What follows belongs to an exercise in optimizing a design on an open flow for small area; a production flow would make more cautious choices. RTL that was checked went through simulation tests only; none was proved equivalent to the original. Not every run is shown, and edits may drop behaviour that the tests do not exercise. Only the layout flow was run in run 2; the RTL was not checked for function there.

--- flow/run.sh ---
#!/bin/bash
# synth_recipe.tcl (not shown) runs the flow's synth.tcl, then flattens the netlist and writes it again
# the make line also repeats each setting of config.mk as NAME=value (left out here)
make -C /OpenROAD-flow-scripts/flow DESIGN_CONFIG=/design/flow/config.mk WORK_HOME=/design/flow/orfs CLKGATE_MAP_FILE= SYNTH_SCRIPT=/design/flow/synth_recipe.tcl finish
--- flow/config.mk ---
export PLATFORM = sky130hd
export DESIGN_NAME = kof_top
export DESIGN_NICKNAME = kof_top
export VERILOG_FILES = /design/flow/design.v
export SDC_FILE = /design/flow/constraint.sdc
export NUM_CORES = 4
export LEC_CHECK = 0
export CAP_MARGIN = 20
export CORE_MARGIN = 2
export CORE_UTILIZATION = 40
export SLEW_MARGIN = 20
export SYNTH_MEMORY_MAX_BITS = 131072
--- flow/constraint.sdc ---
create_clock -name core_clock -period 20.0 [get_ports {clk}]
set_input_delay 4.0000 -clock core_clock [delete_from_list [all_inputs] [get_ports {clk}]]
set_output_delay 4.0000 -clock core_clock [all_outputs]
set_load 0.01 [all_outputs]
--- flow/design.v ---
module INV(input I, output O);
	assign O = ~I;
endmodule
module AND2(input I0, I1, output O);
	assign O = I0 & I1;
endmodule
module AND3(input I0, I1, I2, output O);
	assign O = I0 & I1 & I2;
endmodule
module AND4(input I0, I1, I2, I3, output O);
	assign O = I0 & I1 & I2 & I3;
endmodule
module OR2(input I0, I1, output O);
	assign O = I0 | I1;
endmodule
module OR3(input I0, I1, I2, output O);
	assign O = I0 | I1 | I2;
endmodule
module OR4(input I0, I1, I2, I3, output O);
	assign O = I0 | I1 | I2 | I3;
endmodule
`timescale 1ns / 1ps
module Mux441(input wire[1:0] sel, 
input wire[3:0] num1, 
input wire[3:0] num2, 
input wire[3:0] num3, 
input wire[3:0] num4, 
output reg[3:0] num);
	always @(*) begin
		case(sel) 
			2'b00: num <= num1;
			2'b01: num <= num2;
			2'b10: num <= num3;
			2'b11: num <= num4;
		endcase
	end
endmodule
`timescale 1ns / 1ps
module clkdiv(input clk, input rst, output reg[31:0] clkdiv);
	always @(posedge clk) begin 
		if (rst) clkdiv <= 0;
		else clkdiv <= clkdiv + 1;
	end
endmodule
`timescale 1ns / 1ps
module MY_MC14495_MUSER_disp_num(D0, 
                                 D1, 
                                 D2, 
                                 D3, 
                                 LE, 
                                 point, 
                                 a, 
                                 b, 
                                 c, 
                                 d, 
                                 e, 
                                 f, 
                                 g, 
                                 p);
    input D0;
    input D1;
    input D2;
    input D3;
    input LE;
    input point;
   output a;
   output b;
   output c;
   output d;
   output e;
   output f;
   output g;
   output p;
   wire XLXN_129;
   wire XLXN_130;
   wire XLXN_131;
   wire XLXN_132;
   wire XLXN_133;
   wire XLXN_134;
   wire XLXN_135;
   wire XLXN_136;
   wire XLXN_137;
   wire XLXN_138;
   wire XLXN_139;
   wire XLXN_140;
   wire XLXN_141;
   wire XLXN_142;
   wire XLXN_143;
   wire XLXN_144;
   wire XLXN_145;
   wire XLXN_146;
   wire XLXN_148;
   wire XLXN_149;
   wire XLXN_152;
   wire XLXN_156;
   wire XLXN_158;
   wire XLXN_166;
   wire XLXN_171;
   wire XLXN_178;
   wire XLXN_179;
   wire XLXN_180;
   wire XLXN_184;
   wire XLXN_185;
   wire XLXN_186;
   wire XLXN_187;
   INV  XLXI_97 (.I(D0), 
                .O(XLXN_171));
   INV  XLXI_98 (.I(D1), 
                .O(XLXN_166));
   INV  XLXI_99 (.I(D2), 
                .O(XLXN_158));
   INV  XLXI_100 (.I(D3), 
                 .O(XLXN_156));
   AND4  XLXI_228 (.I0(XLXN_171), 
                  .I1(XLXN_166), 
                  .I2(D2), 
                  .I3(D3), 
                  .O(XLXN_129));
   AND4  XLXI_229 (.I0(D0), 
                  .I1(D1), 
                  .I2(D2), 
                  .I3(XLXN_156), 
                  .O(XLXN_130));
   AND3  XLXI_233 (.I0(XLXN_166), 
                  .I1(XLXN_158), 
                  .I2(XLXN_156), 
                  .O(XLXN_131));
   AND3  XLXI_234 (.I0(D0), 
                  .I1(D1), 
                  .I2(XLXN_156), 
                  .O(XLXN_132));
   AND3  XLXI_235 (.I0(D1), 
                  .I1(XLXN_158), 
                  .I2(XLXN_156), 
                  .O(XLXN_133));
   AND3  XLXI_236 (.I0(D0), 
                  .I1(XLXN_158), 
                  .I2(XLXN_156), 
                  .O(XLXN_134));
   AND3  XLXI_237 (.I0(D0), 
                  .I1(XLXN_166), 
                  .I2(XLXN_158), 
                  .O(XLXN_136));
   AND3  XLXI_238 (.I0(XLXN_166), 
                  .I1(D2), 
                  .I2(XLXN_156), 
                  .O(XLXN_137));
   AND2  XLXI_239 (.I0(D0), 
                  .I1(XLXN_156), 
                  .O(XLXN_138));
   AND4  XLXI_240 (.I0(XLXN_171), 
                  .I1(D1), 
                  .I2(XLXN_158), 
                  .I3(D3), 
                  .O(XLXN_139));
   AND3  XLXI_241 (.I0(D0), 
                  .I1(D1), 
                  .I2(D2), 
                  .O(XLXN_140));
   AND3  XLXI_242 (.I0(D1), 
                  .I1(D2), 
                  .I2(D3), 
                  .O(XLXN_143));
   AND4  XLXI_243 (.I0(XLXN_171), 
                  .I1(D1), 
                  .I2(XLXN_158), 
                  .I3(XLXN_156), 
                  .O(XLXN_144));
   AND3  XLXI_244 (.I0(D0), 
                  .I1(D1), 
                  .I2(D3), 
                  .O(XLXN_146));
   AND3  XLXI_245 (.I0(XLXN_171), 
                  .I1(D2), 
                  .I2(D3), 
                  .O(XLXN_145));
   AND3  XLXI_246 (.I0(XLXN_171), 
                  .I1(D1), 
                  .I2(D2), 
                  .O(XLXN_148));
   AND4  XLXI_247 (.I0(D0), 
                  .I1(XLXN_166), 
                  .I2(D2), 
                  .I3(XLXN_156), 
                  .O(XLXN_149));
   AND4  XLXI_248 (.I0(D0), 
                  .I1(D1), 
                  .I2(XLXN_158), 
                  .I3(D3), 
                  .O(XLXN_152));
   AND4  XLXI_249 (.I0(D0), 
                  .I1(XLXN_166), 
                  .I2(D2), 
                  .I3(D3), 
                  .O(XLXN_135));
   AND4  XLXI_250 (.I0(XLXN_171), 
                  .I1(XLXN_166), 
                  .I2(D2), 
                  .I3(XLXN_156), 
                  .O(XLXN_141));
   AND4  XLXI_271 (.I0(D0), 
                  .I1(XLXN_158), 
                  .I2(XLXN_166), 
                  .I3(XLXN_156), 
                  .O(XLXN_142));
   OR3  XLXI_272 (.I0(XLXN_129), 
                 .I1(XLXN_130), 
                 .I2(XLXN_131), 
                 .O(XLXN_187));
   OR4  XLXI_273 (.I0(XLXN_132), 
                 .I1(XLXN_133), 
                 .I2(XLXN_134), 
                 .I3(XLXN_135), 
                 .O(XLXN_186));
   OR3  XLXI_274 (.I0(XLXN_136), 
                 .I1(XLXN_137), 
                 .I2(XLXN_138), 
                 .O(XLXN_185));
   OR4  XLXI_275 (.I0(XLXN_139), 
                 .I1(XLXN_140), 
                 .I2(XLXN_141), 
                 .I3(XLXN_142), 
                 .O(XLXN_184));
   OR3  XLXI_276 (.I0(XLXN_143), 
                 .I1(XLXN_144), 
                 .I2(XLXN_145), 
                 .O(XLXN_180));
   OR4  XLXI_277 (.I0(XLXN_146), 
                 .I1(XLXN_145), 
                 .I2(XLXN_148), 
                 .I3(XLXN_149), 
                 .O(XLXN_179));
   OR4  XLXI_278 (.I0(XLXN_152), 
                 .I1(XLXN_135), 
                 .I2(XLXN_141), 
                 .I3(XLXN_142), 
                 .O(XLXN_178));
   OR2  XLXI_290 (.I0(LE), 
                 .I1(XLXN_187), 
                 .O(g));
   OR2  XLXI_291 (.I0(LE), 
                 .I1(XLXN_186), 
                 .O(f));
   OR2  XLXI_292 (.I0(LE), 
                 .I1(XLXN_185), 
                 .O(e));
   OR2  XLXI_293 (.I0(LE), 
                 .I1(XLXN_184), 
                 .O(d));
   OR2  XLXI_294 (.I0(LE), 
                 .I1(XLXN_180), 
                 .O(c));
   OR2  XLXI_295 (.I0(LE), 
                 .I1(XLXN_179), 
                 .O(b));
   OR2  XLXI_296 (.I0(LE), 
                 .I1(XLXN_178), 
                 .O(a));
   INV  XLXI_297 (.I(point), 
                 .O(p));
endmodule
`timescale 1ns / 1ps
module Mux4to1_MUSER_disp_num(I0, 
                              I1, 
                              I2, 
                              I3, 
                              s, 
                              o);
    input I0;
    input I1;
    input I2;
    input I3;
    input [1:0] s;
   output o;
   wire XLXN_17;
   wire XLXN_20;
   wire XLXN_26;
   wire XLXN_27;
   wire XLXN_28;
   wire XLXN_29;
   wire XLXN_30;
   wire XLXN_31;
   wire XLXN_32;
   wire XLXN_33;
   AND2  XLXI_1 (.I0(XLXN_20), 
                .I1(XLXN_17), 
                .O(XLXN_26));
   AND2  XLXI_2 (.I0(s[0]), 
                .I1(XLXN_17), 
                .O(XLXN_27));
   AND2  XLXI_3 (.I0(s[1]), 
                .I1(XLXN_20), 
                .O(XLXN_28));
   AND2  XLXI_4 (.I0(s[1]), 
                .I1(s[0]), 
                .O(XLXN_29));
   AND2  XLXI_5 (.I0(I0), 
                .I1(XLXN_26), 
                .O(XLXN_30));
   AND2  XLXI_6 (.I0(I1), 
                .I1(XLXN_27), 
                .O(XLXN_31));
   AND2  XLXI_7 (.I0(I2), 
                .I1(XLXN_28), 
                .O(XLXN_32));
   AND2  XLXI_8 (.I0(I3), 
                .I1(XLXN_29), 
                .O(XLXN_33));
   INV  XLXI_9 (.I(s[1]), 
               .O(XLXN_17));
   INV  XLXI_10 (.I(s[0]), 
                .O(XLXN_20));
   OR4  XLXI_11 (.I0(XLXN_33), 
                .I1(XLXN_32), 
                .I2(XLXN_31), 
                .I3(XLXN_30), 
                .O(o));
endmodule
`timescale 1ns / 1ps
module Dispsync_MUSER_disp_num(Hexs, 
                               LES, 
                               point, 
                               Scan, 
                               AN, 
                               Hex, 
                               LE, 
                               p);
    input [15:0] Hexs;
    input [3:0] LES;
    input [3:0] point;
    input [1:0] Scan;
   output [3:0] AN;
   output [3:0] Hex;
   output LE;
   output p;
   wire [3:0] XLXN_21;
   wire [3:0] XLXN_22;
   wire [3:0] XLXN_23;
   wire [3:0] XLXN_24;
   assign XLXN_21 = 4'hE;
   assign XLXN_22 = 4'hD;
   assign XLXN_23 = 4'hB;
   assign XLXN_24 = 4'h7;
   Mux441  XLXI_3 (.num1(Hexs[3:0]), 
                  .num2(Hexs[7:4]), 
                  .num3(Hexs[11:8]), 
                  .num4(Hexs[15:12]), 
                  .sel(Scan[1:0]), 
                  .num(Hex[3:0]));
   Mux441  XLXI_4 (.num1(XLXN_21[3:0]), 
                  .num2(XLXN_22[3:0]), 
                  .num3(XLXN_23[3:0]), 
                  .num4(XLXN_24[3:0]), 
                  .sel(Scan[1:0]), 
                  .num(AN[3:0]));
   Mux4to1_MUSER_disp_num  XLXI_5 (.I0(point[0]), 
                                  .I1(point[1]), 
                                  .I2(point[2]), 
                                  .I3(point[3]), 
                                  .s(Scan[1:0]), 
                                  .o(p));
   Mux4to1_MUSER_disp_num  XLXI_6 (.I0(LES[0]), 
                                  .I1(LES[1]), 
                                  .I2(LES[2]), 
                                  .I3(LES[3]), 
                                  .s(Scan[1:0]), 
                                  .o(LE));
endmodule
`timescale 1ns / 1ps
module disp_num(clk, 
                hex_num, 
                Les, 
                Points, 
                rst, 
                AN, 
                SEGMENT);
    input clk;
    input [15:0] hex_num;
    input [3:0] Les;
    input [3:0] Points;
    input rst;
   output [3:0] AN;
   output [7:0] SEGMENT;
   wire [31:0] clkd;
   wire [3:0] h;
   wire XLXN_13;
   wire XLXN_14;
   clkdiv  XLXI_1 (.clk(clk), 
                  .rst(rst), 
                  .clkdiv(clkd[31:0]));
   Dispsync_MUSER_disp_num  XLXI_2 (.Hexs(hex_num[15:0]), 
                                   .LES(Les[3:0]), 
                                   .point(Points[3:0]), 
                                   .Scan(clkd[18:17]), 
                                   .AN(AN[3:0]), 
                                   .Hex(h[3:0]), 
                                   .LE(XLXN_14), 
                                   .p(XLXN_13));
   MY_MC14495_MUSER_disp_num  XLXI_3 (.D0(h[0]), 
                                     .D1(h[1]), 
                                     .D2(h[2]), 
                                     .D3(h[3]), 
                                     .LE(XLXN_14), 
                                     .point(XLXN_13), 
                                     .a(SEGMENT[0]), 
                                     .b(SEGMENT[1]), 
                                     .c(SEGMENT[2]), 
                                     .d(SEGMENT[3]), 
                                     .e(SEGMENT[4]), 
                                     .f(SEGMENT[5]), 
                                     .g(SEGMENT[6]), 
                                     .p(SEGMENT[7]));
endmodule
`timescale 1ns / 1ps
module vga_sync(input wire clk, reset,output wire hsync ,vsync, video_on, p_tick,
	output wire [9:0] pixel_x, pixel_y);
	localparam HD = 640;  
	localparam HF = 48 ;  
	localparam HB = 16 ;  
	localparam HR = 96 ;  
	localparam VD = 480;  
	localparam VF = 10;  
	localparam VB = 33;  
	localparam VR = 2;  
	reg mod2_reg;
	wire mod2_next ;
	reg [9:0] h_count_reg, h_count_next;
	reg [9:0] v_count_reg , v_count_next;
	reg v_sync_reg, h_sync_reg;
	wire v_sync_next, h_sync_next;
	wire h_end,v_end,pixel_tick;
	always @(posedge clk)
		if (reset)
			begin
				mod2_reg <= 1'b0;
				v_count_reg <= 0;
				h_count_reg <= 0 ;
				v_sync_reg <= 1'b0;
				h_sync_reg <= 1'b0;
			end
		else
			begin
				mod2_reg <= mod2_next ;
				v_count_reg <= v_count_next;
				h_count_reg <= h_count_next;
				v_sync_reg <= v_sync_next ;
				h_sync_reg <= h_sync_next ;
			end
	assign mod2_next = ~mod2_reg;
	assign pixel_tick = mod2_reg;
	assign h_end = (h_count_reg==(HD+HF+HB+HR-1)) ;
	assign v_end = (v_count_reg==(VD+VF+VB+VR-1)) ;
	always @*
		if (pixel_tick)  
			if (h_end)
				h_count_next = 0 ;
			else
				h_count_next = h_count_reg + 1;
		else
			h_count_next = h_count_reg;
	always @*
		if (pixel_tick & h_end)
			if (v_end)
				v_count_next = 0;
			else
				v_count_next = v_count_reg + 1;
		else
			v_count_next = v_count_reg;
	assign h_sync_next = (h_count_reg>=(HD+HB) &&
								h_count_reg<=(HD+HB+HR-1));
	assign v_sync_next = (v_count_reg>=(VD+VB) &&
								v_count_reg<=(VD+VB+VR-1));
   assign video_on = (h_count_reg<HD) && (v_count_reg<VD);
	assign hsync = h_sync_reg;
	assign vsync = v_sync_reg;
	assign pixel_x = h_count_reg;
	assign pixel_y = v_count_reg;
	assign p_tick = pixel_tick;
endmodule
`timescale 1ns / 1ps
module PS2_Keyboard(
input clk,
input rst,
input ps2_clk,
input ps2_data,
output [9:0] data_out,
output ready
    );
    reg ps2_clk_sign0, ps2_clk_sign1, ps2_clk_sign2, ps2_clk_sign3;
    wire negedge_ps2_clk;
    always @(posedge clk) begin
        if(rst) begin
            ps2_clk_sign0 <= 1'b0;
            ps2_clk_sign1 <= 1'b0;
            ps2_clk_sign2 <= 1'b0; 
            ps2_clk_sign3 <= 1'b0;
        end
        else begin
            ps2_clk_sign0 <= ps2_clk;
            ps2_clk_sign1 <= ps2_clk_sign0;
            ps2_clk_sign2 <= ps2_clk_sign1; 
            ps2_clk_sign3 <= ps2_clk_sign2;  
        end
    end
    assign negedge_ps2_clk = !ps2_clk_sign0 & !ps2_clk_sign1 & ps2_clk_sign2 & ps2_clk_sign3;
    reg [3:0] cnt;
    always @(posedge clk) begin
        if(rst)
            cnt <= 4'd0;
        else if(cnt == 4'd11)
            cnt <= 4'd0;
        else if(negedge_ps2_clk)
            cnt <= cnt + 1'b1;
    end
    reg negedge_ps2_clk_shift;
    always @ (posedge clk) begin
        negedge_ps2_clk_shift <= negedge_ps2_clk;
    end
    reg [7:0] data_in;
    always @(posedge clk) begin
        if(rst)
            data_in <= 8'd0;
        else if(negedge_ps2_clk_shift) begin
            case(cnt)
                4'd2 : data_in[0] <= ps2_data;
                4'd3 : data_in[1] <= ps2_data;
                4'd4 : data_in[2] <= ps2_data;
                4'd5 : data_in[3] <= ps2_data;
                4'd6 : data_in[4] <= ps2_data;
                4'd7 : data_in[5] <= ps2_data;
                4'd8 : data_in[6] <= ps2_data;
                4'd9 : data_in[7] <= ps2_data;
                default : data_in <= data_in;
            endcase 
        end else
            data_in <= data_in;
    end
    reg key_break, key_done, key_expand;
    reg [9:0] data;
    always @(posedge clk) begin
        if(rst) begin
            key_break <= 1'b0;
            data <= 10'd0;
            key_done <= 1'b0;
            key_expand <= 1'b0;
        end else if(cnt == 4'd11) begin
            if(data_in == 8'hE0)
                key_expand <= 1'b1;
            else if(data_in == 8'hF0)
                key_break <= 1'b1;
            else begin
                data <= {key_expand, key_break, data_in};
                key_done <= 1'b1;
                key_expand <= 1'b0;
                key_break <= 1'b0;
            end  
        end else begin
            data <= data;
            key_done <= 1'b0;
            key_expand <= key_expand;
            key_break <= key_break;
        end
    end
    assign data_out = data;
    assign ready = key_done;
endmodule
`timescale 1ns / 1ps
module Scan_Code_ASCII(
    input clk,
    input rst,
    input [9:0] data,
    output [7:0] data_out
    );
    reg [7:0] data_ascii;
    parameter Scan_Space = 8'h29;
    parameter Scan_Enter = 8'h5A;
    parameter Scan_Back = 8'h66;
    parameter Scan_Esc = 8'h76;
    parameter Scan_0 = 8'h45;
    parameter Scan_1 = 8'h16;
    parameter Scan_2 = 8'h1E;
    parameter Scan_3 = 8'h26;
    parameter Scan_4 = 8'h25;
    parameter Scan_5 = 8'h2E;
    parameter Scan_6 = 8'h36;
    parameter Scan_7 = 8'h3D;
    parameter Scan_8 = 8'h3E;
    parameter Scan_9 = 8'h46;
    parameter Scan_A = 8'h1C;
    parameter Scan_B = 8'h32;
    parameter Scan_C = 8'h21;
    parameter Scan_D = 8'h23;
    parameter Scan_E = 8'h24;
    parameter Scan_F = 8'h2B;
    parameter Scan_G = 8'h34;
    parameter Scan_H = 8'h33;
    parameter Scan_I = 8'h43;
    parameter Scan_J = 8'h3B;
    parameter Scan_K = 8'h42;
    parameter Scan_L = 8'h4B;
    parameter Scan_M = 8'h3A;
    parameter Scan_N = 8'h31;
    parameter Scan_O = 8'h44;
    parameter Scan_P = 8'h4D;
    parameter Scan_Q = 8'h15;
    parameter Scan_R = 8'h2D;
    parameter Scan_S = 8'h1B;
    parameter Scan_T = 8'h2C;
    parameter Scan_U = 8'h3C;
    parameter Scan_V = 8'h2A;
    parameter Scan_W = 8'h1D;
    parameter Scan_X = 8'h22;
    parameter Scan_Y = 8'h35;
    parameter Scan_Z = 8'h1A;
    parameter Scan_Right = 8'h74;
    parameter Scan_Left = 8'h6B;
    parameter Scan_Up = 8'h75;
    parameter Scan_Down = 8'h72;
    always @ (posedge clk) begin
        if(rst) data_ascii <= 8'h00;
        else if(!data[9] & !data[8]) begin
            case (data[7:0])
                Scan_Space : data_ascii <= 8'h20;
                Scan_Enter : data_ascii <= 8'h0D;
                Scan_Back : data_ascii <= 8'h08;
                Scan_Esc : data_ascii <= 8'h1B;
                Scan_0 : data_ascii <= 8'h30;
                Scan_1 : data_ascii <= 8'h31;
                Scan_2 : data_ascii <= 8'h32;
                Scan_3 : data_ascii <= 8'h33;
                Scan_4 : data_ascii <= 8'h34;
                Scan_5 : data_ascii <= 8'h35;
                Scan_6 : data_ascii <= 8'h36;
                Scan_7 : data_ascii <= 8'h37;
                Scan_8 : data_ascii <= 8'h38;
                Scan_9 : data_ascii <= 8'h39;
                Scan_A : data_ascii <= 8'h61;
                Scan_B : data_ascii <= 8'h62;
                Scan_C : data_ascii <= 8'h63;
                Scan_D : data_ascii <= 8'h64;
                Scan_E : data_ascii <= 8'h65;
                Scan_F : data_ascii <= 8'h66;
                Scan_G : data_ascii <= 8'h67;
                Scan_H : data_ascii <= 8'h68;
                Scan_I : data_ascii <= 8'h69;
                Scan_J : data_ascii <= 8'h6A;
                Scan_K : data_ascii <= 8'h6B;
                Scan_L : data_ascii <= 8'h6C;
                Scan_M : data_ascii <= 8'h6D;
                Scan_N : data_ascii <= 8'h6E;
                Scan_O : data_ascii <= 8'h6F;
                Scan_P : data_ascii <= 8'h70;
                Scan_Q : data_ascii <= 8'h71;
                Scan_R : data_ascii <= 8'h72;
                Scan_S : data_ascii <= 8'h73;
                Scan_T : data_ascii <= 8'h74;
                Scan_U : data_ascii <= 8'h75;
                Scan_V : data_ascii <= 8'h76;
                Scan_W : data_ascii <= 8'h77;
                Scan_X : data_ascii <= 8'h78;
                Scan_Y : data_ascii <= 8'h79;
                Scan_Z : data_ascii <= 8'h7A;
                default : data_ascii <= 8'h00;
            endcase
        end else if(data[9] & !data[8]) begin
            case (data[7:0])
                Scan_Right : data_ascii <= 8'h1C;
                Scan_Left : data_ascii <= 8'h1D;
                Scan_Up : data_ascii <= 8'h1E;
                Scan_Down : data_ascii <= 8'h1F;
                default : data_ascii <= 8'h00;
            endcase
        end else data_ascii <= data_ascii;
    end
    assign data_out = data_ascii;
endmodule
`timescale 1ns / 1ps
module PS2_Read(
    input clk,
    input rst,
    input ps2_clk,
    input ps2_data,
    output reg [7:0] ascii,
    output key_break,
    output ready
    );
    wire ready_keyboard;
    wire [9:0] data;
    wire [7:0] data_ascii;
    assign key_break = data[8];
    PS2_Keyboard    PS2_1(.clk(clk), .rst(rst), .ps2_clk(ps2_clk), .ps2_data(ps2_data), .data_out(data), .ready(ready_keyboard));
    Scan_Code_ASCII PS2_2(.clk(clk), .rst(rst), .data(data), .data_out(data_ascii));
    reg [4:0] ready_shift;
    always @(posedge clk) begin
        if(rst) ready_shift <= 0;
        else ready_shift <= {ready_shift[3:0], ready_keyboard};
    end
    assign ready = ready_shift[4];
    always @(posedge clk) begin
        if(rst) begin
            ascii <= 8'h00;
        end else if (ready_shift[2] & ~ready_shift[3]) begin
            ascii <= data_ascii;
        end
    end
endmodule
`timescale 1ns / 1ps
module Blood_Counter(input wire clk, reset, keep, fresh, input wire[15:0] blood_dec,
	output wire[15:0] blood, output wire over);
	localparam blood_init=16'b00001111_00001111;
	reg [15:0] blood_reg,blood_next;
	reg over_reg,over_next;
	always @(posedge clk)
		if (reset)
			begin
				blood_reg<=blood_init;
				over_reg<=0;
			end
		else
			begin
				if (fresh) begin
					blood_reg<=blood_next;
					over_reg<=over_next;
				end
			end
	always @(*)
	begin
		over_next=over_reg;
		blood_next=blood_reg;
		if (~keep) begin 
		if (blood_next[15:8]<=blood_dec[15:8]) 
			begin
				over_next=1;
				blood_next[15:8]=0;
			end
		else 
			blood_next[15:8]=blood_reg[15:8]-blood_dec[15:8];
		if (blood_next[7:0]<=blood_dec[7:0]) 
			begin
				over_next=1;
				blood_next[7:0]=0;
			end
		else 
			blood_next[7:0]=blood_reg[7:0]-blood_dec[7:0];
		end
	end
	assign blood=blood_reg;
	assign over=over_reg;
endmodule
`timescale 1ns / 1ps
module Timer(input wire clk, reset, keep, output wire [6:0] remain_t,
	output wire timeout);
	localparam limit_time=7'd60;
	localparam freq=400000;
	reg[6:0] times;
	reg[31:0] clk_1s;
	reg timeout_reg;
	always @(posedge clk)
	begin
		if (reset)
			begin
				times<=limit_time;
				clk_1s<=0;
				timeout_reg<=0;
			end
		else 
			if (~keep) begin 
			if (times==0) 
				timeout_reg<=1;
			else 
				begin
					if (clk_1s==freq-1) 
						begin
							times<=times-1;
							clk_1s<=0;
						end
					else
						clk_1s<=clk_1s+1;
				end
			end
	end
	assign remain_t=times;
	assign timeout=timeout_reg;
endmodule
`timescale 1ns / 1ps
module BCD_cvt(input wire clk, input wire [15:0] data_in, output reg [15:0] bcd);
	reg [15:0] data;
	always @(posedge clk)
		data<=data_in;
	always@(*) 
	begin
		bcd=0;
		if (data[15:8]>=90) 
					begin
						bcd[15:12]=9;
						bcd[11:8]=data[15:8]-90;
					end
		else if (data[15:8]>=80) 
					begin
						bcd[15:12]=8;
						bcd[11:8]=data[15:8]-80;
					end
		else if (data[15:8]>=70) 
					begin
						bcd[15:12]=7;
						bcd[11:8]=data[15:8]-70;
					end
		else if (data[15:8]>=60) 
					begin
						bcd[15:12]=6;
						bcd[11:8]=data[15:8]-60;
					end
		else if (data[15:8]>=50) 
					begin
						bcd[15:12]=5;
						bcd[11:8]=data[15:8]-50;
					end
		else if (data[15:8]>=40) 
					begin
						bcd[15:12]=4;
						bcd[11:8]=data[15:8]-40;
					end
		else if (data[15:8]>=30) 
					begin
						bcd[15:12]=3;
						bcd[11:8]=data[15:8]-30;
					end
		else if (data[15:8]>=20) 
					begin
						bcd[15:12]=2;
						bcd[11:8]=data[15:8]-20;
					end
		else if (data[15:8]>=10) 
					begin
						bcd[15:12]=1;
						bcd[11:8]=data[15:8]-10;
					end
		else bcd[11:8]=data[11:8];
		if (data[7:0]>=90) 
					begin
						bcd[7:4]=9;
						bcd[3:0]=data[7:0]-90;
					end
		else if (data[7:0]>=80) 
					begin
						bcd[7:4]=8;
						bcd[3:0]=data[7:0]-80;
					end
		else if (data[7:0]>=70) 
					begin
						bcd[7:4]=7;
						bcd[3:0]=data[7:0]-70;
					end
		else if (data[7:0]>=60) 
					begin
						bcd[7:4]=6;
						bcd[3:0]=data[7:0]-60;
					end
		else if (data[7:0]>=50) 
					begin
						bcd[7:4]=5;
						bcd[3:0]=data[7:0]-50;
					end
		else if (data[7:0]>=40) 
					begin
						bcd[7:4]=4;
						bcd[3:0]=data[7:0]-40;
					end
		else if (data[7:0]>=30) 
					begin
						bcd[7:4]=3;
						bcd[3:0]=data[7:0]-30;
					end
		else if (data[7:0]>=20) 
					begin
						bcd[7:4]=2;
						bcd[3:0]=data[7:0]-20;
					end
		else if (data[7:0]>=10) 
					begin
						bcd[7:4]=1;
						bcd[3:0]=data[7:0]-10;
					end
		else bcd[3:0]=data[3:0];
	end
endmodule
`timescale 1ns / 1ps
module BCD_cvt_t(input wire clk, input wire [6:0] data_in, output reg [7:0] bcd);
	reg [6:0] data;
	always @(posedge clk)
		data<=data_in;
	always@(*) 
	begin
		bcd=0;
		if (data>=90)
			begin
				bcd[7:4]=9;
				bcd[3:0]=data-7'd90;
			end
		else if (data>=80)
			begin
				bcd[7:4]=8;
				bcd[3:0]=data-7'd80;
			end	
		else if (data>=70)
			begin
				bcd[7:4]=7;
				bcd[3:0]=data-7'd70;
			end	
		else if (data>=60)
			begin
				bcd[7:4]=6;
				bcd[3:0]=data-7'd60;
			end	
		else if (data>=50)
			begin
				bcd[7:4]=5;
				bcd[3:0]=data-7'd50;
			end	
		else if (data>=40)
			begin
				bcd[7:4]=4;
				bcd[3:0]=data-7'd40;
			end	
		else if (data>=30)
			begin
				bcd[7:4]=3;
				bcd[3:0]=data-7'd30;
			end	
		else if (data>=20)
			begin
				bcd[7:4]=2;
				bcd[3:0]=data-7'd20;
			end	
		else if (data>=10)
			begin
				bcd[7:4]=1;
				bcd[3:0]=data-7'd10;
			end	
		else 	bcd[3:0]=data[3:0];
	end
endmodule
`timescale 1ns / 1ps
module p1_rom_red(input wire clk, input wire[9:0] addr, output reg[15:0] bitmap);
	reg [9:0] addr_reg;
	always @(posedge clk)
		addr_reg<=addr;
	always @(*)
	begin
		case (addr_reg)
10'o0000:bitmap<=16'b1111110000111111;
10'o0100:bitmap<=16'b1111100000011111;
10'o0200:bitmap<=16'b1111110000111111;
10'o0300:bitmap<=16'b1111110000011111;
10'o0400:bitmap<=16'b1111101110011111;
10'o0500:bitmap<=16'b1111101111011111;
10'o0600:bitmap<=16'b1111110111011111;
10'o0700:bitmap<=16'b1111100001111111;
10'o1000:bitmap<=16'b1111111111111111;
10'o1100:bitmap<=16'b1111111111111111;
10'o1200:bitmap<=16'b1111111111111111;
10'o1300:bitmap<=16'b1111111111111111;
10'o1400:bitmap<=16'b1111111111111111;
10'o1500:bitmap<=16'b1111111111111111;
10'o1600:bitmap<=16'b1111111111111111;
10'o1700:bitmap<=16'b1111111111111111;
10'o0001:bitmap<=16'b1111110000111111;
10'o0101:bitmap<=16'b1111100000011111;
10'o0201:bitmap<=16'b1111110000111111;
10'o0301:bitmap<=16'b1111110000011111;
10'o0401:bitmap<=16'b1111101110011111;
10'o0501:bitmap<=16'b1111101111011111;
10'o0601:bitmap<=16'b1111110111011111;
10'o0701:bitmap<=16'b1111100001111111;
10'o1001:bitmap<=16'b1111111111111111;
10'o1101:bitmap<=16'b1111111111111111;
10'o1201:bitmap<=16'b1111111111111111;
10'o1301:bitmap<=16'b1111111111111111;
10'o1401:bitmap<=16'b1111111111111111;
10'o1501:bitmap<=16'b1111111111111111;
10'o1601:bitmap<=16'b1111111111111111;
10'o1701:bitmap<=16'b1111111111111111;
10'o0002:bitmap<=16'b1111110000111111;
10'o0102:bitmap<=16'b1111100000011111;
10'o0202:bitmap<=16'b1111110000111111;
10'o0302:bitmap<=16'b1111110000011111;
10'o0402:bitmap<=16'b1111101110011111;
10'o0502:bitmap<=16'b1111101111011111;
10'o0602:bitmap<=16'b1111110111011111;
10'o0702:bitmap<=16'b1111100001111111;
10'o1002:bitmap<=16'b1111111111111111;
10'o1102:bitmap<=16'b1111111111111111;
10'o1202:bitmap<=16'b1111111111111111;
10'o1302:bitmap<=16'b1111111111111111;
10'o1402:bitmap<=16'b1111111111111111;
10'o1502:bitmap<=16'b1111111111111111;
10'o1602:bitmap<=16'b1111111111111111;
10'o1702:bitmap<=16'b1111111111111111;
10'o0003:bitmap<=16'b1111110000111111;
10'o0103:bitmap<=16'b1111100000011111;
10'o0203:bitmap<=16'b1111110000111111;
10'o0303:bitmap<=16'b1111110000011111;
10'o0403:bitmap<=16'b1111101110011111;
10'o0503:bitmap<=16'b1111101111011111;
10'o0603:bitmap<=16'b1111110111011111;
10'o0703:bitmap<=16'b1111100001111111;
10'o1003:bitmap<=16'b1111111111111111;
10'o1103:bitmap<=16'b1111111111111111;
10'o1203:bitmap<=16'b1111111111111111;
10'o1303:bitmap<=16'b1111111111111111;
10'o1403:bitmap<=16'b1111111111111111;
10'o1503:bitmap<=16'b1111111111111111;
10'o1603:bitmap<=16'b1111111111111111;
10'o1703:bitmap<=16'b1111111111111111;
10'o0010:bitmap<=16'b1111110000111111;
10'o0110:bitmap<=16'b1111100000011111;
10'o0210:bitmap<=16'b1111110000111111;
10'o0310:bitmap<=16'b1111110000011111;
10'o0410:bitmap<=16'b1111101110011111;
10'o0510:bitmap<=16'b1111101111010111;
10'o0610:bitmap<=16'b1111111111111111;
10'o0710:bitmap<=16'b1111100111111111;
10'o1010:bitmap<=16'b1111111111111111;
10'o1110:bitmap<=16'b1111111111111111;
10'o1210:bitmap<=16'b1111111111111111;
10'o1310:bitmap<=16'b1111111111111111;
10'o1410:bitmap<=16'b1111111111111111;
10'o1510:bitmap<=16'b1111111111111111;
10'o1610:bitmap<=16'b1111111111111111;
10'o1710:bitmap<=16'b1111111111111111;
10'o0011:bitmap<=16'b1111110000111111;
10'o0111:bitmap<=16'b1111100000011111;
10'o0211:bitmap<=16'b1111110000111111;
10'o0311:bitmap<=16'b1111110000011111;
10'o0411:bitmap<=16'b1111100111011111;
10'o0511:bitmap<=16'b1111111100011111;
10'o0611:bitmap<=16'b1111110000011111;
10'o0711:bitmap<=16'b1111110000011111;
10'o1011:bitmap<=16'b1111111111111111;
10'o1111:bitmap<=16'b1111111111111111;
10'o1211:bitmap<=16'b1111111111111111;
10'o1311:bitmap<=16'b1111111111111111;
10'o1411:bitmap<=16'b1111111111111111;
10'o1511:bitmap<=16'b1111111111111111;
10'o1611:bitmap<=16'b1111111111111111;
10'o1711:bitmap<=16'b1111111111111111;
10'o0012:bitmap<=16'b1111110000111111;
10'o0112:bitmap<=16'b1111100000011111;
10'o0212:bitmap<=16'b1111110000111111;
10'o0312:bitmap<=16'b1111110000011111;
10'o0412:bitmap<=16'b1111100111011111;
10'o0512:bitmap<=16'b1111111100011111;
10'o0612:bitmap<=16'b1111110000011111;
10'o0712:bitmap<=16'b1111110000011111;
10'o1012:bitmap<=16'b1111111111111111;
10'o1112:bitmap<=16'b1111111111111111;
10'o1212:bitmap<=16'b1111111111111111;
10'o1312:bitmap<=16'b1111111111111111;
10'o1412:bitmap<=16'b1111111111111111;
10'o1512:bitmap<=16'b1111111111111111;
10'o1612:bitmap<=16'b1111111111111111;
10'o1712:bitmap<=16'b1111111111111111;
10'o0013:bitmap<=16'b1111110000111111;
10'o0113:bitmap<=16'b1111100000011111;
10'o0213:bitmap<=16'b1111110000111111;
10'o0313:bitmap<=16'b1111110000011111;
10'o0413:bitmap<=16'b1111101110011111;
10'o0513:bitmap<=16'b1111101111010111;
10'o0613:bitmap<=16'b1111111111111111;
10'o0713:bitmap<=16'b1111100111111111;
10'o1013:bitmap<=16'b1111111111111111;
10'o1113:bitmap<=16'b1111111111111111;
10'o1213:bitmap<=16'b1111111111111111;
10'o1313:bitmap<=16'b1111111111111111;
10'o1413:bitmap<=16'b1111111111111111;
10'o1513:bitmap<=16'b1111111111111111;
10'o1613:bitmap<=16'b1111111111111111;
10'o1713:bitmap<=16'b1111111111111111;
10'o0020:bitmap<=16'b1111110000111111;
10'o0120:bitmap<=16'b1111100000011111;
10'o0220:bitmap<=16'b1111110000111111;
10'o0320:bitmap<=16'b1111110000011111;
10'o0420:bitmap<=16'b1111101110011111;
10'o0520:bitmap<=16'b1111101111010111;
10'o0620:bitmap<=16'b1111111111111111;
10'o0720:bitmap<=16'b1111100111111111;
10'o1020:bitmap<=16'b1111111111111111;
10'o1120:bitmap<=16'b1111111111111111;
10'o1220:bitmap<=16'b1111111111111111;
10'o1320:bitmap<=16'b1111111111111111;
10'o1420:bitmap<=16'b1111111111111111;
10'o1520:bitmap<=16'b1111111111111111;
10'o1620:bitmap<=16'b1111111111111111;
10'o1720:bitmap<=16'b1111111111111111;
10'o0021:bitmap<=16'b1111110000111111;
10'o0121:bitmap<=16'b1111100000011111;
10'o0221:bitmap<=16'b1111110000111111;
10'o0321:bitmap<=16'b1111110000011111;
10'o0421:bitmap<=16'b1111100111011111;
10'o0521:bitmap<=16'b1111111100011111;
10'o0621:bitmap<=16'b1111110000011111;
10'o0721:bitmap<=16'b1111110000011111;
10'o1021:bitmap<=16'b1111111111111111;
10'o1121:bitmap<=16'b1111111111111111;
10'o1221:bitmap<=16'b1111111111111111;
10'o1321:bitmap<=16'b1111111111111111;
10'o1421:bitmap<=16'b1111111111111111;
10'o1521:bitmap<=16'b1111111111111111;
10'o1621:bitmap<=16'b1111111111111111;
10'o1721:bitmap<=16'b1111111111111111;
10'o0022:bitmap<=16'b1111110000111111;
10'o0122:bitmap<=16'b1111100000011111;
10'o0222:bitmap<=16'b1111110000111111;
10'o0322:bitmap<=16'b1111110000011111;
10'o0422:bitmap<=16'b1111100111011111;
10'o0522:bitmap<=16'b1111111100011111;
10'o0622:bitmap<=16'b1111110000011111;
10'o0722:bitmap<=16'b1111110000011111;
10'o1022:bitmap<=16'b1111111111111111;
10'o1122:bitmap<=16'b1111111111111111;
10'o1222:bitmap<=16'b1111111111111111;
10'o1322:bitmap<=16'b1111111111111111;
10'o1422:bitmap<=16'b1111111111111111;
10'o1522:bitmap<=16'b1111111111111111;
10'o1622:bitmap<=16'b1111111111111111;
10'o1722:bitmap<=16'b1111111111111111;
10'o0023:bitmap<=16'b1111110000111111;
10'o0123:bitmap<=16'b1111100000011111;
10'o0223:bitmap<=16'b1111110000111111;
10'o0323:bitmap<=16'b1111110000011111;
10'o0423:bitmap<=16'b1111101110011111;
10'o0523:bitmap<=16'b1111101111010111;
10'o0623:bitmap<=16'b1111111111111111;
10'o0723:bitmap<=16'b1111100111111111;
10'o1023:bitmap<=16'b1111111111111111;
10'o1123:bitmap<=16'b1111111111111111;
10'o1223:bitmap<=16'b1111111111111111;
10'o1323:bitmap<=16'b1111111111111111;
10'o1423:bitmap<=16'b1111111111111111;
10'o1523:bitmap<=16'b1111111111111111;
10'o1623:bitmap<=16'b1111111111111111;
10'o1723:bitmap<=16'b1111111111111111;
10'o0030:bitmap<=16'b1111000011111111;
10'o0130:bitmap<=16'b1110000001111111;
10'o0230:bitmap<=16'b1111000011111111;
10'o0330:bitmap<=16'b1111100000111111;
10'o0430:bitmap<=16'b1111101110011111;
10'o0530:bitmap<=16'b1111101111011111;
10'o0630:bitmap<=16'b1111111111111111;
10'o0730:bitmap<=16'b1111100111111111;
10'o1030:bitmap<=16'b1111111111111111;
10'o1130:bitmap<=16'b1111111111111111;
10'o1230:bitmap<=16'b1111111111111111;
10'o1330:bitmap<=16'b1111111111111111;
10'o1430:bitmap<=16'b1111111111111111;
10'o1530:bitmap<=16'b1111111111111111;
10'o1630:bitmap<=16'b1111111111111111;
10'o1730:bitmap<=16'b1111111111111111;
10'o0031:bitmap<=16'b1111000011111111;
10'o0131:bitmap<=16'b1110000001111111;
10'o0231:bitmap<=16'b1111000011111111;
10'o0331:bitmap<=16'b1111100000111111;
10'o0431:bitmap<=16'b1111101110011111;
10'o0531:bitmap<=16'b1111101111011111;
10'o0631:bitmap<=16'b1111111111111111;
10'o0731:bitmap<=16'b1111100111111111;
10'o1031:bitmap<=16'b1111111111111111;
10'o1131:bitmap<=16'b1111111111111111;
10'o1231:bitmap<=16'b1111111111111111;
10'o1331:bitmap<=16'b1111111111111111;
10'o1431:bitmap<=16'b1111111111111111;
10'o1531:bitmap<=16'b1111111111111111;
10'o1631:bitmap<=16'b1111111111111111;
10'o1731:bitmap<=16'b1111111111111111;
10'o0032:bitmap<=16'b1111111110000111;
10'o0132:bitmap<=16'b1111111100000011;
10'o0232:bitmap<=16'b1111111110000111;
10'o0332:bitmap<=16'b1111111000001111;
10'o0432:bitmap<=16'b1111101111111111;
10'o0532:bitmap<=16'b1111100000111111;
10'o0632:bitmap<=16'b1111110000111111;
10'o0732:bitmap<=16'b1111100000111111;
10'o1032:bitmap<=16'b1111111111111111;
10'o1132:bitmap<=16'b1111111111111111;
10'o1232:bitmap<=16'b1111111111111111;
10'o1332:bitmap<=16'b1111111111111111;
10'o1432:bitmap<=16'b1111111111111111;
10'o1532:bitmap<=16'b1111111111111111;
10'o1632:bitmap<=16'b1111111111111111;
10'o1732:bitmap<=16'b1111111111111111;
10'o0033:bitmap<=16'b1111111110000111;
10'o0133:bitmap<=16'b1111111100000011;
10'o0233:bitmap<=16'b1111111110000111;
10'o0333:bitmap<=16'b1111111000001111;
10'o0433:bitmap<=16'b1111101111111111;
10'o0533:bitmap<=16'b1111100000111111;
10'o0633:bitmap<=16'b1111110000111111;
10'o0733:bitmap<=16'b1111100000111111;
10'o1033:bitmap<=16'b1111111111111111;
10'o1133:bitmap<=16'b1111111111111111;
10'o1233:bitmap<=16'b1111111111111111;
10'o1333:bitmap<=16'b1111111111111111;
10'o1433:bitmap<=16'b1111111111111111;
10'o1533:bitmap<=16'b1111111111111111;
10'o1633:bitmap<=16'b1111111111111111;
10'o1733:bitmap<=16'b1111111111111111;
10'o0040:bitmap<=16'b1111110000111111;
10'o0140:bitmap<=16'b1111100000011111;
10'o0240:bitmap<=16'b1111110000111111;
10'o0340:bitmap<=16'b1111110000011111;
10'o0440:bitmap<=16'b1111101110011111;
10'o0540:bitmap<=16'b1111101111011111;
10'o0640:bitmap<=16'b1111110111011111;
10'o0740:bitmap<=16'b1111100001111111;
10'o1040:bitmap<=16'b1111111111111111;
10'o1140:bitmap<=16'b1111111111111111;
10'o1240:bitmap<=16'b1111111111111111;
10'o1340:bitmap<=16'b1111111111111111;
10'o1440:bitmap<=16'b1111111111111111;
10'o1540:bitmap<=16'b1111111111111111;
10'o1640:bitmap<=16'b1111111111111111;
10'o1740:bitmap<=16'b1111111111111111;
10'o0041:bitmap<=16'b1111110000111111;
10'o0141:bitmap<=16'b1111100000011111;
10'o0241:bitmap<=16'b1111110000111111;
10'o0341:bitmap<=16'b1111110000011111;
10'o0441:bitmap<=16'b1111100111011111;
10'o0541:bitmap<=16'b1111111100011111;
10'o0641:bitmap<=16'b1111110000011111;
10'o0741:bitmap<=16'b1111110000011111;
10'o1041:bitmap<=16'b1111111111111111;
10'o1141:bitmap<=16'b1111111111111111;
10'o1241:bitmap<=16'b1111111111111111;
10'o1341:bitmap<=16'b1111111111111111;
10'o1441:bitmap<=16'b1111111111111111;
10'o1541:bitmap<=16'b1111111111111111;
10'o1641:bitmap<=16'b1111111111111111;
10'o1741:bitmap<=16'b1111111111111111;
10'o0042:bitmap<=16'b1111110000111111;
10'o0142:bitmap<=16'b1111100000011111;
10'o0242:bitmap<=16'b1111110000111111;
10'o0342:bitmap<=16'b1111110000011111;
10'o0442:bitmap<=16'b1111100111011111;
10'o0542:bitmap<=16'b1111111100011111;
10'o0642:bitmap<=16'b1111110000011111;
10'o0742:bitmap<=16'b1111110000011111;
10'o1042:bitmap<=16'b1111111111111111;
10'o1142:bitmap<=16'b1111111111111111;
10'o1242:bitmap<=16'b1111111111111111;
10'o1342:bitmap<=16'b1111111111111111;
10'o1442:bitmap<=16'b1111111111111111;
10'o1542:bitmap<=16'b1111111111111111;
10'o1642:bitmap<=16'b1111111111111111;
10'o1742:bitmap<=16'b1111111111111111;
10'o0043:bitmap<=16'b1111000011111111;
10'o0143:bitmap<=16'b1110000001111111;
10'o0243:bitmap<=16'b1111000011111111;
10'o0343:bitmap<=16'b1111100000111111;
10'o0443:bitmap<=16'b1111100111011111;
10'o0543:bitmap<=16'b1111111100011111;
10'o0643:bitmap<=16'b1111110000011111;
10'o0743:bitmap<=16'b1111110000011111;
10'o1043:bitmap<=16'b1111111111111111;
10'o1143:bitmap<=16'b1111111111111111;
10'o1243:bitmap<=16'b1111111111111111;
10'o1343:bitmap<=16'b1111111111111111;
10'o1443:bitmap<=16'b1111111111111111;
10'o1543:bitmap<=16'b1111111111111111;
10'o1643:bitmap<=16'b1111111111111111;
10'o1743:bitmap<=16'b1111111111111111;
			default: bitmap<=16'b1111111111111111;
		endcase
	end
endmodule
`timescale 1ns / 1ps
module p1_rom_green(input wire clk, input wire[9:0] addr, output reg[15:0] bitmap);
reg [9:0] addr_reg;
	always @(posedge clk)
		addr_reg<=addr;
	always @(*)
	begin
		case (addr_reg)
10'o0000:bitmap<=16'b1111110000111111;
10'o0100:bitmap<=16'b1111100000011111;
10'o0200:bitmap<=16'b1111110000111111;
10'o0300:bitmap<=16'b1111000000011111;
10'o0400:bitmap<=16'b1100000000011100;
10'o0500:bitmap<=16'b0001100000010001;
10'o0600:bitmap<=16'b1000110000000111;
10'o0700:bitmap<=16'b1111100000011111;
10'o1000:bitmap<=16'b1111100000111111;
10'o1100:bitmap<=16'b1111000000011111;
10'o1200:bitmap<=16'b1111000000001111;
10'o1300:bitmap<=16'b1110000110000111;
10'o1400:bitmap<=16'b1110001111000011;
10'o1500:bitmap<=16'b1100011111100011;
10'o1600:bitmap<=16'b0000111111100001;
10'o1700:bitmap<=16'b0000111111110000;
10'o0001:bitmap<=16'b1111110000111111;
10'o0101:bitmap<=16'b1111100000011111;
10'o0201:bitmap<=16'b1111110000111111;
10'o0301:bitmap<=16'b1111000000011111;
10'o0401:bitmap<=16'b1100000000011100;
10'o0501:bitmap<=16'b0001100000010001;
10'o0601:bitmap<=16'b1000110000000111;
10'o0701:bitmap<=16'b1111100000011111;
10'o1001:bitmap<=16'b1111100000111111;
10'o1101:bitmap<=16'b1111000000011111;
10'o1201:bitmap<=16'b1111000000001111;
10'o1301:bitmap<=16'b1110000110000111;
10'o1401:bitmap<=16'b1110001111000011;
10'o1501:bitmap<=16'b1100011111100011;
10'o1601:bitmap<=16'b0000111111100001;
10'o1701:bitmap<=16'b0000111111110000;
10'o0002:bitmap<=16'b1111110000111111;
10'o0102:bitmap<=16'b1111100000011111;
10'o0202:bitmap<=16'b1111110000111111;
10'o0302:bitmap<=16'b1111000000011111;
10'o0402:bitmap<=16'b1100000000011100;
10'o0502:bitmap<=16'b0001100000010001;
10'o0602:bitmap<=16'b1000110000000111;
10'o0702:bitmap<=16'b1111100000011111;
10'o1002:bitmap<=16'b1111100000111111;
10'o1102:bitmap<=16'b1111000000011111;
10'o1202:bitmap<=16'b1111000000001111;
10'o1302:bitmap<=16'b1110000110000111;
10'o1402:bitmap<=16'b1110001111000011;
10'o1502:bitmap<=16'b1100011111100011;
10'o1602:bitmap<=16'b0000111111100001;
10'o1702:bitmap<=16'b0000111111110000;
10'o0003:bitmap<=16'b1111110000111111;
10'o0103:bitmap<=16'b1111100000011111;
10'o0203:bitmap<=16'b1111110000111111;
10'o0303:bitmap<=16'b1111000000011111;
10'o0403:bitmap<=16'b1100000000011100;
10'o0503:bitmap<=16'b0001100000010001;
10'o0603:bitmap<=16'b1000110000000111;
10'o0703:bitmap<=16'b1111100000011111;
10'o1003:bitmap<=16'b1111100000111111;
10'o1103:bitmap<=16'b1111000000011111;
10'o1203:bitmap<=16'b1111000000001111;
10'o1303:bitmap<=16'b1110000110000111;
10'o1403:bitmap<=16'b1110001111000011;
10'o1503:bitmap<=16'b1100011111100011;
10'o1603:bitmap<=16'b0000111111100001;
10'o1703:bitmap<=16'b0000111111110000;
10'o0010:bitmap<=16'b1111110000111111;
10'o0110:bitmap<=16'b1111100000011111;
10'o0210:bitmap<=16'b1111110000111111;
10'o0310:bitmap<=16'b1111110000011111;
10'o0410:bitmap<=16'b1111100000011111;
10'o0510:bitmap<=16'b1111100000011111;
10'o0610:bitmap<=16'b1111110000111111;
10'o0710:bitmap<=16'b1111100000000111;
10'o1010:bitmap<=16'b1111100000111111;
10'o1110:bitmap<=16'b1111100000001111;
10'o1210:bitmap<=16'b1111000010000111;
10'o1310:bitmap<=16'b1110000111000111;
10'o1410:bitmap<=16'b1110001111100011;
10'o1510:bitmap<=16'b1100011111000111;
10'o1610:bitmap<=16'b0000111110000111;
10'o1710:bitmap<=16'b0000111100001111;
10'o0011:bitmap<=16'b1111110000111111;
10'o0111:bitmap<=16'b1111100000011111;
10'o0211:bitmap<=16'b1111110000111111;
10'o0311:bitmap<=16'b1111110000011111;
10'o0411:bitmap<=16'b1111100000011100;
10'o0511:bitmap<=16'b1111000000011001;
10'o0611:bitmap<=16'b1100000000000111;
10'o0711:bitmap<=16'b1111000000011111;
10'o1011:bitmap<=16'b1111100000111111;
10'o1111:bitmap<=16'b1111100000111111;
10'o1211:bitmap<=16'b1111100000111111;
10'o1311:bitmap<=16'b1111100000111111;
10'o1411:bitmap<=16'b1111100000111111;
10'o1511:bitmap<=16'b1111100000111111;
10'o1611:bitmap<=16'b1111100000111111;
10'o1711:bitmap<=16'b1111100000111111;
10'o0012:bitmap<=16'b1111110000111111;
10'o0112:bitmap<=16'b1111100000011111;
10'o0212:bitmap<=16'b1111110000111111;
10'o0312:bitmap<=16'b1111110000011111;
10'o0412:bitmap<=16'b1111100000011100;
10'o0512:bitmap<=16'b1111000000011001;
10'o0612:bitmap<=16'b1100000000000111;
10'o0712:bitmap<=16'b1111000000011111;
10'o1012:bitmap<=16'b1111100000111111;
10'o1112:bitmap<=16'b1111100000111111;
10'o1212:bitmap<=16'b1111100000111111;
10'o1312:bitmap<=16'b1111100000111111;
10'o1412:bitmap<=16'b1111100000111111;
10'o1512:bitmap<=16'b1111100000111111;
10'o1612:bitmap<=16'b1111100000111111;
10'o1712:bitmap<=16'b1111100000111111;
10'o0013:bitmap<=16'b1111110000111111;
10'o0113:bitmap<=16'b1111100000011111;
10'o0213:bitmap<=16'b1111110000111111;
10'o0313:bitmap<=16'b1111110000011111;
10'o0413:bitmap<=16'b1111100000011111;
10'o0513:bitmap<=16'b1111100000011111;
10'o0613:bitmap<=16'b1111110000111111;
10'o0713:bitmap<=16'b1111100000000111;
10'o1013:bitmap<=16'b1111100000111111;
10'o1113:bitmap<=16'b1111100000001111;
10'o1213:bitmap<=16'b1111000010000111;
10'o1313:bitmap<=16'b1110000111000111;
10'o1413:bitmap<=16'b1110001111100011;
10'o1513:bitmap<=16'b1100011111000111;
10'o1613:bitmap<=16'b0000111110000111;
10'o1713:bitmap<=16'b0000111100001111;
10'o0020:bitmap<=16'b111111000011111;
10'o0120:bitmap<=16'b1111100000011111;
10'o0220:bitmap<=16'b1111110000111111;
10'o0320:bitmap<=16'b1111110000011111;
10'o0420:bitmap<=16'b1111100000011111;
10'o0520:bitmap<=16'b1111100000011111;
10'o0620:bitmap<=16'b1111110000111111;
10'o0720:bitmap<=16'b1111100000000111;
10'o1020:bitmap<=16'b1111100000111111;
10'o1120:bitmap<=16'b1111100000001111;
10'o1220:bitmap<=16'b1111000010000111;
10'o1320:bitmap<=16'b1110000111000111;
10'o1420:bitmap<=16'b1110001111100011;
10'o1520:bitmap<=16'b1100011111000111;
10'o1620:bitmap<=16'b0000111110000111;
10'o1720:bitmap<=16'b0000111100001111;
10'o0021:bitmap<=16'b1111110000111111;
10'o0121:bitmap<=16'b1111100000011111;
10'o0221:bitmap<=16'b1111110000111111;
10'o0321:bitmap<=16'b1111110000011111;
10'o0421:bitmap<=16'b1111100000011100;
10'o0521:bitmap<=16'b1111000000011001;
10'o0621:bitmap<=16'b1100000000000111;
10'o0721:bitmap<=16'b1111000000011111;
10'o1021:bitmap<=16'b1111100000111111;
10'o1121:bitmap<=16'b1111100000111111;
10'o1221:bitmap<=16'b1111100000111111;
10'o1321:bitmap<=16'b1111100000111111;
10'o1421:bitmap<=16'b1111100000111111;
10'o1521:bitmap<=16'b1111100000111111;
10'o1621:bitmap<=16'b1111100000111111;
10'o1721:bitmap<=16'b1111100000111111;
10'o0022:bitmap<=16'b1111110000111111;
10'o0122:bitmap<=16'b1111100000011111;
10'o0222:bitmap<=16'b1111110000111111;
10'o0322:bitmap<=16'b1111110000011111;
10'o0422:bitmap<=16'b1111100000011100;
10'o0522:bitmap<=16'b1111000000011001;
10'o0622:bitmap<=16'b1100000000000111;
10'o0722:bitmap<=16'b1111000000011111;
10'o1022:bitmap<=16'b1111100000111111;
10'o1122:bitmap<=16'b1111100000111111;
10'o1222:bitmap<=16'b1111100000111111;
10'o1322:bitmap<=16'b1111100000111111;
10'o1422:bitmap<=16'b1111100000111111;
10'o1522:bitmap<=16'b1111100000111111;
10'o1622:bitmap<=16'b1111100000111111;
10'o1722:bitmap<=16'b1111100000111111;
10'o0023:bitmap<=16'b1111110000111111;
10'o0123:bitmap<=16'b1111100000011111;
10'o0223:bitmap<=16'b1111110000111111;
10'o0323:bitmap<=16'b1111110000011111;
10'o0423:bitmap<=16'b1111100000011111;
10'o0523:bitmap<=16'b1111100000011111;
10'o0623:bitmap<=16'b1111110000111111;
10'o0723:bitmap<=16'b1111100000000111;
10'o1023:bitmap<=16'b1111100000111111;
10'o1123:bitmap<=16'b1111100000001111;
10'o1223:bitmap<=16'b1111000010000111;
10'o1323:bitmap<=16'b1110000111000111;
10'o1423:bitmap<=16'b1110001111100011;
10'o1523:bitmap<=16'b1100011111000111;
10'o1623:bitmap<=16'b0000111110000111;
10'o1723:bitmap<=16'b0000111100001111;
10'o0030:bitmap<=16'b1111000011111111;
10'o0130:bitmap<=16'b1110000001111111;
10'o0230:bitmap<=16'b1111000011111111;
10'o0330:bitmap<=16'b1111100000111111;
10'o0430:bitmap<=16'b1111100000011111;
10'o0530:bitmap<=16'b1111100000011111;
10'o0630:bitmap<=16'b1111110000111111;
10'o0730:bitmap<=16'b1111100000000111;
10'o1030:bitmap<=16'b1111100000111111;
10'o1130:bitmap<=16'b1111100000001111;
10'o1230:bitmap<=16'b1111000010000111;
10'o1330:bitmap<=16'b1110000111000111;
10'o1430:bitmap<=16'b1110001111100011;
10'o1530:bitmap<=16'b1100011111000111;
10'o1630:bitmap<=16'b0000111110000111;
10'o1730:bitmap<=16'b0000111100001111;
10'o0031:bitmap<=16'b1111000011111111;
10'o0131:bitmap<=16'b1110000001111111;
10'o0231:bitmap<=16'b1111000011111111;
10'o0331:bitmap<=16'b1111100000111111;
10'o0431:bitmap<=16'b1111100000011111;
10'o0531:bitmap<=16'b1111100000011111;
10'o0631:bitmap<=16'b1111110000111111;
10'o0731:bitmap<=16'b1111100000000111;
10'o1031:bitmap<=16'b1111100000111111;
10'o1131:bitmap<=16'b1111100000001111;
10'o1231:bitmap<=16'b1111000010000111;
10'o1331:bitmap<=16'b1110000111000111;
10'o1431:bitmap<=16'b1110001111100011;
10'o1531:bitmap<=16'b1100011111000111;
10'o1631:bitmap<=16'b0000111110000111;
10'o1731:bitmap<=16'b0000111100001111;
10'o0032:bitmap<=16'b1111111110000111;
10'o0132:bitmap<=16'b1111111100000011;
10'o0232:bitmap<=16'b1111111110000111;
10'o0332:bitmap<=16'b1111111000001111;
10'o0432:bitmap<=16'b1111100000000000;
10'o0532:bitmap<=16'b1111100000111111;
10'o0632:bitmap<=16'b1111110000111111;
10'o0732:bitmap<=16'b1111100000111111;
10'o1032:bitmap<=16'b1111100000111111;
10'o1132:bitmap<=16'b1111100000001111;
10'o1232:bitmap<=16'b1111000010000111;
10'o1332:bitmap<=16'b1110000111000111;
10'o1432:bitmap<=16'b1110001111100011;
10'o1532:bitmap<=16'b1100011111000111;
10'o1632:bitmap<=16'b0000111110000111;
10'o1732:bitmap<=16'b0000111100001111;
10'o0033:bitmap<=16'b1111111110000111;
10'o0133:bitmap<=16'b1111111100000011;
10'o0233:bitmap<=16'b1111111110000111;
10'o0333:bitmap<=16'b1111111000001111;
10'o0433:bitmap<=16'b1111100000000000;
10'o0533:bitmap<=16'b1111100000111111;
10'o0633:bitmap<=16'b1111110000111111;
10'o0733:bitmap<=16'b1111100000111111;
10'o1033:bitmap<=16'b1111100000111111;
10'o1133:bitmap<=16'b1111100000001111;
10'o1233:bitmap<=16'b1111000010000111;
10'o1333:bitmap<=16'b1110000111000111;
10'o1433:bitmap<=16'b1110001111100011;
10'o1533:bitmap<=16'b1100011111000111;
10'o1633:bitmap<=16'b0000111110000111;
10'o1733:bitmap<=16'b0000111100001111;
10'o0040:bitmap<=16'b1111110000111111;
10'o0140:bitmap<=16'b1111100000011111;
10'o0240:bitmap<=16'b1111110000111111;
10'o0340:bitmap<=16'b1111000000011111;
10'o0440:bitmap<=16'b1100000000011100;
10'o0540:bitmap<=16'b0001100000010001;
10'o0640:bitmap<=16'b1000110000000111;
10'o0740:bitmap<=16'b1111100000011111;
10'o1040:bitmap<=16'b1111100000111111;
10'o1140:bitmap<=16'b1111100000001111;
10'o1240:bitmap<=16'b1111000010000111;
10'o1340:bitmap<=16'b1110000111000111;
10'o1440:bitmap<=16'b1110001111100011;
10'o1540:bitmap<=16'b1100011111000111;
10'o1640:bitmap<=16'b0000111110000111;
10'o1740:bitmap<=16'b0000111100001111;
10'o0041:bitmap<=16'b1111110000111111;
10'o0141:bitmap<=16'b1111100000011111;
10'o0241:bitmap<=16'b1111110000111111;
10'o0341:bitmap<=16'b1111110000011111;
10'o0441:bitmap<=16'b1111100000011100;
10'o0541:bitmap<=16'b1111000000011001;
10'o0641:bitmap<=16'b1100000000000111;
10'o0741:bitmap<=16'b1111000000011111;
10'o1041:bitmap<=16'b1111100000111111;
10'o1141:bitmap<=16'b1111100000111111;
10'o1241:bitmap<=16'b1111100000111111;
10'o1341:bitmap<=16'b0000000000111111;
10'o1441:bitmap<=16'b1111100011111111;
10'o1541:bitmap<=16'b1111100011111111;
10'o1641:bitmap<=16'b1111100011111111;
10'o1741:bitmap<=16'b1111100011111111;
10'o0042:bitmap<=16'b1111000011111111;
10'o0142:bitmap<=16'b1110000001111111;
10'o0242:bitmap<=16'b1111000011111111;
10'o0342:bitmap<=16'b1111100000111111;
10'o0442:bitmap<=16'b1111100000011100;
10'o0542:bitmap<=16'b1111000000011001;
10'o0642:bitmap<=16'b1100000000000111;
10'o0742:bitmap<=16'b1111000000011111;
10'o1042:bitmap<=16'b1111100000111111;
10'o1142:bitmap<=16'b1111100010001111;
10'o1242:bitmap<=16'b1111100011000111;
10'o1342:bitmap<=16'b1111100011100011;
10'o1442:bitmap<=16'b1111100011110001;
10'o1542:bitmap<=16'b1111100011111000;
10'o1642:bitmap<=16'b1111100011111100;
10'o1742:bitmap<=16'b1111100011111110;
10'o0043:bitmap<=16'b1111110000111111;
10'o0143:bitmap<=16'b1111100000011111;
10'o0243:bitmap<=16'b1111110000111111;
10'o0343:bitmap<=16'b1111110000011111;
10'o0443:bitmap<=16'b1111100000011100;
10'o0543:bitmap<=16'b1111000000011001;
10'o0643:bitmap<=16'b1100000000000111;
10'o0743:bitmap<=16'b1111000000011111;
10'o1043:bitmap<=16'b1111100000111111;
10'o1143:bitmap<=16'b1111100000111111;
10'o1243:bitmap<=16'b1111100000111111;
10'o1343:bitmap<=16'b0000000000111111;
10'o1443:bitmap<=16'b1111100011111111;
10'o1543:bitmap<=16'b1111100011111111;
10'o1643:bitmap<=16'b1111100011111111;
10'o1743:bitmap<=16'b1111100011111111;
			default: bitmap<=16'b1111111111111111;
		endcase
	end
endmodule
`timescale 1ns / 1ps
module p1_rom_blue(input wire clk, input wire[9:0] addr, output reg[15:0] bitmap);
reg [9:0] addr_reg;
	always @(posedge clk)
		addr_reg<=addr;
	always @(*)
	begin
		case (addr_reg)
10'o0000:bitmap<=16'b1111110000111111;
10'o0100:bitmap<=16'b1111100000011111;
10'o0200:bitmap<=16'b1111110000111111;
10'o0300:bitmap<=16'b1111000000011111;
10'o0400:bitmap<=16'b1100000000011100;
10'o0500:bitmap<=16'b0001100000010001;
10'o0600:bitmap<=16'b1000110000000111;
10'o0700:bitmap<=16'b1111100000011111;
10'o1000:bitmap<=16'b1111100000111111;
10'o1100:bitmap<=16'b1111000000011111;
10'o1200:bitmap<=16'b1111000000001111;
10'o1300:bitmap<=16'b1110000110000111;
10'o1400:bitmap<=16'b1110001111000011;
10'o1500:bitmap<=16'b1100011111100011;
10'o1600:bitmap<=16'b0000111111100001;
10'o1700:bitmap<=16'b0000111111110000;
10'o0001:bitmap<=16'b1111110000111111;
10'o0101:bitmap<=16'b1111100000011111;
10'o0201:bitmap<=16'b1111110000111111;
10'o0301:bitmap<=16'b1111000000011111;
10'o0401:bitmap<=16'b1100000000011100;
10'o0501:bitmap<=16'b0001100000010001;
10'o0601:bitmap<=16'b1000110000000111;
10'o0701:bitmap<=16'b1111100000011111;
10'o1001:bitmap<=16'b1111100000111111;
10'o1101:bitmap<=16'b1111000000011111;
10'o1201:bitmap<=16'b1111000000001111;
10'o1301:bitmap<=16'b1110000110000111;
10'o1401:bitmap<=16'b1110001111000011;
10'o1501:bitmap<=16'b1100011111100011;
10'o1601:bitmap<=16'b0000111111100001;
10'o1701:bitmap<=16'b0000111111110000;
10'o0002:bitmap<=16'b1111110000111111;
10'o0102:bitmap<=16'b1111100000011111;
10'o0202:bitmap<=16'b1111110000111111;
10'o0302:bitmap<=16'b1111000000011111;
10'o0402:bitmap<=16'b1100000000011100;
10'o0502:bitmap<=16'b0001100000010001;
10'o0602:bitmap<=16'b1000110000000111;
10'o0702:bitmap<=16'b1111100000011111;
10'o1002:bitmap<=16'b1111100000111111;
10'o1102:bitmap<=16'b1111000000011111;
10'o1202:bitmap<=16'b1111000000001111;
10'o1302:bitmap<=16'b1110000110000111;
10'o1402:bitmap<=16'b1110001111000011;
10'o1502:bitmap<=16'b1100011111100011;
10'o1602:bitmap<=16'b0000111111100001;
10'o1702:bitmap<=16'b0000111111110000;
10'o0003:bitmap<=16'b1111110000111111;
10'o0103:bitmap<=16'b1111100000011111;
10'o0203:bitmap<=16'b1111110000111111;
10'o0303:bitmap<=16'b1111000000011111;
10'o0403:bitmap<=16'b1100000000011100;
10'o0503:bitmap<=16'b0001100000010001;
10'o0603:bitmap<=16'b1000110000000111;
10'o0703:bitmap<=16'b1111100000011111;
10'o1003:bitmap<=16'b1111100000111111;
10'o1103:bitmap<=16'b1111000000011111;
10'o1203:bitmap<=16'b1111000000001111;
10'o1303:bitmap<=16'b1110000110000111;
10'o1403:bitmap<=16'b1110001111000011;
10'o1503:bitmap<=16'b1100011111100011;
10'o1603:bitmap<=16'b0000111111100001;
10'o1703:bitmap<=16'b0000111111110000;
10'o0010:bitmap<=16'b1111110000111111;
10'o0110:bitmap<=16'b1111100000011111;
10'o0210:bitmap<=16'b1111110000111111;
10'o0310:bitmap<=16'b1111110000011111;
10'o0410:bitmap<=16'b1111100000011111;
10'o0510:bitmap<=16'b1111100000011111;
10'o0610:bitmap<=16'b1111110000111111;
10'o0710:bitmap<=16'b1111100000000111;
10'o1010:bitmap<=16'b1111100000111111;
10'o1110:bitmap<=16'b1111100000001111;
10'o1210:bitmap<=16'b1111000010000111;
10'o1310:bitmap<=16'b1110000111000111;
10'o1410:bitmap<=16'b1110001111100011;
10'o1510:bitmap<=16'b1100011111000111;
10'o1610:bitmap<=16'b0000111110000111;
10'o1710:bitmap<=16'b0000111100001111;
10'o0011:bitmap<=16'b1111110000111111;
10'o0111:bitmap<=16'b1111100000011111;
10'o0211:bitmap<=16'b1111110000111111;
10'o0311:bitmap<=16'b1111110000011111;
10'o0411:bitmap<=16'b1111100000011100;
10'o0511:bitmap<=16'b1111000000011001;
10'o0611:bitmap<=16'b1100000000000111;
10'o0711:bitmap<=16'b1111000000011111;
10'o1011:bitmap<=16'b1111100000111111;
10'o1111:bitmap<=16'b1111100000111111;
10'o1211:bitmap<=16'b1111100000111111;
10'o1311:bitmap<=16'b1111100000111111;
10'o1411:bitmap<=16'b1111100000111111;
10'o1511:bitmap<=16'b1111100000111111;
10'o1611:bitmap<=16'b1111100000111111;
10'o1711:bitmap<=16'b1111100000111111;
10'o0012:bitmap<=16'b1111110000111111;
10'o0112:bitmap<=16'b1111100000011111;
10'o0212:bitmap<=16'b1111110000111111;
10'o0312:bitmap<=16'b1111110000011111;
10'o0412:bitmap<=16'b1111100000011100;
10'o0512:bitmap<=16'b1111000000011001;
10'o0612:bitmap<=16'b1100000000000111;
10'o0712:bitmap<=16'b1111000000011111;
10'o1012:bitmap<=16'b1111100000111111;
10'o1112:bitmap<=16'b1111100000111111;
10'o1212:bitmap<=16'b1111100000111111;
10'o1312:bitmap<=16'b1111100000111111;
10'o1412:bitmap<=16'b1111100000111111;
10'o1512:bitmap<=16'b1111100000111111;
10'o1612:bitmap<=16'b1111100000111111;
10'o1712:bitmap<=16'b1111100000111111;
10'o0013:bitmap<=16'b1111110000111111;
10'o0113:bitmap<=16'b1111100000011111;
10'o0213:bitmap<=16'b1111110000111111;
10'o0313:bitmap<=16'b1111110000011111;
10'o0413:bitmap<=16'b1111100000011111;
10'o0513:bitmap<=16'b1111100000011111;
10'o0613:bitmap<=16'b1111110000111111;
10'o0713:bitmap<=16'b1111100000000111;
10'o1013:bitmap<=16'b1111100000111111;
10'o1113:bitmap<=16'b1111100000001111;
10'o1213:bitmap<=16'b1111000010000111;
10'o1313:bitmap<=16'b1110000111000111;
10'o1413:bitmap<=16'b1110001111100011;
10'o1513:bitmap<=16'b1100011111000111;
10'o1613:bitmap<=16'b0000111110000111;
10'o1713:bitmap<=16'b0000111100001111;
10'o0020:bitmap<=16'b111111000011111;
10'o0120:bitmap<=16'b1111100000011111;
10'o0220:bitmap<=16'b1111110000111111;
10'o0320:bitmap<=16'b1111110000011111;
10'o0420:bitmap<=16'b1111100000011111;
10'o0520:bitmap<=16'b1111100000011111;
10'o0620:bitmap<=16'b1111110000111111;
10'o0720:bitmap<=16'b1111100000000111;
10'o1020:bitmap<=16'b1111100000111111;
10'o1120:bitmap<=16'b1111100000001111;
10'o1220:bitmap<=16'b1111000010000111;
10'o1320:bitmap<=16'b1110000111000111;
10'o1420:bitmap<=16'b1110001111100011;
10'o1520:bitmap<=16'b1100011111000111;
10'o1620:bitmap<=16'b0000111110000111;
10'o1720:bitmap<=16'b0000111100001111;
10'o0021:bitmap<=16'b1111110000111111;
10'o0121:bitmap<=16'b1111100000011111;
10'o0221:bitmap<=16'b1111110000111111;
10'o0321:bitmap<=16'b1111110000011111;
10'o0421:bitmap<=16'b1111100000011100;
10'o0521:bitmap<=16'b1111000000011001;
10'o0621:bitmap<=16'b1100000000000111;
10'o0721:bitmap<=16'b1111000000011111;
10'o1021:bitmap<=16'b1111100000111111;
10'o1121:bitmap<=16'b1111100000111111;
10'o1221:bitmap<=16'b1111100000111111;
10'o1321:bitmap<=16'b1111100000111111;
10'o1421:bitmap<=16'b1111100000111111;
10'o1521:bitmap<=16'b1111100000111111;
10'o1621:bitmap<=16'b1111100000111111;
10'o1721:bitmap<=16'b1111100000111111;
10'o0022:bitmap<=16'b1111110000111111;
10'o0122:bitmap<=16'b1111100000011111;
10'o0222:bitmap<=16'b1111110000111111;
10'o0322:bitmap<=16'b1111110000011111;
10'o0422:bitmap<=16'b1111100000011100;
10'o0522:bitmap<=16'b1111000000011001;
10'o0622:bitmap<=16'b1100000000000111;
10'o0722:bitmap<=16'b1111000000011111;
10'o1022:bitmap<=16'b1111100000111111;
10'o1122:bitmap<=16'b1111100000111111;
10'o1222:bitmap<=16'b1111100000111111;
10'o1322:bitmap<=16'b1111100000111111;
10'o1422:bitmap<=16'b1111100000111111;
10'o1522:bitmap<=16'b1111100000111111;
10'o1622:bitmap<=16'b1111100000111111;
10'o1722:bitmap<=16'b1111100000111111;
10'o0023:bitmap<=16'b1111110000111111;
10'o0123:bitmap<=16'b1111100000011111;
10'o0223:bitmap<=16'b1111110000111111;
10'o0323:bitmap<=16'b1111110000011111;
10'o0423:bitmap<=16'b1111100000011111;
10'o0523:bitmap<=16'b1111100000011111;
10'o0623:bitmap<=16'b1111110000111111;
10'o0723:bitmap<=16'b1111100000000111;
10'o1023:bitmap<=16'b1111100000111111;
10'o1123:bitmap<=16'b1111100000001111;
10'o1223:bitmap<=16'b1111000010000111;
10'o1323:bitmap<=16'b1110000111000111;
10'o1423:bitmap<=16'b1110001111100011;
10'o1523:bitmap<=16'b1100011111000111;
10'o1623:bitmap<=16'b0000111110000111;
10'o1723:bitmap<=16'b0000111100001111;
10'o0030:bitmap<=16'b1111000011111111;
10'o0130:bitmap<=16'b1110000001111111;
10'o0230:bitmap<=16'b1111000011111111;
10'o0330:bitmap<=16'b1111100000111111;
10'o0430:bitmap<=16'b1111100000011111;
10'o0530:bitmap<=16'b1111100000011111;
10'o0630:bitmap<=16'b1111110000111111;
10'o0730:bitmap<=16'b1111100000000111;
10'o1030:bitmap<=16'b1111100000111111;
10'o1130:bitmap<=16'b1111100000001111;
10'o1230:bitmap<=16'b1111000010000111;
10'o1330:bitmap<=16'b1110000111000111;
10'o1430:bitmap<=16'b1110001111100011;
10'o1530:bitmap<=16'b1100011111000111;
10'o1630:bitmap<=16'b0000111110000111;
10'o1730:bitmap<=16'b0000111100001111;
10'o0031:bitmap<=16'b1111000011111111;
10'o0131:bitmap<=16'b1110000001111111;
10'o0231:bitmap<=16'b1111000011111111;
10'o0331:bitmap<=16'b1111100000111111;
10'o0431:bitmap<=16'b1111100000011111;
10'o0531:bitmap<=16'b1111100000011111;
10'o0631:bitmap<=16'b1111110000111111;
10'o0731:bitmap<=16'b1111100000000111;
10'o1031:bitmap<=16'b1111100000111111;
10'o1131:bitmap<=16'b1111100000001111;
10'o1231:bitmap<=16'b1111000010000111;
10'o1331:bitmap<=16'b1110000111000111;
10'o1431:bitmap<=16'b1110001111100011;
10'o1531:bitmap<=16'b1100011111000111;
10'o1631:bitmap<=16'b0000111110000111;
10'o1731:bitmap<=16'b0000111100001111;
10'o0032:bitmap<=16'b1111111110000111;
10'o0132:bitmap<=16'b1111111100000011;
10'o0232:bitmap<=16'b1111111110000111;
10'o0332:bitmap<=16'b1111111000001111;
10'o0432:bitmap<=16'b1111100000000000;
10'o0532:bitmap<=16'b1111100000111111;
10'o0632:bitmap<=16'b1111110000111111;
10'o0732:bitmap<=16'b1111100000111111;
10'o1032:bitmap<=16'b1111100000111111;
10'o1132:bitmap<=16'b1111100000001111;
10'o1232:bitmap<=16'b1111000010000111;
10'o1332:bitmap<=16'b1110000111000111;
10'o1432:bitmap<=16'b1110001111100011;
10'o1532:bitmap<=16'b1100011111000111;
10'o1632:bitmap<=16'b0000111110000111;
10'o1732:bitmap<=16'b0000111100001111;
10'o0033:bitmap<=16'b1111111110000111;
10'o0133:bitmap<=16'b1111111100000011;
10'o0233:bitmap<=16'b1111111110000111;
10'o0333:bitmap<=16'b1111111000001111;
10'o0433:bitmap<=16'b1111100000000000;
10'o0533:bitmap<=16'b1111100000111111;
10'o0633:bitmap<=16'b1111110000111111;
10'o0733:bitmap<=16'b1111100000111111;
10'o1033:bitmap<=16'b1111100000111111;
10'o1133:bitmap<=16'b1111100000001111;
10'o1233:bitmap<=16'b1111000010000111;
10'o1333:bitmap<=16'b1110000111000111;
10'o1433:bitmap<=16'b1110001111100011;
10'o1533:bitmap<=16'b1100011111000111;
10'o1633:bitmap<=16'b0000111110000111;
10'o1733:bitmap<=16'b0000111100001111;
10'o0040:bitmap<=16'b1111110000111111;
10'o0140:bitmap<=16'b1111100000011111;
10'o0240:bitmap<=16'b1111110000111111;
10'o0340:bitmap<=16'b1111000000011111;
10'o0440:bitmap<=16'b1100000000011100;
10'o0540:bitmap<=16'b0001100000010001;
10'o0640:bitmap<=16'b1000110000000111;
10'o0740:bitmap<=16'b1111100000011111;
10'o1040:bitmap<=16'b1111100000111111;
10'o1140:bitmap<=16'b1111100000001111;
10'o1240:bitmap<=16'b1111000010000111;
10'o1340:bitmap<=16'b1110000111000111;
10'o1440:bitmap<=16'b1110001111100011;
10'o1540:bitmap<=16'b1100011111000111;
10'o1640:bitmap<=16'b0000111110000111;
10'o1740:bitmap<=16'b0000111100001111;
10'o0041:bitmap<=16'b1111110000111111;
10'o0141:bitmap<=16'b1111100000011111;
10'o0241:bitmap<=16'b1111110000111111;
10'o0341:bitmap<=16'b1111110000011111;
10'o0441:bitmap<=16'b1111100000011100;
10'o0541:bitmap<=16'b1111000000011001;
10'o0641:bitmap<=16'b1100000000000111;
10'o0741:bitmap<=16'b1111000000011111;
10'o1041:bitmap<=16'b1111100000111111;
10'o1141:bitmap<=16'b1111100000111111;
10'o1241:bitmap<=16'b1111100000111111;
10'o1341:bitmap<=16'b0000000000111111;
10'o1441:bitmap<=16'b1111100011111111;
10'o1541:bitmap<=16'b1111100011111111;
10'o1641:bitmap<=16'b1111100011111111;
10'o1741:bitmap<=16'b1111100011111111;
10'o0042:bitmap<=16'b1111000011111111;
10'o0142:bitmap<=16'b1110000001111111;
10'o0242:bitmap<=16'b1111000011111111;
10'o0342:bitmap<=16'b1111100000111111;
10'o0442:bitmap<=16'b1111100000011100;
10'o0542:bitmap<=16'b1111000000011001;
10'o0642:bitmap<=16'b1100000000000111;
10'o0742:bitmap<=16'b1111000000011111;
10'o1042:bitmap<=16'b1111100000111111;
10'o1142:bitmap<=16'b1111100010001111;
10'o1242:bitmap<=16'b1111100011000111;
10'o1342:bitmap<=16'b1111100011100011;
10'o1442:bitmap<=16'b1111100011110001;
10'o1542:bitmap<=16'b1111100011111000;
10'o1642:bitmap<=16'b1111100011111100;
10'o1742:bitmap<=16'b1111100011111110;
10'o0043:bitmap<=16'b1111110000111111;
10'o0143:bitmap<=16'b1111100000011111;
10'o0243:bitmap<=16'b1111110000111111;
10'o0343:bitmap<=16'b1111110000011111;
10'o0443:bitmap<=16'b1111100000011100;
10'o0543:bitmap<=16'b1111000000011001;
10'o0643:bitmap<=16'b1100000000000111;
10'o0743:bitmap<=16'b1111000000011111;
10'o1043:bitmap<=16'b1111100000111111;
10'o1143:bitmap<=16'b1111100000111111;
10'o1243:bitmap<=16'b1111100000111111;
10'o1343:bitmap<=16'b0000000000111111;
10'o1443:bitmap<=16'b1111100011111111;
10'o1543:bitmap<=16'b1111100011111111;
10'o1643:bitmap<=16'b1111100011111111;
10'o1743:bitmap<=16'b1111100011111111;
			default: bitmap<=16'b1111111111111111;
		endcase
	end
endmodule
`timescale 1ns / 1ps
module p2_rom_red(input wire clk, input wire[9:0] addr, output reg[15:0] bitmap);
reg [9:0] addr_reg;
	always @(posedge clk)
		addr_reg<=addr;
	always @(*)
	begin
		case (addr_reg)
10'o0000:bitmap<=16'b1111110000111111;
10'o0100:bitmap<=16'b1111100000011111;
10'o0200:bitmap<=16'b1111110000111111;
10'o0300:bitmap<=16'b1111100000001111;
10'o0400:bitmap<=16'b0011100000000011;
10'o0500:bitmap<=16'b1000100000011000;
10'o0600:bitmap<=16'b1110000000110001;
10'o0700:bitmap<=16'b1111100000011111;
10'o1000:bitmap<=16'b1111110000011111;
10'o1100:bitmap<=16'b1111100000001111;
10'o1200:bitmap<=16'b1111000000001111;
10'o1300:bitmap<=16'b1110000110000111;
10'o1400:bitmap<=16'b1100001111000111;
10'o1500:bitmap<=16'b1100011111100011;
10'o1600:bitmap<=16'b1000011111110000;
10'o1700:bitmap<=16'b0000111111110000;
10'o0001:bitmap<=16'b1111110000111111;
10'o0101:bitmap<=16'b1111100000011111;
10'o0201:bitmap<=16'b1111110000111111;
10'o0301:bitmap<=16'b1111100000001111;
10'o0401:bitmap<=16'b0011100000000011;
10'o0501:bitmap<=16'b1000100000011000;
10'o0601:bitmap<=16'b1110000000110001;
10'o0701:bitmap<=16'b1111100000011111;
10'o1001:bitmap<=16'b1111110000011111;
10'o1101:bitmap<=16'b1111100000001111;
10'o1201:bitmap<=16'b1111000000001111;
10'o1301:bitmap<=16'b1110000110000111;
10'o1401:bitmap<=16'b1100001111000111;
10'o1501:bitmap<=16'b1100011111100011;
10'o1601:bitmap<=16'b1000011111110000;
10'o1701:bitmap<=16'b0000111111110000;
10'o0002:bitmap<=16'b1111110000111111;
10'o0102:bitmap<=16'b1111100000011111;
10'o0202:bitmap<=16'b1111110000111111;
10'o0302:bitmap<=16'b1111100000001111;
10'o0402:bitmap<=16'b0011100000000011;
10'o0502:bitmap<=16'b1000100000011000;
10'o0602:bitmap<=16'b1110000000110001;
10'o0702:bitmap<=16'b1111100000011111;
10'o1002:bitmap<=16'b1111110000011111;
10'o1102:bitmap<=16'b1111100000001111;
10'o1202:bitmap<=16'b1111000000001111;
10'o1302:bitmap<=16'b1110000110000111;
10'o1402:bitmap<=16'b1100001111000111;
10'o1502:bitmap<=16'b1100011111100011;
10'o1602:bitmap<=16'b1000011111110000;
10'o1702:bitmap<=16'b0000111111110000;
10'o0003:bitmap<=16'b1111110000111111;
10'o0103:bitmap<=16'b1111100000011111;
10'o0203:bitmap<=16'b1111110000111111;
10'o0303:bitmap<=16'b1111100000001111;
10'o0403:bitmap<=16'b0011100000000011;
10'o0503:bitmap<=16'b1000100000011000;
10'o0603:bitmap<=16'b1110000000110001;
10'o0703:bitmap<=16'b1111100000011111;
10'o1003:bitmap<=16'b1111110000011111;
10'o1103:bitmap<=16'b1111100000001111;
10'o1203:bitmap<=16'b1111000000001111;
10'o1303:bitmap<=16'b1110000110000111;
10'o1403:bitmap<=16'b1100001111000111;
10'o1503:bitmap<=16'b1100011111100011;
10'o1603:bitmap<=16'b1000011111110000;
10'o1703:bitmap<=16'b0000111111110000;
10'o0010:bitmap<=16'b111110000111111;
10'o0110:bitmap<=16'b1111100000011111;
10'o0210:bitmap<=16'b1111110000111111;
10'o0310:bitmap<=16'b1111100000111111;
10'o0410:bitmap<=16'b1111100000011111;
10'o0510:bitmap<=16'b1111100000011111;
10'o0610:bitmap<=16'b1111110000111111;
10'o0710:bitmap<=16'b1110000000011111;
10'o1010:bitmap<=16'b1111110000011111;
10'o1110:bitmap<=16'b1111000000011111;
10'o1210:bitmap<=16'b1110000100001111;
10'o1310:bitmap<=16'b1110001110000111;
10'o1410:bitmap<=16'b1100011111000111;
10'o1510:bitmap<=16'b1110001111100011;
10'o1610:bitmap<=16'b1110000111110000;
10'o1710:bitmap<=16'b1111000011110000;
10'o0011:bitmap<=16'b1111110000111111;
10'o0111:bitmap<=16'b1111100000011111;
10'o0211:bitmap<=16'b1111110000111111;
10'o0311:bitmap<=16'b1111100000111111;
10'o0411:bitmap<=16'b0011100000011111;
10'o0511:bitmap<=16'b1001100000001111;
10'o0611:bitmap<=16'b1110000000000011;
10'o0711:bitmap<=16'b1111100000001111;
10'o1011:bitmap<=16'b1111110000011111;
10'o1111:bitmap<=16'b1111110000011111;
10'o1211:bitmap<=16'b1111110000011111;
10'o1311:bitmap<=16'b1111110000011111;
10'o1411:bitmap<=16'b1111110000011111;
10'o1511:bitmap<=16'b1111110000011111;
10'o1611:bitmap<=16'b1111110000011111;
10'o1711:bitmap<=16'b1111110000011111;
10'o0012:bitmap<=16'b1111110000111111;
10'o0112:bitmap<=16'b1111100000011111;
10'o0212:bitmap<=16'b1111110000111111;
10'o0312:bitmap<=16'b1111100000111111;
10'o0412:bitmap<=16'b0011100000011111;
10'o0512:bitmap<=16'b1001100000001111;
10'o0612:bitmap<=16'b1110000000000011;
10'o0712:bitmap<=16'b1111100000001111;
10'o1012:bitmap<=16'b1111110000011111;
10'o1112:bitmap<=16'b1111110000011111;
10'o1212:bitmap<=16'b1111110000011111;
10'o1312:bitmap<=16'b1111110000011111;
10'o1412:bitmap<=16'b1111110000011111;
10'o1512:bitmap<=16'b1111110000011111;
10'o1612:bitmap<=16'b1111110000011111;
10'o1712:bitmap<=16'b1111110000011111;
10'o0013:bitmap<=16'b111110000111111;
10'o0113:bitmap<=16'b1111100000011111;
10'o0213:bitmap<=16'b1111110000111111;
10'o0313:bitmap<=16'b1111100000111111;
10'o0413:bitmap<=16'b1111100000011111;
10'o0513:bitmap<=16'b1111100000011111;
10'o0613:bitmap<=16'b1111110000111111;
10'o0713:bitmap<=16'b1110000000011111;
10'o1013:bitmap<=16'b1111110000011111;
10'o1113:bitmap<=16'b1111000000011111;
10'o1213:bitmap<=16'b1110000100001111;
10'o1313:bitmap<=16'b1110001110000111;
10'o1413:bitmap<=16'b1100011111000111;
10'o1513:bitmap<=16'b1110001111100011;
10'o1613:bitmap<=16'b1110000111110000;
10'o1713:bitmap<=16'b1111000011110000;
10'o0020:bitmap<=16'b111110000111111;
10'o0120:bitmap<=16'b1111100000011111;
10'o0220:bitmap<=16'b1111110000111111;
10'o0320:bitmap<=16'b1111100000111111;
10'o0420:bitmap<=16'b1111100000011111;
10'o0520:bitmap<=16'b1111100000011111;
10'o0620:bitmap<=16'b1111110000111111;
10'o0720:bitmap<=16'b1110000000011111;
10'o1020:bitmap<=16'b1111110000011111;
10'o1120:bitmap<=16'b1111000000011111;
10'o1220:bitmap<=16'b1110000100001111;
10'o1320:bitmap<=16'b1110001110000111;
10'o1420:bitmap<=16'b1100011111000111;
10'o1520:bitmap<=16'b1110001111100011;
10'o1620:bitmap<=16'b1110000111110000;
10'o1720:bitmap<=16'b1111000011110000;
10'o0021:bitmap<=16'b1111110000111111;
10'o0121:bitmap<=16'b1111100000011111;
10'o0221:bitmap<=16'b1111110000111111;
10'o0321:bitmap<=16'b1111100000111111;
10'o0421:bitmap<=16'b0011100000011111;
10'o0521:bitmap<=16'b1001100000001111;
10'o0621:bitmap<=16'b1110000000000011;
10'o0721:bitmap<=16'b1111100000001111;
10'o1021:bitmap<=16'b1111110000011111;
10'o1121:bitmap<=16'b1111110000011111;
10'o1221:bitmap<=16'b1111110000011111;
10'o1321:bitmap<=16'b1111110000011111;
10'o1421:bitmap<=16'b1111110000011111;
10'o1521:bitmap<=16'b1111110000011111;
10'o1621:bitmap<=16'b1111110000011111;
10'o1721:bitmap<=16'b1111110000011111;
10'o0022:bitmap<=16'b1111110000111111;
10'o0122:bitmap<=16'b1111100000011111;
10'o0222:bitmap<=16'b1111110000111111;
10'o0322:bitmap<=16'b1111100000111111;
10'o0422:bitmap<=16'b0011100000011111;
10'o0522:bitmap<=16'b1001100000001111;
10'o0622:bitmap<=16'b1110000000000011;
10'o0722:bitmap<=16'b1111100000001111;
10'o1022:bitmap<=16'b1111110000011111;
10'o1122:bitmap<=16'b1111110000011111;
10'o1222:bitmap<=16'b1111110000011111;
10'o1322:bitmap<=16'b1111110000011111;
10'o1422:bitmap<=16'b1111110000011111;
10'o1522:bitmap<=16'b1111110000011111;
10'o1622:bitmap<=16'b1111110000011111;
10'o1722:bitmap<=16'b1111110000011111;
10'o0023:bitmap<=16'b111110000111111;
10'o0123:bitmap<=16'b1111100000011111;
10'o0223:bitmap<=16'b1111110000111111;
10'o0323:bitmap<=16'b1111100000111111;
10'o0423:bitmap<=16'b1111100000011111;
10'o0523:bitmap<=16'b1111100000011111;
10'o0623:bitmap<=16'b1111110000111111;
10'o0723:bitmap<=16'b1110000000011111;
10'o1023:bitmap<=16'b1111110000011111;
10'o1123:bitmap<=16'b1111000000011111;
10'o1223:bitmap<=16'b1110000100001111;
10'o1323:bitmap<=16'b1110001110000111;
10'o1423:bitmap<=16'b1100011111000111;
10'o1523:bitmap<=16'b1110001111100011;
10'o1623:bitmap<=16'b1110000111110000;
10'o1723:bitmap<=16'b1111000011110000;
10'o0030:bitmap<=16'b1111111100001111;
10'o0130:bitmap<=16'b1111111000000111;
10'o0230:bitmap<=16'b1111111100001111;
10'o0330:bitmap<=16'b1111110000011111;
10'o0430:bitmap<=16'b1111100000011111;
10'o0530:bitmap<=16'b1111100000011111;
10'o0630:bitmap<=16'b111110000111111;
10'o0730:bitmap<=16'b110000000011111;
10'o1030:bitmap<=16'b1111110000011111;
10'o1130:bitmap<=16'b1111000000011111;
10'o1230:bitmap<=16'b1110000100001111;
10'o1330:bitmap<=16'b1110001110000111;
10'o1430:bitmap<=16'b1100011111000111;
10'o1530:bitmap<=16'b1110001111100011;
10'o1630:bitmap<=16'b1110000111110000;
10'o1730:bitmap<=16'b1111000011110000;
10'o0031:bitmap<=16'b1111111100001111;
10'o0131:bitmap<=16'b1111111000000111;
10'o0231:bitmap<=16'b1111111100001111;
10'o0331:bitmap<=16'b1111110000011111;
10'o0431:bitmap<=16'b1111100000011111;
10'o0531:bitmap<=16'b1111100000011111;
10'o0631:bitmap<=16'b111110000111111;
10'o0731:bitmap<=16'b110000000011111;
10'o1031:bitmap<=16'b1111110000011111;
10'o1131:bitmap<=16'b1111000000011111;
10'o1231:bitmap<=16'b1110000100001111;
10'o1331:bitmap<=16'b1110001110000111;
10'o1431:bitmap<=16'b1100011111000111;
10'o1531:bitmap<=16'b1110001111100011;
10'o1631:bitmap<=16'b1110000111110000;
10'o1731:bitmap<=16'b1111000011110000;
10'o0032:bitmap<=16'b1110000111111111;
10'o0132:bitmap<=16'b1100000011111111;
10'o0232:bitmap<=16'b1110000111111111;
10'o0332:bitmap<=16'b1111000001111111;
10'o0432:bitmap<=16'b0000000000011111;
10'o0532:bitmap<=16'b1111110000011111;
10'o0632:bitmap<=16'b1111110000111111;
10'o0732:bitmap<=16'b1111110000011111;
10'o1032:bitmap<=16'b1111110000011111;
10'o1132:bitmap<=16'b1111000000011111;
10'o1232:bitmap<=16'b1110000100001111;
10'o1332:bitmap<=16'b1110001110000111;
10'o1432:bitmap<=16'b1100011111000111;
10'o1532:bitmap<=16'b1110001111100011;
10'o1632:bitmap<=16'b1110000111110000;
10'o1732:bitmap<=16'b1111000011110000;
10'o0033:bitmap<=16'b1110000111111111;
10'o0133:bitmap<=16'b1100000011111111;
10'o0233:bitmap<=16'b1110000111111111;
10'o0333:bitmap<=16'b1111000001111111;
10'o0433:bitmap<=16'b0000000000011111;
10'o0533:bitmap<=16'b1111110000011111;
10'o0633:bitmap<=16'b1111110000111111;
10'o0733:bitmap<=16'b1111110000011111;
10'o1033:bitmap<=16'b1111110000011111;
10'o1133:bitmap<=16'b1111000000011111;
10'o1233:bitmap<=16'b1110000100001111;
10'o1333:bitmap<=16'b1110001110000111;
10'o1433:bitmap<=16'b1100011111000111;
10'o1533:bitmap<=16'b1110001111100011;
10'o1633:bitmap<=16'b1110000111110000;
10'o1733:bitmap<=16'b1111000011110000;
10'o0040:bitmap<=16'b1111111000011111;
10'o0140:bitmap<=16'b1111100000011111;
10'o0240:bitmap<=16'b1111110000111111;
10'o0340:bitmap<=16'b1111100000001111;
10'o0440:bitmap<=16'b0011100000000011;
10'o0540:bitmap<=16'b1000100000011000;
10'o0640:bitmap<=16'b1110000000110001;
10'o0740:bitmap<=16'b1111100000011111;
10'o1040:bitmap<=16'b1111110000011111;
10'o1140:bitmap<=16'b1111000000011111;
10'o1240:bitmap<=16'b1110000100001111;
10'o1340:bitmap<=16'b1110001110000111;
10'o1440:bitmap<=16'b1100011111000111;
10'o1540:bitmap<=16'b1110001111100011;
10'o1640:bitmap<=16'b1110000111110000;
10'o1740:bitmap<=16'b1111000011110000;
10'o0041:bitmap<=16'b1111110000111111;
10'o0141:bitmap<=16'b1111100000011111;
10'o0241:bitmap<=16'b1111110000111111;
10'o0341:bitmap<=16'b1111100000111111;
10'o0441:bitmap<=16'b0011100000011111;
10'o0541:bitmap<=16'b1001100000001111;
10'o0641:bitmap<=16'b1110000000000011;
10'o0741:bitmap<=16'b1111100000001111;
10'o1041:bitmap<=16'b1111110000011111;
10'o1141:bitmap<=16'b1111110000011111;
10'o1241:bitmap<=16'b1111110000011111;
10'o1341:bitmap<=16'b1111110000000000;
10'o1441:bitmap<=16'b1111111100011111;
10'o1541:bitmap<=16'b1111111100011111;
10'o1641:bitmap<=16'b1111111100011111;
10'o1741:bitmap<=16'b1111111100011111;
10'o0042:bitmap<=16'b1111111100001111;
10'o0142:bitmap<=16'b1111111000000111;
10'o0242:bitmap<=16'b1111111100001111;
10'o0342:bitmap<=16'b1111110000011111;
10'o0442:bitmap<=16'b0011100000011111;
10'o0542:bitmap<=16'b1001100000001111;
10'o0642:bitmap<=16'b1110000000000011;
10'o0742:bitmap<=16'b1111100000001111;
10'o1042:bitmap<=16'b1111110000011111;
10'o1142:bitmap<=16'b1111000100011111;
10'o1242:bitmap<=16'b1110001100011111;
10'o1342:bitmap<=16'b1100011100011111;
10'o1442:bitmap<=16'b1000111100011111;
10'o1542:bitmap<=16'b0001111100011111;
10'o1642:bitmap<=16'b0011111100011111;
10'o1742:bitmap<=16'b0111111100011111;
10'o0043:bitmap<=16'b1111110000111111;
10'o0143:bitmap<=16'b1111100000011111;
10'o0243:bitmap<=16'b1111110000111111;
10'o0343:bitmap<=16'b1111100000111111;
10'o0443:bitmap<=16'b0011100000011111;
10'o0543:bitmap<=16'b1001100000001111;
10'o0643:bitmap<=16'b1110000000000011;
10'o0743:bitmap<=16'b1111100000001111;
10'o1043:bitmap<=16'b1111110000011111;
10'o1143:bitmap<=16'b1111110000011111;
10'o1243:bitmap<=16'b1111110000011111;
10'o1343:bitmap<=16'b1111110000000000;
10'o1443:bitmap<=16'b1111111100011111;
10'o1543:bitmap<=16'b1111111100011111;
10'o1643:bitmap<=16'b1111111100011111;
10'o1743:bitmap<=16'b1111111100011111;
			default: bitmap<=16'b1111111111111111;
		endcase
	end
endmodule
`timescale 1ns / 1ps
module p2_rom_green(input wire clk, input wire[9:0] addr, output reg[15:0] bitmap);
reg [9:0] addr_reg;
	always @(posedge clk)
		addr_reg<=addr;
	always @(*)
	begin
		case (addr_reg)
10'o0000:bitmap<=16'b1111110000111111;
10'o0100:bitmap<=16'b1111100000011111;
10'o0200:bitmap<=16'b1111110000111111;
10'o0300:bitmap<=16'b1111100000001111;
10'o0400:bitmap<=16'b0011100000000011;
10'o0500:bitmap<=16'b1000100000011000;
10'o0600:bitmap<=16'b1110000000110001;
10'o0700:bitmap<=16'b1111100000011111;
10'o1000:bitmap<=16'b1111110000011111;
10'o1100:bitmap<=16'b1111100000001111;
10'o1200:bitmap<=16'b1111000000001111;
10'o1300:bitmap<=16'b1110000110000111;
10'o1400:bitmap<=16'b1100001111000111;
10'o1500:bitmap<=16'b1100011111100011;
10'o1600:bitmap<=16'b1000011111110000;
10'o1700:bitmap<=16'b0000111111110000;
10'o0001:bitmap<=16'b1111110000111111;
10'o0101:bitmap<=16'b1111100000011111;
10'o0201:bitmap<=16'b1111110000111111;
10'o0301:bitmap<=16'b1111100000001111;
10'o0401:bitmap<=16'b0011100000000011;
10'o0501:bitmap<=16'b1000100000011000;
10'o0601:bitmap<=16'b1110000000110001;
10'o0701:bitmap<=16'b1111100000011111;
10'o1001:bitmap<=16'b1111110000011111;
10'o1101:bitmap<=16'b1111100000001111;
10'o1201:bitmap<=16'b1111000000001111;
10'o1301:bitmap<=16'b1110000110000111;
10'o1401:bitmap<=16'b1100001111000111;
10'o1501:bitmap<=16'b1100011111100011;
10'o1601:bitmap<=16'b1000011111110000;
10'o1701:bitmap<=16'b0000111111110000;
10'o0002:bitmap<=16'b1111110000111111;
10'o0102:bitmap<=16'b1111100000011111;
10'o0202:bitmap<=16'b1111110000111111;
10'o0302:bitmap<=16'b1111100000001111;
10'o0402:bitmap<=16'b0011100000000011;
10'o0502:bitmap<=16'b1000100000011000;
10'o0602:bitmap<=16'b1110000000110001;
10'o0702:bitmap<=16'b1111100000011111;
10'o1002:bitmap<=16'b1111110000011111;
10'o1102:bitmap<=16'b1111100000001111;
10'o1202:bitmap<=16'b1111000000001111;
10'o1302:bitmap<=16'b1110000110000111;
10'o1402:bitmap<=16'b1100001111000111;
10'o1502:bitmap<=16'b1100011111100011;
10'o1602:bitmap<=16'b1000011111110000;
10'o1702:bitmap<=16'b0000111111110000;
10'o0003:bitmap<=16'b1111110000111111;
10'o0103:bitmap<=16'b1111100000011111;
10'o0203:bitmap<=16'b1111110000111111;
10'o0303:bitmap<=16'b1111100000001111;
10'o0403:bitmap<=16'b0011100000000011;
10'o0503:bitmap<=16'b1000100000011000;
10'o0603:bitmap<=16'b1110000000110001;
10'o0703:bitmap<=16'b1111100000011111;
10'o1003:bitmap<=16'b1111110000011111;
10'o1103:bitmap<=16'b1111100000001111;
10'o1203:bitmap<=16'b1111000000001111;
10'o1303:bitmap<=16'b1110000110000111;
10'o1403:bitmap<=16'b1100001111000111;
10'o1503:bitmap<=16'b1100011111100011;
10'o1603:bitmap<=16'b1000011111110000;
10'o1703:bitmap<=16'b0000111111110000;
10'o0010:bitmap<=16'b111110000111111;
10'o0110:bitmap<=16'b1111100000011111;
10'o0210:bitmap<=16'b1111110000111111;
10'o0310:bitmap<=16'b1111100000111111;
10'o0410:bitmap<=16'b1111100000011111;
10'o0510:bitmap<=16'b1111100000011111;
10'o0610:bitmap<=16'b1111110000111111;
10'o0710:bitmap<=16'b1110000000011111;
10'o1010:bitmap<=16'b1111110000011111;
10'o1110:bitmap<=16'b1111000000011111;
10'o1210:bitmap<=16'b1110000100001111;
10'o1310:bitmap<=16'b1110001110000111;
10'o1410:bitmap<=16'b1100011111000111;
10'o1510:bitmap<=16'b1110001111100011;
10'o1610:bitmap<=16'b1110000111110000;
10'o1710:bitmap<=16'b1111000011110000;
10'o0011:bitmap<=16'b1111110000111111;
10'o0111:bitmap<=16'b1111100000011111;
10'o0211:bitmap<=16'b1111110000111111;
10'o0311:bitmap<=16'b1111100000111111;
10'o0411:bitmap<=16'b0011100000011111;
10'o0511:bitmap<=16'b1001100000001111;
10'o0611:bitmap<=16'b1110000000000011;
10'o0711:bitmap<=16'b1111100000001111;
10'o1011:bitmap<=16'b1111110000011111;
10'o1111:bitmap<=16'b1111110000011111;
10'o1211:bitmap<=16'b1111110000011111;
10'o1311:bitmap<=16'b1111110000011111;
10'o1411:bitmap<=16'b1111110000011111;
10'o1511:bitmap<=16'b1111110000011111;
10'o1611:bitmap<=16'b1111110000011111;
10'o1711:bitmap<=16'b1111110000011111;
10'o0012:bitmap<=16'b1111110000111111;
10'o0112:bitmap<=16'b1111100000011111;
10'o0212:bitmap<=16'b1111110000111111;
10'o0312:bitmap<=16'b1111100000111111;
10'o0412:bitmap<=16'b0011100000011111;
10'o0512:bitmap<=16'b1001100000001111;
10'o0612:bitmap<=16'b1110000000000011;
10'o0712:bitmap<=16'b1111100000001111;
10'o1012:bitmap<=16'b1111110000011111;
10'o1112:bitmap<=16'b1111110000011111;
10'o1212:bitmap<=16'b1111110000011111;
10'o1312:bitmap<=16'b1111110000011111;
10'o1412:bitmap<=16'b1111110000011111;
10'o1512:bitmap<=16'b1111110000011111;
10'o1612:bitmap<=16'b1111110000011111;
10'o1712:bitmap<=16'b1111110000011111;
10'o0013:bitmap<=16'b111110000111111;
10'o0113:bitmap<=16'b1111100000011111;
10'o0213:bitmap<=16'b1111110000111111;
10'o0313:bitmap<=16'b1111100000111111;
10'o0413:bitmap<=16'b1111100000011111;
10'o0513:bitmap<=16'b1111100000011111;
10'o0613:bitmap<=16'b1111110000111111;
10'o0713:bitmap<=16'b1110000000011111;
10'o1013:bitmap<=16'b1111110000011111;
10'o1113:bitmap<=16'b1111000000011111;
10'o1213:bitmap<=16'b1110000100001111;
10'o1313:bitmap<=16'b1110001110000111;
10'o1413:bitmap<=16'b1100011111000111;
10'o1513:bitmap<=16'b1110001111100011;
10'o1613:bitmap<=16'b1110000111110000;
10'o1713:bitmap<=16'b1111000011110000;
10'o0020:bitmap<=16'b111110000111111;
10'o0120:bitmap<=16'b1111100000011111;
10'o0220:bitmap<=16'b1111110000111111;
10'o0320:bitmap<=16'b1111100000111111;
10'o0420:bitmap<=16'b1111100000011111;
10'o0520:bitmap<=16'b1111100000011111;
10'o0620:bitmap<=16'b1111110000111111;
10'o0720:bitmap<=16'b1110000000011111;
10'o1020:bitmap<=16'b1111110000011111;
10'o1120:bitmap<=16'b1111000000011111;
10'o1220:bitmap<=16'b1110000100001111;
10'o1320:bitmap<=16'b1110001110000111;
10'o1420:bitmap<=16'b1100011111000111;
10'o1520:bitmap<=16'b1110001111100011;
10'o1620:bitmap<=16'b1110000111110000;
10'o1720:bitmap<=16'b1111000011110000;
10'o0021:bitmap<=16'b1111110000111111;
10'o0121:bitmap<=16'b1111100000011111;
10'o0221:bitmap<=16'b1111110000111111;
10'o0321:bitmap<=16'b1111100000111111;
10'o0421:bitmap<=16'b0011100000011111;
10'o0521:bitmap<=16'b1001100000001111;
10'o0621:bitmap<=16'b1110000000000011;
10'o0721:bitmap<=16'b1111100000001111;
10'o1021:bitmap<=16'b1111110000011111;
10'o1121:bitmap<=16'b1111110000011111;
10'o1221:bitmap<=16'b1111110000011111;
10'o1321:bitmap<=16'b1111110000011111;
10'o1421:bitmap<=16'b1111110000011111;
10'o1521:bitmap<=16'b1111110000011111;
10'o1621:bitmap<=16'b1111110000011111;
10'o1721:bitmap<=16'b1111110000011111;
10'o0022:bitmap<=16'b1111110000111111;
10'o0122:bitmap<=16'b1111100000011111;
10'o0222:bitmap<=16'b1111110000111111;
10'o0322:bitmap<=16'b1111100000111111;
10'o0422:bitmap<=16'b0011100000011111;
10'o0522:bitmap<=16'b1001100000001111;
10'o0622:bitmap<=16'b1110000000000011;
10'o0722:bitmap<=16'b1111100000001111;
10'o1022:bitmap<=16'b1111110000011111;
10'o1122:bitmap<=16'b1111110000011111;
10'o1222:bitmap<=16'b1111110000011111;
10'o1322:bitmap<=16'b1111110000011111;
10'o1422:bitmap<=16'b1111110000011111;
10'o1522:bitmap<=16'b1111110000011111;
10'o1622:bitmap<=16'b1111110000011111;
10'o1722:bitmap<=16'b1111110000011111;
10'o0023:bitmap<=16'b111110000111111;
10'o0123:bitmap<=16'b1111100000011111;
10'o0223:bitmap<=16'b1111110000111111;
10'o0323:bitmap<=16'b1111100000111111;
10'o0423:bitmap<=16'b1111100000011111;
10'o0523:bitmap<=16'b1111100000011111;
10'o0623:bitmap<=16'b1111110000111111;
10'o0723:bitmap<=16'b1110000000011111;
10'o1023:bitmap<=16'b1111110000011111;
10'o1123:bitmap<=16'b1111000000011111;
10'o1223:bitmap<=16'b1110000100001111;
10'o1323:bitmap<=16'b1110001110000111;
10'o1423:bitmap<=16'b1100011111000111;
10'o1523:bitmap<=16'b1110001111100011;
10'o1623:bitmap<=16'b1110000111110000;
10'o1723:bitmap<=16'b1111000011110000;
10'o0030:bitmap<=16'b1111111100001111;
10'o0130:bitmap<=16'b1111111000000111;
10'o0230:bitmap<=16'b1111111100001111;
10'o0330:bitmap<=16'b1111110000011111;
10'o0430:bitmap<=16'b1111100000011111;
10'o0530:bitmap<=16'b1111100000011111;
10'o0630:bitmap<=16'b111110000111111;
10'o0730:bitmap<=16'b110000000011111;
10'o1030:bitmap<=16'b1111110000011111;
10'o1130:bitmap<=16'b1111000000011111;
10'o1230:bitmap<=16'b1110000100001111;
10'o1330:bitmap<=16'b1110001110000111;
10'o1430:bitmap<=16'b1100011111000111;
10'o1530:bitmap<=16'b1110001111100011;
10'o1630:bitmap<=16'b1110000111110000;
10'o1730:bitmap<=16'b1111000011110000;
10'o0031:bitmap<=16'b1111111100001111;
10'o0131:bitmap<=16'b1111111000000111;
10'o0231:bitmap<=16'b1111111100001111;
10'o0331:bitmap<=16'b1111110000011111;
10'o0431:bitmap<=16'b1111100000011111;
10'o0531:bitmap<=16'b1111100000011111;
10'o0631:bitmap<=16'b111110000111111;
10'o0731:bitmap<=16'b110000000011111;
10'o1031:bitmap<=16'b1111110000011111;
10'o1131:bitmap<=16'b1111000000011111;
10'o1231:bitmap<=16'b1110000100001111;
10'o1331:bitmap<=16'b1110001110000111;
10'o1431:bitmap<=16'b1100011111000111;
10'o1531:bitmap<=16'b1110001111100011;
10'o1631:bitmap<=16'b1110000111110000;
10'o1731:bitmap<=16'b1111000011110000;
10'o0032:bitmap<=16'b1110000111111111;
10'o0132:bitmap<=16'b1100000011111111;
10'o0232:bitmap<=16'b1110000111111111;
10'o0332:bitmap<=16'b1111000001111111;
10'o0432:bitmap<=16'b0000000000011111;
10'o0532:bitmap<=16'b1111110000011111;
10'o0632:bitmap<=16'b1111110000111111;
10'o0732:bitmap<=16'b1111110000011111;
10'o1032:bitmap<=16'b1111110000011111;
10'o1132:bitmap<=16'b1111000000011111;
10'o1232:bitmap<=16'b1110000100001111;
10'o1332:bitmap<=16'b1110001110000111;
10'o1432:bitmap<=16'b1100011111000111;
10'o1532:bitmap<=16'b1110001111100011;
10'o1632:bitmap<=16'b1110000111110000;
10'o1732:bitmap<=16'b1111000011110000;
10'o0033:bitmap<=16'b1110000111111111;
10'o0133:bitmap<=16'b1100000011111111;
10'o0233:bitmap<=16'b1110000111111111;
10'o0333:bitmap<=16'b1111000001111111;
10'o0433:bitmap<=16'b0000000000011111;
10'o0533:bitmap<=16'b1111110000011111;
10'o0633:bitmap<=16'b1111110000111111;
10'o0733:bitmap<=16'b1111110000011111;
10'o1033:bitmap<=16'b1111110000011111;
10'o1133:bitmap<=16'b1111000000011111;
10'o1233:bitmap<=16'b1110000100001111;
10'o1333:bitmap<=16'b1110001110000111;
10'o1433:bitmap<=16'b1100011111000111;
10'o1533:bitmap<=16'b1110001111100011;
10'o1633:bitmap<=16'b1110000111110000;
10'o1733:bitmap<=16'b1111000011110000;
10'o0040:bitmap<=16'b1111111000011111;
10'o0140:bitmap<=16'b1111100000011111;
10'o0240:bitmap<=16'b1111110000111111;
10'o0340:bitmap<=16'b1111100000001111;
10'o0440:bitmap<=16'b0011100000000011;
10'o0540:bitmap<=16'b1000100000011000;
10'o0640:bitmap<=16'b1110000000110001;
10'o0740:bitmap<=16'b1111100000011111;
10'o1040:bitmap<=16'b1111110000011111;
10'o1140:bitmap<=16'b1111000000011111;
10'o1240:bitmap<=16'b1110000100001111;
10'o1340:bitmap<=16'b1110001110000111;
10'o1440:bitmap<=16'b1100011111000111;
10'o1540:bitmap<=16'b1110001111100011;
10'o1640:bitmap<=16'b1110000111110000;
10'o1740:bitmap<=16'b1111000011110000;
10'o0041:bitmap<=16'b1111110000111111;
10'o0141:bitmap<=16'b1111100000011111;
10'o0241:bitmap<=16'b1111110000111111;
10'o0341:bitmap<=16'b1111100000111111;
10'o0441:bitmap<=16'b0011100000011111;
10'o0541:bitmap<=16'b1001100000001111;
10'o0641:bitmap<=16'b1110000000000011;
10'o0741:bitmap<=16'b1111100000001111;
10'o1041:bitmap<=16'b1111110000011111;
10'o1141:bitmap<=16'b1111110000011111;
10'o1241:bitmap<=16'b1111110000011111;
10'o1341:bitmap<=16'b1111110000000000;
10'o1441:bitmap<=16'b1111111100011111;
10'o1541:bitmap<=16'b1111111100011111;
10'o1641:bitmap<=16'b1111111100011111;
10'o1741:bitmap<=16'b1111111100011111;
10'o0042:bitmap<=16'b1111111100001111;
10'o0142:bitmap<=16'b1111111000000111;
10'o0242:bitmap<=16'b1111111100001111;
10'o0342:bitmap<=16'b1111110000011111;
10'o0442:bitmap<=16'b0011100000011111;
10'o0542:bitmap<=16'b1001100000001111;
10'o0642:bitmap<=16'b1110000000000011;
10'o0742:bitmap<=16'b1111100000001111;
10'o1042:bitmap<=16'b1111110000011111;
10'o1142:bitmap<=16'b1111000100011111;
10'o1242:bitmap<=16'b1110001100011111;
10'o1342:bitmap<=16'b1100011100011111;
10'o1442:bitmap<=16'b1000111100011111;
10'o1542:bitmap<=16'b0001111100011111;
10'o1642:bitmap<=16'b0011111100011111;
10'o1742:bitmap<=16'b0111111100011111;
10'o0043:bitmap<=16'b1111110000111111;
10'o0143:bitmap<=16'b1111100000011111;
10'o0243:bitmap<=16'b1111110000111111;
10'o0343:bitmap<=16'b1111100000111111;
10'o0443:bitmap<=16'b0011100000011111;
10'o0543:bitmap<=16'b1001100000001111;
10'o0643:bitmap<=16'b1110000000000011;
10'o0743:bitmap<=16'b1111100000001111;
10'o1043:bitmap<=16'b1111110000011111;
10'o1143:bitmap<=16'b1111110000011111;
10'o1243:bitmap<=16'b1111110000011111;
10'o1343:bitmap<=16'b1111110000000000;
10'o1443:bitmap<=16'b1111111100011111;
10'o1543:bitmap<=16'b1111111100011111;
10'o1643:bitmap<=16'b1111111100011111;
10'o1743:bitmap<=16'b1111111100011111;
			default: bitmap<=16'b1111111111111111;
		endcase
	end
endmodule
`timescale 1ns / 1ps
module p2_rom_blue(input wire clk, input wire[9:0] addr, output reg[15:0] bitmap);
reg [9:0] addr_reg;
	always @(posedge clk)
		addr_reg<=addr;
	always @(*)
	begin
		case (addr_reg)
10'o0000:bitmap<=16'b1111110000111111;
10'o0100:bitmap<=16'b1111100000011111;
10'o0200:bitmap<=16'b1111110000111111;
10'o0300:bitmap<=16'b1111100000111111;
10'o0400:bitmap<=16'b1111100111011111;
10'o0500:bitmap<=16'b1111101111011111;
10'o0600:bitmap<=16'b1111101110111111;
10'o0700:bitmap<=16'b1111111000011111;
10'o1000:bitmap<=16'b1111111111111111;
10'o1100:bitmap<=16'b1111111111111111;
10'o1200:bitmap<=16'b1111111111111111;
10'o1300:bitmap<=16'b1111111111111111;
10'o1400:bitmap<=16'b1111111111111111;
10'o1500:bitmap<=16'b1111111111111111;
10'o1600:bitmap<=16'b1111111111111111;
10'o1700:bitmap<=16'b1111111111111111;
10'o0001:bitmap<=16'b1111110000111111;
10'o0101:bitmap<=16'b1111100000011111;
10'o0201:bitmap<=16'b1111110000111111;
10'o0301:bitmap<=16'b1111100000111111;
10'o0401:bitmap<=16'b1111100111011111;
10'o0501:bitmap<=16'b1111101111011111;
10'o0601:bitmap<=16'b1111101110111111;
10'o0701:bitmap<=16'b1111111000011111;
10'o1001:bitmap<=16'b1111111111111111;
10'o1101:bitmap<=16'b1111111111111111;
10'o1201:bitmap<=16'b1111111111111111;
10'o1301:bitmap<=16'b1111111111111111;
10'o1401:bitmap<=16'b1111111111111111;
10'o1501:bitmap<=16'b1111111111111111;
10'o1601:bitmap<=16'b1111111111111111;
10'o1701:bitmap<=16'b1111111111111111;
10'o0002:bitmap<=16'b1111110000111111;
10'o0102:bitmap<=16'b1111100000011111;
10'o0202:bitmap<=16'b1111110000111111;
10'o0302:bitmap<=16'b1111100000111111;
10'o0402:bitmap<=16'b1111100111011111;
10'o0502:bitmap<=16'b1111101111011111;
10'o0602:bitmap<=16'b1111101110111111;
10'o0702:bitmap<=16'b1111111000011111;
10'o1002:bitmap<=16'b1111111111111111;
10'o1102:bitmap<=16'b1111111111111111;
10'o1202:bitmap<=16'b1111111111111111;
10'o1302:bitmap<=16'b1111111111111111;
10'o1402:bitmap<=16'b1111111111111111;
10'o1502:bitmap<=16'b1111111111111111;
10'o1602:bitmap<=16'b1111111111111111;
10'o1702:bitmap<=16'b1111111111111111;
10'o0003:bitmap<=16'b1111110000111111;
10'o0103:bitmap<=16'b1111100000011111;
10'o0203:bitmap<=16'b1111110000111111;
10'o0303:bitmap<=16'b1111100000111111;
10'o0403:bitmap<=16'b1111100111011111;
10'o0503:bitmap<=16'b1111101111011111;
10'o0603:bitmap<=16'b1111101110111111;
10'o0703:bitmap<=16'b1111111000011111;
10'o1003:bitmap<=16'b1111111111111111;
10'o1103:bitmap<=16'b1111111111111111;
10'o1203:bitmap<=16'b1111111111111111;
10'o1303:bitmap<=16'b1111111111111111;
10'o1403:bitmap<=16'b1111111111111111;
10'o1503:bitmap<=16'b1111111111111111;
10'o1603:bitmap<=16'b1111111111111111;
10'o1703:bitmap<=16'b1111111111111111;
10'o0010:bitmap<=16'b1111110000111111;
10'o0110:bitmap<=16'b1111100000011111;
10'o0210:bitmap<=16'b1111110000111111;
10'o0310:bitmap<=16'b1111100000111111;
10'o0410:bitmap<=16'b1111100111011111;
10'o0510:bitmap<=16'b1110101111011111;
10'o0610:bitmap<=16'b1111111111111111;
10'o0710:bitmap<=16'b1111111110011111;
10'o1010:bitmap<=16'b1111111111111111;
10'o1110:bitmap<=16'b1111111111111111;
10'o1210:bitmap<=16'b1111111111111111;
10'o1310:bitmap<=16'b1111111111111111;
10'o1410:bitmap<=16'b1111111111111111;
10'o1510:bitmap<=16'b1111111111111111;
10'o1610:bitmap<=16'b1111111111111111;
10'o1710:bitmap<=16'b1111111111111111;
10'o0011:bitmap<=16'b1111110000111111;
10'o0111:bitmap<=16'b1111100000011111;
10'o0211:bitmap<=16'b1111110000111111;
10'o0311:bitmap<=16'b1111100000111111;
10'o0411:bitmap<=16'b1111101110011111;
10'o0511:bitmap<=16'b1111100011111111;
10'o0611:bitmap<=16'b1111100000111111;
10'o0711:bitmap<=16'b1111100000111111;
10'o1011:bitmap<=16'b1111111111111111;
10'o1111:bitmap<=16'b1111111111111111;
10'o1211:bitmap<=16'b1111111111111111;
10'o1311:bitmap<=16'b1111111111111111;
10'o1411:bitmap<=16'b1111111111111111;
10'o1511:bitmap<=16'b1111111111111111;
10'o1611:bitmap<=16'b1111111111111111;
10'o1711:bitmap<=16'b1111111111111111;
10'o0012:bitmap<=16'b1111110000111111;
10'o0112:bitmap<=16'b1111100000011111;
10'o0212:bitmap<=16'b1111110000111111;
10'o0312:bitmap<=16'b1111100000111111;
10'o0412:bitmap<=16'b1111101110011111;
10'o0512:bitmap<=16'b1111100011111111;
10'o0612:bitmap<=16'b1111100000111111;
10'o0712:bitmap<=16'b1111100000111111;
10'o1012:bitmap<=16'b1111111111111111;
10'o1112:bitmap<=16'b1111111111111111;
10'o1212:bitmap<=16'b1111111111111111;
10'o1312:bitmap<=16'b1111111111111111;
10'o1412:bitmap<=16'b1111111111111111;
10'o1512:bitmap<=16'b1111111111111111;
10'o1612:bitmap<=16'b1111111111111111;
10'o1712:bitmap<=16'b1111111111111111;
10'o0013:bitmap<=16'b1111110000111111;
10'o0113:bitmap<=16'b1111100000011111;
10'o0213:bitmap<=16'b1111110000111111;
10'o0313:bitmap<=16'b1111100000111111;
10'o0413:bitmap<=16'b1111100111011111;
10'o0513:bitmap<=16'b1110101111011111;
10'o0613:bitmap<=16'b1111111111111111;
10'o0713:bitmap<=16'b1111111110011111;
10'o1013:bitmap<=16'b1111111111111111;
10'o1113:bitmap<=16'b1111111111111111;
10'o1213:bitmap<=16'b1111111111111111;
10'o1313:bitmap<=16'b1111111111111111;
10'o1413:bitmap<=16'b1111111111111111;
10'o1513:bitmap<=16'b1111111111111111;
10'o1613:bitmap<=16'b1111111111111111;
10'o1713:bitmap<=16'b1111111111111111;
10'o0020:bitmap<=16'b1111110000111111;
10'o0120:bitmap<=16'b1111100000011111;
10'o0220:bitmap<=16'b1111110000111111;
10'o0320:bitmap<=16'b1111100000111111;
10'o0420:bitmap<=16'b1111100111011111;
10'o0520:bitmap<=16'b1110101111011111;
10'o0620:bitmap<=16'b1111111111111111;
10'o0720:bitmap<=16'b1111111110011111;
10'o1020:bitmap<=16'b1111111111111111;
10'o1120:bitmap<=16'b1111111111111111;
10'o1220:bitmap<=16'b1111111111111111;
10'o1320:bitmap<=16'b1111111111111111;
10'o1420:bitmap<=16'b1111111111111111;
10'o1520:bitmap<=16'b1111111111111111;
10'o1620:bitmap<=16'b1111111111111111;
10'o1720:bitmap<=16'b1111111111111111;
10'o0021:bitmap<=16'b1111110000111111;
10'o0121:bitmap<=16'b1111100000011111;
10'o0221:bitmap<=16'b1111110000111111;
10'o0321:bitmap<=16'b1111100000111111;
10'o0421:bitmap<=16'b1111101110011111;
10'o0521:bitmap<=16'b1111100011111111;
10'o0621:bitmap<=16'b1111100000111111;
10'o0721:bitmap<=16'b1111100000111111;
10'o1021:bitmap<=16'b1111111111111111;
10'o1121:bitmap<=16'b1111111111111111;
10'o1221:bitmap<=16'b1111111111111111;
10'o1321:bitmap<=16'b1111111111111111;
10'o1421:bitmap<=16'b1111111111111111;
10'o1521:bitmap<=16'b1111111111111111;
10'o1621:bitmap<=16'b1111111111111111;
10'o1721:bitmap<=16'b1111111111111111;
10'o0022:bitmap<=16'b1111110000111111;
10'o0122:bitmap<=16'b1111100000011111;
10'o0222:bitmap<=16'b1111110000111111;
10'o0322:bitmap<=16'b1111100000111111;
10'o0422:bitmap<=16'b1111101110011111;
10'o0522:bitmap<=16'b1111100011111111;
10'o0622:bitmap<=16'b1111100000111111;
10'o0722:bitmap<=16'b1111100000111111;
10'o1022:bitmap<=16'b1111111111111111;
10'o1122:bitmap<=16'b1111111111111111;
10'o1222:bitmap<=16'b1111111111111111;
10'o1322:bitmap<=16'b1111111111111111;
10'o1422:bitmap<=16'b1111111111111111;
10'o1522:bitmap<=16'b1111111111111111;
10'o1622:bitmap<=16'b1111111111111111;
10'o1722:bitmap<=16'b1111111111111111;
10'o0023:bitmap<=16'b1111110000111111;
10'o0123:bitmap<=16'b1111100000011111;
10'o0223:bitmap<=16'b1111110000111111;
10'o0323:bitmap<=16'b1111100000111111;
10'o0423:bitmap<=16'b1111100111011111;
10'o0523:bitmap<=16'b1110101111011111;
10'o0623:bitmap<=16'b1111111111111111;
10'o0723:bitmap<=16'b1111111110011111;
10'o1023:bitmap<=16'b1111111111111111;
10'o1123:bitmap<=16'b1111111111111111;
10'o1223:bitmap<=16'b1111111111111111;
10'o1323:bitmap<=16'b1111111111111111;
10'o1423:bitmap<=16'b1111111111111111;
10'o1523:bitmap<=16'b1111111111111111;
10'o1623:bitmap<=16'b1111111111111111;
10'o1723:bitmap<=16'b1111111111111111;
10'o0030:bitmap<=16'b1111111100001111;
10'o0130:bitmap<=16'b1111111000000111;
10'o0230:bitmap<=16'b1111111100001111;
10'o0330:bitmap<=16'b1111110000011111;
10'o0430:bitmap<=16'b1111100111011111;
10'o0530:bitmap<=16'b1111101111011111;
10'o0630:bitmap<=16'b1111111111111111;
10'o0730:bitmap<=16'b1111111110011111;
10'o1030:bitmap<=16'b1111111111111111;
10'o1130:bitmap<=16'b1111111111111111;
10'o1230:bitmap<=16'b1111111111111111;
10'o1330:bitmap<=16'b1111111111111111;
10'o1430:bitmap<=16'b1111111111111111;
10'o1530:bitmap<=16'b1111111111111111;
10'o1630:bitmap<=16'b1111111111111111;
10'o1730:bitmap<=16'b1111111111111111;
10'o0031:bitmap<=16'b1111111100001111;
10'o0131:bitmap<=16'b1111111000000111;
10'o0231:bitmap<=16'b1111111100001111;
10'o0331:bitmap<=16'b1111110000011111;
10'o0431:bitmap<=16'b1111100111011111;
10'o0531:bitmap<=16'b1111101111011111;
10'o0631:bitmap<=16'b1111111111111111;
10'o0731:bitmap<=16'b1111111110011111;
10'o1031:bitmap<=16'b1111111111111111;
10'o1131:bitmap<=16'b1111111111111111;
10'o1231:bitmap<=16'b1111111111111111;
10'o1331:bitmap<=16'b1111111111111111;
10'o1431:bitmap<=16'b1111111111111111;
10'o1531:bitmap<=16'b1111111111111111;
10'o1631:bitmap<=16'b1111111111111111;
10'o1731:bitmap<=16'b1111111111111111;
10'o0032:bitmap<=16'b1110000111111111;
10'o0132:bitmap<=16'b1100000011111111;
10'o0232:bitmap<=16'b1110000111111111;
10'o0332:bitmap<=16'b1111000001111111;
10'o0432:bitmap<=16'b1111111111011111;
10'o0532:bitmap<=16'b1111110000011111;
10'o0632:bitmap<=16'b1111110000111111;
10'o0732:bitmap<=16'b1111110000011111;
10'o1032:bitmap<=16'b1111111111111111;
10'o1132:bitmap<=16'b1111111111111111;
10'o1232:bitmap<=16'b1111111111111111;
10'o1332:bitmap<=16'b1111111111111111;
10'o1432:bitmap<=16'b1111111111111111;
10'o1532:bitmap<=16'b1111111111111111;
10'o1632:bitmap<=16'b1111111111111111;
10'o1732:bitmap<=16'b1111111111111111;
10'o0033:bitmap<=16'b1110000111111111;
10'o0133:bitmap<=16'b1100000011111111;
10'o0233:bitmap<=16'b1110000111111111;
10'o0333:bitmap<=16'b1111000001111111;
10'o0433:bitmap<=16'b1111111111011111;
10'o0533:bitmap<=16'b1111110000011111;
10'o0633:bitmap<=16'b1111110000111111;
10'o0733:bitmap<=16'b1111110000011111;
10'o1033:bitmap<=16'b1111111111111111;
10'o1133:bitmap<=16'b1111111111111111;
10'o1233:bitmap<=16'b1111111111111111;
10'o1333:bitmap<=16'b1111111111111111;
10'o1433:bitmap<=16'b1111111111111111;
10'o1533:bitmap<=16'b1111111111111111;
10'o1633:bitmap<=16'b1111111111111111;
10'o1733:bitmap<=16'b1111111111111111;
10'o0040:bitmap<=16'b1111110000111111;
10'o0140:bitmap<=16'b1111100000011111;
10'o0240:bitmap<=16'b1111110000111111;
10'o0340:bitmap<=16'b1111100000111111;
10'o0440:bitmap<=16'b1111100111011111;
10'o0540:bitmap<=16'b1111101111011111;
10'o0640:bitmap<=16'b1111101110111111;
10'o0740:bitmap<=16'b1111111000011111;
10'o1040:bitmap<=16'b1111111111111111;
10'o1140:bitmap<=16'b1111111111111111;
10'o1240:bitmap<=16'b1111111111111111;
10'o1340:bitmap<=16'b1111111111111111;
10'o1440:bitmap<=16'b1111111111111111;
10'o1540:bitmap<=16'b1111111111111111;
10'o1640:bitmap<=16'b1111111111111111;
10'o1740:bitmap<=16'b1111111111111111;
10'o0041:bitmap<=16'b1111110000111111;
10'o0141:bitmap<=16'b1111100000011111;
10'o0241:bitmap<=16'b1111110000111111;
10'o0341:bitmap<=16'b1111100000111111;
10'o0441:bitmap<=16'b1111101110011111;
10'o0541:bitmap<=16'b1111100011111111;
10'o0641:bitmap<=16'b1111100000111111;
10'o0741:bitmap<=16'b1111100000111111;
10'o1041:bitmap<=16'b1111111111111111;
10'o1141:bitmap<=16'b1111111111111111;
10'o1241:bitmap<=16'b1111111111111111;
10'o1341:bitmap<=16'b1111111111111111;
10'o1441:bitmap<=16'b1111111111111111;
10'o1541:bitmap<=16'b1111111111111111;
10'o1641:bitmap<=16'b1111111111111111;
10'o1741:bitmap<=16'b1111111111111111;
10'o0042:bitmap<=16'b1111110000111111;
10'o0142:bitmap<=16'b1111100000011111;
10'o0242:bitmap<=16'b1111110000111111;
10'o0342:bitmap<=16'b1111100000111111;
10'o0442:bitmap<=16'b1111101110011111;
10'o0542:bitmap<=16'b1111100011111111;
10'o0642:bitmap<=16'b1111100000111111;
10'o0742:bitmap<=16'b1111100000111111;
10'o1042:bitmap<=16'b1111111111111111;
10'o1142:bitmap<=16'b1111111111111111;
10'o1242:bitmap<=16'b1111111111111111;
10'o1342:bitmap<=16'b1111111111111111;
10'o1442:bitmap<=16'b1111111111111111;
10'o1542:bitmap<=16'b1111111111111111;
10'o1642:bitmap<=16'b1111111111111111;
10'o1742:bitmap<=16'b1111111111111111;
10'o0043:bitmap<=16'b1111111100001111;
10'o0143:bitmap<=16'b1111111000000111;
10'o0243:bitmap<=16'b1111111100001111;
10'o0343:bitmap<=16'b1111110000011111;
10'o0443:bitmap<=16'b1111101110011111;
10'o0543:bitmap<=16'b1111100011111111;
10'o0643:bitmap<=16'b1111100000111111;
10'o0743:bitmap<=16'b1111100000111111;
10'o1043:bitmap<=16'b1111111111111111;
10'o1143:bitmap<=16'b1111111111111111;
10'o1243:bitmap<=16'b1111111111111111;
10'o1343:bitmap<=16'b1111111111111111;
10'o1443:bitmap<=16'b1111111111111111;
10'o1543:bitmap<=16'b1111111111111111;
10'o1643:bitmap<=16'b1111111111111111;
10'o1743:bitmap<=16'b1111111111111111;
			default: bitmap<=16'b1111111111111111;
		endcase
	end
endmodule
`timescale 1ns / 1ps
module graph(input wire clk, input wire rst, input wire p_tick, input wire keep, input wire[7:0] action, input wire[9:0] pixel_x, pixel_y, 
				input wire video_on, input wire graph_state,
				input wire[15:0] blood, output wire [3:0] hit, output wire fresh, 
				output reg [2:0] graph_rgb, output wire graph_on);
	localparam start_state=0;
	localparam run_state=1;
	localparam timeout_state=2;
	localparam gameover_state=3;
	localparam stay=3'b000;
	localparam forward=3'b001;
	localparam backward=3'b010;
	localparam punch=3'b011;
	localparam kick=3'b100;
	localparam action_frame=3'd3;
	localparam delay=2;
	localparam p1_bar_x=10'd10;
	localparam p1_bar_y=10'd10;
	localparam p2_bar_x=10'd330;
	localparam p2_bar_y=10'd10;
	localparam bar_lx=10'd200;
	localparam bar_ly=10'd50;
	localparam p1_init_x=10'd100;
	localparam p1_init_y=10'd380;
	localparam p2_init_x=10'd150;
	localparam p2_init_y=10'd380;
	localparam p1_lx=10'd64;
	localparam p1_ly=10'd64;
	localparam p2_lx=10'd64;
	localparam p2_ly=10'd64;
	localparam p1_speed=10'd4;
	localparam p2_speed=10'd4;
	localparam p_block=10'd32;
	localparam p_wall=10'd620;
	wire p1_bar_on,p2_bar_on;
	wire [2:0] p1_bar_rgb,p2_bar_rgb;
	reg[9:0] p1_x,p1_y,p2_x,p2_y;
	reg[9:0] p1_x_next,p1_y_next,p2_x_next,p2_y_next;
	wire[5:0] p1_bitrow,p2_bitrow;
	wire[5:0] p1_bitcol,p2_bitcol;
	wire[3:0] p1_bitcolh,p2_bitcolh;
	reg[5:0] p1_state,p2_state;  
	reg[5:0] p1_state_next,p2_state_next;
	wire[9:0] p1_addr,p2_addr;  
	wire[15:0] p1_bitmap_r,p1_bitmap_g,p1_bitmap_b;
	wire[15:0] p2_bitmap_r,p2_bitmap_g,p2_bitmap_b;
	wire p1_bit_r,p1_bit_g,p1_bit_b;
	wire p2_bit_r,p2_bit_g,p2_bit_b;
	wire[2:0] p1_rgb,p2_rgb;
	wire p1_on, p2_on;
	reg p1_anime,p2_anime;
	reg p1_anime_next,p2_anime_next;
	reg[4:0] hit_reg,hit_reg_next;
	reg[4:0] p1_delay,p2_delay;
	reg[4:0] p1_delay_next,p2_delay_next;
	wire frame;
	wire ground_on;
	assign ground_on=(pixel_y>=p1_init_y+p1_ly);
	assign p1_bar_on=(p1_bar_x<=pixel_x) && (p1_bar_x+bar_lx>=pixel_x) && (p1_bar_y<=pixel_y) && (p1_bar_y+bar_ly>=pixel_y);
	assign p1_bar_rgb=((p1_bar_x<=pixel_x) && ((p1_bar_x+blood[15:8]*2)>=pixel_x))?3'b100:3'b111;
	assign p2_bar_on=(p2_bar_x<=pixel_x) && (p2_bar_x+bar_lx>=pixel_x) && (p2_bar_y<=pixel_y) && (p2_bar_y+bar_ly>=pixel_y);
	assign p2_bar_rgb=((p2_bar_x+bar_lx-blood[7:0]*2<=pixel_x) && (p2_bar_x+bar_lx>=pixel_x))? 3'b100:3'b111;
	assign p1_on=(p1_x<=pixel_x) && (p1_x+p1_lx>=pixel_x) && (p1_y<=pixel_y) && (p1_y+p1_ly>=pixel_y);
	assign p1_bitcol=pixel_x-p1_x;
	assign p1_bitcolh=p1_bitcol[5:2];
	assign p1_bitrow=pixel_y-p1_y;
	assign p1_addr={p1_bitrow[5:2],p1_state};
	p1_rom_red p1_r(clk,p1_addr,p1_bitmap_r);
	p1_rom_green p1_g(clk,p1_addr,p1_bitmap_g);
	p1_rom_blue p1_b(clk,p1_addr,p1_bitmap_b);
	assign p1_bit_r=p1_bitmap_r[~p1_bitcolh];
	assign p1_bit_g=p1_bitmap_g[~p1_bitcolh];
	assign p1_bit_b=p1_bitmap_b[~p1_bitcolh];
	assign p1_rgb=p1_on?{p1_bit_r,p1_bit_g,p1_bit_b}:3'b000;
	assign p2_on=(p2_x<=pixel_x) && (p2_x+p2_lx>=pixel_x) && (p2_y<=pixel_y) && (p2_y+p2_ly>=pixel_y);
	assign p2_bitcol=pixel_x-p2_x;
	assign p2_bitcolh=p2_bitcol[5:2];
	assign p2_bitrow=pixel_y-p2_y;
	assign p2_addr={p2_bitrow[5:2],p2_state};
	p2_rom_red p2_r(clk,p2_addr,p2_bitmap_r);
	p2_rom_green p2_g(clk,p2_addr,p2_bitmap_g);
	p2_rom_blue p2_b(clk,p2_addr,p2_bitmap_b);
	assign p2_bit_r=p2_bitmap_r[~p2_bitcolh];
	assign p2_bit_g=p2_bitmap_g[~p2_bitcolh];
	assign p2_bit_b=p2_bitmap_b[~p2_bitcolh];
	assign p2_rgb=p2_on?{p2_bit_r,p2_bit_g,p2_bit_b}:3'b000;
	assign frame=(pixel_y==481) & (pixel_x==0) & ~p_tick;
	assign fresh=frame;
	always @(posedge clk)
		if (rst | (frame & (graph_state!=run_state)))
			begin
				p1_x<=p1_init_x;
				p1_y<=p1_init_y;
				p2_x<=p2_init_x;
				p2_y<=p2_init_y;
				p1_anime<=0;p2_anime<=0;
				p1_delay<=delay;p2_delay<=delay;
				p1_state<={stay,3'b000};p2_state<={stay,3'b000};
				hit_reg<=0;
			end
		else if (frame)
			begin
				p1_x<=p1_x_next;
				p1_y<=p1_init_y;
				p2_x<=p2_x_next;
				p2_y<=p2_init_y;
				p1_anime<=p1_anime_next;
				p2_anime<=p2_anime_next;
				p1_delay<=p1_delay_next;
				p2_delay<=p2_delay_next;
				p1_state<=p1_state_next;
				p2_state<=p2_state_next;
				hit_reg<=hit_reg_next;
			end
	always @(*)
		begin
			p1_x_next=p1_x;
			p2_x_next=p2_x;
			p1_anime_next=p1_anime;
			p1_state_next=p1_state;
			p1_delay_next=p1_delay;
			p2_anime_next=p2_anime;
			p2_state_next=p2_state;
			p2_delay_next=p2_delay;
			hit_reg_next=5'b0;
			if ((graph_state==run_state) & (~keep)) begin
			if ((p1_state_next[5:0]=={punch,3'b010}) && (p1_x_next+p1_lx>p2_x_next))
				hit_reg_next[1]=1;
			if ((p1_state_next[5:0]=={kick,3'b010}) && (p1_x_next+p1_lx>p2_x_next))
				hit_reg_next[0]=1;
			if ((p2_state_next[5:0]=={punch,3'b010}) && (p1_x_next+p1_lx>p2_x_next))
				hit_reg_next[3]=1;
			if ((p2_state_next[5:0]=={kick,3'b010}) && (p1_x_next+p1_lx>p2_x_next))
				hit_reg_next[2]=1;
			if (!p1_anime_next)
				begin
					if (action[7])
						begin
							p1_anime_next=1;
							p1_state_next={forward,3'b000};
						end
					else if (action[6])
						begin
							p1_anime_next=1;
							p1_state_next={backward,3'b000};
						end
					else if (action[5])
						begin
							p1_anime_next=1;
							p1_state_next={punch,3'b000};
						end
					else if (action[4])
						begin
							p1_anime_next=1;
							p1_state_next={kick,3'b000};
						end
				end
			else begin
				if (p1_state_next[2:0]<action_frame)
				begin
					p1_delay_next=p1_delay_next-1;
					if (p1_delay_next==0) 
					begin
						p1_state_next[2:0]=p1_state_next[2:0]+3'b1;
						p1_delay_next=delay;
					end
				end
				else 
					begin
						p1_anime_next=0;
						p1_delay_next=delay;
						p1_state_next={stay,3'b000};
					end	
			end	
			if (!p2_anime_next)
				begin
					if (action[3])
						begin
							p2_anime_next=1;
							p2_state_next={forward,3'b000};
						end
					else if (action[2])
						begin
							p2_anime_next=1;
							p2_state_next={backward,3'b000};
						end
					else if (action[1])
						begin
							p2_anime_next=1;
							p2_state_next={punch,3'b000};
						end
					else if (action[0])
						begin
							p2_anime_next=1;
							p2_state_next={kick,3'b000};
						end
				end
			else begin
				if (p2_state_next[2:0]<action_frame)
				begin
					p2_delay_next=p2_delay_next-1;
					if (p2_delay_next==0)
					begin
						p2_state_next[2:0]=p2_state_next[2:0]+3'b1;
						p2_delay_next=delay;
					end
				end
				else 
					begin
						p2_anime_next=0;
						p2_delay_next=delay;
						p2_state_next={stay,3'b000};
					end	
			end	
		if ((p1_state_next[5:3]==forward) && (p1_x_next+p1_speed+p_block<=p2_x_next))
			p1_x_next=p1_x_next+p1_speed;
		else if ((p1_state_next[5:3]==backward) && (p1_x_next>p_block))
			p1_x_next=p1_x_next-p1_speed;		
		if ((p2_state_next[5:3]==forward) && (p1_x_next+p1_speed+p_block<=p2_x_next))
			p2_x_next=p2_x_next-p2_speed;
		else if ((p2_state_next[5:3]==backward) && (p2_x_next+p2_lx<p_wall))
			p2_x_next=p2_x_next+p2_speed;	
		end
	end	
	assign hit=hit_reg;
	always @(*)
		if (!video_on)
			graph_rgb=3'b000;
		else
			if ((p1_on) && (p1_rgb!=3'b111))
				graph_rgb=p1_rgb;
			else if ((p2_on) && (p2_rgb!=3'b111))
				graph_rgb=p2_rgb;
			else if (p1_bar_on)
				graph_rgb=p1_bar_rgb;
			else if (p2_bar_on)
				graph_rgb=p2_bar_rgb;
			else if (ground_on)
				graph_rgb=3'b010;
			else graph_rgb=3'b111; 
	assign graph_on=p1_on|p2_on|p1_bar_on|p2_bar_on|ground_on;
endmodule
`timescale 1ns / 1ps
module Font_ROM(input wire clk, input wire[10:0] addr, output reg[7:0] data);
	reg [10:0] addr_reg;
	always @(posedge clk)
		addr_reg<=addr;
	always @(*)
		case (addr_reg)
			11'h000: data<=8'b0001_1000; 
			11'h001: data<=8'b0010_0100; 
			11'h002: data<=8'b0100_0010; 
			11'h003: data<=8'b0100_0010; 
			11'h004: data<=8'b0100_0010; 
			11'h005: data<=8'b0111_1110; 
			11'h006: data<=8'b0100_0010; 
			11'h007: data<=8'b0100_0010; 
			11'h010: data<=8'b0011_1100; 
			11'h011: data<=8'b0100_0010; 
			11'h012: data<=8'b0100_0010; 
			11'h013: data<=8'b0100_0010; 
			11'h014: data<=8'b0100_0010; 
			11'h015: data<=8'b0100_0010; 
			11'h016: data<=8'b0100_0010; 
			11'h017: data<=8'b0011_1100; 
			11'h020: data<=8'b0011_1100; 
			11'h021: data<=8'b0100_0010; 
			11'h022: data<=8'b0100_0010; 
			11'h023: data<=8'b0100_0000; 
			11'h024: data<=8'b0100_0110; 
			11'h025: data<=8'b0100_0010; 
			11'h026: data<=8'b0100_0010; 
			11'h027: data<=8'b0011_1100; 
			11'h030: data<=8'b0111_1110; 
			11'h031: data<=8'b0100_0000; 
			11'h032: data<=8'b0100_0000; 
			11'h033: data<=8'b0100_0000; 
			11'h034: data<=8'b0111_1110; 
			11'h035: data<=8'b0100_0000; 
			11'h036: data<=8'b0100_0000; 
			11'h037: data<=8'b0111_1110; 
			11'h040: data<=8'b0111_1100; 
			11'h041: data<=8'b0100_0010; 
			11'h042: data<=8'b0100_0010; 
			11'h043: data<=8'b0111_1100; 
			11'h044: data<=8'b0110_0000; 
			11'h045: data<=8'b0101_1000; 
			11'h046: data<=8'b0100_1100; 
			11'h047: data<=8'b0100_0010; 
			11'h050: data<=8'b1000_0001; 
			11'h051: data<=8'b1000_0001; 
			11'h052: data<=8'b1000_0001; 
			11'h053: data<=8'b1000_0001; 
			11'h054: data<=8'b1000_0001; 
			11'h055: data<=8'b0100_0010; 
			11'h056: data<=8'b0010_0100; 
			11'h057: data<=8'b0001_1000; 
			11'h060: data<=8'b1111_1111; 
			11'h061: data<=8'b0001_1000; 
			11'h062: data<=8'b0001_1000; 
			11'h063: data<=8'b0001_1000; 
			11'h064: data<=8'b0001_1000; 
			11'h065: data<=8'b0001_1000; 
			11'h066: data<=8'b0001_1000; 
			11'h067: data<=8'b0001_1000; 
			11'h070: data<=8'b0011_1100; 
			11'h071: data<=8'b0100_0010; 
			11'h072: data<=8'b0100_0010; 
			11'h073: data<=8'b0100_0000; 
			11'h074: data<=8'b0011_1100; 
			11'h075: data<=8'b0000_0010; 
			11'h076: data<=8'b0100_0010; 
			11'h077: data<=8'b0011_1100; 
			11'h080: data<=8'b1000_0010; 
			11'h081: data<=8'b1100_0110; 
			11'h082: data<=8'b1010_1010; 
			11'h083: data<=8'b1001_0010; 
			11'h084: data<=8'b1001_0010; 
			11'h085: data<=8'b1001_0010; 
			11'h086: data<=8'b1001_0010; 
			11'h087: data<=8'b1001_0010; 
			11'h090: data<=8'b0100_0010; 
			11'h091: data<=8'b0100_0010; 
			11'h092: data<=8'b0100_0010; 
			11'h093: data<=8'b0100_0010; 
			11'h094: data<=8'b0100_0010; 
			11'h095: data<=8'b0100_0010; 
			11'h096: data<=8'b0100_0010; 
			11'h097: data<=8'b0011_1100; 
			11'h0a0: data<=8'b1001_0010; 
			11'h0a1: data<=8'b1001_0010; 
			11'h0a2: data<=8'b1001_0010; 
			11'h0a3: data<=8'b1001_0010; 
			11'h0a4: data<=8'b1001_0010; 
			11'h0a5: data<=8'b1001_0010; 
			11'h0a6: data<=8'b0101_0100; 
			11'h0a7: data<=8'b0010_1000; 
			11'h0b0: data<=8'b0011_1100; 
			11'h0b1: data<=8'b0001_1000; 
			11'h0b2: data<=8'b0001_1000; 
			11'h0b3: data<=8'b0001_1000; 
			11'h0b4: data<=8'b0001_1000; 
			11'h0b5: data<=8'b0001_1000; 
			11'h0b6: data<=8'b0001_1000; 
			11'h0b7: data<=8'b0011_1100; 
			11'h0c0: data<=8'b0100_0010; 
			11'h0c1: data<=8'b0110_0010; 
			11'h0c2: data<=8'b0111_0010; 
			11'h0c3: data<=8'b0101_0010; 
			11'h0c4: data<=8'b0100_1010; 
			11'h0c5: data<=8'b0100_1110; 
			11'h0c6: data<=8'b0100_0110; 
			11'h0c7: data<=8'b0100_0010; 
			11'h0d0: data<=8'b0111_1100; 
			11'h0d1: data<=8'b0100_0010; 
			11'h0d2: data<=8'b0100_0010; 
			11'h0d3: data<=8'b0111_1100; 
			11'h0d4: data<=8'b0100_0000; 
			11'h0d5: data<=8'b0100_0000; 
			11'h0d6: data<=8'b0100_0000; 
			11'h0d7: data<=8'b0100_0000; 
			11'h0e0: data<=8'b0000_0000;
			11'h0e1: data<=8'b0000_0000;
			11'h0e2: data<=8'b0000_0000;
			11'h0e3: data<=8'b0000_0000;
			11'h0e4: data<=8'b0000_0000;
			11'h0e5: data<=8'b0000_0000;
			11'h0e6: data<=8'b0000_0000;
			11'h0e7: data<=8'b0000_0000;
			11'h100: data<=8'b0011_1100; 
			11'h101: data<=8'b0100_0010; 
			11'h102: data<=8'b0100_0010; 
			11'h103: data<=8'b0100_0010; 
			11'h104: data<=8'b0100_0010; 
			11'h105: data<=8'b0100_0010; 
			11'h106: data<=8'b0100_0010; 
			11'h107: data<=8'b0011_1100; 
			11'h110: data<=8'b0001_1000; 
			11'h111: data<=8'b0011_1000; 
			11'h112: data<=8'b0111_1000; 
			11'h113: data<=8'b0001_1000; 
			11'h114: data<=8'b0001_1000; 
			11'h115: data<=8'b0001_1000; 
			11'h116: data<=8'b0001_1000; 
			11'h117: data<=8'b0001_1000; 
			11'h120: data<=8'b0011_1100; 
			11'h121: data<=8'b0100_0010; 
			11'h122: data<=8'b0100_0010; 
			11'h123: data<=8'b0000_0010; 
			11'h124: data<=8'b0011_1100; 
			11'h125: data<=8'b0100_0000; 
			11'h126: data<=8'b0100_0000; 
			11'h127: data<=8'b0111_1110; 
			11'h130: data<=8'b0011_1100; 
			11'h131: data<=8'b0100_0010; 
			11'h132: data<=8'b0100_0010; 
			11'h133: data<=8'b0000_0010; 
			11'h134: data<=8'b0011_1100; 
			11'h135: data<=8'b0000_0010; 
			11'h136: data<=8'b0100_0010; 
			11'h137: data<=8'b0011_1100; 
			11'h140: data<=8'b0000_1100; 
			11'h141: data<=8'b0001_1100; 
			11'h142: data<=8'b0010_1100; 
			11'h143: data<=8'b0100_1100; 
			11'h144: data<=8'b0100_1100; 
			11'h145: data<=8'b0111_1111; 
			11'h146: data<=8'b0000_1100; 
			11'h147: data<=8'b0000_1100; 
			11'h150: data<=8'b0111_1110; 
			11'h151: data<=8'b0100_0000; 
			11'h152: data<=8'b0100_0000; 
			11'h153: data<=8'b0111_1100; 
			11'h154: data<=8'b0000_0010; 
			11'h155: data<=8'b0000_0010; 
			11'h156: data<=8'b0100_0010; 
			11'h157: data<=8'b0011_1100; 
			11'h160: data<=8'b0011_1100; 
			11'h161: data<=8'b0100_0000; 
			11'h162: data<=8'b0100_0000; 
			11'h163: data<=8'b0100_0000; 
			11'h164: data<=8'b0111_1100; 
			11'h165: data<=8'b0100_0010; 
			11'h166: data<=8'b0100_0010; 
			11'h167: data<=8'b0011_1100; 
			11'h170: data<=8'b0111_1111; 
			11'h171: data<=8'b0000_0011; 
			11'h172: data<=8'b0000_0110; 
			11'h173: data<=8'b0000_1000; 
			11'h174: data<=8'b0000_1000; 
			11'h175: data<=8'b0000_1000; 
			11'h176: data<=8'b0000_1000; 
			11'h177: data<=8'b0000_1000; 
			11'h180: data<=8'b0011_1100; 
			11'h181: data<=8'b0100_0010; 
			11'h182: data<=8'b0100_0010; 
			11'h183: data<=8'b0011_1100; 
			11'h184: data<=8'b0011_1100; 
			11'h185: data<=8'b0100_0010; 
			11'h186: data<=8'b0100_0010; 
			11'h187: data<=8'b0011_1100; 
			11'h190: data<=8'b0011_1100; 
			11'h191: data<=8'b0100_0010; 
			11'h192: data<=8'b0100_0010; 
			11'h193: data<=8'b0011_1110; 
			11'h194: data<=8'b0000_0010; 
			11'h195: data<=8'b0000_0010; 
			11'h196: data<=8'b0100_0010; 
			11'h197: data<=8'b0011_1100; 
			default: data<=8'b0000_0000;
		endcase
endmodule
`timescale 1ns / 1ps
module Font(input wire clk, input wire[9:0] pixel_x, pixel_y, input wire video_on, 
				input wire[7:0] time_BCD,  input wire[15:0] blood, input wire[1:0] graph_state, output reg [2:0] font_rgb, output wire [5:0] font_on);
	localparam start_state=0;
	localparam run_state=1;
	localparam timeout_state=2;
	localparam gameover_state=3;
	reg [3:0] font_row;
	reg [2:0] font_col;
	reg [7:0] font_addr;
	wire font_bit;
	wire [10:0] rom_addr;
	wire [7:0] rom_data;
	wire start_on;
	wire [3:0] start_row;
	wire [2:0] start_col;
	reg [6:0] start_addr;
	assign start_on=((pixel_y[9:5]==4) & (5<=pixel_x[9:5]) & (pixel_x[9:5]<=9));
	assign start_row={1'b0,pixel_y[4:2]};
	assign start_col=pixel_x[4:2];
	always @(*)
		case (pixel_x[9:5])
			5'd5:start_addr<=7'h07;
			5'd6:start_addr<=7'h06;
			5'd7:start_addr<=7'h00;
			5'd8:start_addr<=7'h04;
			default:start_addr<=7'h06;
		endcase
	wire gameover_on;
	wire [3:0] gameover_row;
	wire [2:0] gameover_col;
	reg [6:0] gameover_addr;
	assign gameover_on=((pixel_y[9:5]==4) & (4<=pixel_x[9:5]) & (pixel_x[9:5]<=12));
	assign gameover_row={1'b0,pixel_y[4:2]};
	assign gameover_col=pixel_x[4:2];
	always @(*)
		case (pixel_x[9:5])
			5'd4:gameover_addr<=7'h02;
			5'd5:gameover_addr<=7'h00;
			5'd6:gameover_addr<=7'h08;
			5'd7:gameover_addr<=7'h03;
			5'd8:gameover_addr<=7'h0e;
			5'd9:gameover_addr<=7'h01;
			5'd10:gameover_addr<=7'h05;
			5'd11:gameover_addr<=7'h03;
			default:gameover_addr<=7'h04;
		endcase
	wire p1win_on;
	wire [3:0] p1win_row;
	wire [2:0] p1win_col;
	reg [6:0] p1win_addr;
	assign p1win_on=((pixel_y[9:5]==6) & (5<=pixel_x[9:5]) & (pixel_x[9:5]<=10));
	assign p1win_row={1'b0,pixel_y[4:2]};
	assign p1win_col=pixel_x[4:2];
	always @(*)
		case (pixel_x[9:5])
			5'd5:p1win_addr<=7'h0d;
			5'd6:p1win_addr<=7'h11;
			5'd7:p1win_addr<=7'h0e;
			5'd8:p1win_addr<=7'h0a;
			5'd9:p1win_addr<=7'h0b;
			5'd10:p1win_addr<=7'h0c;
			default:p1win_addr<=7'h0c;
		endcase
	wire p2win_on;
	wire [3:0] p2win_row;
	wire [2:0] p2win_col;
	reg [6:0] p2win_addr;
	assign p2win_on=((pixel_y[9:5]==6) & (5<=pixel_x[9:5]) & (pixel_x[9:5]<=10));
	assign p2win_row={1'b0,pixel_y[4:2]};
	assign p2win_col=pixel_x[4:2];
	always @(*)
		case (pixel_x[9:5])
			5'd5:p2win_addr<=7'h0d;
			5'd6:p2win_addr<=7'h12;
			5'd7:p2win_addr<=7'h0e;
			5'd8:p2win_addr<=7'h0a;
			5'd9:p2win_addr<=7'h0b;
			5'd10:p2win_addr<=7'h0c;
			default:p2win_addr<=7'h0c;
		endcase
	wire timeout_on;
	wire [3:0] timeout_row;
	wire [2:0] timeout_col;
	reg [6:0] timeout_addr;
	assign timeout_on=((pixel_y[9:5]==4) & (4<=pixel_x[9:5]) & (pixel_x[9:5]<=10));
	assign timeout_row={1'b0,pixel_y[4:2]};
	assign timeout_col=pixel_x[4:2];
	always @(*)
		case (pixel_x[9:5])
			4'd4:timeout_addr<=7'h06;
			4'd5:timeout_addr<=7'h0b;
			4'd6:timeout_addr<=7'h08;
			4'd7:timeout_addr<=7'h03;
			4'd8:timeout_addr<=7'h01;
			4'd9:timeout_addr<=7'h09;
			default:timeout_addr<=7'h06;
		endcase
	wire time_on;
	wire [3:0] time_row;
	wire [2:0] time_col;
	reg [6:0] time_addr;
	assign time_on=((pixel_y[9:5]==1) & (7<=pixel_x[9:5]) & (pixel_x[9:5]<=8));
	assign time_row={1'b0,pixel_y[4:2]};
	assign time_col=pixel_x[4:2];
	always @(*)
		if (pixel_x[9:5]==7)
			time_addr={3'b001,time_BCD[7:4]};
		else
			time_addr={3'b001,time_BCD[3:0]};
	always @(*)
	begin
		font_rgb=3'b111;
		font_addr=8'd0;
		font_row=4'd0;
		font_col=3'd0;
		if ((start_on) & (graph_state==start_state))
			begin
				font_addr=start_addr;
				font_row=start_row;
				font_col=start_col;
				if (font_bit)
					font_rgb=3'b000;
			end
		else if ((gameover_on) & (graph_state==gameover_state))
			begin
				font_addr=gameover_addr;
				font_row=gameover_row;
				font_col=gameover_col;
				if (font_bit)
					font_rgb=3'b000;				
			end
		else if ((timeout_on) & (graph_state==timeout_state))
			begin
				font_addr=timeout_addr;
				font_row=timeout_row;
				font_col=timeout_col;
				if (font_bit)
					font_rgb=3'b000;
			end
		else if ((p1win_on) & ((graph_state==gameover_state) | (graph_state==timeout_state)))
			begin
				if (blood[7:0]==0) begin
				font_addr=p1win_addr;
				font_row=p1win_row;
				font_col=p1win_col;
				if (font_bit)
					font_rgb=3'b000;
				end	
			end
		else if ((p2win_on) & ((graph_state==gameover_state) | (graph_state==timeout_state)))
			begin
				if (blood[15:8]==0) begin
				font_addr=p2win_addr;
				font_row=p2win_row;
				font_col=p2win_col;
				if (font_bit)
					font_rgb=3'b000;
				end
			end
		else if (time_on)
			begin
				font_addr=time_addr;
				font_row=time_row;
				font_col=time_col;
				if (font_bit)
					font_rgb=3'b000;						
			end
	end
	assign rom_addr={font_addr,font_row};
	Font_ROM ftROM(clk,rom_addr,rom_data);
	assign font_bit=rom_data[~font_col];
	assign font_on={start_on,gameover_on,timeout_on,p1win_on,p2win_on,time_on};
endmodule
`timescale 1ns / 1ps
module kof_top(input wire clk, input wire rst, input wire [3:0] btn,input wire ps2d,ps2c,
			input wire [7:0]sw,output wire [3:0]an, output wire [7:0]segment,
			output wire hsync ,vsync, output wire [2:0] rgb);
	localparam start_state=2'b0;
	localparam run_state=2'd1;
	localparam timeout_state=2'd2;
	localparam gameover_state=2'd3;		
	wire video_on, p_tick;
	wire [9:0] pixel_x, pixel_y;
	wire [3:0] hit;
	wire reset,over,timeout;
	wire [6:0] remain_t;
	wire [7:0] time_BCD;
	wire [15:0] blood_dec;
	wire [15:0] blood;
	wire [15:0] blood_BCD;
	wire [1:0] graph_state;
	wire [2:0] graph_rgb;
	wire graph_on; 
	wire [2:0] font_rgb;
	wire [5:0] font_on;
	wire fresh;
	reg keep_reg,keep_next;
	wire reset_game;
	assign reset_game=sw[0];
	wire reset_scr;
	assign reset_scr=~sw[1];
	reg [7:0] action_reg,action_next;
	wire [7:0] ascii;
	wire keybreak,ready;
	PS2_Read ps2(clk, rst | ~reset_game, ps2c, ps2d, ascii, keybreak, ready); 
	always @(posedge clk)
		if (rst | ~reset_game)
			action_reg<=8'b0;
		else 
			action_reg<=action_next;
	always @(*)
	begin
		action_next=0;
		if ((~keybreak) && (ascii==8'h64))
			action_next[7]=1;
		if ((~keybreak) && (ascii==8'h61))
			action_next[6]=1;
		if ((~keybreak) && (ascii==8'h77))
			action_next[5]=1;
		if ((~keybreak) && (ascii==8'h73))
			action_next[4]=1;
		if ((~keybreak) && (ascii==8'h1d))
			action_next[3]=1;
		if ((~keybreak) && (ascii==8'h1c))
			action_next[2]=1;
		if ((~keybreak) && (ascii==8'h1e))
			action_next[1]=1;
		if ((~keybreak) && (ascii==8'h1f))
			action_next[0]=1;
	end
	vga_sync sync(clk, rst, hsync ,vsync, video_on, p_tick, pixel_x, pixel_y);
	Blood_Counter blood_c(clk, rst | reset, keep_reg, fresh, blood_dec, blood, over);
	Timer timer(clk, rst | reset, keep_reg, remain_t, timeout);
	BCD_cvt cvt(clk, blood, blood_BCD);
	BCD_cvt_t cvt_t(clk, remain_t, time_BCD);
	graph gph(clk, rst, p_tick, keep_reg, action_reg, pixel_x, pixel_y, video_on, graph_state, blood, hit, fresh, graph_rgb, graph_on);
	Font ft(clk, pixel_x, pixel_y, video_on, time_BCD, blood, graph_state, font_rgb, font_on);
	disp_num disp(clk, blood_BCD, 4'b0000,4'b0000, rst, an, segment);
	localparam hit_punch=8'd15;
	localparam hit_kick=8'd10;
	localparam hit_interval=8'd5;
	reg[15:0] blood_dec_reg,blood_dec_next;
	reg reset_reg,reset_next;
	reg[1:0] graph_state_reg,graph_state_next;
	reg [7:0] hit_valid_reg,hit_valid_next;
	always @(posedge clk)
		if (rst | ~reset_game)
			begin
				blood_dec_reg<=0;
				reset_reg<=1;
				keep_reg<=1;
				graph_state_reg<=start_state;
				hit_valid_reg<=0;
			end
		else 
			begin
				blood_dec_reg<=blood_dec_next;
				reset_reg<=reset_next;keep_reg<=keep_next;
				graph_state_reg<=graph_state_next;
				hit_valid_reg<=hit_valid_next;
			end
	always @(*)
	begin
		reset_next=reset_reg;
		graph_state_next=graph_state;
		keep_next=keep_reg;
		case (graph_state)
			start_state:
			if (reset_game)
				begin
					reset_next=0;
					keep_next=0;
					graph_state_next=run_state;
				end
			run_state:
			if (over)
				begin
					reset_next=0;
					keep_next=1;
					graph_state_next=gameover_state;
				end		
			else if (timeout)
				begin
					reset_next=0;
					keep_next=1;
					graph_state_next=timeout_state;
				end
			default:keep_next=1;
		endcase
	end
	always @(*)
		begin
		blood_dec_next=blood_dec_reg;
		hit_valid_next=hit_valid_reg;
		if (fresh & ~reset_reg)
		begin
			blood_dec_next=16'b0;
			if (hit_valid_next==hit_interval) begin
				if (hit[3]) blood_dec_next[15:8]=blood_dec_next[15:8]+hit_punch;
				if (hit[2]) blood_dec_next[15:8]=blood_dec_next[15:8]+hit_kick;
				if (hit[1]) blood_dec_next[7:0]=blood_dec_next[7:0]+hit_punch;
				if (hit[0]) blood_dec_next[7:0]=blood_dec_next[7:0]+hit_kick;
				hit_valid_next=0;
			end
			else hit_valid_next=hit_valid_next+1;
		end
		end
	assign blood_dec=blood_dec_reg;
	assign reset=reset_reg;	
	assign graph_state=graph_state_reg;
	reg [3:0] rgb_reg,rgb_next;
	always @(posedge clk)
		if (rst | ~reset_scr)
			rgb_reg<=0;
		else 
			if (p_tick)
				rgb_reg<=rgb_next;
	always @(*)
	begin
		if (~video_on)
			rgb_next=3'b000;
		else if ((font_on[5] & (graph_state==start_state)) | (font_on[4] & (graph_state==gameover_state))) 
			rgb_next=font_rgb;
		else if ((font_on[3] & (graph_state==timeout_state)) | font_on[0])
			rgb_next=font_rgb;
		else if (font_on[2] & ((graph_state==timeout_state) | (graph_state==gameover_state)))
			rgb_next=font_rgb;
		else if (font_on[1] & ((graph_state==timeout_state) | (graph_state==gameover_state)))
			rgb_next=font_rgb;
		else if (graph_on)
			rgb_next=graph_rgb;
		else rgb_next=3'b111;
	end
	assign rgb=rgb_reg;
endmodule
Fig. 1: run 1, local utilization
Drawn at 1.5 px/um. The die is cut into 25 by 25 equal tiles; black is low, pale yellow is high, 0 to 100% covered.
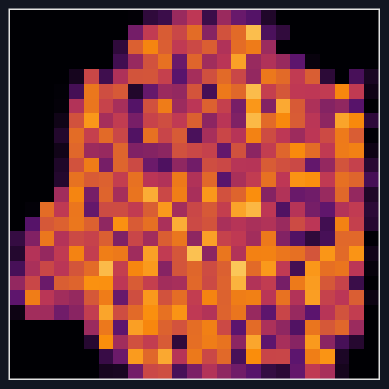
The fullest tile reaches 88%. 7.2% of the tiles are over 75% full. The emptiest ninth of the die: top left. The mean over all tiles is 40%. 20% of the tiles are nearly empty.
Core Util, Final: 43.70%
Starting Density: 40.49%

Fig. 2: run 1, congestion heat map
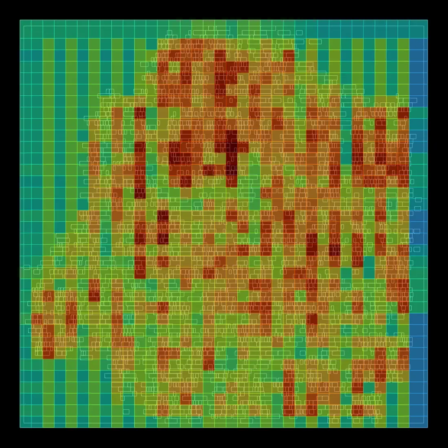
wire length per cell: 18.23 um
Tot GR Track Use: 22.08%
Most Crowded Layer GR: met2
GR Util met3: 3.470%
met1 usage: 30.04%

Fig. 3: run 1, pin map
Drawn at 1.5 px/um. Pins as bars across the die edge, other pins in grey.
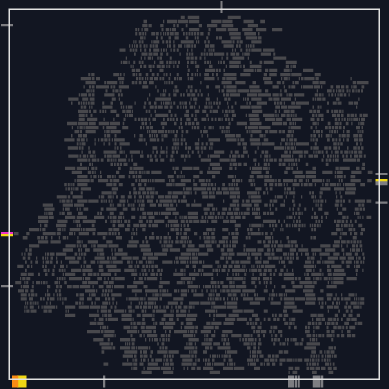
Orange shows btn, pins 4, direction input, edge bottom. Magenta shows rst, pins 1, direction input, edge left.
All pins by edge: 23 bottom, 5 right, 4 left, 1 top.

==> flow_summary_export.csv, run 1 <==
group,metric,value,unit
final_layout,layout.nets,3143,
final_layout,diodes,0,
drt,avgViaCountPerCell,6.016,
sta,rsz0062_at_grt,"false",
worst_setup_path,cp-start-kind,"register",
synth,yosysTopAreaCell,"dfxtp_1",
synth,synthDominantCellAreaShare,27.42,%
place,portBuffers,21,
die,die_h,245.7,um
final_layout,final-clk-cell-share,4.943,%
place,place_inst,3667,
sta,hold_viol_final,0,
worst_setup_path,rrSetupSlack,12.33,ns
synth,synth-simple-area-share,23.21,%
final_layout,drive_gt1_share,5.522,%
final_layout,nonClockBufferCount,49,
sta,finClkSkew,0.02090,ns
final_layout,reg_top3,"timer.clk_1s (32), disp.XLXI_1.clkdiv (19)",
place,place_congestion,0.9493,
synth,syn_area_per_cell,7.667,sq um
sta,setup_viol,0,
sta,worst_pin_slew,1.098,ns
sta,fmax,117.8,MHz
worst_setup_path,endpoint_kind,"output port",
final_layout,top_register,"timer.clk_1s",
synth,synthTopCellsByCount,"nor2_1 (350), dfxtp_1 (320), nand2_1 (291), a21oi_1 (238), ha_1 (180)",
worst_setup_path,endpoint,"segment[1]",
drt,drtIter0Drc,2017,
die,tapCellCount,765,
synth,synth-edff-count,0,
final_layout,layout_common_cells,"nor2_1 (349), dfxtp_1 (318), nand2_1 (291), a21oi_1 (238), ha_1 (179)",
sta,post-route-period-util,42.45,%
synth,muxShareOfSynthArea,4.643,%
clocking,cts_buffer_depth,3,
sta,drv_slew,0,
drt,wl,68090,um
clocking,clk_latency,0.58,ns
final_layout,regArea,6409,sq um
synth,synth_compound_area_share,23.24,%
clocking,cts_max_level,2,
die,io_pins,33,
die,die-area,60360,sq um
final_layout,layout.cells.non_filler,3735,
final_layout,largest_reg_flops,32,
min_path,hp-class,"reg -> reg",
run_status,status,"timing/DRC/antenna clean",
worst_setup_path,setup.worst_path.start,"cvt.data[10]",
die,placeableCoreArea,57700,sq um
final_layout,multi_input_area_share,62.18,%
grt,grt_max_degree,69,
final_layout,inverters_excl_clock,134,
grt,grt-ovfl-total,0,
clocking,post_cts.repair.setup_buffers,0,
run,cap_viol_max_count,0,
worst_setup_path,cpMostUsedCell,"o21ai_0",
synth,ys_ff_latch,320,
grt,grt_pass1_vias,20980,
final_layout,largestClassByArea,"multi-input gates",
drt,drcViolationCount,0,
worst_setup_path,path_class,"reg -> out",
clocking,cts.sinks,320,
min_path,worstHoldEndpoint,"cvt_t.data[6]",
final_layout,seq_share,25.42,%
clocking,hold_buffers,0,
final_layout,multi_input_gates,2399,
clocking,cts-root-buf,"clkbuf_16",
synth,synth_cell_types,95,
die,rows,88,
clocking,cts_buffers,38,
synth,synth_top_family_by_area,"compound AO/OA/AOI/OAI gates",
worst_setup_path,cp_slowest_cell,"o211ai_1",
final_layout,fin_area,25210,sq um
place,post_dp_cell_area,23960,sq um
final_layout,layout_commonest_cell,"nor2_1",
final_layout,clock_buffers,54,
die,dieWidth,245.7,um
synth,ys_warn_count,21,
drt,postRouteAntennaNets,0,
worst_setup_path,rr_worst_depth,32,
synth,synthXorXnorAreaFrac,5.773,%
worst_setup_path,r2r_start,"gph.p1_x[4]",
clocking,clk_pin_slew,0.06,ns
final_layout,signal_buffer_area_fraction,1.667,%
clocking,cts_tree,"built",
worst_setup_path,path_depth,11,
worst_setup_path,crit_family,"compound AO/OA/AOI/OAI gates",
sta,finalCriticalPeriod,8.490,ns
synth,synth.most_common_cell,"nor2_1",
place,place_hpwl,49020,um
worst_setup_path,cp_cell_sequence,"inv_1 -> ha_1 -> a21oi_1 -> o21ai_0 -> a221oi_1 -> o21ai_0 -> xnor2_1 -> o211ai_1 -> nor2_1 -> a211o_1 -> clkdlybuf4s50_1",
min_path,hp-start,"timer.times[6]",
grt,grt_pass1_wl,110500,um
sta,setup-tns-final,0,ns
synth,yosysSeqAreaShare,27.42,%
worst_setup_path,worstPathMaxFanout,11,
synth,synth_ff_type,"dfxtp_1",
synth,synth_nets,3248,
sta,max-slew-margin-rel,26.80,%
worst_setup_path,critical_path_buf_inv_count,2,
final_layout,n_sequential_cell,320,
worst_setup_path,crit_required,16.00,ns
worst_setup_path,reg2reg_to,"gph.p2_x[9]",
final_layout,fillers,5791,
synth,postSynthCellCount,3047,
worst_setup_path,slowest_delay,0.59,ns
sta,whs,0.3497,ns
final_layout,syn2layout_area_growth,7.921,%
synth,syn_area,23360,sq um
clocking,cts_resized,0,
final_layout,multi_input_area,15680,sq um
synth,synthTopCellsByArea,"dfxtp_1 (27%), ha_1 (9.6%), nor2_1 (5.6%)",
grt,antenna_found_initial,0,
worst_setup_path,worstPathArrival,4.49,ns
[run 1: layer usage]
layer / global-route usage (%) / up-vias / routed length (um)
li1: - / 10790 / -
met1: 30.04 / 10720 / 30950
met2: 35.91 / 826 / 31020
met3: 3.470 / 131 / 4658
met4: 6.471 / 0 / 1457
met5: 0 / - / 0
[run 1: per-stage QoR]
stage / worst slack [ns] / utilization (%)
2_1_floorplan: 13.04 / -
3_3_place_gp: 12.25 / 41.53
3_5_place_dp: 12.20 / 41.53
4_1_cts: 11.58 / 43.69
5_1_grt: 11.28 / 43.70
6_report: 11.51 / 43.70
[run 1: cell families after synthesis]
| logic type | Yosys count |
|---|---|
| xor gates and xnor gates | 154 |
| muxes | 85 |
| buffers and inverters | 328 |
| DFF | 320 |
| adders and majority gates | 185 |
| other | 1 |
| and+or+nand+nor | 1137 |
| AOI/OAI and AO/OA | 837 |
Fig. 4: run 1, clock distribution
Drawn at 3 px/um.
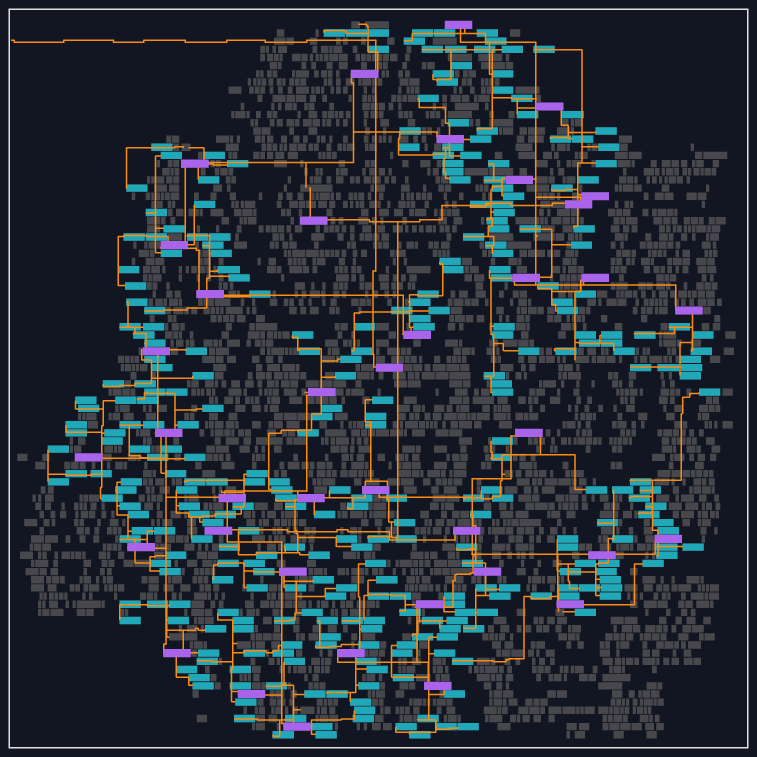

--- run 2: outline of the changes from run 1 ---
flow/design.v: 3722 -> 5416 lines; modules unchanged: 0
  spr_p1: new, 2588 lines
  spr_p2: new, 2332 lines
  font_rom: new, 199 lines
  kof_top: edited, 161 -> 296 lines
  removed: INV, AND2, AND3, AND4, OR2, OR3, OR4, Mux441, clkdiv, MY_MC14495_MUSER_disp_num, Mux4to1_MUSER_disp_num, Dispsync_MUSER_disp_num, disp_num, vga_sync, PS2_Keyboard, Scan_Code_ASCII, PS2_Read, Blood_Counter, Timer, BCD_cvt, BCD_cvt_t, p1_rom_red, p1_rom_green, p1_rom_blue, p2_rom_red, p2_rom_green, p2_rom_blue, graph, Font_ROM, Font
==> module kof_top as of run 2 <==
module kof_top(input wire clk, input wire rst, input wire [3:0] btn, input wire ps2d, ps2c,
			input wire [7:0] sw, output wire [3:0] an, output wire [7:0] segment,
			output wire hsync, vsync, output wire [2:0] rgb);
	wire grst = rst | ~sw[0];           
	reg mod2;
	reg [9:0] hc, vc;
	reg hs, vs;
	wire h_end = (hc == 10'd799);
	wire v_end = (vc == 10'd524);
	always @(posedge clk)
		if (rst) begin
			mod2 <= 1'b0; hc <= 10'd0; vc <= 10'd0;
		end else begin
			mod2 <= ~mod2;
			if (mod2) hc <= h_end ? 10'd0 : hc + 10'd1;
			if (mod2 & h_end) vc <= v_end ? 10'd0 : vc + 10'd1;
		end
	always @(posedge clk) begin
		hs <= (hc >= 10'd656) && (hc <= 10'd751);
		vs <= (vc >= 10'd513) && (vc <= 10'd514);
	end
	assign hsync = hs;
	assign vsync = vs;
	wire video_on = (hc < 10'd640) && (vc < 10'd480);
	wire frame = (vc == 10'd481) && (hc == 10'd0) && ~mod2;
	reg [1:0] gs;
	reg over, timeout;
	wire gs_start = (gs == 2'd0);
	wire gs_run = (gs == 2'd1);
	always @(posedge clk)
		if (grst) gs <= 2'd0;
		else case (gs)
			2'd0: gs <= 2'd1;
			2'd1: if (over) gs <= 2'd3; else if (timeout) gs <= 2'd2;
			default: ;
		endcase
	wire greset = rst | gs_start;        
	reg [2:0] t1;
	reg [3:0] t0;
	reg [18:0] c1s;
	wire tzero = (t1 == 3'd0) && (t0 == 4'd0);
	always @(posedge clk)
		if (greset) begin
			t1 <= 3'd6; t0 <= 4'd0; c1s <= 19'd0; timeout <= 1'b0;
		end else begin
			c1s <= (c1s == 19'd399999) ? 19'd0 : c1s + 19'd1;
			if (gs_run) begin
				if (tzero) timeout <= 1'b1;
				else if (c1s == 19'd399999) begin
					if (t0 == 4'd0) begin t0 <= 4'd9; t1 <= t1 - 3'd1; end
					else t0 <= t0 - 4'd1;
				end
			end
		end
	reg [2:0] t1d;
	reg [3:0] t0d;
	always @(posedge clk) begin t1d <= t1; t0d <= t0; end
	reg [3:0] b1, b2;                   
	reg [3:0] bd;                       
	reg [2:0] hv;
	reg [3:0] hit;
	wire c1 = bd[3] | (bd[2] ? (b1 <= 4'd10) : (b1 == 4'd0));
	wire c2 = bd[1] | (bd[0] ? (b2 <= 4'd10) : (b2 == 4'd0));
	always @(posedge clk)
		if (greset) begin
			b1 <= 4'd15; b2 <= 4'd15; over <= 1'b0;
		end else if (frame & gs_run) begin
			if (c1) b1 <= 4'd0; else if (bd[2]) b1 <= b1 - 4'd10;
			if (c2) b2 <= 4'd0; else if (bd[0]) b2 <= b2 - 4'd10;
			if (c1 | c2) over <= 1'b1;
		end
	always @(posedge clk)
		if (grst) begin
			bd <= 4'd0; hv <= 3'd0;
		end else if (frame & ~gs_start) begin
			if (hv == 3'd5) begin bd <= hit; hv <= 3'd0; end
			else begin bd <= 4'd0; hv <= hv + 3'd1; end
		end
	reg [3:0] b1d, b2d;
	always @(posedge clk) begin b1d <= b1; b2d <= b2; end
	reg [12:0] cd;
	always @(posedge clk)
		if (rst) cd <= 13'd0;
		else if (mod2 && (hc[4:0] == 5'd31)) cd <= cd + 13'd1;
	wire [1:0] sel = cd[12:11];
	assign an = ~(4'b0001 << sel);
	wire [3:0] dv = sel[1] ? b1d : b2d;
	wire tens = (dv >= 4'd10);
	wire [3:0] units = tens ? dv - 4'd10 : dv;
	wire [3:0] digit = sel[0] ? {3'b000, tens} : units;
	reg [6:0] seg;
	always @(*)
		case (digit)
			4'd0: seg = 7'b1000000;
			4'd1: seg = 7'b1111001;
			4'd2: seg = 7'b0100100;
			4'd3: seg = 7'b0110000;
			4'd4: seg = 7'b0011001;
			4'd5: seg = 7'b0010010;
			4'd6: seg = 7'b0000010;
			4'd7: seg = 7'b1111000;
			4'd8: seg = 7'b0000000;
			4'd9: seg = 7'b0010000;
			4'd10: seg = 7'b0001000;
			4'd11: seg = 7'b0000011;
			4'd12: seg = 7'b1000110;
			4'd13: seg = 7'b0100001;
			4'd14: seg = 7'b0000110;
			default: seg = 7'b0001110;
		endcase
	assign segment = {1'b1, seg};
	reg s0, s1, s2, s3;
	wire ne = ~s0 & ~s1 & s2 & s3;
	reg [3:0] cnt;
	reg nsh;
	reg [7:0] din;
	reg kbrk, kexp, kdone;
	reg [3:0] rs;
	reg kb, ke;                          
	reg [3:0] asc;                       
	reg [3:0] cls;
	always @(*) begin
		cls = 4'd0;
		if (~ke)
			case (din)
				8'h23: cls = 4'b1000;    
				8'h1C: cls = 4'b1001;    
				8'h1D: cls = 4'b1010;    
				8'h1B: cls = 4'b1011;    
				default: cls = 4'd0;
			endcase
		else
			case (din)
				8'h6B: cls = 4'b1100;    
				8'h74: cls = 4'b1101;    
				8'h75: cls = 4'b1110;    
				8'h72: cls = 4'b1111;    
				default: cls = 4'd0;
			endcase
	end
	always @(posedge clk) nsh <= ne;
	always @(posedge clk)
		if (nsh && (cnt >= 4'd2) && (cnt <= 4'd9)) din <= {ps2d, din[7:1]};
	always @(posedge clk)
		if (kdone) ke <= kexp;
	always @(posedge clk)
		if (grst) begin
			s0 <= 1'b0; s1 <= 1'b0; s2 <= 1'b0; s3 <= 1'b0;
			cnt <= 4'd0;
			kbrk <= 1'b0; kexp <= 1'b0; kdone <= 1'b0;
			kb <= 1'b0; rs <= 4'd0; asc <= 4'd0;
		end else begin
			s0 <= ps2c; s1 <= s0; s2 <= s1; s3 <= s2;
			if (cnt == 4'd11) cnt <= 4'd0;
			else if (ne) cnt <= cnt + 4'd1;
			kdone <= (cnt == 4'd11) && (din != 8'hE0) && (din != 8'hF0);
			if (cnt == 4'd11) begin
				if (din == 8'hE0) kexp <= 1'b1;
				else if (din == 8'hF0) kbrk <= 1'b1;
			end
			if (kdone) begin
				kb <= kbrk;
				kbrk <= 1'b0;
				kexp <= 1'b0;
			end
			rs <= {rs[2:0], kdone};
			if (rs[3] & ~kb) asc <= cls;
		end
	wire [3:0] act = (~kb & asc[3]) ? asc : 4'd0;
	reg [7:0] x1, x2;
	reg [2:0] a1, a2;
	reg [1:0] f1, f2;
	reg dl1, dl2;
	reg [2:0] a1n, a2n;
	reg [1:0] f1n, f2n;
	reg dl1n, dl2n;
	reg [7:0] x1n, x2n;
	wire hitc = (x1 + 8'd16 > x2);
	wire [3:0] hitn = {(a2 == 3'd3) && (f2 == 2'd2) && hitc, (a2 == 3'd4) && (f2 == 2'd2) && hitc,
	                   (a1 == 3'd3) && (f1 == 2'd2) && hitc, (a1 == 3'd4) && (f1 == 2'd2) && hitc};
	always @(*) begin
		a1n = a1; f1n = f1; dl1n = dl1;
		a2n = a2; f2n = f2; dl2n = dl2;
		if (a1 == 3'd0) begin
			if (act[3] & ~act[2]) begin a1n = {1'b0, act[1:0]} + 3'd1; f1n = 2'd0; end
		end else if (f1 != 2'd3) begin
			if (dl1) begin f1n = f1 + 2'd1; dl1n = 1'b0; end
			else dl1n = 1'b1;
		end else begin
			a1n = 3'd0; f1n = 2'd0; dl1n = 1'b0;
		end
		if (a2 == 3'd0) begin
			if (act[3] & act[2]) begin a2n = {1'b0, act[1:0]} + 3'd1; f2n = 2'd0; end
		end else if (f2 != 2'd3) begin
			if (dl2) begin f2n = f2 + 2'd1; dl2n = 1'b0; end
			else dl2n = 1'b1;
		end else begin
			a2n = 3'd0; f2n = 2'd0; dl2n = 1'b0;
		end
		x1n = x1;
		if ((a1n == 3'd1) && (x1 + 8'd9 <= x2)) x1n = x1 + 8'd1;
		else if ((a1n == 3'd2) && (x1 > 8'd8)) x1n = x1 - 8'd1;
		x2n = x2;
		if ((a2n == 3'd1) && (x1n + 8'd9 <= x2)) x2n = x2 - 8'd1;
		else if ((a2n == 3'd2) && (x2 <= 8'd138)) x2n = x2 + 8'd1;
	end
	always @(posedge clk)
		if (rst | (frame & ~gs[0])) begin
			x1 <= 8'd25; x2 <= 8'd37;
			a1 <= 3'd0; f1 <= 2'd0; dl1 <= 1'b0;
			a2 <= 3'd0; f2 <= 2'd0; dl2 <= 1'b0;
			hit <= 4'd0;
		end else if (frame) begin
			if (gs_run) begin
				x1 <= x1n; x2 <= x2n;
				a1 <= a1n; f1 <= f1n; dl1 <= dl1n;
				a2 <= a2n; f2 <= f2n; dl2 <= dl2n;
				hit <= hitn;
			end else hit <= 4'd0;
		end
	wire [9:0] ry = vc - 10'd380;
	wire on_y = (vc >= 10'd380) && (vc <= 10'd444);
	wire [10:0] dx1 = {1'b0, hc} - {1'b0, x1, 2'b00};
	wire [10:0] dx2 = {1'b0, hc} - {1'b0, x2, 2'b10};
	wire p1_on = on_y && ~dx1[10] && ((dx1[9:6] == 4'd0) || (dx1[9:0] == 10'd64));
	wire p2_on = on_y && ~dx2[10] && ((dx2[9:6] == 4'd0) || (dx2[9:0] == 10'd64));
	wire [1:0] q1, q2;
	spr_p1 sp1(.a(a1), .f(f1), .row(ry[5:2]), .col(dx1[5:2]), .q(q1));
	spr_p2 sp2(.a(a2), .f(f2), .row(ry[5:2]), .col(dx2[5:2]), .q(q2));
	wire bar_y = (vc >= 10'd10) && (vc <= 10'd60);
	wire p1bar = bar_y && (hc >= 10'd10) && (hc <= 10'd210);
	wire p2bar = bar_y && (hc >= 10'd330) && (hc <= 10'd530);
	wire red1 = (hc <= 10'd10 + {5'd0, b1, 1'b0});
	wire red2 = (hc >= 10'd530 - {5'd0, b2, 1'b0});
	wire ground = (vc >= 10'd444);
	reg [2:0] grgb;
	always @(*)
		if (p1_on && (q1 != 2'b11)) grgb = {q1[1], q1[0], q1[0]};
		else if (p2_on && (q2 != 2'b11)) grgb = {q2[1], q2[1], q2[0]};
		else if (p1bar) grgb = red1 ? 3'b100 : 3'b111;
		else if (p2bar) grgb = red2 ? 3'b100 : 3'b111;
		else if (ground) grgb = 3'b010;
		else grgb = 3'b111;
	wire [4:0] X5 = hc[9:5];
	wire [4:0] Y5 = vc[9:5];
	wire br_start = gs_start && (Y5 == 5'd4) && (X5 >= 5'd5) && (X5 <= 5'd9);
	wire br_go = (gs == 2'd3) && (Y5 == 5'd4) && (X5 >= 5'd4) && (X5 <= 5'd12);
	wire br_to = (gs == 2'd2) && (Y5 == 5'd4) && (X5 >= 5'd4) && (X5 <= 5'd10);
	wire br_win = gs[1] && (Y5 == 5'd6) && (X5 >= 5'd5) && (X5 <= 5'd10);
	wire br_time = (Y5 == 5'd1) && (X5 >= 5'd7) && (X5 <= 5'd8);
	wire p1wins = (b2 == 4'd0);
	wire txt = br_start | br_go | br_to | br_win | br_time;
	wire txt_real = br_start | br_go | br_to | (br_win & p1wins) | br_time;
	reg [4:0] ch;
	always @(*) begin
		ch = 5'd0;
		if (br_start)
			case (X5)
				5'd5: ch = 5'h07; 5'd6: ch = 5'h06; 5'd7: ch = 5'h00; 5'd8: ch = 5'h04;
				default: ch = 5'h06;
			endcase
		else if (br_go)
			case (X5)
				5'd4: ch = 5'h02; 5'd5: ch = 5'h00; 5'd6: ch = 5'h08; 5'd7: ch = 5'h03;
				5'd8: ch = 5'h0e; 5'd9: ch = 5'h01; 5'd10: ch = 5'h05; 5'd11: ch = 5'h03;
				default: ch = 5'h04;
			endcase
		else if (br_to)
			case (X5)
				5'd4: ch = 5'h06; 5'd5: ch = 5'h0b; 5'd6: ch = 5'h08; 5'd7: ch = 5'h03;
				5'd8: ch = 5'h01; 5'd9: ch = 5'h09;
				default: ch = 5'h06;
			endcase
		else if (br_win) begin
			if (p1wins)
				case (X5)
					5'd5: ch = 5'h0d; 5'd6: ch = 5'h11; 5'd7: ch = 5'h0e; 5'd8: ch = 5'h0a;
					5'd9: ch = 5'h0b;
					default: ch = 5'h0c;
				endcase
		end else if (br_time)
			ch = (X5 == 5'd7) ? {2'b10, t1d} : {1'b1, t0d};
	end
	wire [2:0] frow = txt_real ? vc[4:2] : 3'd0;
	wire [7:0] fdata;
	font_rom from(.ch(ch), .r(frow), .data(fdata));
	reg fbit;
	always @(posedge clk) fbit <= fdata[~hc[4:2]];
	wire [2:0] frgb = (txt_real & fbit) ? 3'b000 : 3'b111;
	wire [2:0] rgb_next = ~video_on ? 3'b000 : txt ? frgb : grgb;
	reg [2:0] rgb_reg;
	always @(posedge clk)
		if (rst | sw[1]) rgb_reg <= 3'b000;
		else if (mod2) rgb_reg <= rgb_next;
	assign rgb = rgb_reg;
endmodule
==> flow/flow/run.sh (new file) <==
#!/bin/bash
# Standard synthesis, then the combinational logic is re-mapped for area with a stronger ABC
# script (registers, their names and cell types are kept), then the standard layout flow.
set -euo pipefail
LIB=$FLOW_HOME/platforms/sky130hd/lib/sky130_fd_sc_hd__tt_025C_1v80.lib
RES=orfs/results/sky130hd/kof_top/base
bash standard.sh synth > synth.log 2>&1
cp $RES/1_2_yosys.v std_synth.v
python3 flow/mk_techmap.py $LIB > cells_comb.v
DU=$(sed -n '/DONT_USE_CELLS/,/^$/p' $FLOW_HOME/platforms/sky130hd/config.mk | grep -o "sky130_fd_sc_hd__[a-z0-9_]*" | sed 's/^/-dont_use /' | tr '\n' ' ')
cat > remap.ys <<EOS
read_liberty -lib $LIB
read_verilog std_synth.v
hierarchy -check -top kof_top
techmap -map cells_comb.v
techmap
opt -purge
abc -liberty $LIB $DU -script flow/deep.abc
splitnets
opt_clean -purge
hilomap -singleton -hicell sky130_fd_sc_hd__conb_1 HI -locell sky130_fd_sc_hd__conb_1 LO
insbuf -buf sky130_fd_sc_hd__buf_4 A X
opt_clean -purge
tee -o remap_stat.txt stat -liberty $LIB
write_verilog -noattr -nohex -nodec remap.v
EOS
yosys -s remap.ys > remap.log 2>&1
cp remap.v $RES/1_2_yosys.v
rm -f $RES/1_synth.odb $RES/1_synth.sdc
bash standard.sh finish > finish.log 2>&1
==> flow/flow/deep.abc (new file) <==
strash
&get -n
&deepsyn -T 120
&put
dch -f
amap
==> flow/flow/mk_techmap.py (new file) <==
# Generate a yosys techmap turning combinational sky130 cells into generic logic.
import re, sys
lib = open(sys.argv[1]).read()
out = []
# crude liberty parser: cell blocks
seen = set()
for m in re.finditer(r'\n\s*cell\s*\(\s*"?([\w]+)"?\s*\)\s*\{', lib):
    name = m.group(1)
    if name in seen:
        continue
    seen.add(name)
    # find block end by brace matching
    i = m.end(); depth = 1
    while depth:
        c = lib[i]
        if c == '{': depth += 1
        elif c == '}': depth -= 1
        i += 1
    body = lib[m.end():i]
    if re.search(r'\bff\s*\(|\blatch\s*\(|statetable', body):
        continue
    pins = []
    for pm in re.finditer(r'\n\s*pin\s*\(\s*"?(\w+)"?\s*\)\s*\{', body):
        j = pm.end(); d = 1
        while d:
            c = body[j]
            if c == '{': d += 1
            elif c == '}': d -= 1
            j += 1
        pb = body[pm.end():j]
        dirm = re.search(r'direction\s*:\s*"?(\w+)"?', pb)
        fm = re.search(r'function\s*:\s*"([^"]*)"', pb)
        pins.append((pm.group(1), dirm.group(1) if dirm else None, fm.group(1) if fm else None))
    outs = [p for p in pins if p[1] == 'output']
    ins = [p for p in pins if p[1] == 'input']
    if not outs or any(o[2] is None for o in outs):
        continue
    if re.search(r'three_state|tristate', body):
        continue
    ports = [p[0] for p in ins] + [o[0] for o in outs]
    s = f"module {name}(" + ", ".join(ports) + ");\n"
    for p in ins: s += f"  input {p[0]};\n"
    for o in outs:
        f = o[2].replace('!', '~')
        f = re.sub(r'\)\s*\(', ') & (', f)
        s += f"  output {o[0]};\n  assign {o[0]} = {f};\n"
    s += "endmodule\n"
    out.append(s)
print("\n".join(out))
==> flow/standard.sh (new file) <==
#!/bin/bash
# synth_recipe.tcl (not shown) runs the flow's synth.tcl, then flattens the netlist and writes it again
# the make line also repeats each setting of config.mk as NAME=value (left out here)
make -C /OpenROAD-flow-scripts/flow DESIGN_CONFIG=/design/flow/config.mk WORK_HOME=/design/flow/orfs CLKGATE_MAP_FILE= SYNTH_SCRIPT=/design/flow/synth_recipe.tcl "${@:-finish}"
removed: flow/run.sh
Fig. 5: run 2, clock distribution
Drawn at 4 px/um.
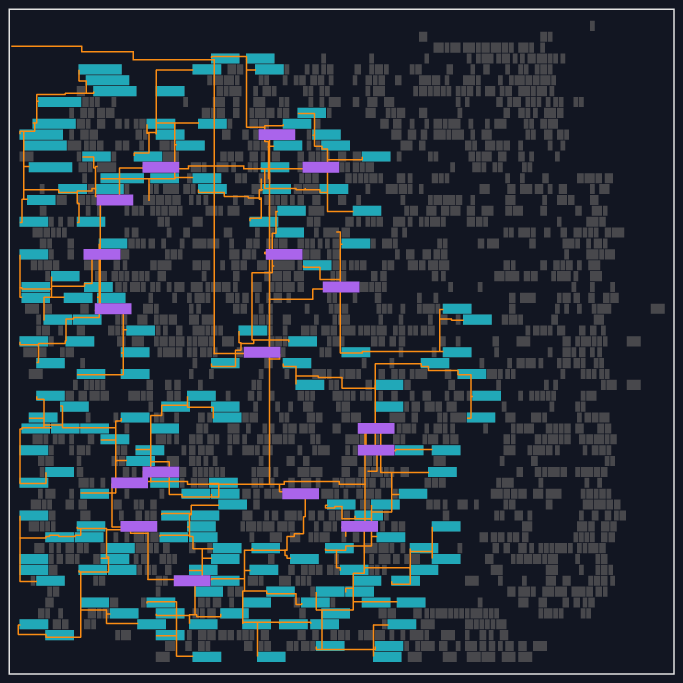
Cyan shows flip-flops, count 166. Purple shows clock drivers, count 17. Orange shows clock wires, length 2050 um.
There are 18 routed clock nets.

==> flow_summary_export.csv, run 2 <==
group,metric,value,unit
synth,ys_warn_count,4,
clocking,hold_buffers,0,
drt,drtIter0Drc,1485,
clocking,cts_buffers,17,
clocking,post_cts.repair.setup_buffers,0,
synth,syn_area_per_cell,6.649,sq um
drt,wl_per_cell,19.50,um
clocking,cts_buffer_depth,2,
clocking,cts.sinks,166,
drt,firstDrtPassIters,6,
sta,max-slew-margin-rel,31.81,%
worst_setup_path,path_class,"reg -> out",
final_layout,fin_util,45.38,%
worst_setup_path,endpoint_kind,"output port",
sta,finalCriticalPeriod,7.085,ns
die,initial_core_util,40.42,%
place,portBuffers,21,
die,dieWidth,165.8,um
run,cap_viol_max_count,0,
place,place_hpwl,29670,um
final_layout,layout_commonest_cell,"nor2_1",
final_layout,largest_reg_flops,19,
clocking,cts_tree,"built",
clocking,cts-root-buf,"clkbuf_16",
drt,drcViolationCount,0,
worst_setup_path,worstPathArrival,3.08,ns
final_layout,layout.nets,1644,
sta,rsz0062_at_grt,"false",
min_path,hp-class,"reg -> reg",
worst_setup_path,crit_required,16.00,ns
sta,finClkSkew,0.008581,ns
grt,grt_util_all_layers,27.23,%
final_layout,drive_gt1_share,2.683,%
die,placeableCoreArea,25910,sq um
grt,grt_pass1_vias,10770,
synth,syn_area,10470,sq um
die,rows,59,
grt,antenna_found_initial,0,
sta,setup-tns-final,0,ns
drt,wl,38510,um
clocking,clk_latency,0.43,ns
die,die-area,27490,sq um
sta,post-route-period-util,35.42,%
synth,postSynthCellCount,1575,
sta,drv_slew,0,
worst_setup_path,crit_family,"buffers and inverters",
worst_setup_path,critical_path_buf_inv_count,3,
drt,via_count,11950,
sta,setup_viol,0,
worst_setup_path,slowest_delay,0.49,ns
sta,worst_pin_slew,1.017,ns
final_layout,reg_top3,"c1s (19), cd (13)",
run_status,status,"timing/DRC/antenna clean",
final_layout,layout_common_cells,"nor2_1 (361), clkinv_1 (201), dfxtp_1 (157), nand2_1 (124), o21ai_0 (124)",
sta,fmax,141.1,MHz
clocking,cts_resized,0,
place,place_congestion,0.9593,
die,die_h,165.8,um
drt,avgViaCountPerCell,6.051,
worst_setup_path,worstPathMaxFanout,7,
worst_setup_path,cp-start-kind,"register",
die,io_pins,33,
synth,synth_nets,1591,
final_layout,syn2layout_area_growth,12.28,%
grt,grt-ovfl-total,0,
grt,grt_max_degree,29,
worst_setup_path,cp_slowest_cell,"a32oi_1",
final_layout,diodes,0,
final_layout,top_register,"c1s",
clocking,cts_max_level,4,
clocking,clk_pin_slew,0.07,ns
sta,whs,0.3637,ns
sta,hold_viol_final,0,
drt,postRouteAntennaNets,0,
grt,grt_pass1_wl,60350,um
worst_setup_path,cp_cell_sequence,"clkinv_1 -> a32oi_1 -> clkinv_1 -> nor2_1 -> nand2_1 -> nand2_1 -> o31ai_1 -> and2_0 -> or2_0 -> clkdlybuf4s50_1",
Fig. 6: run 2, pin map
Drawn at 2 px/um. Pins as bars across the die edge, other pins in grey.
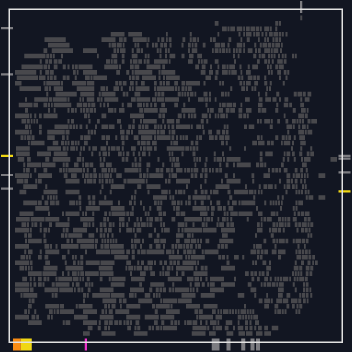
Orange shows btn, pins 4, direction input, edge bottom. Magenta shows rst, pins 1, direction input, edge bottom.

[run 2: routing by layer]
layer	vias up	wire [um]	share of wire, %	global-route usage [%]
li1	5804	-	-	-
met1	5482	17220	45	37.40
met2	554	16830	44	42.36
met3	110	2801	7.3	3.599
met4	0	1667	4.3	13.08
met5	-	0	0	0
[run 2: metrics by stage]
stage	worst slack (ns)	cells	cell area (sq um)
after floorplan	14.08	1575	10470
after global placement	12.99	1944	11200
after detailed placement	12.97	1944	11200
after CTS	12.91	1975	11760
after global routing	12.50	1975	11760
final	12.92	1975	11760
[run 2: final cells by class]
type	instances	area, sq um
clock buffer	19	442.9
clock inverter	12	115.1
fill	2708	14150
inverter	201	754.5
multi-input combinational	1207	6299
sequential	166	3413
tap	335	419.2
timing repair buffer	35	315.3
[run 2: worst paths after layout]
kind	endpoint	slack, ns	depth (start not counted)	from
min reg2reg	t1d[2]	0.36	0	t1[2]
min	t1d[2]	0.36	0	t1[2]
max reg2reg	x2[6]	13.36	31	x1[4]
max	segment[4]	12.92	10	cd[11]
Fig. 7: run 2, congestion heat map
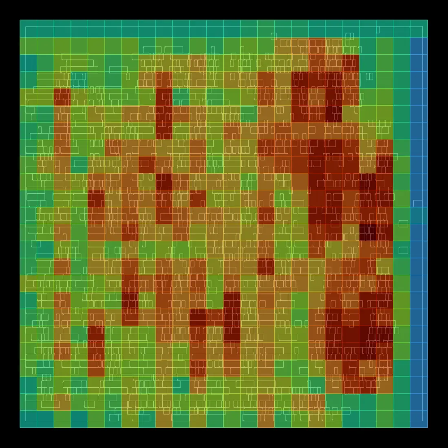

## Run 3: what changed since run 2
--- a/flow/design.v
+++ b/flow/design.v
@@ -5129,16 +5129,14 @@
 	wire v_end = (vc == 10'd524);
 	always @(posedge clk)
 		if (rst) begin
-			mod2 <= 1'b0; hc <= 10'd0; vc <= 10'd0;
+			mod2 <= 1'b0; hc <= 10'd0; vc <= 10'd0; hs <= 1'b0; vs <= 1'b0;
 		end else begin
 			mod2 <= ~mod2;
 			if (mod2) hc <= h_end ? 10'd0 : hc + 10'd1;
 			if (mod2 & h_end) vc <= v_end ? 10'd0 : vc + 10'd1;
+			hs <= (hc >= 10'd656) && (hc <= 10'd751);
+			vs <= (vc >= 10'd513) && (vc <= 10'd514);
 		end
-	always @(posedge clk) begin
-		hs <= (hc >= 10'd656) && (hc <= 10'd751);
-		vs <= (vc >= 10'd513) && (vc <= 10'd514);
-	end
 	assign hsync = hs;
 	assign vsync = vs;
 	wire video_on = (hc < 10'd640) && (vc < 10'd480);
@@ -5162,15 +5160,13 @@
 	always @(posedge clk)
 		if (greset) begin
 			t1 <= 3'd6; t0 <= 4'd0; c1s <= 19'd0; timeout <= 1'b0;
-		end else begin
-			c1s <= (c1s == 19'd399999) ? 19'd0 : c1s + 19'd1;
-			if (gs_run) begin
-				if (tzero) timeout <= 1'b1;
-				else if (c1s == 19'd399999) begin
-					if (t0 == 4'd0) begin t0 <= 4'd9; t1 <= t1 - 3'd1; end
-					else t0 <= t0 - 4'd1;
-				end
-			end
+		end else if (gs_run) begin
+			if (tzero) timeout <= 1'b1;
+			else if (c1s == 19'd399999) begin
+				c1s <= 19'd0;
+				if (t0 == 4'd0) begin t0 <= 4'd9; t1 <= t1 - 3'd1; end
+				else t0 <= t0 - 4'd1;
+			end else c1s <= c1s + 19'd1;
 		end
 	reg [2:0] t1d;
 	reg [3:0] t0d;
@@ -5198,11 +5194,11 @@
 		end
 	reg [3:0] b1d, b2d;
 	always @(posedge clk) begin b1d <= b1; b2d <= b2; end
-	reg [12:0] cd;
+	reg [18:0] cd;
 	always @(posedge clk)
-		if (rst) cd <= 13'd0;
-		else if (mod2 && (hc[4:0] == 5'd31)) cd <= cd + 13'd1;
-	wire [1:0] sel = cd[12:11];
+		if (rst) cd <= 19'd0;
+		else cd <= cd + 19'd1;
+	wire [1:0] sel = cd[18:17];
 	assign an = ~(4'b0001 << sel);
 	wire [3:0] dv = sel[1] ? b1d : b2d;
 	wire tens = (dv >= 4'd10);
@@ -5235,13 +5231,15 @@
 	reg nsh;
 	reg [7:0] din;
 	reg kbrk, kexp, kdone;
-	reg [3:0] rs;
-	reg kb, ke;                          
-	reg [3:0] asc;                       
+	reg kb;                              
+	reg [3:0] kcode;                     
+	reg [2:0] rs;
+	reg [3:0] asc;
+	reg [3:0] act;
 	reg [3:0] cls;
 	always @(*) begin
 		cls = 4'd0;
-		if (~ke)
+		if (~kexp)
 			case (din)
 				8'h23: cls = 4'b1000;    
 				8'h1C: cls = 4'b1001;    
@@ -5260,33 +5258,43 @@
 	end
 	always @(posedge clk) nsh <= ne;
 	always @(posedge clk)
-		if (nsh && (cnt >= 4'd2) && (cnt <= 4'd9)) din <= {ps2d, din[7:1]};
-	always @(posedge clk)
-		if (kdone) ke <= kexp;
-	always @(posedge clk)
 		if (grst) begin
 			s0 <= 1'b0; s1 <= 1'b0; s2 <= 1'b0; s3 <= 1'b0;
-			cnt <= 4'd0;
+			cnt <= 4'd0; din <= 8'd0;
 			kbrk <= 1'b0; kexp <= 1'b0; kdone <= 1'b0;
-			kb <= 1'b0; rs <= 4'd0; asc <= 4'd0;
+			kb <= 1'b0; kcode <= 4'd0; rs <= 3'd0; asc <= 4'd0; act <= 4'd0;
 		end else begin
 			s0 <= ps2c; s1 <= s0; s2 <= s1; s3 <= s2;
 			if (cnt == 4'd11) cnt <= 4'd0;
 			else if (ne) cnt <= cnt + 4'd1;
-			kdone <= (cnt == 4'd11) && (din != 8'hE0) && (din != 8'hF0);
+			if (nsh)
+				case (cnt)
+					4'd2: din[0] <= ps2d;
+					4'd3: din[1] <= ps2d;
+					4'd4: din[2] <= ps2d;
+					4'd5: din[3] <= ps2d;
+					4'd6: din[4] <= ps2d;
+					4'd7: din[5] <= ps2d;
+					4'd8: din[6] <= ps2d;
+					4'd9: din[7] <= ps2d;
+					default: ;
+				endcase
+			kdone <= 1'b0;
 			if (cnt == 4'd11) begin
 				if (din == 8'hE0) kexp <= 1'b1;
 				else if (din == 8'hF0) kbrk <= 1'b1;
+				else begin
+					kb <= kbrk;
+					if (~kbrk) kcode <= cls;
+					kdone <= 1'b1;
+					kexp <= 1'b0;
+					kbrk <= 1'b0;
+				end
 			end
-			if (kdone) begin
-				kb <= kbrk;
-				kbrk <= 1'b0;
-				kexp <= 1'b0;
-			end
-			rs <= {rs[2:0], kdone};
-			if (rs[3] & ~kb) asc <= cls;
+			rs <= {rs[1:0], kdone};
+			if (rs[2]) asc <= kcode;
+			act <= (~kb & asc[3]) ? asc : 4'd0;
 		end
-	wire [3:0] act = (~kb & asc[3]) ? asc : 4'd0;
 	reg [7:0] x1, x2;
 	reg [2:0] a1, a2;
 	reg [1:0] f1, f2;
==> flow/run.sh (new file) <==
#!/bin/bash
# synth_recipe.tcl (not shown) runs the flow's synth.tcl, then flattens the netlist and writes it again
# the make line also repeats each setting of config.mk as NAME=value (left out here)
make -C /OpenROAD-flow-scripts/flow DESIGN_CONFIG=/design/flow/config.mk WORK_HOME=/design/flow/orfs CLKGATE_MAP_FILE= SYNTH_SCRIPT=/design/flow/synth_recipe.tcl finish
removed: flow/flow/run.sh
removed: flow/flow/deep.abc
removed: flow/flow/mk_techmap.py
removed: flow/standard.sh
Fig. 8: run 3, congestion heat map
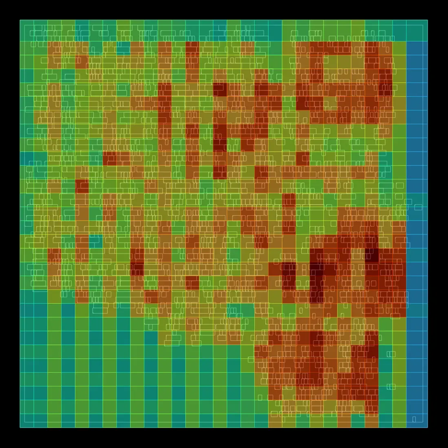
Tot GR Track Use: 23.70%
Core Util, Final: 43.20%

==> flow_summary_export.csv, run 3 <==
group,metric,value,unit
drt,wl_per_cell,18.94,um
final_layout,layout_common_cells,"nor2_1 (252), nand2_1 (198), dfxtp_1 (177), a21oi_1 (159), ha_1 (143)",
synth,synthTopCellsByCount,"nor2_1 (252), nand2_1 (198), dfxtp_1 (178), a21oi_1 (159), ha_1 (143)",
die,dieWidth,203.8,um
clocking,hold_buffers,0,
final_layout,largestClassByArea,"multi-input gates",
sta,whs,0.3620,ns
clocking,cts_buffers,17,
clocking,cts.sinks,178,
place,place_hpwl,36090,um
sta,hold_viol_final,0,
final_layout,multi_input_area_share,67.58,%
final_layout,layout_commonest_cell,"nor2_1",
synth,synth_cell_types,103,
grt,grt-ovfl-total,0,
synth,synthDominantCellAreaShare,22.31,%
clocking,post_cts.repair.setup_buffers,0,
final_layout,nonClockBufferCount,42,
grt,grt_pass1_vias,15090,
clocking,cts_resized,0,
final_layout,signal_buffer_area_fraction,2.153,%
synth,synth-simple-area-share,26.20,%
final_layout,multi_input_area,11550,sq um
sta,post-route-period-util,38.88,%
worst_setup_path,rrSetupSlack,12.22,ns
synth,synth_top_family_by_area,"simple AND/OR/NAND/NOR gates",
final_layout,regArea,3565,sq um
clocking,cts_max_level,4,
drt,firstDrtPassIters,6,
worst_setup_path,cp-start-kind,"register",
clocking,clk_pin_slew,0.07,ns
worst_setup_path,worstPathArrival,8.09,ns
grt,grt_max_degree,70,
place,portBuffers,21,
synth,ys_warn_count,4,
final_layout,n_sequential_cell,178,
clocking,cts_buffer_depth,2,
sta,worst_pin_slew,1.101,ns
grt,antenna_found_initial,1,
sta,finClkSkew,0.01724,ns
synth,synth_compound_area_share,25.92,%
worst_setup_path,crit_family,"compound AO/OA/AOI/OAI gates",
final_layout,inverters_excl_clock,87,
run_status,status,"timing/DRC/antenna clean",
drt,wl,49590,um
drt,via_count,16110,
clocking,cts_tree,"built",
drt,avgViaCountPerCell,6.152,
min_path,hp-class,"reg -> reg",
die,tapCellCount,525,
worst_setup_path,crit_required,20.31,ns
synth,postSynthCellCount,2152,
grt,grt_pass1_wl,80850,um
final_layout,syn2layout_area_growth,6.947,%
die,placeableCoreArea,39550,sq um
sta,rsz0062_at_grt,"false",
synth,yosysSeqAreaShare,22.31,%
clocking,cts-root-buf,"clkbuf_16",
die,io_pins,33,
sta,finalCriticalPeriod,7.776,ns
sta,drv_slew,0,
clocking,clk_latency,0.45,ns
sta,setup_ws,12.22,ns
synth,muxShareOfSynthArea,2.874,%
place,dp_slack,12.28,ns
synth,synth_ff_type,"dfxtp_1",
final_layout,seq_share,20.86,%
worst_setup_path,slowest_delay,0.73,ns
drt,drcViolationCount,0,
Fig. 9: run 3, metal layers overlaid
Drawn at 2 px/um. Only two layers are drawn.
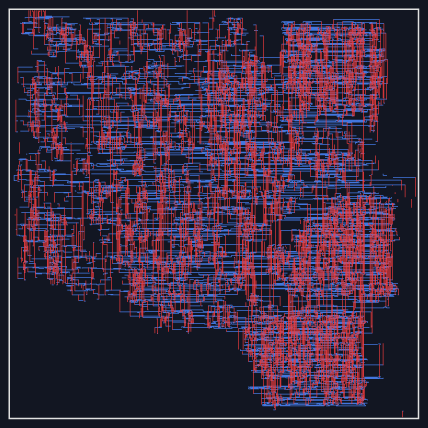
Blue shows metal 1, wire length 22.8 mm. Red shows metal 2, wire length 21.7 mm.

## run 3: cell types whose count changed in the layout (fill, tap and decap cells not counted), moves of 53 or more
cell      delta
clkinv_1   -199
ha_1       +143
nor2_1     -109
inv_1       +83
nand2_1     +74
nand3_1     +64
a21oi_1     +53
xnor2_1     +53
## run 3: final timing paths
path,endpoint,start,cells after the start
setup reg to reg,x2[7],x1[0],35
setup / recovery,x2[7],x1[0],35
hold reg to reg,t1d[0],t1[0],0
hold / removal,t1d[0],t1[0],0
## run 3: per-layer routing
| layer | vias up | global-route usage, % | part of all wire, % |
|---|---|---|---|
| li1 | 7722 | - | - |
| met2 | 656 | 36.94 | 44 |
| met4 | 0 | 7.951 | 2.9 |
| met3 | 109 | 3.747 | 7.3 |
| met5 | - | 0 | 0 |
| met1 | 7624 | 33.18 | 46 |
Fig. 10: run 3, pin map
Drawn at 2 px/um. Pins as bars across the die edge, other pins in grey.
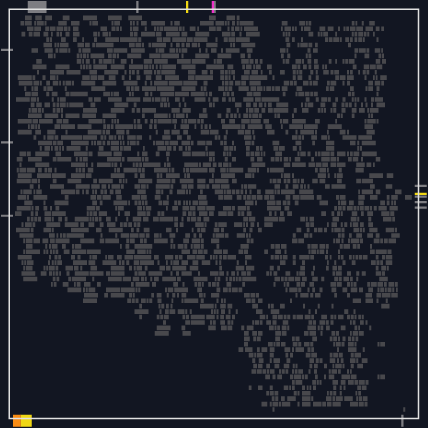

## Run 4: large edit since run 3, in outline
flow/design.v: 5424 -> 3112 lines; modules unchanged: 2
  spr_p2x: new, 20 lines
  kof_top: edited, 304 -> 304 lines
  removed: spr_p2
==> module spr_p2x as of run 4 <==
module spr_p2x(input wire [2:0] a, input wire [1:0] f, input wire [3:0] row, input wire [3:0] col, output reg [1:0] q);
always @(*) begin
  case ({a,f,row,col})
    13'd1024: q = 2'd2;
    13'd1792: q = 2'd2;
    13'd2048: q = 2'd2;
    13'd2053: q = 2'd2;
    13'd2057: q = 2'd2;
    13'd2063: q = 2'd2;
    13'd2816: q = 2'd2;
    13'd3168: q = 2'd2;
    13'd3184: q = 2'd2;
    13'd3424: q = 2'd2;
    13'd3440: q = 2'd2;
    13'd4102: q = 2'd2;
    13'd4106: q = 2'd2;
    default: q = 2'd0;
  endcase
end
endmodule
==> module kof_top as of run 4 <==
module kof_top(input wire clk, input wire rst, input wire [3:0] btn, input wire ps2d, ps2c,
			input wire [7:0] sw, output wire [3:0] an, output wire [7:0] segment,
			output wire hsync, vsync, output wire [2:0] rgb);
	wire grst = rst | ~sw[0];           
	reg mod2;
	reg [9:0] hc, vc;
	reg hs, vs;
	wire h_end = (hc == 10'd799);
	wire v_end = (vc == 10'd524);
	always @(posedge clk)
		if (rst) begin
			mod2 <= 1'b0; hc <= 10'd0; vc <= 10'd0;
		end else begin
			mod2 <= ~mod2;
			if (mod2) hc <= h_end ? 10'd0 : hc + 10'd1;
			if (mod2 & h_end) vc <= v_end ? 10'd0 : vc + 10'd1;
		end
	always @(posedge clk) begin
		hs <= (hc >= 10'd656) && (hc <= 10'd751);
		vs <= (vc >= 10'd513) && (vc <= 10'd514);
	end
	assign hsync = hs;
	assign vsync = vs;
	wire video_on = (hc < 10'd640) && (vc < 10'd480);
	wire frame = (vc == 10'd481) && (hc == 10'd0) && ~mod2;
	reg [1:0] gs;
	reg over, timeout;
	wire gs_start = (gs == 2'd0);
	wire gs_run = (gs == 2'd1);
	always @(posedge clk)
		if (grst) gs <= 2'd0;
		else case (gs)
			2'd0: gs <= 2'd1;
			2'd1: if (over) gs <= 2'd3; else if (timeout) gs <= 2'd2;
			default: ;
		endcase
	wire greset = rst | gs_start;        
	reg pr;                              
	reg pdec;                            
	reg pdm;                             
	reg [2:0] t1L;
	reg [3:0] t0L;
	reg [3:0] b1L, b2L;
	reg [2:0] hv;                        
	reg [3:0] R;                         
	reg [2:0] t1;
	reg [3:0] t0;
	always @(*) begin
		t1 = t1L; t0 = t0L;
		if (pr) begin t1 = 3'd6; t0 = 4'd0; end
		else if (pdec) begin
			if (t0L == 4'd0) begin t0 = 4'd9; t1 = t1L - 3'd1; end
			else t0 = t0L - 4'd1;
		end
	end
	wire tzero = (t1 == 3'd0) && (t0 == 4'd0);
	reg [18:0] c1s;
	wire sec = (c1s == 19'h0fbf1);
	always @(posedge clk)
		if (greset | sec) c1s <= 19'd0;
		else c1s <= {c1s[17:0], ~(c1s[18] ^ c1s[17])};
	wire c1p = R[3] | (R[2] ? (b1L <= 4'd10) : (b1L == 4'd0));
	wire c2p = R[1] | (R[0] ? (b2L <= 4'd10) : (b2L == 4'd0));
	wire [3:0] b1 = pr ? 4'd15 : ~pdm ? b1L : c1p ? 4'd0 : R[2] ? b1L - 4'd10 : b1L;
	wire [3:0] b2 = pr ? 4'd15 : ~pdm ? b2L : c2p ? 4'd0 : R[0] ? b2L - 4'd10 : b2L;
	wire dmg = (hv == 3'd0);
	wire c1 = (dmg & R[3]) | ((dmg & R[2]) ? (b1 <= 4'd10) : (b1 == 4'd0));
	wire c2 = (dmg & R[1]) | ((dmg & R[0]) ? (b2 <= 4'd10) : (b2 == 4'd0));
	always @(posedge clk) begin
		pr <= greset;
		pdec <= ~greset & gs_run & ~tzero & sec;
		pdm <= ~greset & frame & gs_run & dmg;
		t1L <= t1; t0L <= t0;
		b1L <= b1; b2L <= b2;
	end
	always @(posedge clk)
		if (greset) begin
			timeout <= 1'b0; over <= 1'b0;
		end else begin
			if (gs_run & tzero) timeout <= 1'b1;
			if (frame & gs_run & (c1 | c2)) over <= 1'b1;
		end
	always @(posedge clk)
		if (grst) hv <= 3'd7;
		else if (frame & ~gs_start) hv <= (hv == 3'd5) ? 3'd0 : (hv == 3'd7) ? 3'd1 : hv + 3'd1;
	wire [3:0] hitn;
	always @(posedge clk)
		if (frame & ~gs_start & (hv == 3'd4)) R <= gs_run ? hitn : 4'd0;
	reg [12:0] cd;
	always @(posedge clk)
		if (rst) cd <= 13'd0;
		else if (mod2 && (hc[4:0] == 5'd31)) cd <= cd + 13'd1;
	wire [1:0] sel = cd[12:11];
	assign an = ~(4'b0001 << sel);
	wire [3:0] dv = sel[1] ? b1L : b2L;
	wire tens = (dv >= 4'd10);
	wire [3:0] units = tens ? dv - 4'd10 : dv;
	wire [3:0] digit = sel[0] ? {3'b000, tens} : units;
	reg [6:0] seg;
	always @(*)
		case (digit)
			4'd0: seg = 7'b1000000;
			4'd1: seg = 7'b1111001;
			4'd2: seg = 7'b0100100;
			4'd3: seg = 7'b0110000;
			4'd4: seg = 7'b0011001;
			4'd5: seg = 7'b0010010;
			4'd6: seg = 7'b0000010;
			4'd7: seg = 7'b1111000;
			4'd8: seg = 7'b0000000;
			4'd9: seg = 7'b0010000;
			4'd10: seg = 7'b0001000;
			4'd11: seg = 7'b0000011;
			4'd12: seg = 7'b1000110;
			4'd13: seg = 7'b0100001;
			4'd14: seg = 7'b0000110;
			default: seg = 7'b0001110;
		endcase
	assign segment = {1'b1, seg};
	reg s0, s1, s2, s3;
	wire ne = ~s0 & ~s1 & s2 & s3;
	reg [3:0] cnt;
	reg nsh;
	reg [7:0] din;
	reg kbrk, kexp, kdone;
	reg [3:0] rs;
	reg kb;                              
	reg [3:0] asc;                       
	reg [3:0] cls;
	always @(*) begin
		cls = 4'd0;
		if (~kexp)
			case (din)
				8'h23: cls = 4'b1000;    
				8'h1C: cls = 4'b1001;    
				8'h1D: cls = 4'b1010;    
				8'h1B: cls = 4'b1011;    
				default: cls = 4'd0;
			endcase
		else
			case (din)
				8'h6B: cls = 4'b1100;    
				8'h74: cls = 4'b1101;    
				8'h75: cls = 4'b1110;    
				8'h72: cls = 4'b1111;    
				default: cls = 4'd0;
			endcase
	end
	always @(posedge clk) nsh <= ne;
	always @(posedge clk)
		if (nsh && (cnt >= 4'd2) && (cnt <= 4'd9)) din <= {ps2d, din[7:1]};
	always @(posedge clk)
		if (grst) begin
			s0 <= 1'b0; s1 <= 1'b0; s2 <= 1'b0; s3 <= 1'b0;
			cnt <= 4'd0;
			kbrk <= 1'b0; kexp <= 1'b0; kdone <= 1'b0;
			kb <= 1'b0; rs <= 4'd0; asc <= 4'd0;
		end else begin
			s0 <= ps2c; s1 <= s0; s2 <= s1; s3 <= s2;
			if (cnt == 4'd11) cnt <= 4'd0;
			else if (ne) cnt <= cnt + 4'd1;
			kdone <= (cnt == 4'd11) && (din != 8'hE0) && (din != 8'hF0);
			if (cnt == 4'd11) begin
				if (din == 8'hE0) kexp <= 1'b1;
				else if (din == 8'hF0) kbrk <= 1'b1;
			end
			if (kdone) begin
				kb <= kbrk;
				kbrk <= 1'b0;
			end
			rs <= {rs[2:0], kdone};
			if (rs[3]) begin
				kexp <= 1'b0;
				if (~kb) asc <= cls;
			end
		end
	wire [3:0] act = (~kb & asc[3]) ? asc : 4'd0;
	reg [7:0] x1, x2;
	reg [2:0] a1, a2;
	reg [1:0] f1, f2;
	reg dl1, dl2;
	reg [2:0] a1n, a2n;
	reg [1:0] f1n, f2n;
	reg dl1n, dl2n;
	reg [7:0] x1n, x2n;
	wire hitc = (x1 + 8'd16 > x2);
	assign hitn = {(a2 == 3'd3) && (f2 == 2'd2) && hitc, (a2 == 3'd4) && (f2 == 2'd2) && hitc,
	                   (a1 == 3'd3) && (f1 == 2'd2) && hitc, (a1 == 3'd4) && (f1 == 2'd2) && hitc};
	always @(*) begin
		a1n = a1; f1n = f1; dl1n = dl1;
		a2n = a2; f2n = f2; dl2n = dl2;
		if (a1 == 3'd0) begin
			if (act[3] & ~act[2]) begin a1n = {1'b0, act[1:0]} + 3'd1; f1n = 2'd0; end
		end else if (f1 != 2'd3) begin
			if (dl1) begin f1n = f1 + 2'd1; dl1n = 1'b0; end
			else dl1n = 1'b1;
		end else begin
			a1n = 3'd0; f1n = 2'd0; dl1n = 1'b0;
		end
		if (a2 == 3'd0) begin
			if (act[3] & act[2]) begin a2n = {1'b0, act[1:0]} + 3'd1; f2n = 2'd0; end
		end else if (f2 != 2'd3) begin
			if (dl2) begin f2n = f2 + 2'd1; dl2n = 1'b0; end
			else dl2n = 1'b1;
		end else begin
			a2n = 3'd0; f2n = 2'd0; dl2n = 1'b0;
		end
		x1n = x1;
		if ((a1n == 3'd1) && (x1 + 8'd9 <= x2)) x1n = x1 + 8'd1;
		else if ((a1n == 3'd2) && (x1 > 8'd8)) x1n = x1 - 8'd1;
		x2n = x2;
		if ((a2n == 3'd1) && (x1n + 8'd9 <= x2)) x2n = x2 - 8'd1;
		else if ((a2n == 3'd2) && (x2 <= 8'd138)) x2n = x2 + 8'd1;
	end
	always @(posedge clk)
		if (rst | (frame & ~gs[0])) begin
			x1 <= 8'd25; x2 <= 8'd37;
			a1 <= 3'd0; f1 <= 2'd0; dl1 <= 1'b0;
			a2 <= 3'd0; f2 <= 2'd0; dl2 <= 1'b0;
		end else if (frame & gs_run) begin
			x1 <= x1n; x2 <= x2n;
			a1 <= a1n; f1 <= f1n; dl1 <= dl1n;
			a2 <= a2n; f2 <= f2n; dl2 <= dl2n;
		end
	wire [9:0] ry = vc - 10'd380;
	wire on_y = (vc >= 10'd380) && (vc <= 10'd444);
	wire [10:0] dx1 = {1'b0, hc} - {1'b0, x1, 2'b00};
	wire [10:0] dx2 = {1'b0, hc} - {1'b0, x2, 2'b10};
	wire p1_on = on_y && ~dx1[10] && ((dx1[9:6] == 4'd0) || (dx1[9:0] == 10'd64));
	wire p2_on = on_y && ~dx2[10] && ((dx2[9:6] == 4'd0) || (dx2[9:0] == 10'd64));
	wire [1:0] qb, qx;
	spr_p1 sp(.a(mod2 ? a2 : a1), .f(mod2 ? f2 : f1), .row(ry[5:2]), .col(mod2 ? ~dx2[5:2] : dx1[5:2]), .q(qb));
	spr_p2x sx(.a(a2), .f(f2), .row(ry[5:2]), .col(dx2[5:2]), .q(qx));
	reg [1:0] q1r;
	always @(posedge clk) q1r <= qb;
	wire [1:0] q1 = q1r;
	wire [1:0] q2 = {qb[0], qb[1]} ^ qx;
	wire bar_y = (vc >= 10'd10) && (vc <= 10'd60);
	wire p1bar = bar_y && (hc >= 10'd10) && (hc <= 10'd210);
	wire p2bar = bar_y && (hc >= 10'd330) && (hc <= 10'd530);
	wire red1 = (hc <= 10'd10 + {5'd0, b1, 1'b0});
	wire red2 = (hc >= 10'd530 - {5'd0, b2, 1'b0});
	wire ground = (vc >= 10'd444);
	reg [2:0] grgb;
	always @(*)
		if (p1_on && (q1 != 2'b11)) grgb = {q1[1], q1[0], q1[0]};
		else if (p2_on && (q2 != 2'b11)) grgb = {q2[1], q2[1], q2[0]};
		else if (p1bar) grgb = red1 ? 3'b100 : 3'b111;
		else if (p2bar) grgb = red2 ? 3'b100 : 3'b111;
		else if (ground) grgb = 3'b010;
		else grgb = 3'b111;
	wire [4:0] X5 = hc[9:5];
	wire [4:0] Y5 = vc[9:5];
	wire br_start = gs_start && (Y5 == 5'd4) && (X5 >= 5'd5) && (X5 <= 5'd9);
	wire br_go = (gs == 2'd3) && (Y5 == 5'd4) && (X5 >= 5'd4) && (X5 <= 5'd12);
	wire br_to = (gs == 2'd2) && (Y5 == 5'd4) && (X5 >= 5'd4) && (X5 <= 5'd10);
	wire br_win = gs[1] && (Y5 == 5'd6) && (X5 >= 5'd5) && (X5 <= 5'd10);
	wire br_time = (Y5 == 5'd1) && (X5 >= 5'd7) && (X5 <= 5'd8);
	wire p1wins = (b2 == 4'd0);
	wire txt = br_start | br_go | br_to | br_win | br_time;
	wire txt_real = br_start | br_go | br_to | (br_win & p1wins) | br_time;
	reg [4:0] ch;
	always @(*) begin
		ch = 5'd0;
		if (br_start)
			case (X5)
				5'd5: ch = 5'h07; 5'd6: ch = 5'h06; 5'd7: ch = 5'h00; 5'd8: ch = 5'h04;
				default: ch = 5'h06;
			endcase
		else if (br_go)
			case (X5)
				5'd4: ch = 5'h02; 5'd5: ch = 5'h00; 5'd6: ch = 5'h08; 5'd7: ch = 5'h03;
				5'd8: ch = 5'h0e; 5'd9: ch = 5'h01; 5'd10: ch = 5'h05; 5'd11: ch = 5'h03;
				default: ch = 5'h04;
			endcase
		else if (br_to)
			case (X5)
				5'd4: ch = 5'h06; 5'd5: ch = 5'h0b; 5'd6: ch = 5'h08; 5'd7: ch = 5'h03;
				5'd8: ch = 5'h01; 5'd9: ch = 5'h09;
				default: ch = 5'h06;
			endcase
		else if (br_win) begin
			if (p1wins)
				case (X5)
					5'd5: ch = 5'h0d; 5'd6: ch = 5'h11; 5'd7: ch = 5'h0e; 5'd8: ch = 5'h0a;
					5'd9: ch = 5'h0b;
					default: ch = 5'h0c;
				endcase
		end else if (br_time)
			ch = (X5 == 5'd7) ? {2'b10, t1L} : {1'b1, t0L};
	end
	wire [2:0] frow = txt_real ? vc[4:2] : 3'd0;
	wire [7:0] fdata;
	font_rom from(.ch(ch), .r(frow), .data(fdata));
	reg fbit;
	always @(posedge clk) fbit <= fdata[~hc[4:2]];
	wire [2:0] frgb = (txt_real & fbit) ? 3'b000 : 3'b111;
	wire [2:0] rgb_next = ~video_on ? 3'b000 : txt ? frgb : grgb;
	reg [2:0] rgb_reg;
	always @(posedge clk)
		if (rst | sw[1]) rgb_reg <= 3'b000;
		else if (mod2) rgb_reg <= rgb_next;
	assign rgb = rgb_reg;
endmodule
==> flow/flow/run.sh (new file) <==
#!/bin/bash
# Standard synthesis, then the combinational logic is re-mapped for area with a stronger ABC
# script (registers, their names and cell types are kept), then the standard layout flow.
set -euo pipefail
LIB=$FLOW_HOME/platforms/sky130hd/lib/sky130_fd_sc_hd__tt_025C_1v80.lib
RES=orfs/results/sky130hd/kof_top/base
bash standard.sh synth > synth.log 2>&1
cp $RES/1_2_yosys.v std_synth.v
python3 flow/mk_techmap.py $LIB > cells_comb.v
DU=$(sed -n '/DONT_USE_CELLS/,/^$/p' $FLOW_HOME/platforms/sky130hd/config.mk | grep -o "sky130_fd_sc_hd__[a-z0-9_]*" | sed 's/^/-dont_use /' | tr '\n' ' ')
cat > remap.ys <<EOS
read_liberty -lib $LIB
read_verilog std_synth.v
hierarchy -check -top kof_top
techmap -map cells_comb.v
techmap
opt -purge
abc -liberty $LIB $DU -script flow/deep.abc
splitnets
opt_clean -purge
hilomap -singleton -hicell sky130_fd_sc_hd__conb_1 HI -locell sky130_fd_sc_hd__conb_1 LO
insbuf -buf sky130_fd_sc_hd__buf_4 A X
opt_clean -purge
tee -o remap_stat.txt stat -liberty $LIB
write_verilog -noattr -nohex -nodec remap.v
EOS
yosys -s remap.ys > remap.log 2>&1
cp remap.v $RES/1_2_yosys.v
rm -f $RES/1_synth.odb $RES/1_synth.sdc
bash standard.sh finish > finish.log 2>&1
==> flow/flow/deep.abc (new file) <==
strash
&get -n
&deepsyn -T 120
&put
dch -f
amap
==> flow/flow/mk_techmap.py (new file) <==
# Generate a yosys techmap turning combinational sky130 cells into generic logic.
import re, sys
lib = open(sys.argv[1]).read()
out = []
# crude liberty parser: cell blocks
seen = set()
for m in re.finditer(r'\n\s*cell\s*\(\s*"?([\w]+)"?\s*\)\s*\{', lib):
    name = m.group(1)
    if name in seen:
        continue
    seen.add(name)
    # find block end by brace matching
    i = m.end(); depth = 1
    while depth:
        c = lib[i]
        if c == '{': depth += 1
        elif c == '}': depth -= 1
        i += 1
    body = lib[m.end():i]
    if re.search(r'\bff\s*\(|\blatch\s*\(|statetable', body):
        continue
    pins = []
    for pm in re.finditer(r'\n\s*pin\s*\(\s*"?(\w+)"?\s*\)\s*\{', body):
        j = pm.end(); d = 1
        while d:
            c = body[j]
            if c == '{': d += 1
            elif c == '}': d -= 1
            j += 1
        pb = body[pm.end():j]
        dirm = re.search(r'direction\s*:\s*"?(\w+)"?', pb)
        fm = re.search(r'function\s*:\s*"([^"]*)"', pb)
        pins.append((pm.group(1), dirm.group(1) if dirm else None, fm.group(1) if fm else None))
    outs = [p for p in pins if p[1] == 'output']
    ins = [p for p in pins if p[1] == 'input']
    if not outs or any(o[2] is None for o in outs):
        continue
    if re.search(r'three_state|tristate', body):
        continue
    ports = [p[0] for p in ins] + [o[0] for o in outs]
    s = f"module {name}(" + ", ".join(ports) + ");\n"
    for p in ins: s += f"  input {p[0]};\n"
    for o in outs:
        f = o[2].replace('!', '~')
        f = re.sub(r'\)\s*\(', ') & (', f)
        s += f"  output {o[0]};\n  assign {o[0]} = {f};\n"
    s += "endmodule\n"
    out.append(s)
print("\n".join(out))
==> flow/standard.sh (new file) <==
#!/bin/bash
# synth_recipe.tcl (not shown) runs the flow's synth.tcl, then flattens the netlist and writes it again
# the make line also repeats each setting of config.mk as NAME=value (left out here)
make -C /OpenROAD-flow-scripts/flow DESIGN_CONFIG=/design/flow/config.mk WORK_HOME=/design/flow/orfs CLKGATE_MAP_FILE= SYNTH_SCRIPT=/design/flow/synth_recipe.tcl "${@:-finish}"
removed: flow/run.sh
Fig. 11: run 4, pin map
Drawn at 2 px/um. Pins as bars across the die edge, other pins in grey.
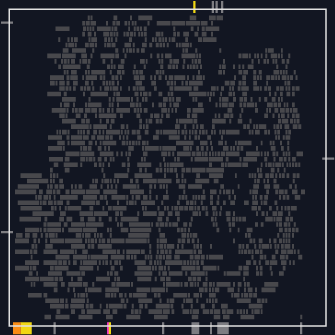
Magenta shows rst, pins 1, direction input, edge bottom. Orange shows btn, pins 4, direction input, edge bottom.

Fig. 12: run 4, congestion heat map
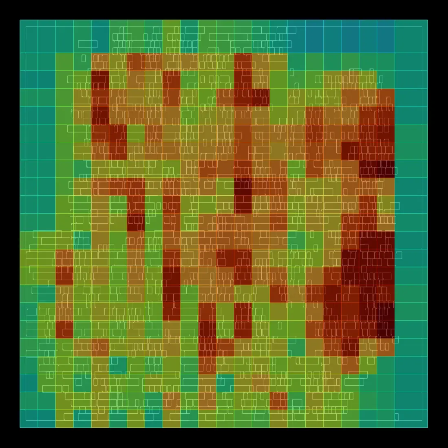
GR met2 Demand/Resource: 41.76%
Core Util, Final: 46.12%
met1 usage: 32.52%
GR Util met3: 3.778%
wire length per cell: 17.54 um

==> flow_summary_export.csv, run 4 <==
group,metric,value,unit
run_status,status,"timing/DRC/antenna clean",
place,dp_slack,13.06,ns
sta,drv_slew,0,
worst_setup_path,setup.worst_path.start,"cd[12]",
place,place_hpwl,24290,um
worst_setup_path,reg2reg_to,"x2[4]",
worst_setup_path,worstPathArrival,3.04,ns
run,cap_viol_max_count,0,
drt,postRouteAntennaNets,0,
worst_setup_path,endpoint_kind,"output port",
clocking,cts_max_level,4,
final_layout,drive_gt1_share,3.127,%
sta,rsz0062_at_grt,"false",
worst_setup_path,worstPathMaxFanout,9,
final_layout,regArea,3143,sq um
die,die-area,24840,sq um
clocking,cts_resized,0,
die,die_h,157.6,um
worst_setup_path,rr_worst_depth,30,
worst_setup_path,slowest_delay,0.48,ns
sta,hold_viol_final,0,
place,post_dp_cell_area,10140,sq um
final_layout,layout_commonest_cell,"nor2_1",
grt,grt_max_degree,24,
grt,grt_pass1_wl,49980,um
grt,grt_util_all_layers,25.59,%
clocking,cts.sinks,151,
sta,setup_ws,12.96,ns
die,initial_core_util,40.44,%
clocking,hold_buffers,0,
worst_setup_path,critical_path_buf_inv_count,3,
sta,whs,0.4254,ns
final_layout,fillers,2440,
clocking,clk_latency,0.44,ns
final_layout,multi_input_area,5574,sq um
sta,max-slew-margin-rel,28.15,%
clocking,post_cts.repair.setup_buffers,0,
worst_setup_path,crit_required,16.00,ns
worst_setup_path,cp_cell_sequence,"clkinv_1 -> o22ai_1 -> clkinv_1 -> or2_0 -> o21ai_0 -> nor2_1 -> nor2_1 -> o21ai_0 -> nor2b_1 -> clkdlybuf4s50_1",
final_layout,fin_area,10760,sq um
min_path,hp-class,"reg -> reg",
worst_setup_path,cp-start-kind,"register",
worst_setup_path,cp_slowest_cell,"clkdlybuf4s50_1",
worst_setup_path,rrSetupSlack,13.47,ns
min_path,hold_depth,2,
clocking,cts_buffers,17,
synth,syn_area,9437,sq um
die,dieWidth,157.6,um
worst_setup_path,endpoint,"segment[2]",
synth,ys_warn_count,4,
drt,drtIter0Drc,872,
sta,finalCriticalPeriod,7.041,ns
clocking,cts-root-buf,"clkbuf_16",
drt,drcViolationCount,0,
place,portBuffers,21,
die,rows,56,
final_layout,top_register,"c1s",
drt,firstDrtPassIters,8,
worst_setup_path,path_depth,10,
final_layout,layout.cells.non_filler,1790,
sta,finClkSkew,0.01555,ns
final_layout,largest_reg_flops,19,
sta,setup-tns-final,0,ns
sta,setup_viol,0,
place,place_congestion,0.9374,
worst_setup_path,r2r_start,"x1[1]",
die,placeableCoreArea,23330,sq um
grt,antenna_found_initial,0,
drt,via_count,10600,
worst_setup_path,crit_family,"buffers and inverters",
sta,post-route-period-util,35.20,%
die,io_pins,33,
sta,fmax,142.0,MHz
clocking,clk_pin_slew,0.07,ns
synth,postSynthCellCount,1405,
final_layout,layout_common_cells,"nor2_1 (338), clkinv_1 (190), dfxtp_1 (139), o21ai_0 (106), nand2_1 (97)",
final_layout,syn2layout_area_growth,14.04,%
grt,grt-ovfl-total,0,
worst_setup_path,path_class,"reg -> out",
clocking,cts_buffer_depth,2,
final_layout,reg_top3,"c1s (19), cd (13)",
drt,avgViaCountPerCell,5.921,
final_layout,layout.nets,1474,
place,place_inst,1758,
grt,grt_pass1_vias,9846,
final_layout,diodes,0,
synth,synth_nets,1421,
synth,syn_area_per_cell,6.716,sq um
drt,wl,31400,um
clocking,cts_tree,"built",
sta,worst_pin_slew,1.074,ns
[run 4: layout make-up]
cell class	instances	area share (%)
clock inverters	15	1.779
inverters	190	6.627
well taps	319	3.709
repair buffers	35	2.930
multi-input cells	1063	51.80
flip-flops and latches	151	29.21
clock buffers	17	3.953
[run 4: worst min-delay path by stage]
| stage | to | from |
|---|---|---|
| after CTS | c1s[4] | c1s[3] |
| after global routing | c1s[4] | c1s[3] |
| final | s2 | s1 |
| after detailed placement | kexp | rs[3] |
| after floorplan | kexp | rs[3] |
| after global placement | kexp | rs[3] |
[run 4: layer usage]
metal  up-vias  GRT usage [%]  wire, um
met1      4829          32.52     13490
met4         0          14.11      1457
met5         -              0         0
met2       473          41.76     14310
met3       111          3.778      2147
li1       5185              -         -
Fig. 13: run 4, metal layers overlaid
Drawn at 2 px/um. Only two layers are drawn.
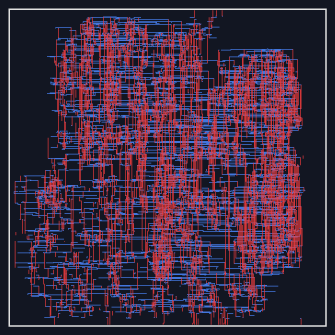

## Run 5: what changed since run 4
==> flow/flow/run.sh (replaced) <==
#!/bin/bash
# Standard synthesis; then the combinational logic is re-mapped for area with a stronger ABC
# script (registers, their names and cell types are kept), trying a few ABC seeds in parallel
# and keeping the smallest; then the standard layout flow, with small port buffers and a
# clock tree without dummy loads.
set -euo pipefail
LIB=$FLOW_HOME/platforms/sky130hd/lib/sky130_fd_sc_hd__tt_025C_1v80.lib
RES=orfs/results/sky130hd/kof_top/base
T=${DEEPSYN_T:-300}
bash standard.sh synth > synth.log 2>&1
cp $RES/1_2_yosys.v std_synth.v
python3 flow/mk_techmap.py $LIB > cells_comb.v
DU=$(sed -n '/DONT_USE_CELLS/,/^$/p' $FLOW_HOME/platforms/sky130hd/config.mk | grep -o "sky130_fd_sc_hd__[a-z0-9_]*" | sed 's/^/-dont_use /' | tr '\n' ' ')
for S in 0 1 2 3; do
  cat > deep_$S.abc <<EOS
strash
&get -n
&deepsyn -T $T -S $S
&put
dch -f
amap
EOS
  cat > remap_$S.ys <<EOS
read_liberty -lib $LIB
read_verilog std_synth.v
hierarchy -check -top kof_top
techmap -map cells_comb.v
techmap
opt -purge
abc -liberty $LIB $DU -script deep_$S.abc
splitnets
opt_clean -purge
hilomap -singleton -hicell sky130_fd_sc_hd__conb_1 HI -locell sky130_fd_sc_hd__conb_1 LO
insbuf -buf sky130_fd_sc_hd__buf_4 A X
opt_clean -purge
tee -o remap_stat_$S.txt stat -liberty $LIB
write_verilog -noattr -nohex -nodec remap_$S.v
EOS
  yosys -s remap_$S.ys > remap_$S.log 2>&1 &
done
wait
BEST=$(for S in 0 1 2 3; do echo "$(grep 'Chip area' remap_stat_$S.txt | awk '{print $NF}') $S"; done | sort -g | head -1 | awk '{print $2}')
echo "areas:"; grep 'Chip area' remap_stat_*.txt; echo "best seed $BEST"
cp remap_$BEST.v $RES/1_2_yosys.v
rm -f $RES/1_synth.odb $RES/1_synth.sdc
bash standard.sh BUFFER_PORTS_ARGS="-buffer_cell sky130_fd_sc_hd__buf_1" \
  CTS_ARGS="-sink_clustering_enable -repair_clock_nets -dont_use_dummy_load" finish > finish.log 2>&1
--- a/flow/config.mk
+++ b/flow/config.mk
@@ -7,6 +7,6 @@
 export LEC_CHECK = 0
 export CAP_MARGIN = 20
 export CORE_MARGIN = 2
-export CORE_UTILIZATION = 40
+export CORE_UTILIZATION = 60
 export SLEW_MARGIN = 20
 export SYNTH_MEMORY_MAX_BITS = 131072
removed: flow/flow/deep.abc
Fig. 14: run 5, metal layers overlaid
Drawn at 3 px/um. Only two layers are drawn.
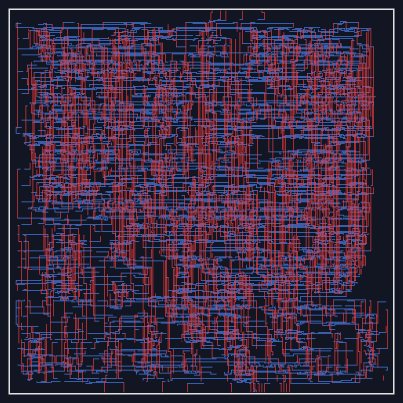
Blue shows metal 1, wire length 12400 um. Red shows metal 2, wire length 12700 um.
wire length per cell: 18.44 um
Tot GR Track Use: 35.75%

Fig. 15: run 5, clock distribution
Drawn at 4 px/um.
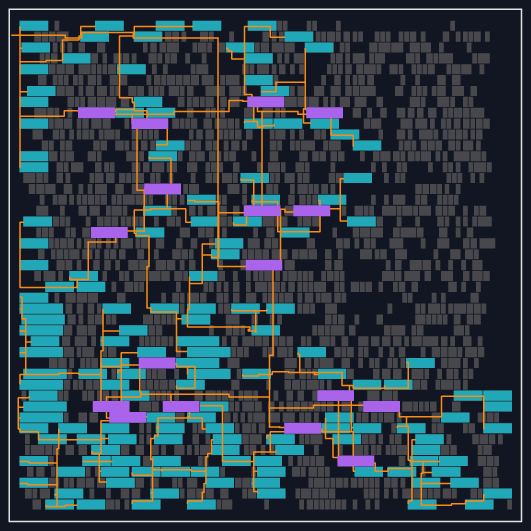
Orange shows clock wires, length 1690 um. Cyan shows flip-flops, count 151. Purple shows clock drivers, count 17.
There are 18 routed clock nets.
Post-Route Skew: 0.02761 ns
clock latency (worst-skew pair): 0.43 ns

==> flow_summary_export.csv, run 5 <==
group,metric,value,unit
run_status,status,"timing/DRC/antenna clean",
worst_setup_path,endpoint,"segment[2]",
worst_setup_path,rr_worst_depth,30,
worst_setup_path,crit_required,16.00,ns
place,portBuffers,21,
final_layout,reg_top3,"c1s (19), cd (13)",
clocking,cts_buffer_depth,2,
min_path,hp-class,"reg -> reg",
sta,setup_ws,13.14,ns
sta,setup_viol,0,
clocking,clk_pin_slew,0.07,ns
die,io_pins,33,
worst_setup_path,cp_cell_sequence,"clkinv_1 -> nor2_1 -> nor3_1 -> a221oi_1 -> nor2b_1 -> nor2b_1 -> o21ai_0 -> nand2_1 -> a21oi_1 -> a21o_1 -> nor2_1 -> buf_1",
final_layout,regArea,3143,sq um
grt,grt_pass1_vias,9338,
final_layout,layout_common_cells,"nor2_1 (278), clkinv_1 (195), dfxtp_1 (139), o21ai_0 (106), nand2_1 (104)",
die,dieWidth,127.7,um
clocking,cts_max_level,4,
final_layout,layout.nets,1410,
sta,fmax,145.7,MHz
die,die-area,16310,sq um
worst_setup_path,cp_slowest_cell,"dfxtp_1",
final_layout,syn2layout_area_growth,8.627,%
min_path,hp-start,"c1s[3]",
clocking,cts_buffers,17,
worst_setup_path,worstPathArrival,2.86,ns
final_layout,top_register,"c1s",
worst_setup_path,critical_path_buf_inv_count,2,
final_layout,largest_reg_flops,19,
run,cap_viol_max_count,0,
final_layout,diodes,0,
clocking,cts_resized,0,
die,rows,45,
min_path,hold_depth,2,
worst_setup_path,crit_family,"compound AO/OA/AOI/OAI gates",
clocking,hold_buffers,0,
synth,syn_area,9180,sq um
worst_setup_path,endpoint_kind,"output port",
final_layout,multi_input_area,5298,sq um
drt,postRouteAntennaNets,0,
sta,max-slew-margin-rel,36.47,%
sta,setup-tns-final,0,ns
final_layout,layout_commonest_cell,"nor2_1",
worst_setup_path,worstPathMaxFanout,10,
clocking,post_cts.repair.setup_buffers,0,
worst_setup_path,path_depth,12,
sta,worst_pin_slew,0.9407,ns
final_layout,drive_gt1_share,1.796,%
place,place_hpwl,22050,um
drt,wl,29140,um
clocking,cts_tree,"built",
worst_setup_path,slowest_delay,0.51,ns
drt,drcViolationCount,0,
die,initial_core_util,60.84,%
sta,whs,0.4014,ns
grt,grt_pass1_wl,46680,um
grt,antenna_found_initial,0,
die,die_h,127.7,um
synth,synth_nets,1363,
worst_setup_path,setup.worst_path.start,"cd[12]",
worst_setup_path,path_class,"reg -> out",
drt,avgViaCountPerCell,6.547,
worst_setup_path,rrSetupSlack,13.22,ns
sta,rsz0062_at_grt,"false",
worst_setup_path,reg2reg_to,"x2[7]",
synth,ys_warn_count,4,
grt,grt-ovfl-total,0,
drt,firstDrtPassIters,7,
final_layout,fillers,1373,
grt,grt_max_degree,28,
synth,syn_area_per_cell,6.815,sq um
worst_setup_path,r2r_start,"x1[4]",
drt,drtIter0Drc,1280,
sta,finalCriticalPeriod,6.863,ns
drt,via_count,10340,
place,place_congestion,1.003,
place,dp_slack,13.09,ns
sta,post-route-period-util,34.32,%
min_path,worstHoldEndpoint,"c1s[4]",
clocking,cts-root-buf,"clkbuf_16",
worst_setup_path,cp-start-kind,"register",
clocking,cts.sinks,151,
## run 5: worst register-to-register path: cells and delay by family, from the launching register on
kind	cells	cell delay [ns]
AND/OR/NAND/NOR	15	3.26
AO/OA/AOI/OAI	10	2.21
buffers and inverters	5	0.75
flip-flops	1	0.48
## run 5: metal layers
layer | track usage, % | vias up | part of all wire (%)
li1 | - | 4983 | -
met1 | 47.91 | 4675 | 42
met2 | 54.95 | 566 | 43
met3 | 6.553 | 120 | 9.0
met4 | 19.13 | 0 | 5.1
met5 | 0 | - | 0
## run 5: stage by stage
step | area, sq um | instances | utilization, %
CTS | 9972 | 1580 | 66.09
detailed placement | 9547 | 1563 | 63.27
global placement | 9547 | 1563 | 63.27
finish | 9972 | 1580 | 66.09
global route | 9972 | 1580 | 66.09
floorplan | 9180 | 1347 | -
## run 5: area by class of cell
cell class	count	share of cell area, %
multi-input cells	1000	53.12
flip-flops and latches	151	31.52
inverters	195	7.340
clock buffers	17	4.266
well taps	188	2.359
repair buffers	29	1.393

## separate check: timing with driven ports
In the flow no input, the clock included, has a driving cell. The finished layouts below were timed again as built, in two steps. Step 1, drivers: a clkbuf_16 drives clk and a buf_2 each remaining input, both assumed. Step 2 moves the port delays by t, midway between the first and last clock arrival at a register: inputs arrive t later, outputs are due t later. That takes back most of the time a late clock gives input paths. a / b / c = ideal / step 1 / step 2; a / b = the first two.
| run | shift t [ns] | slack for setup (ns) | worst setup path after step 2 | slew at the worst register clock pin (ns) |
|---|---|---|---|---|
| run 1 | 0.626 | 11.510 / 11.450 / 12.076 | register to output | 0.06 / 0.06 |
| run 2 | 0.476 | 12.915 / 12.868 / 12.943 | input to register | 0.07 / 0.07 |
| run 3 | 0.487 | 12.224 / 12.224 / 12.224 | register to register | 0.08 / 0.08 |
| run 4 | 0.479 | 12.959 / 12.912 / 13.165 | input to register | 0.08 / 0.08 |
| run 5 | 0.462 | 13.137 / 13.092 / 13.018 | input to register | 0.07 / 0.07 |
After both steps every run listed still meets setup and hold. For run 5, which loses most, drivers alone change the setup slack by -0.045 ns; drivers and shift together by -0.119 ns.
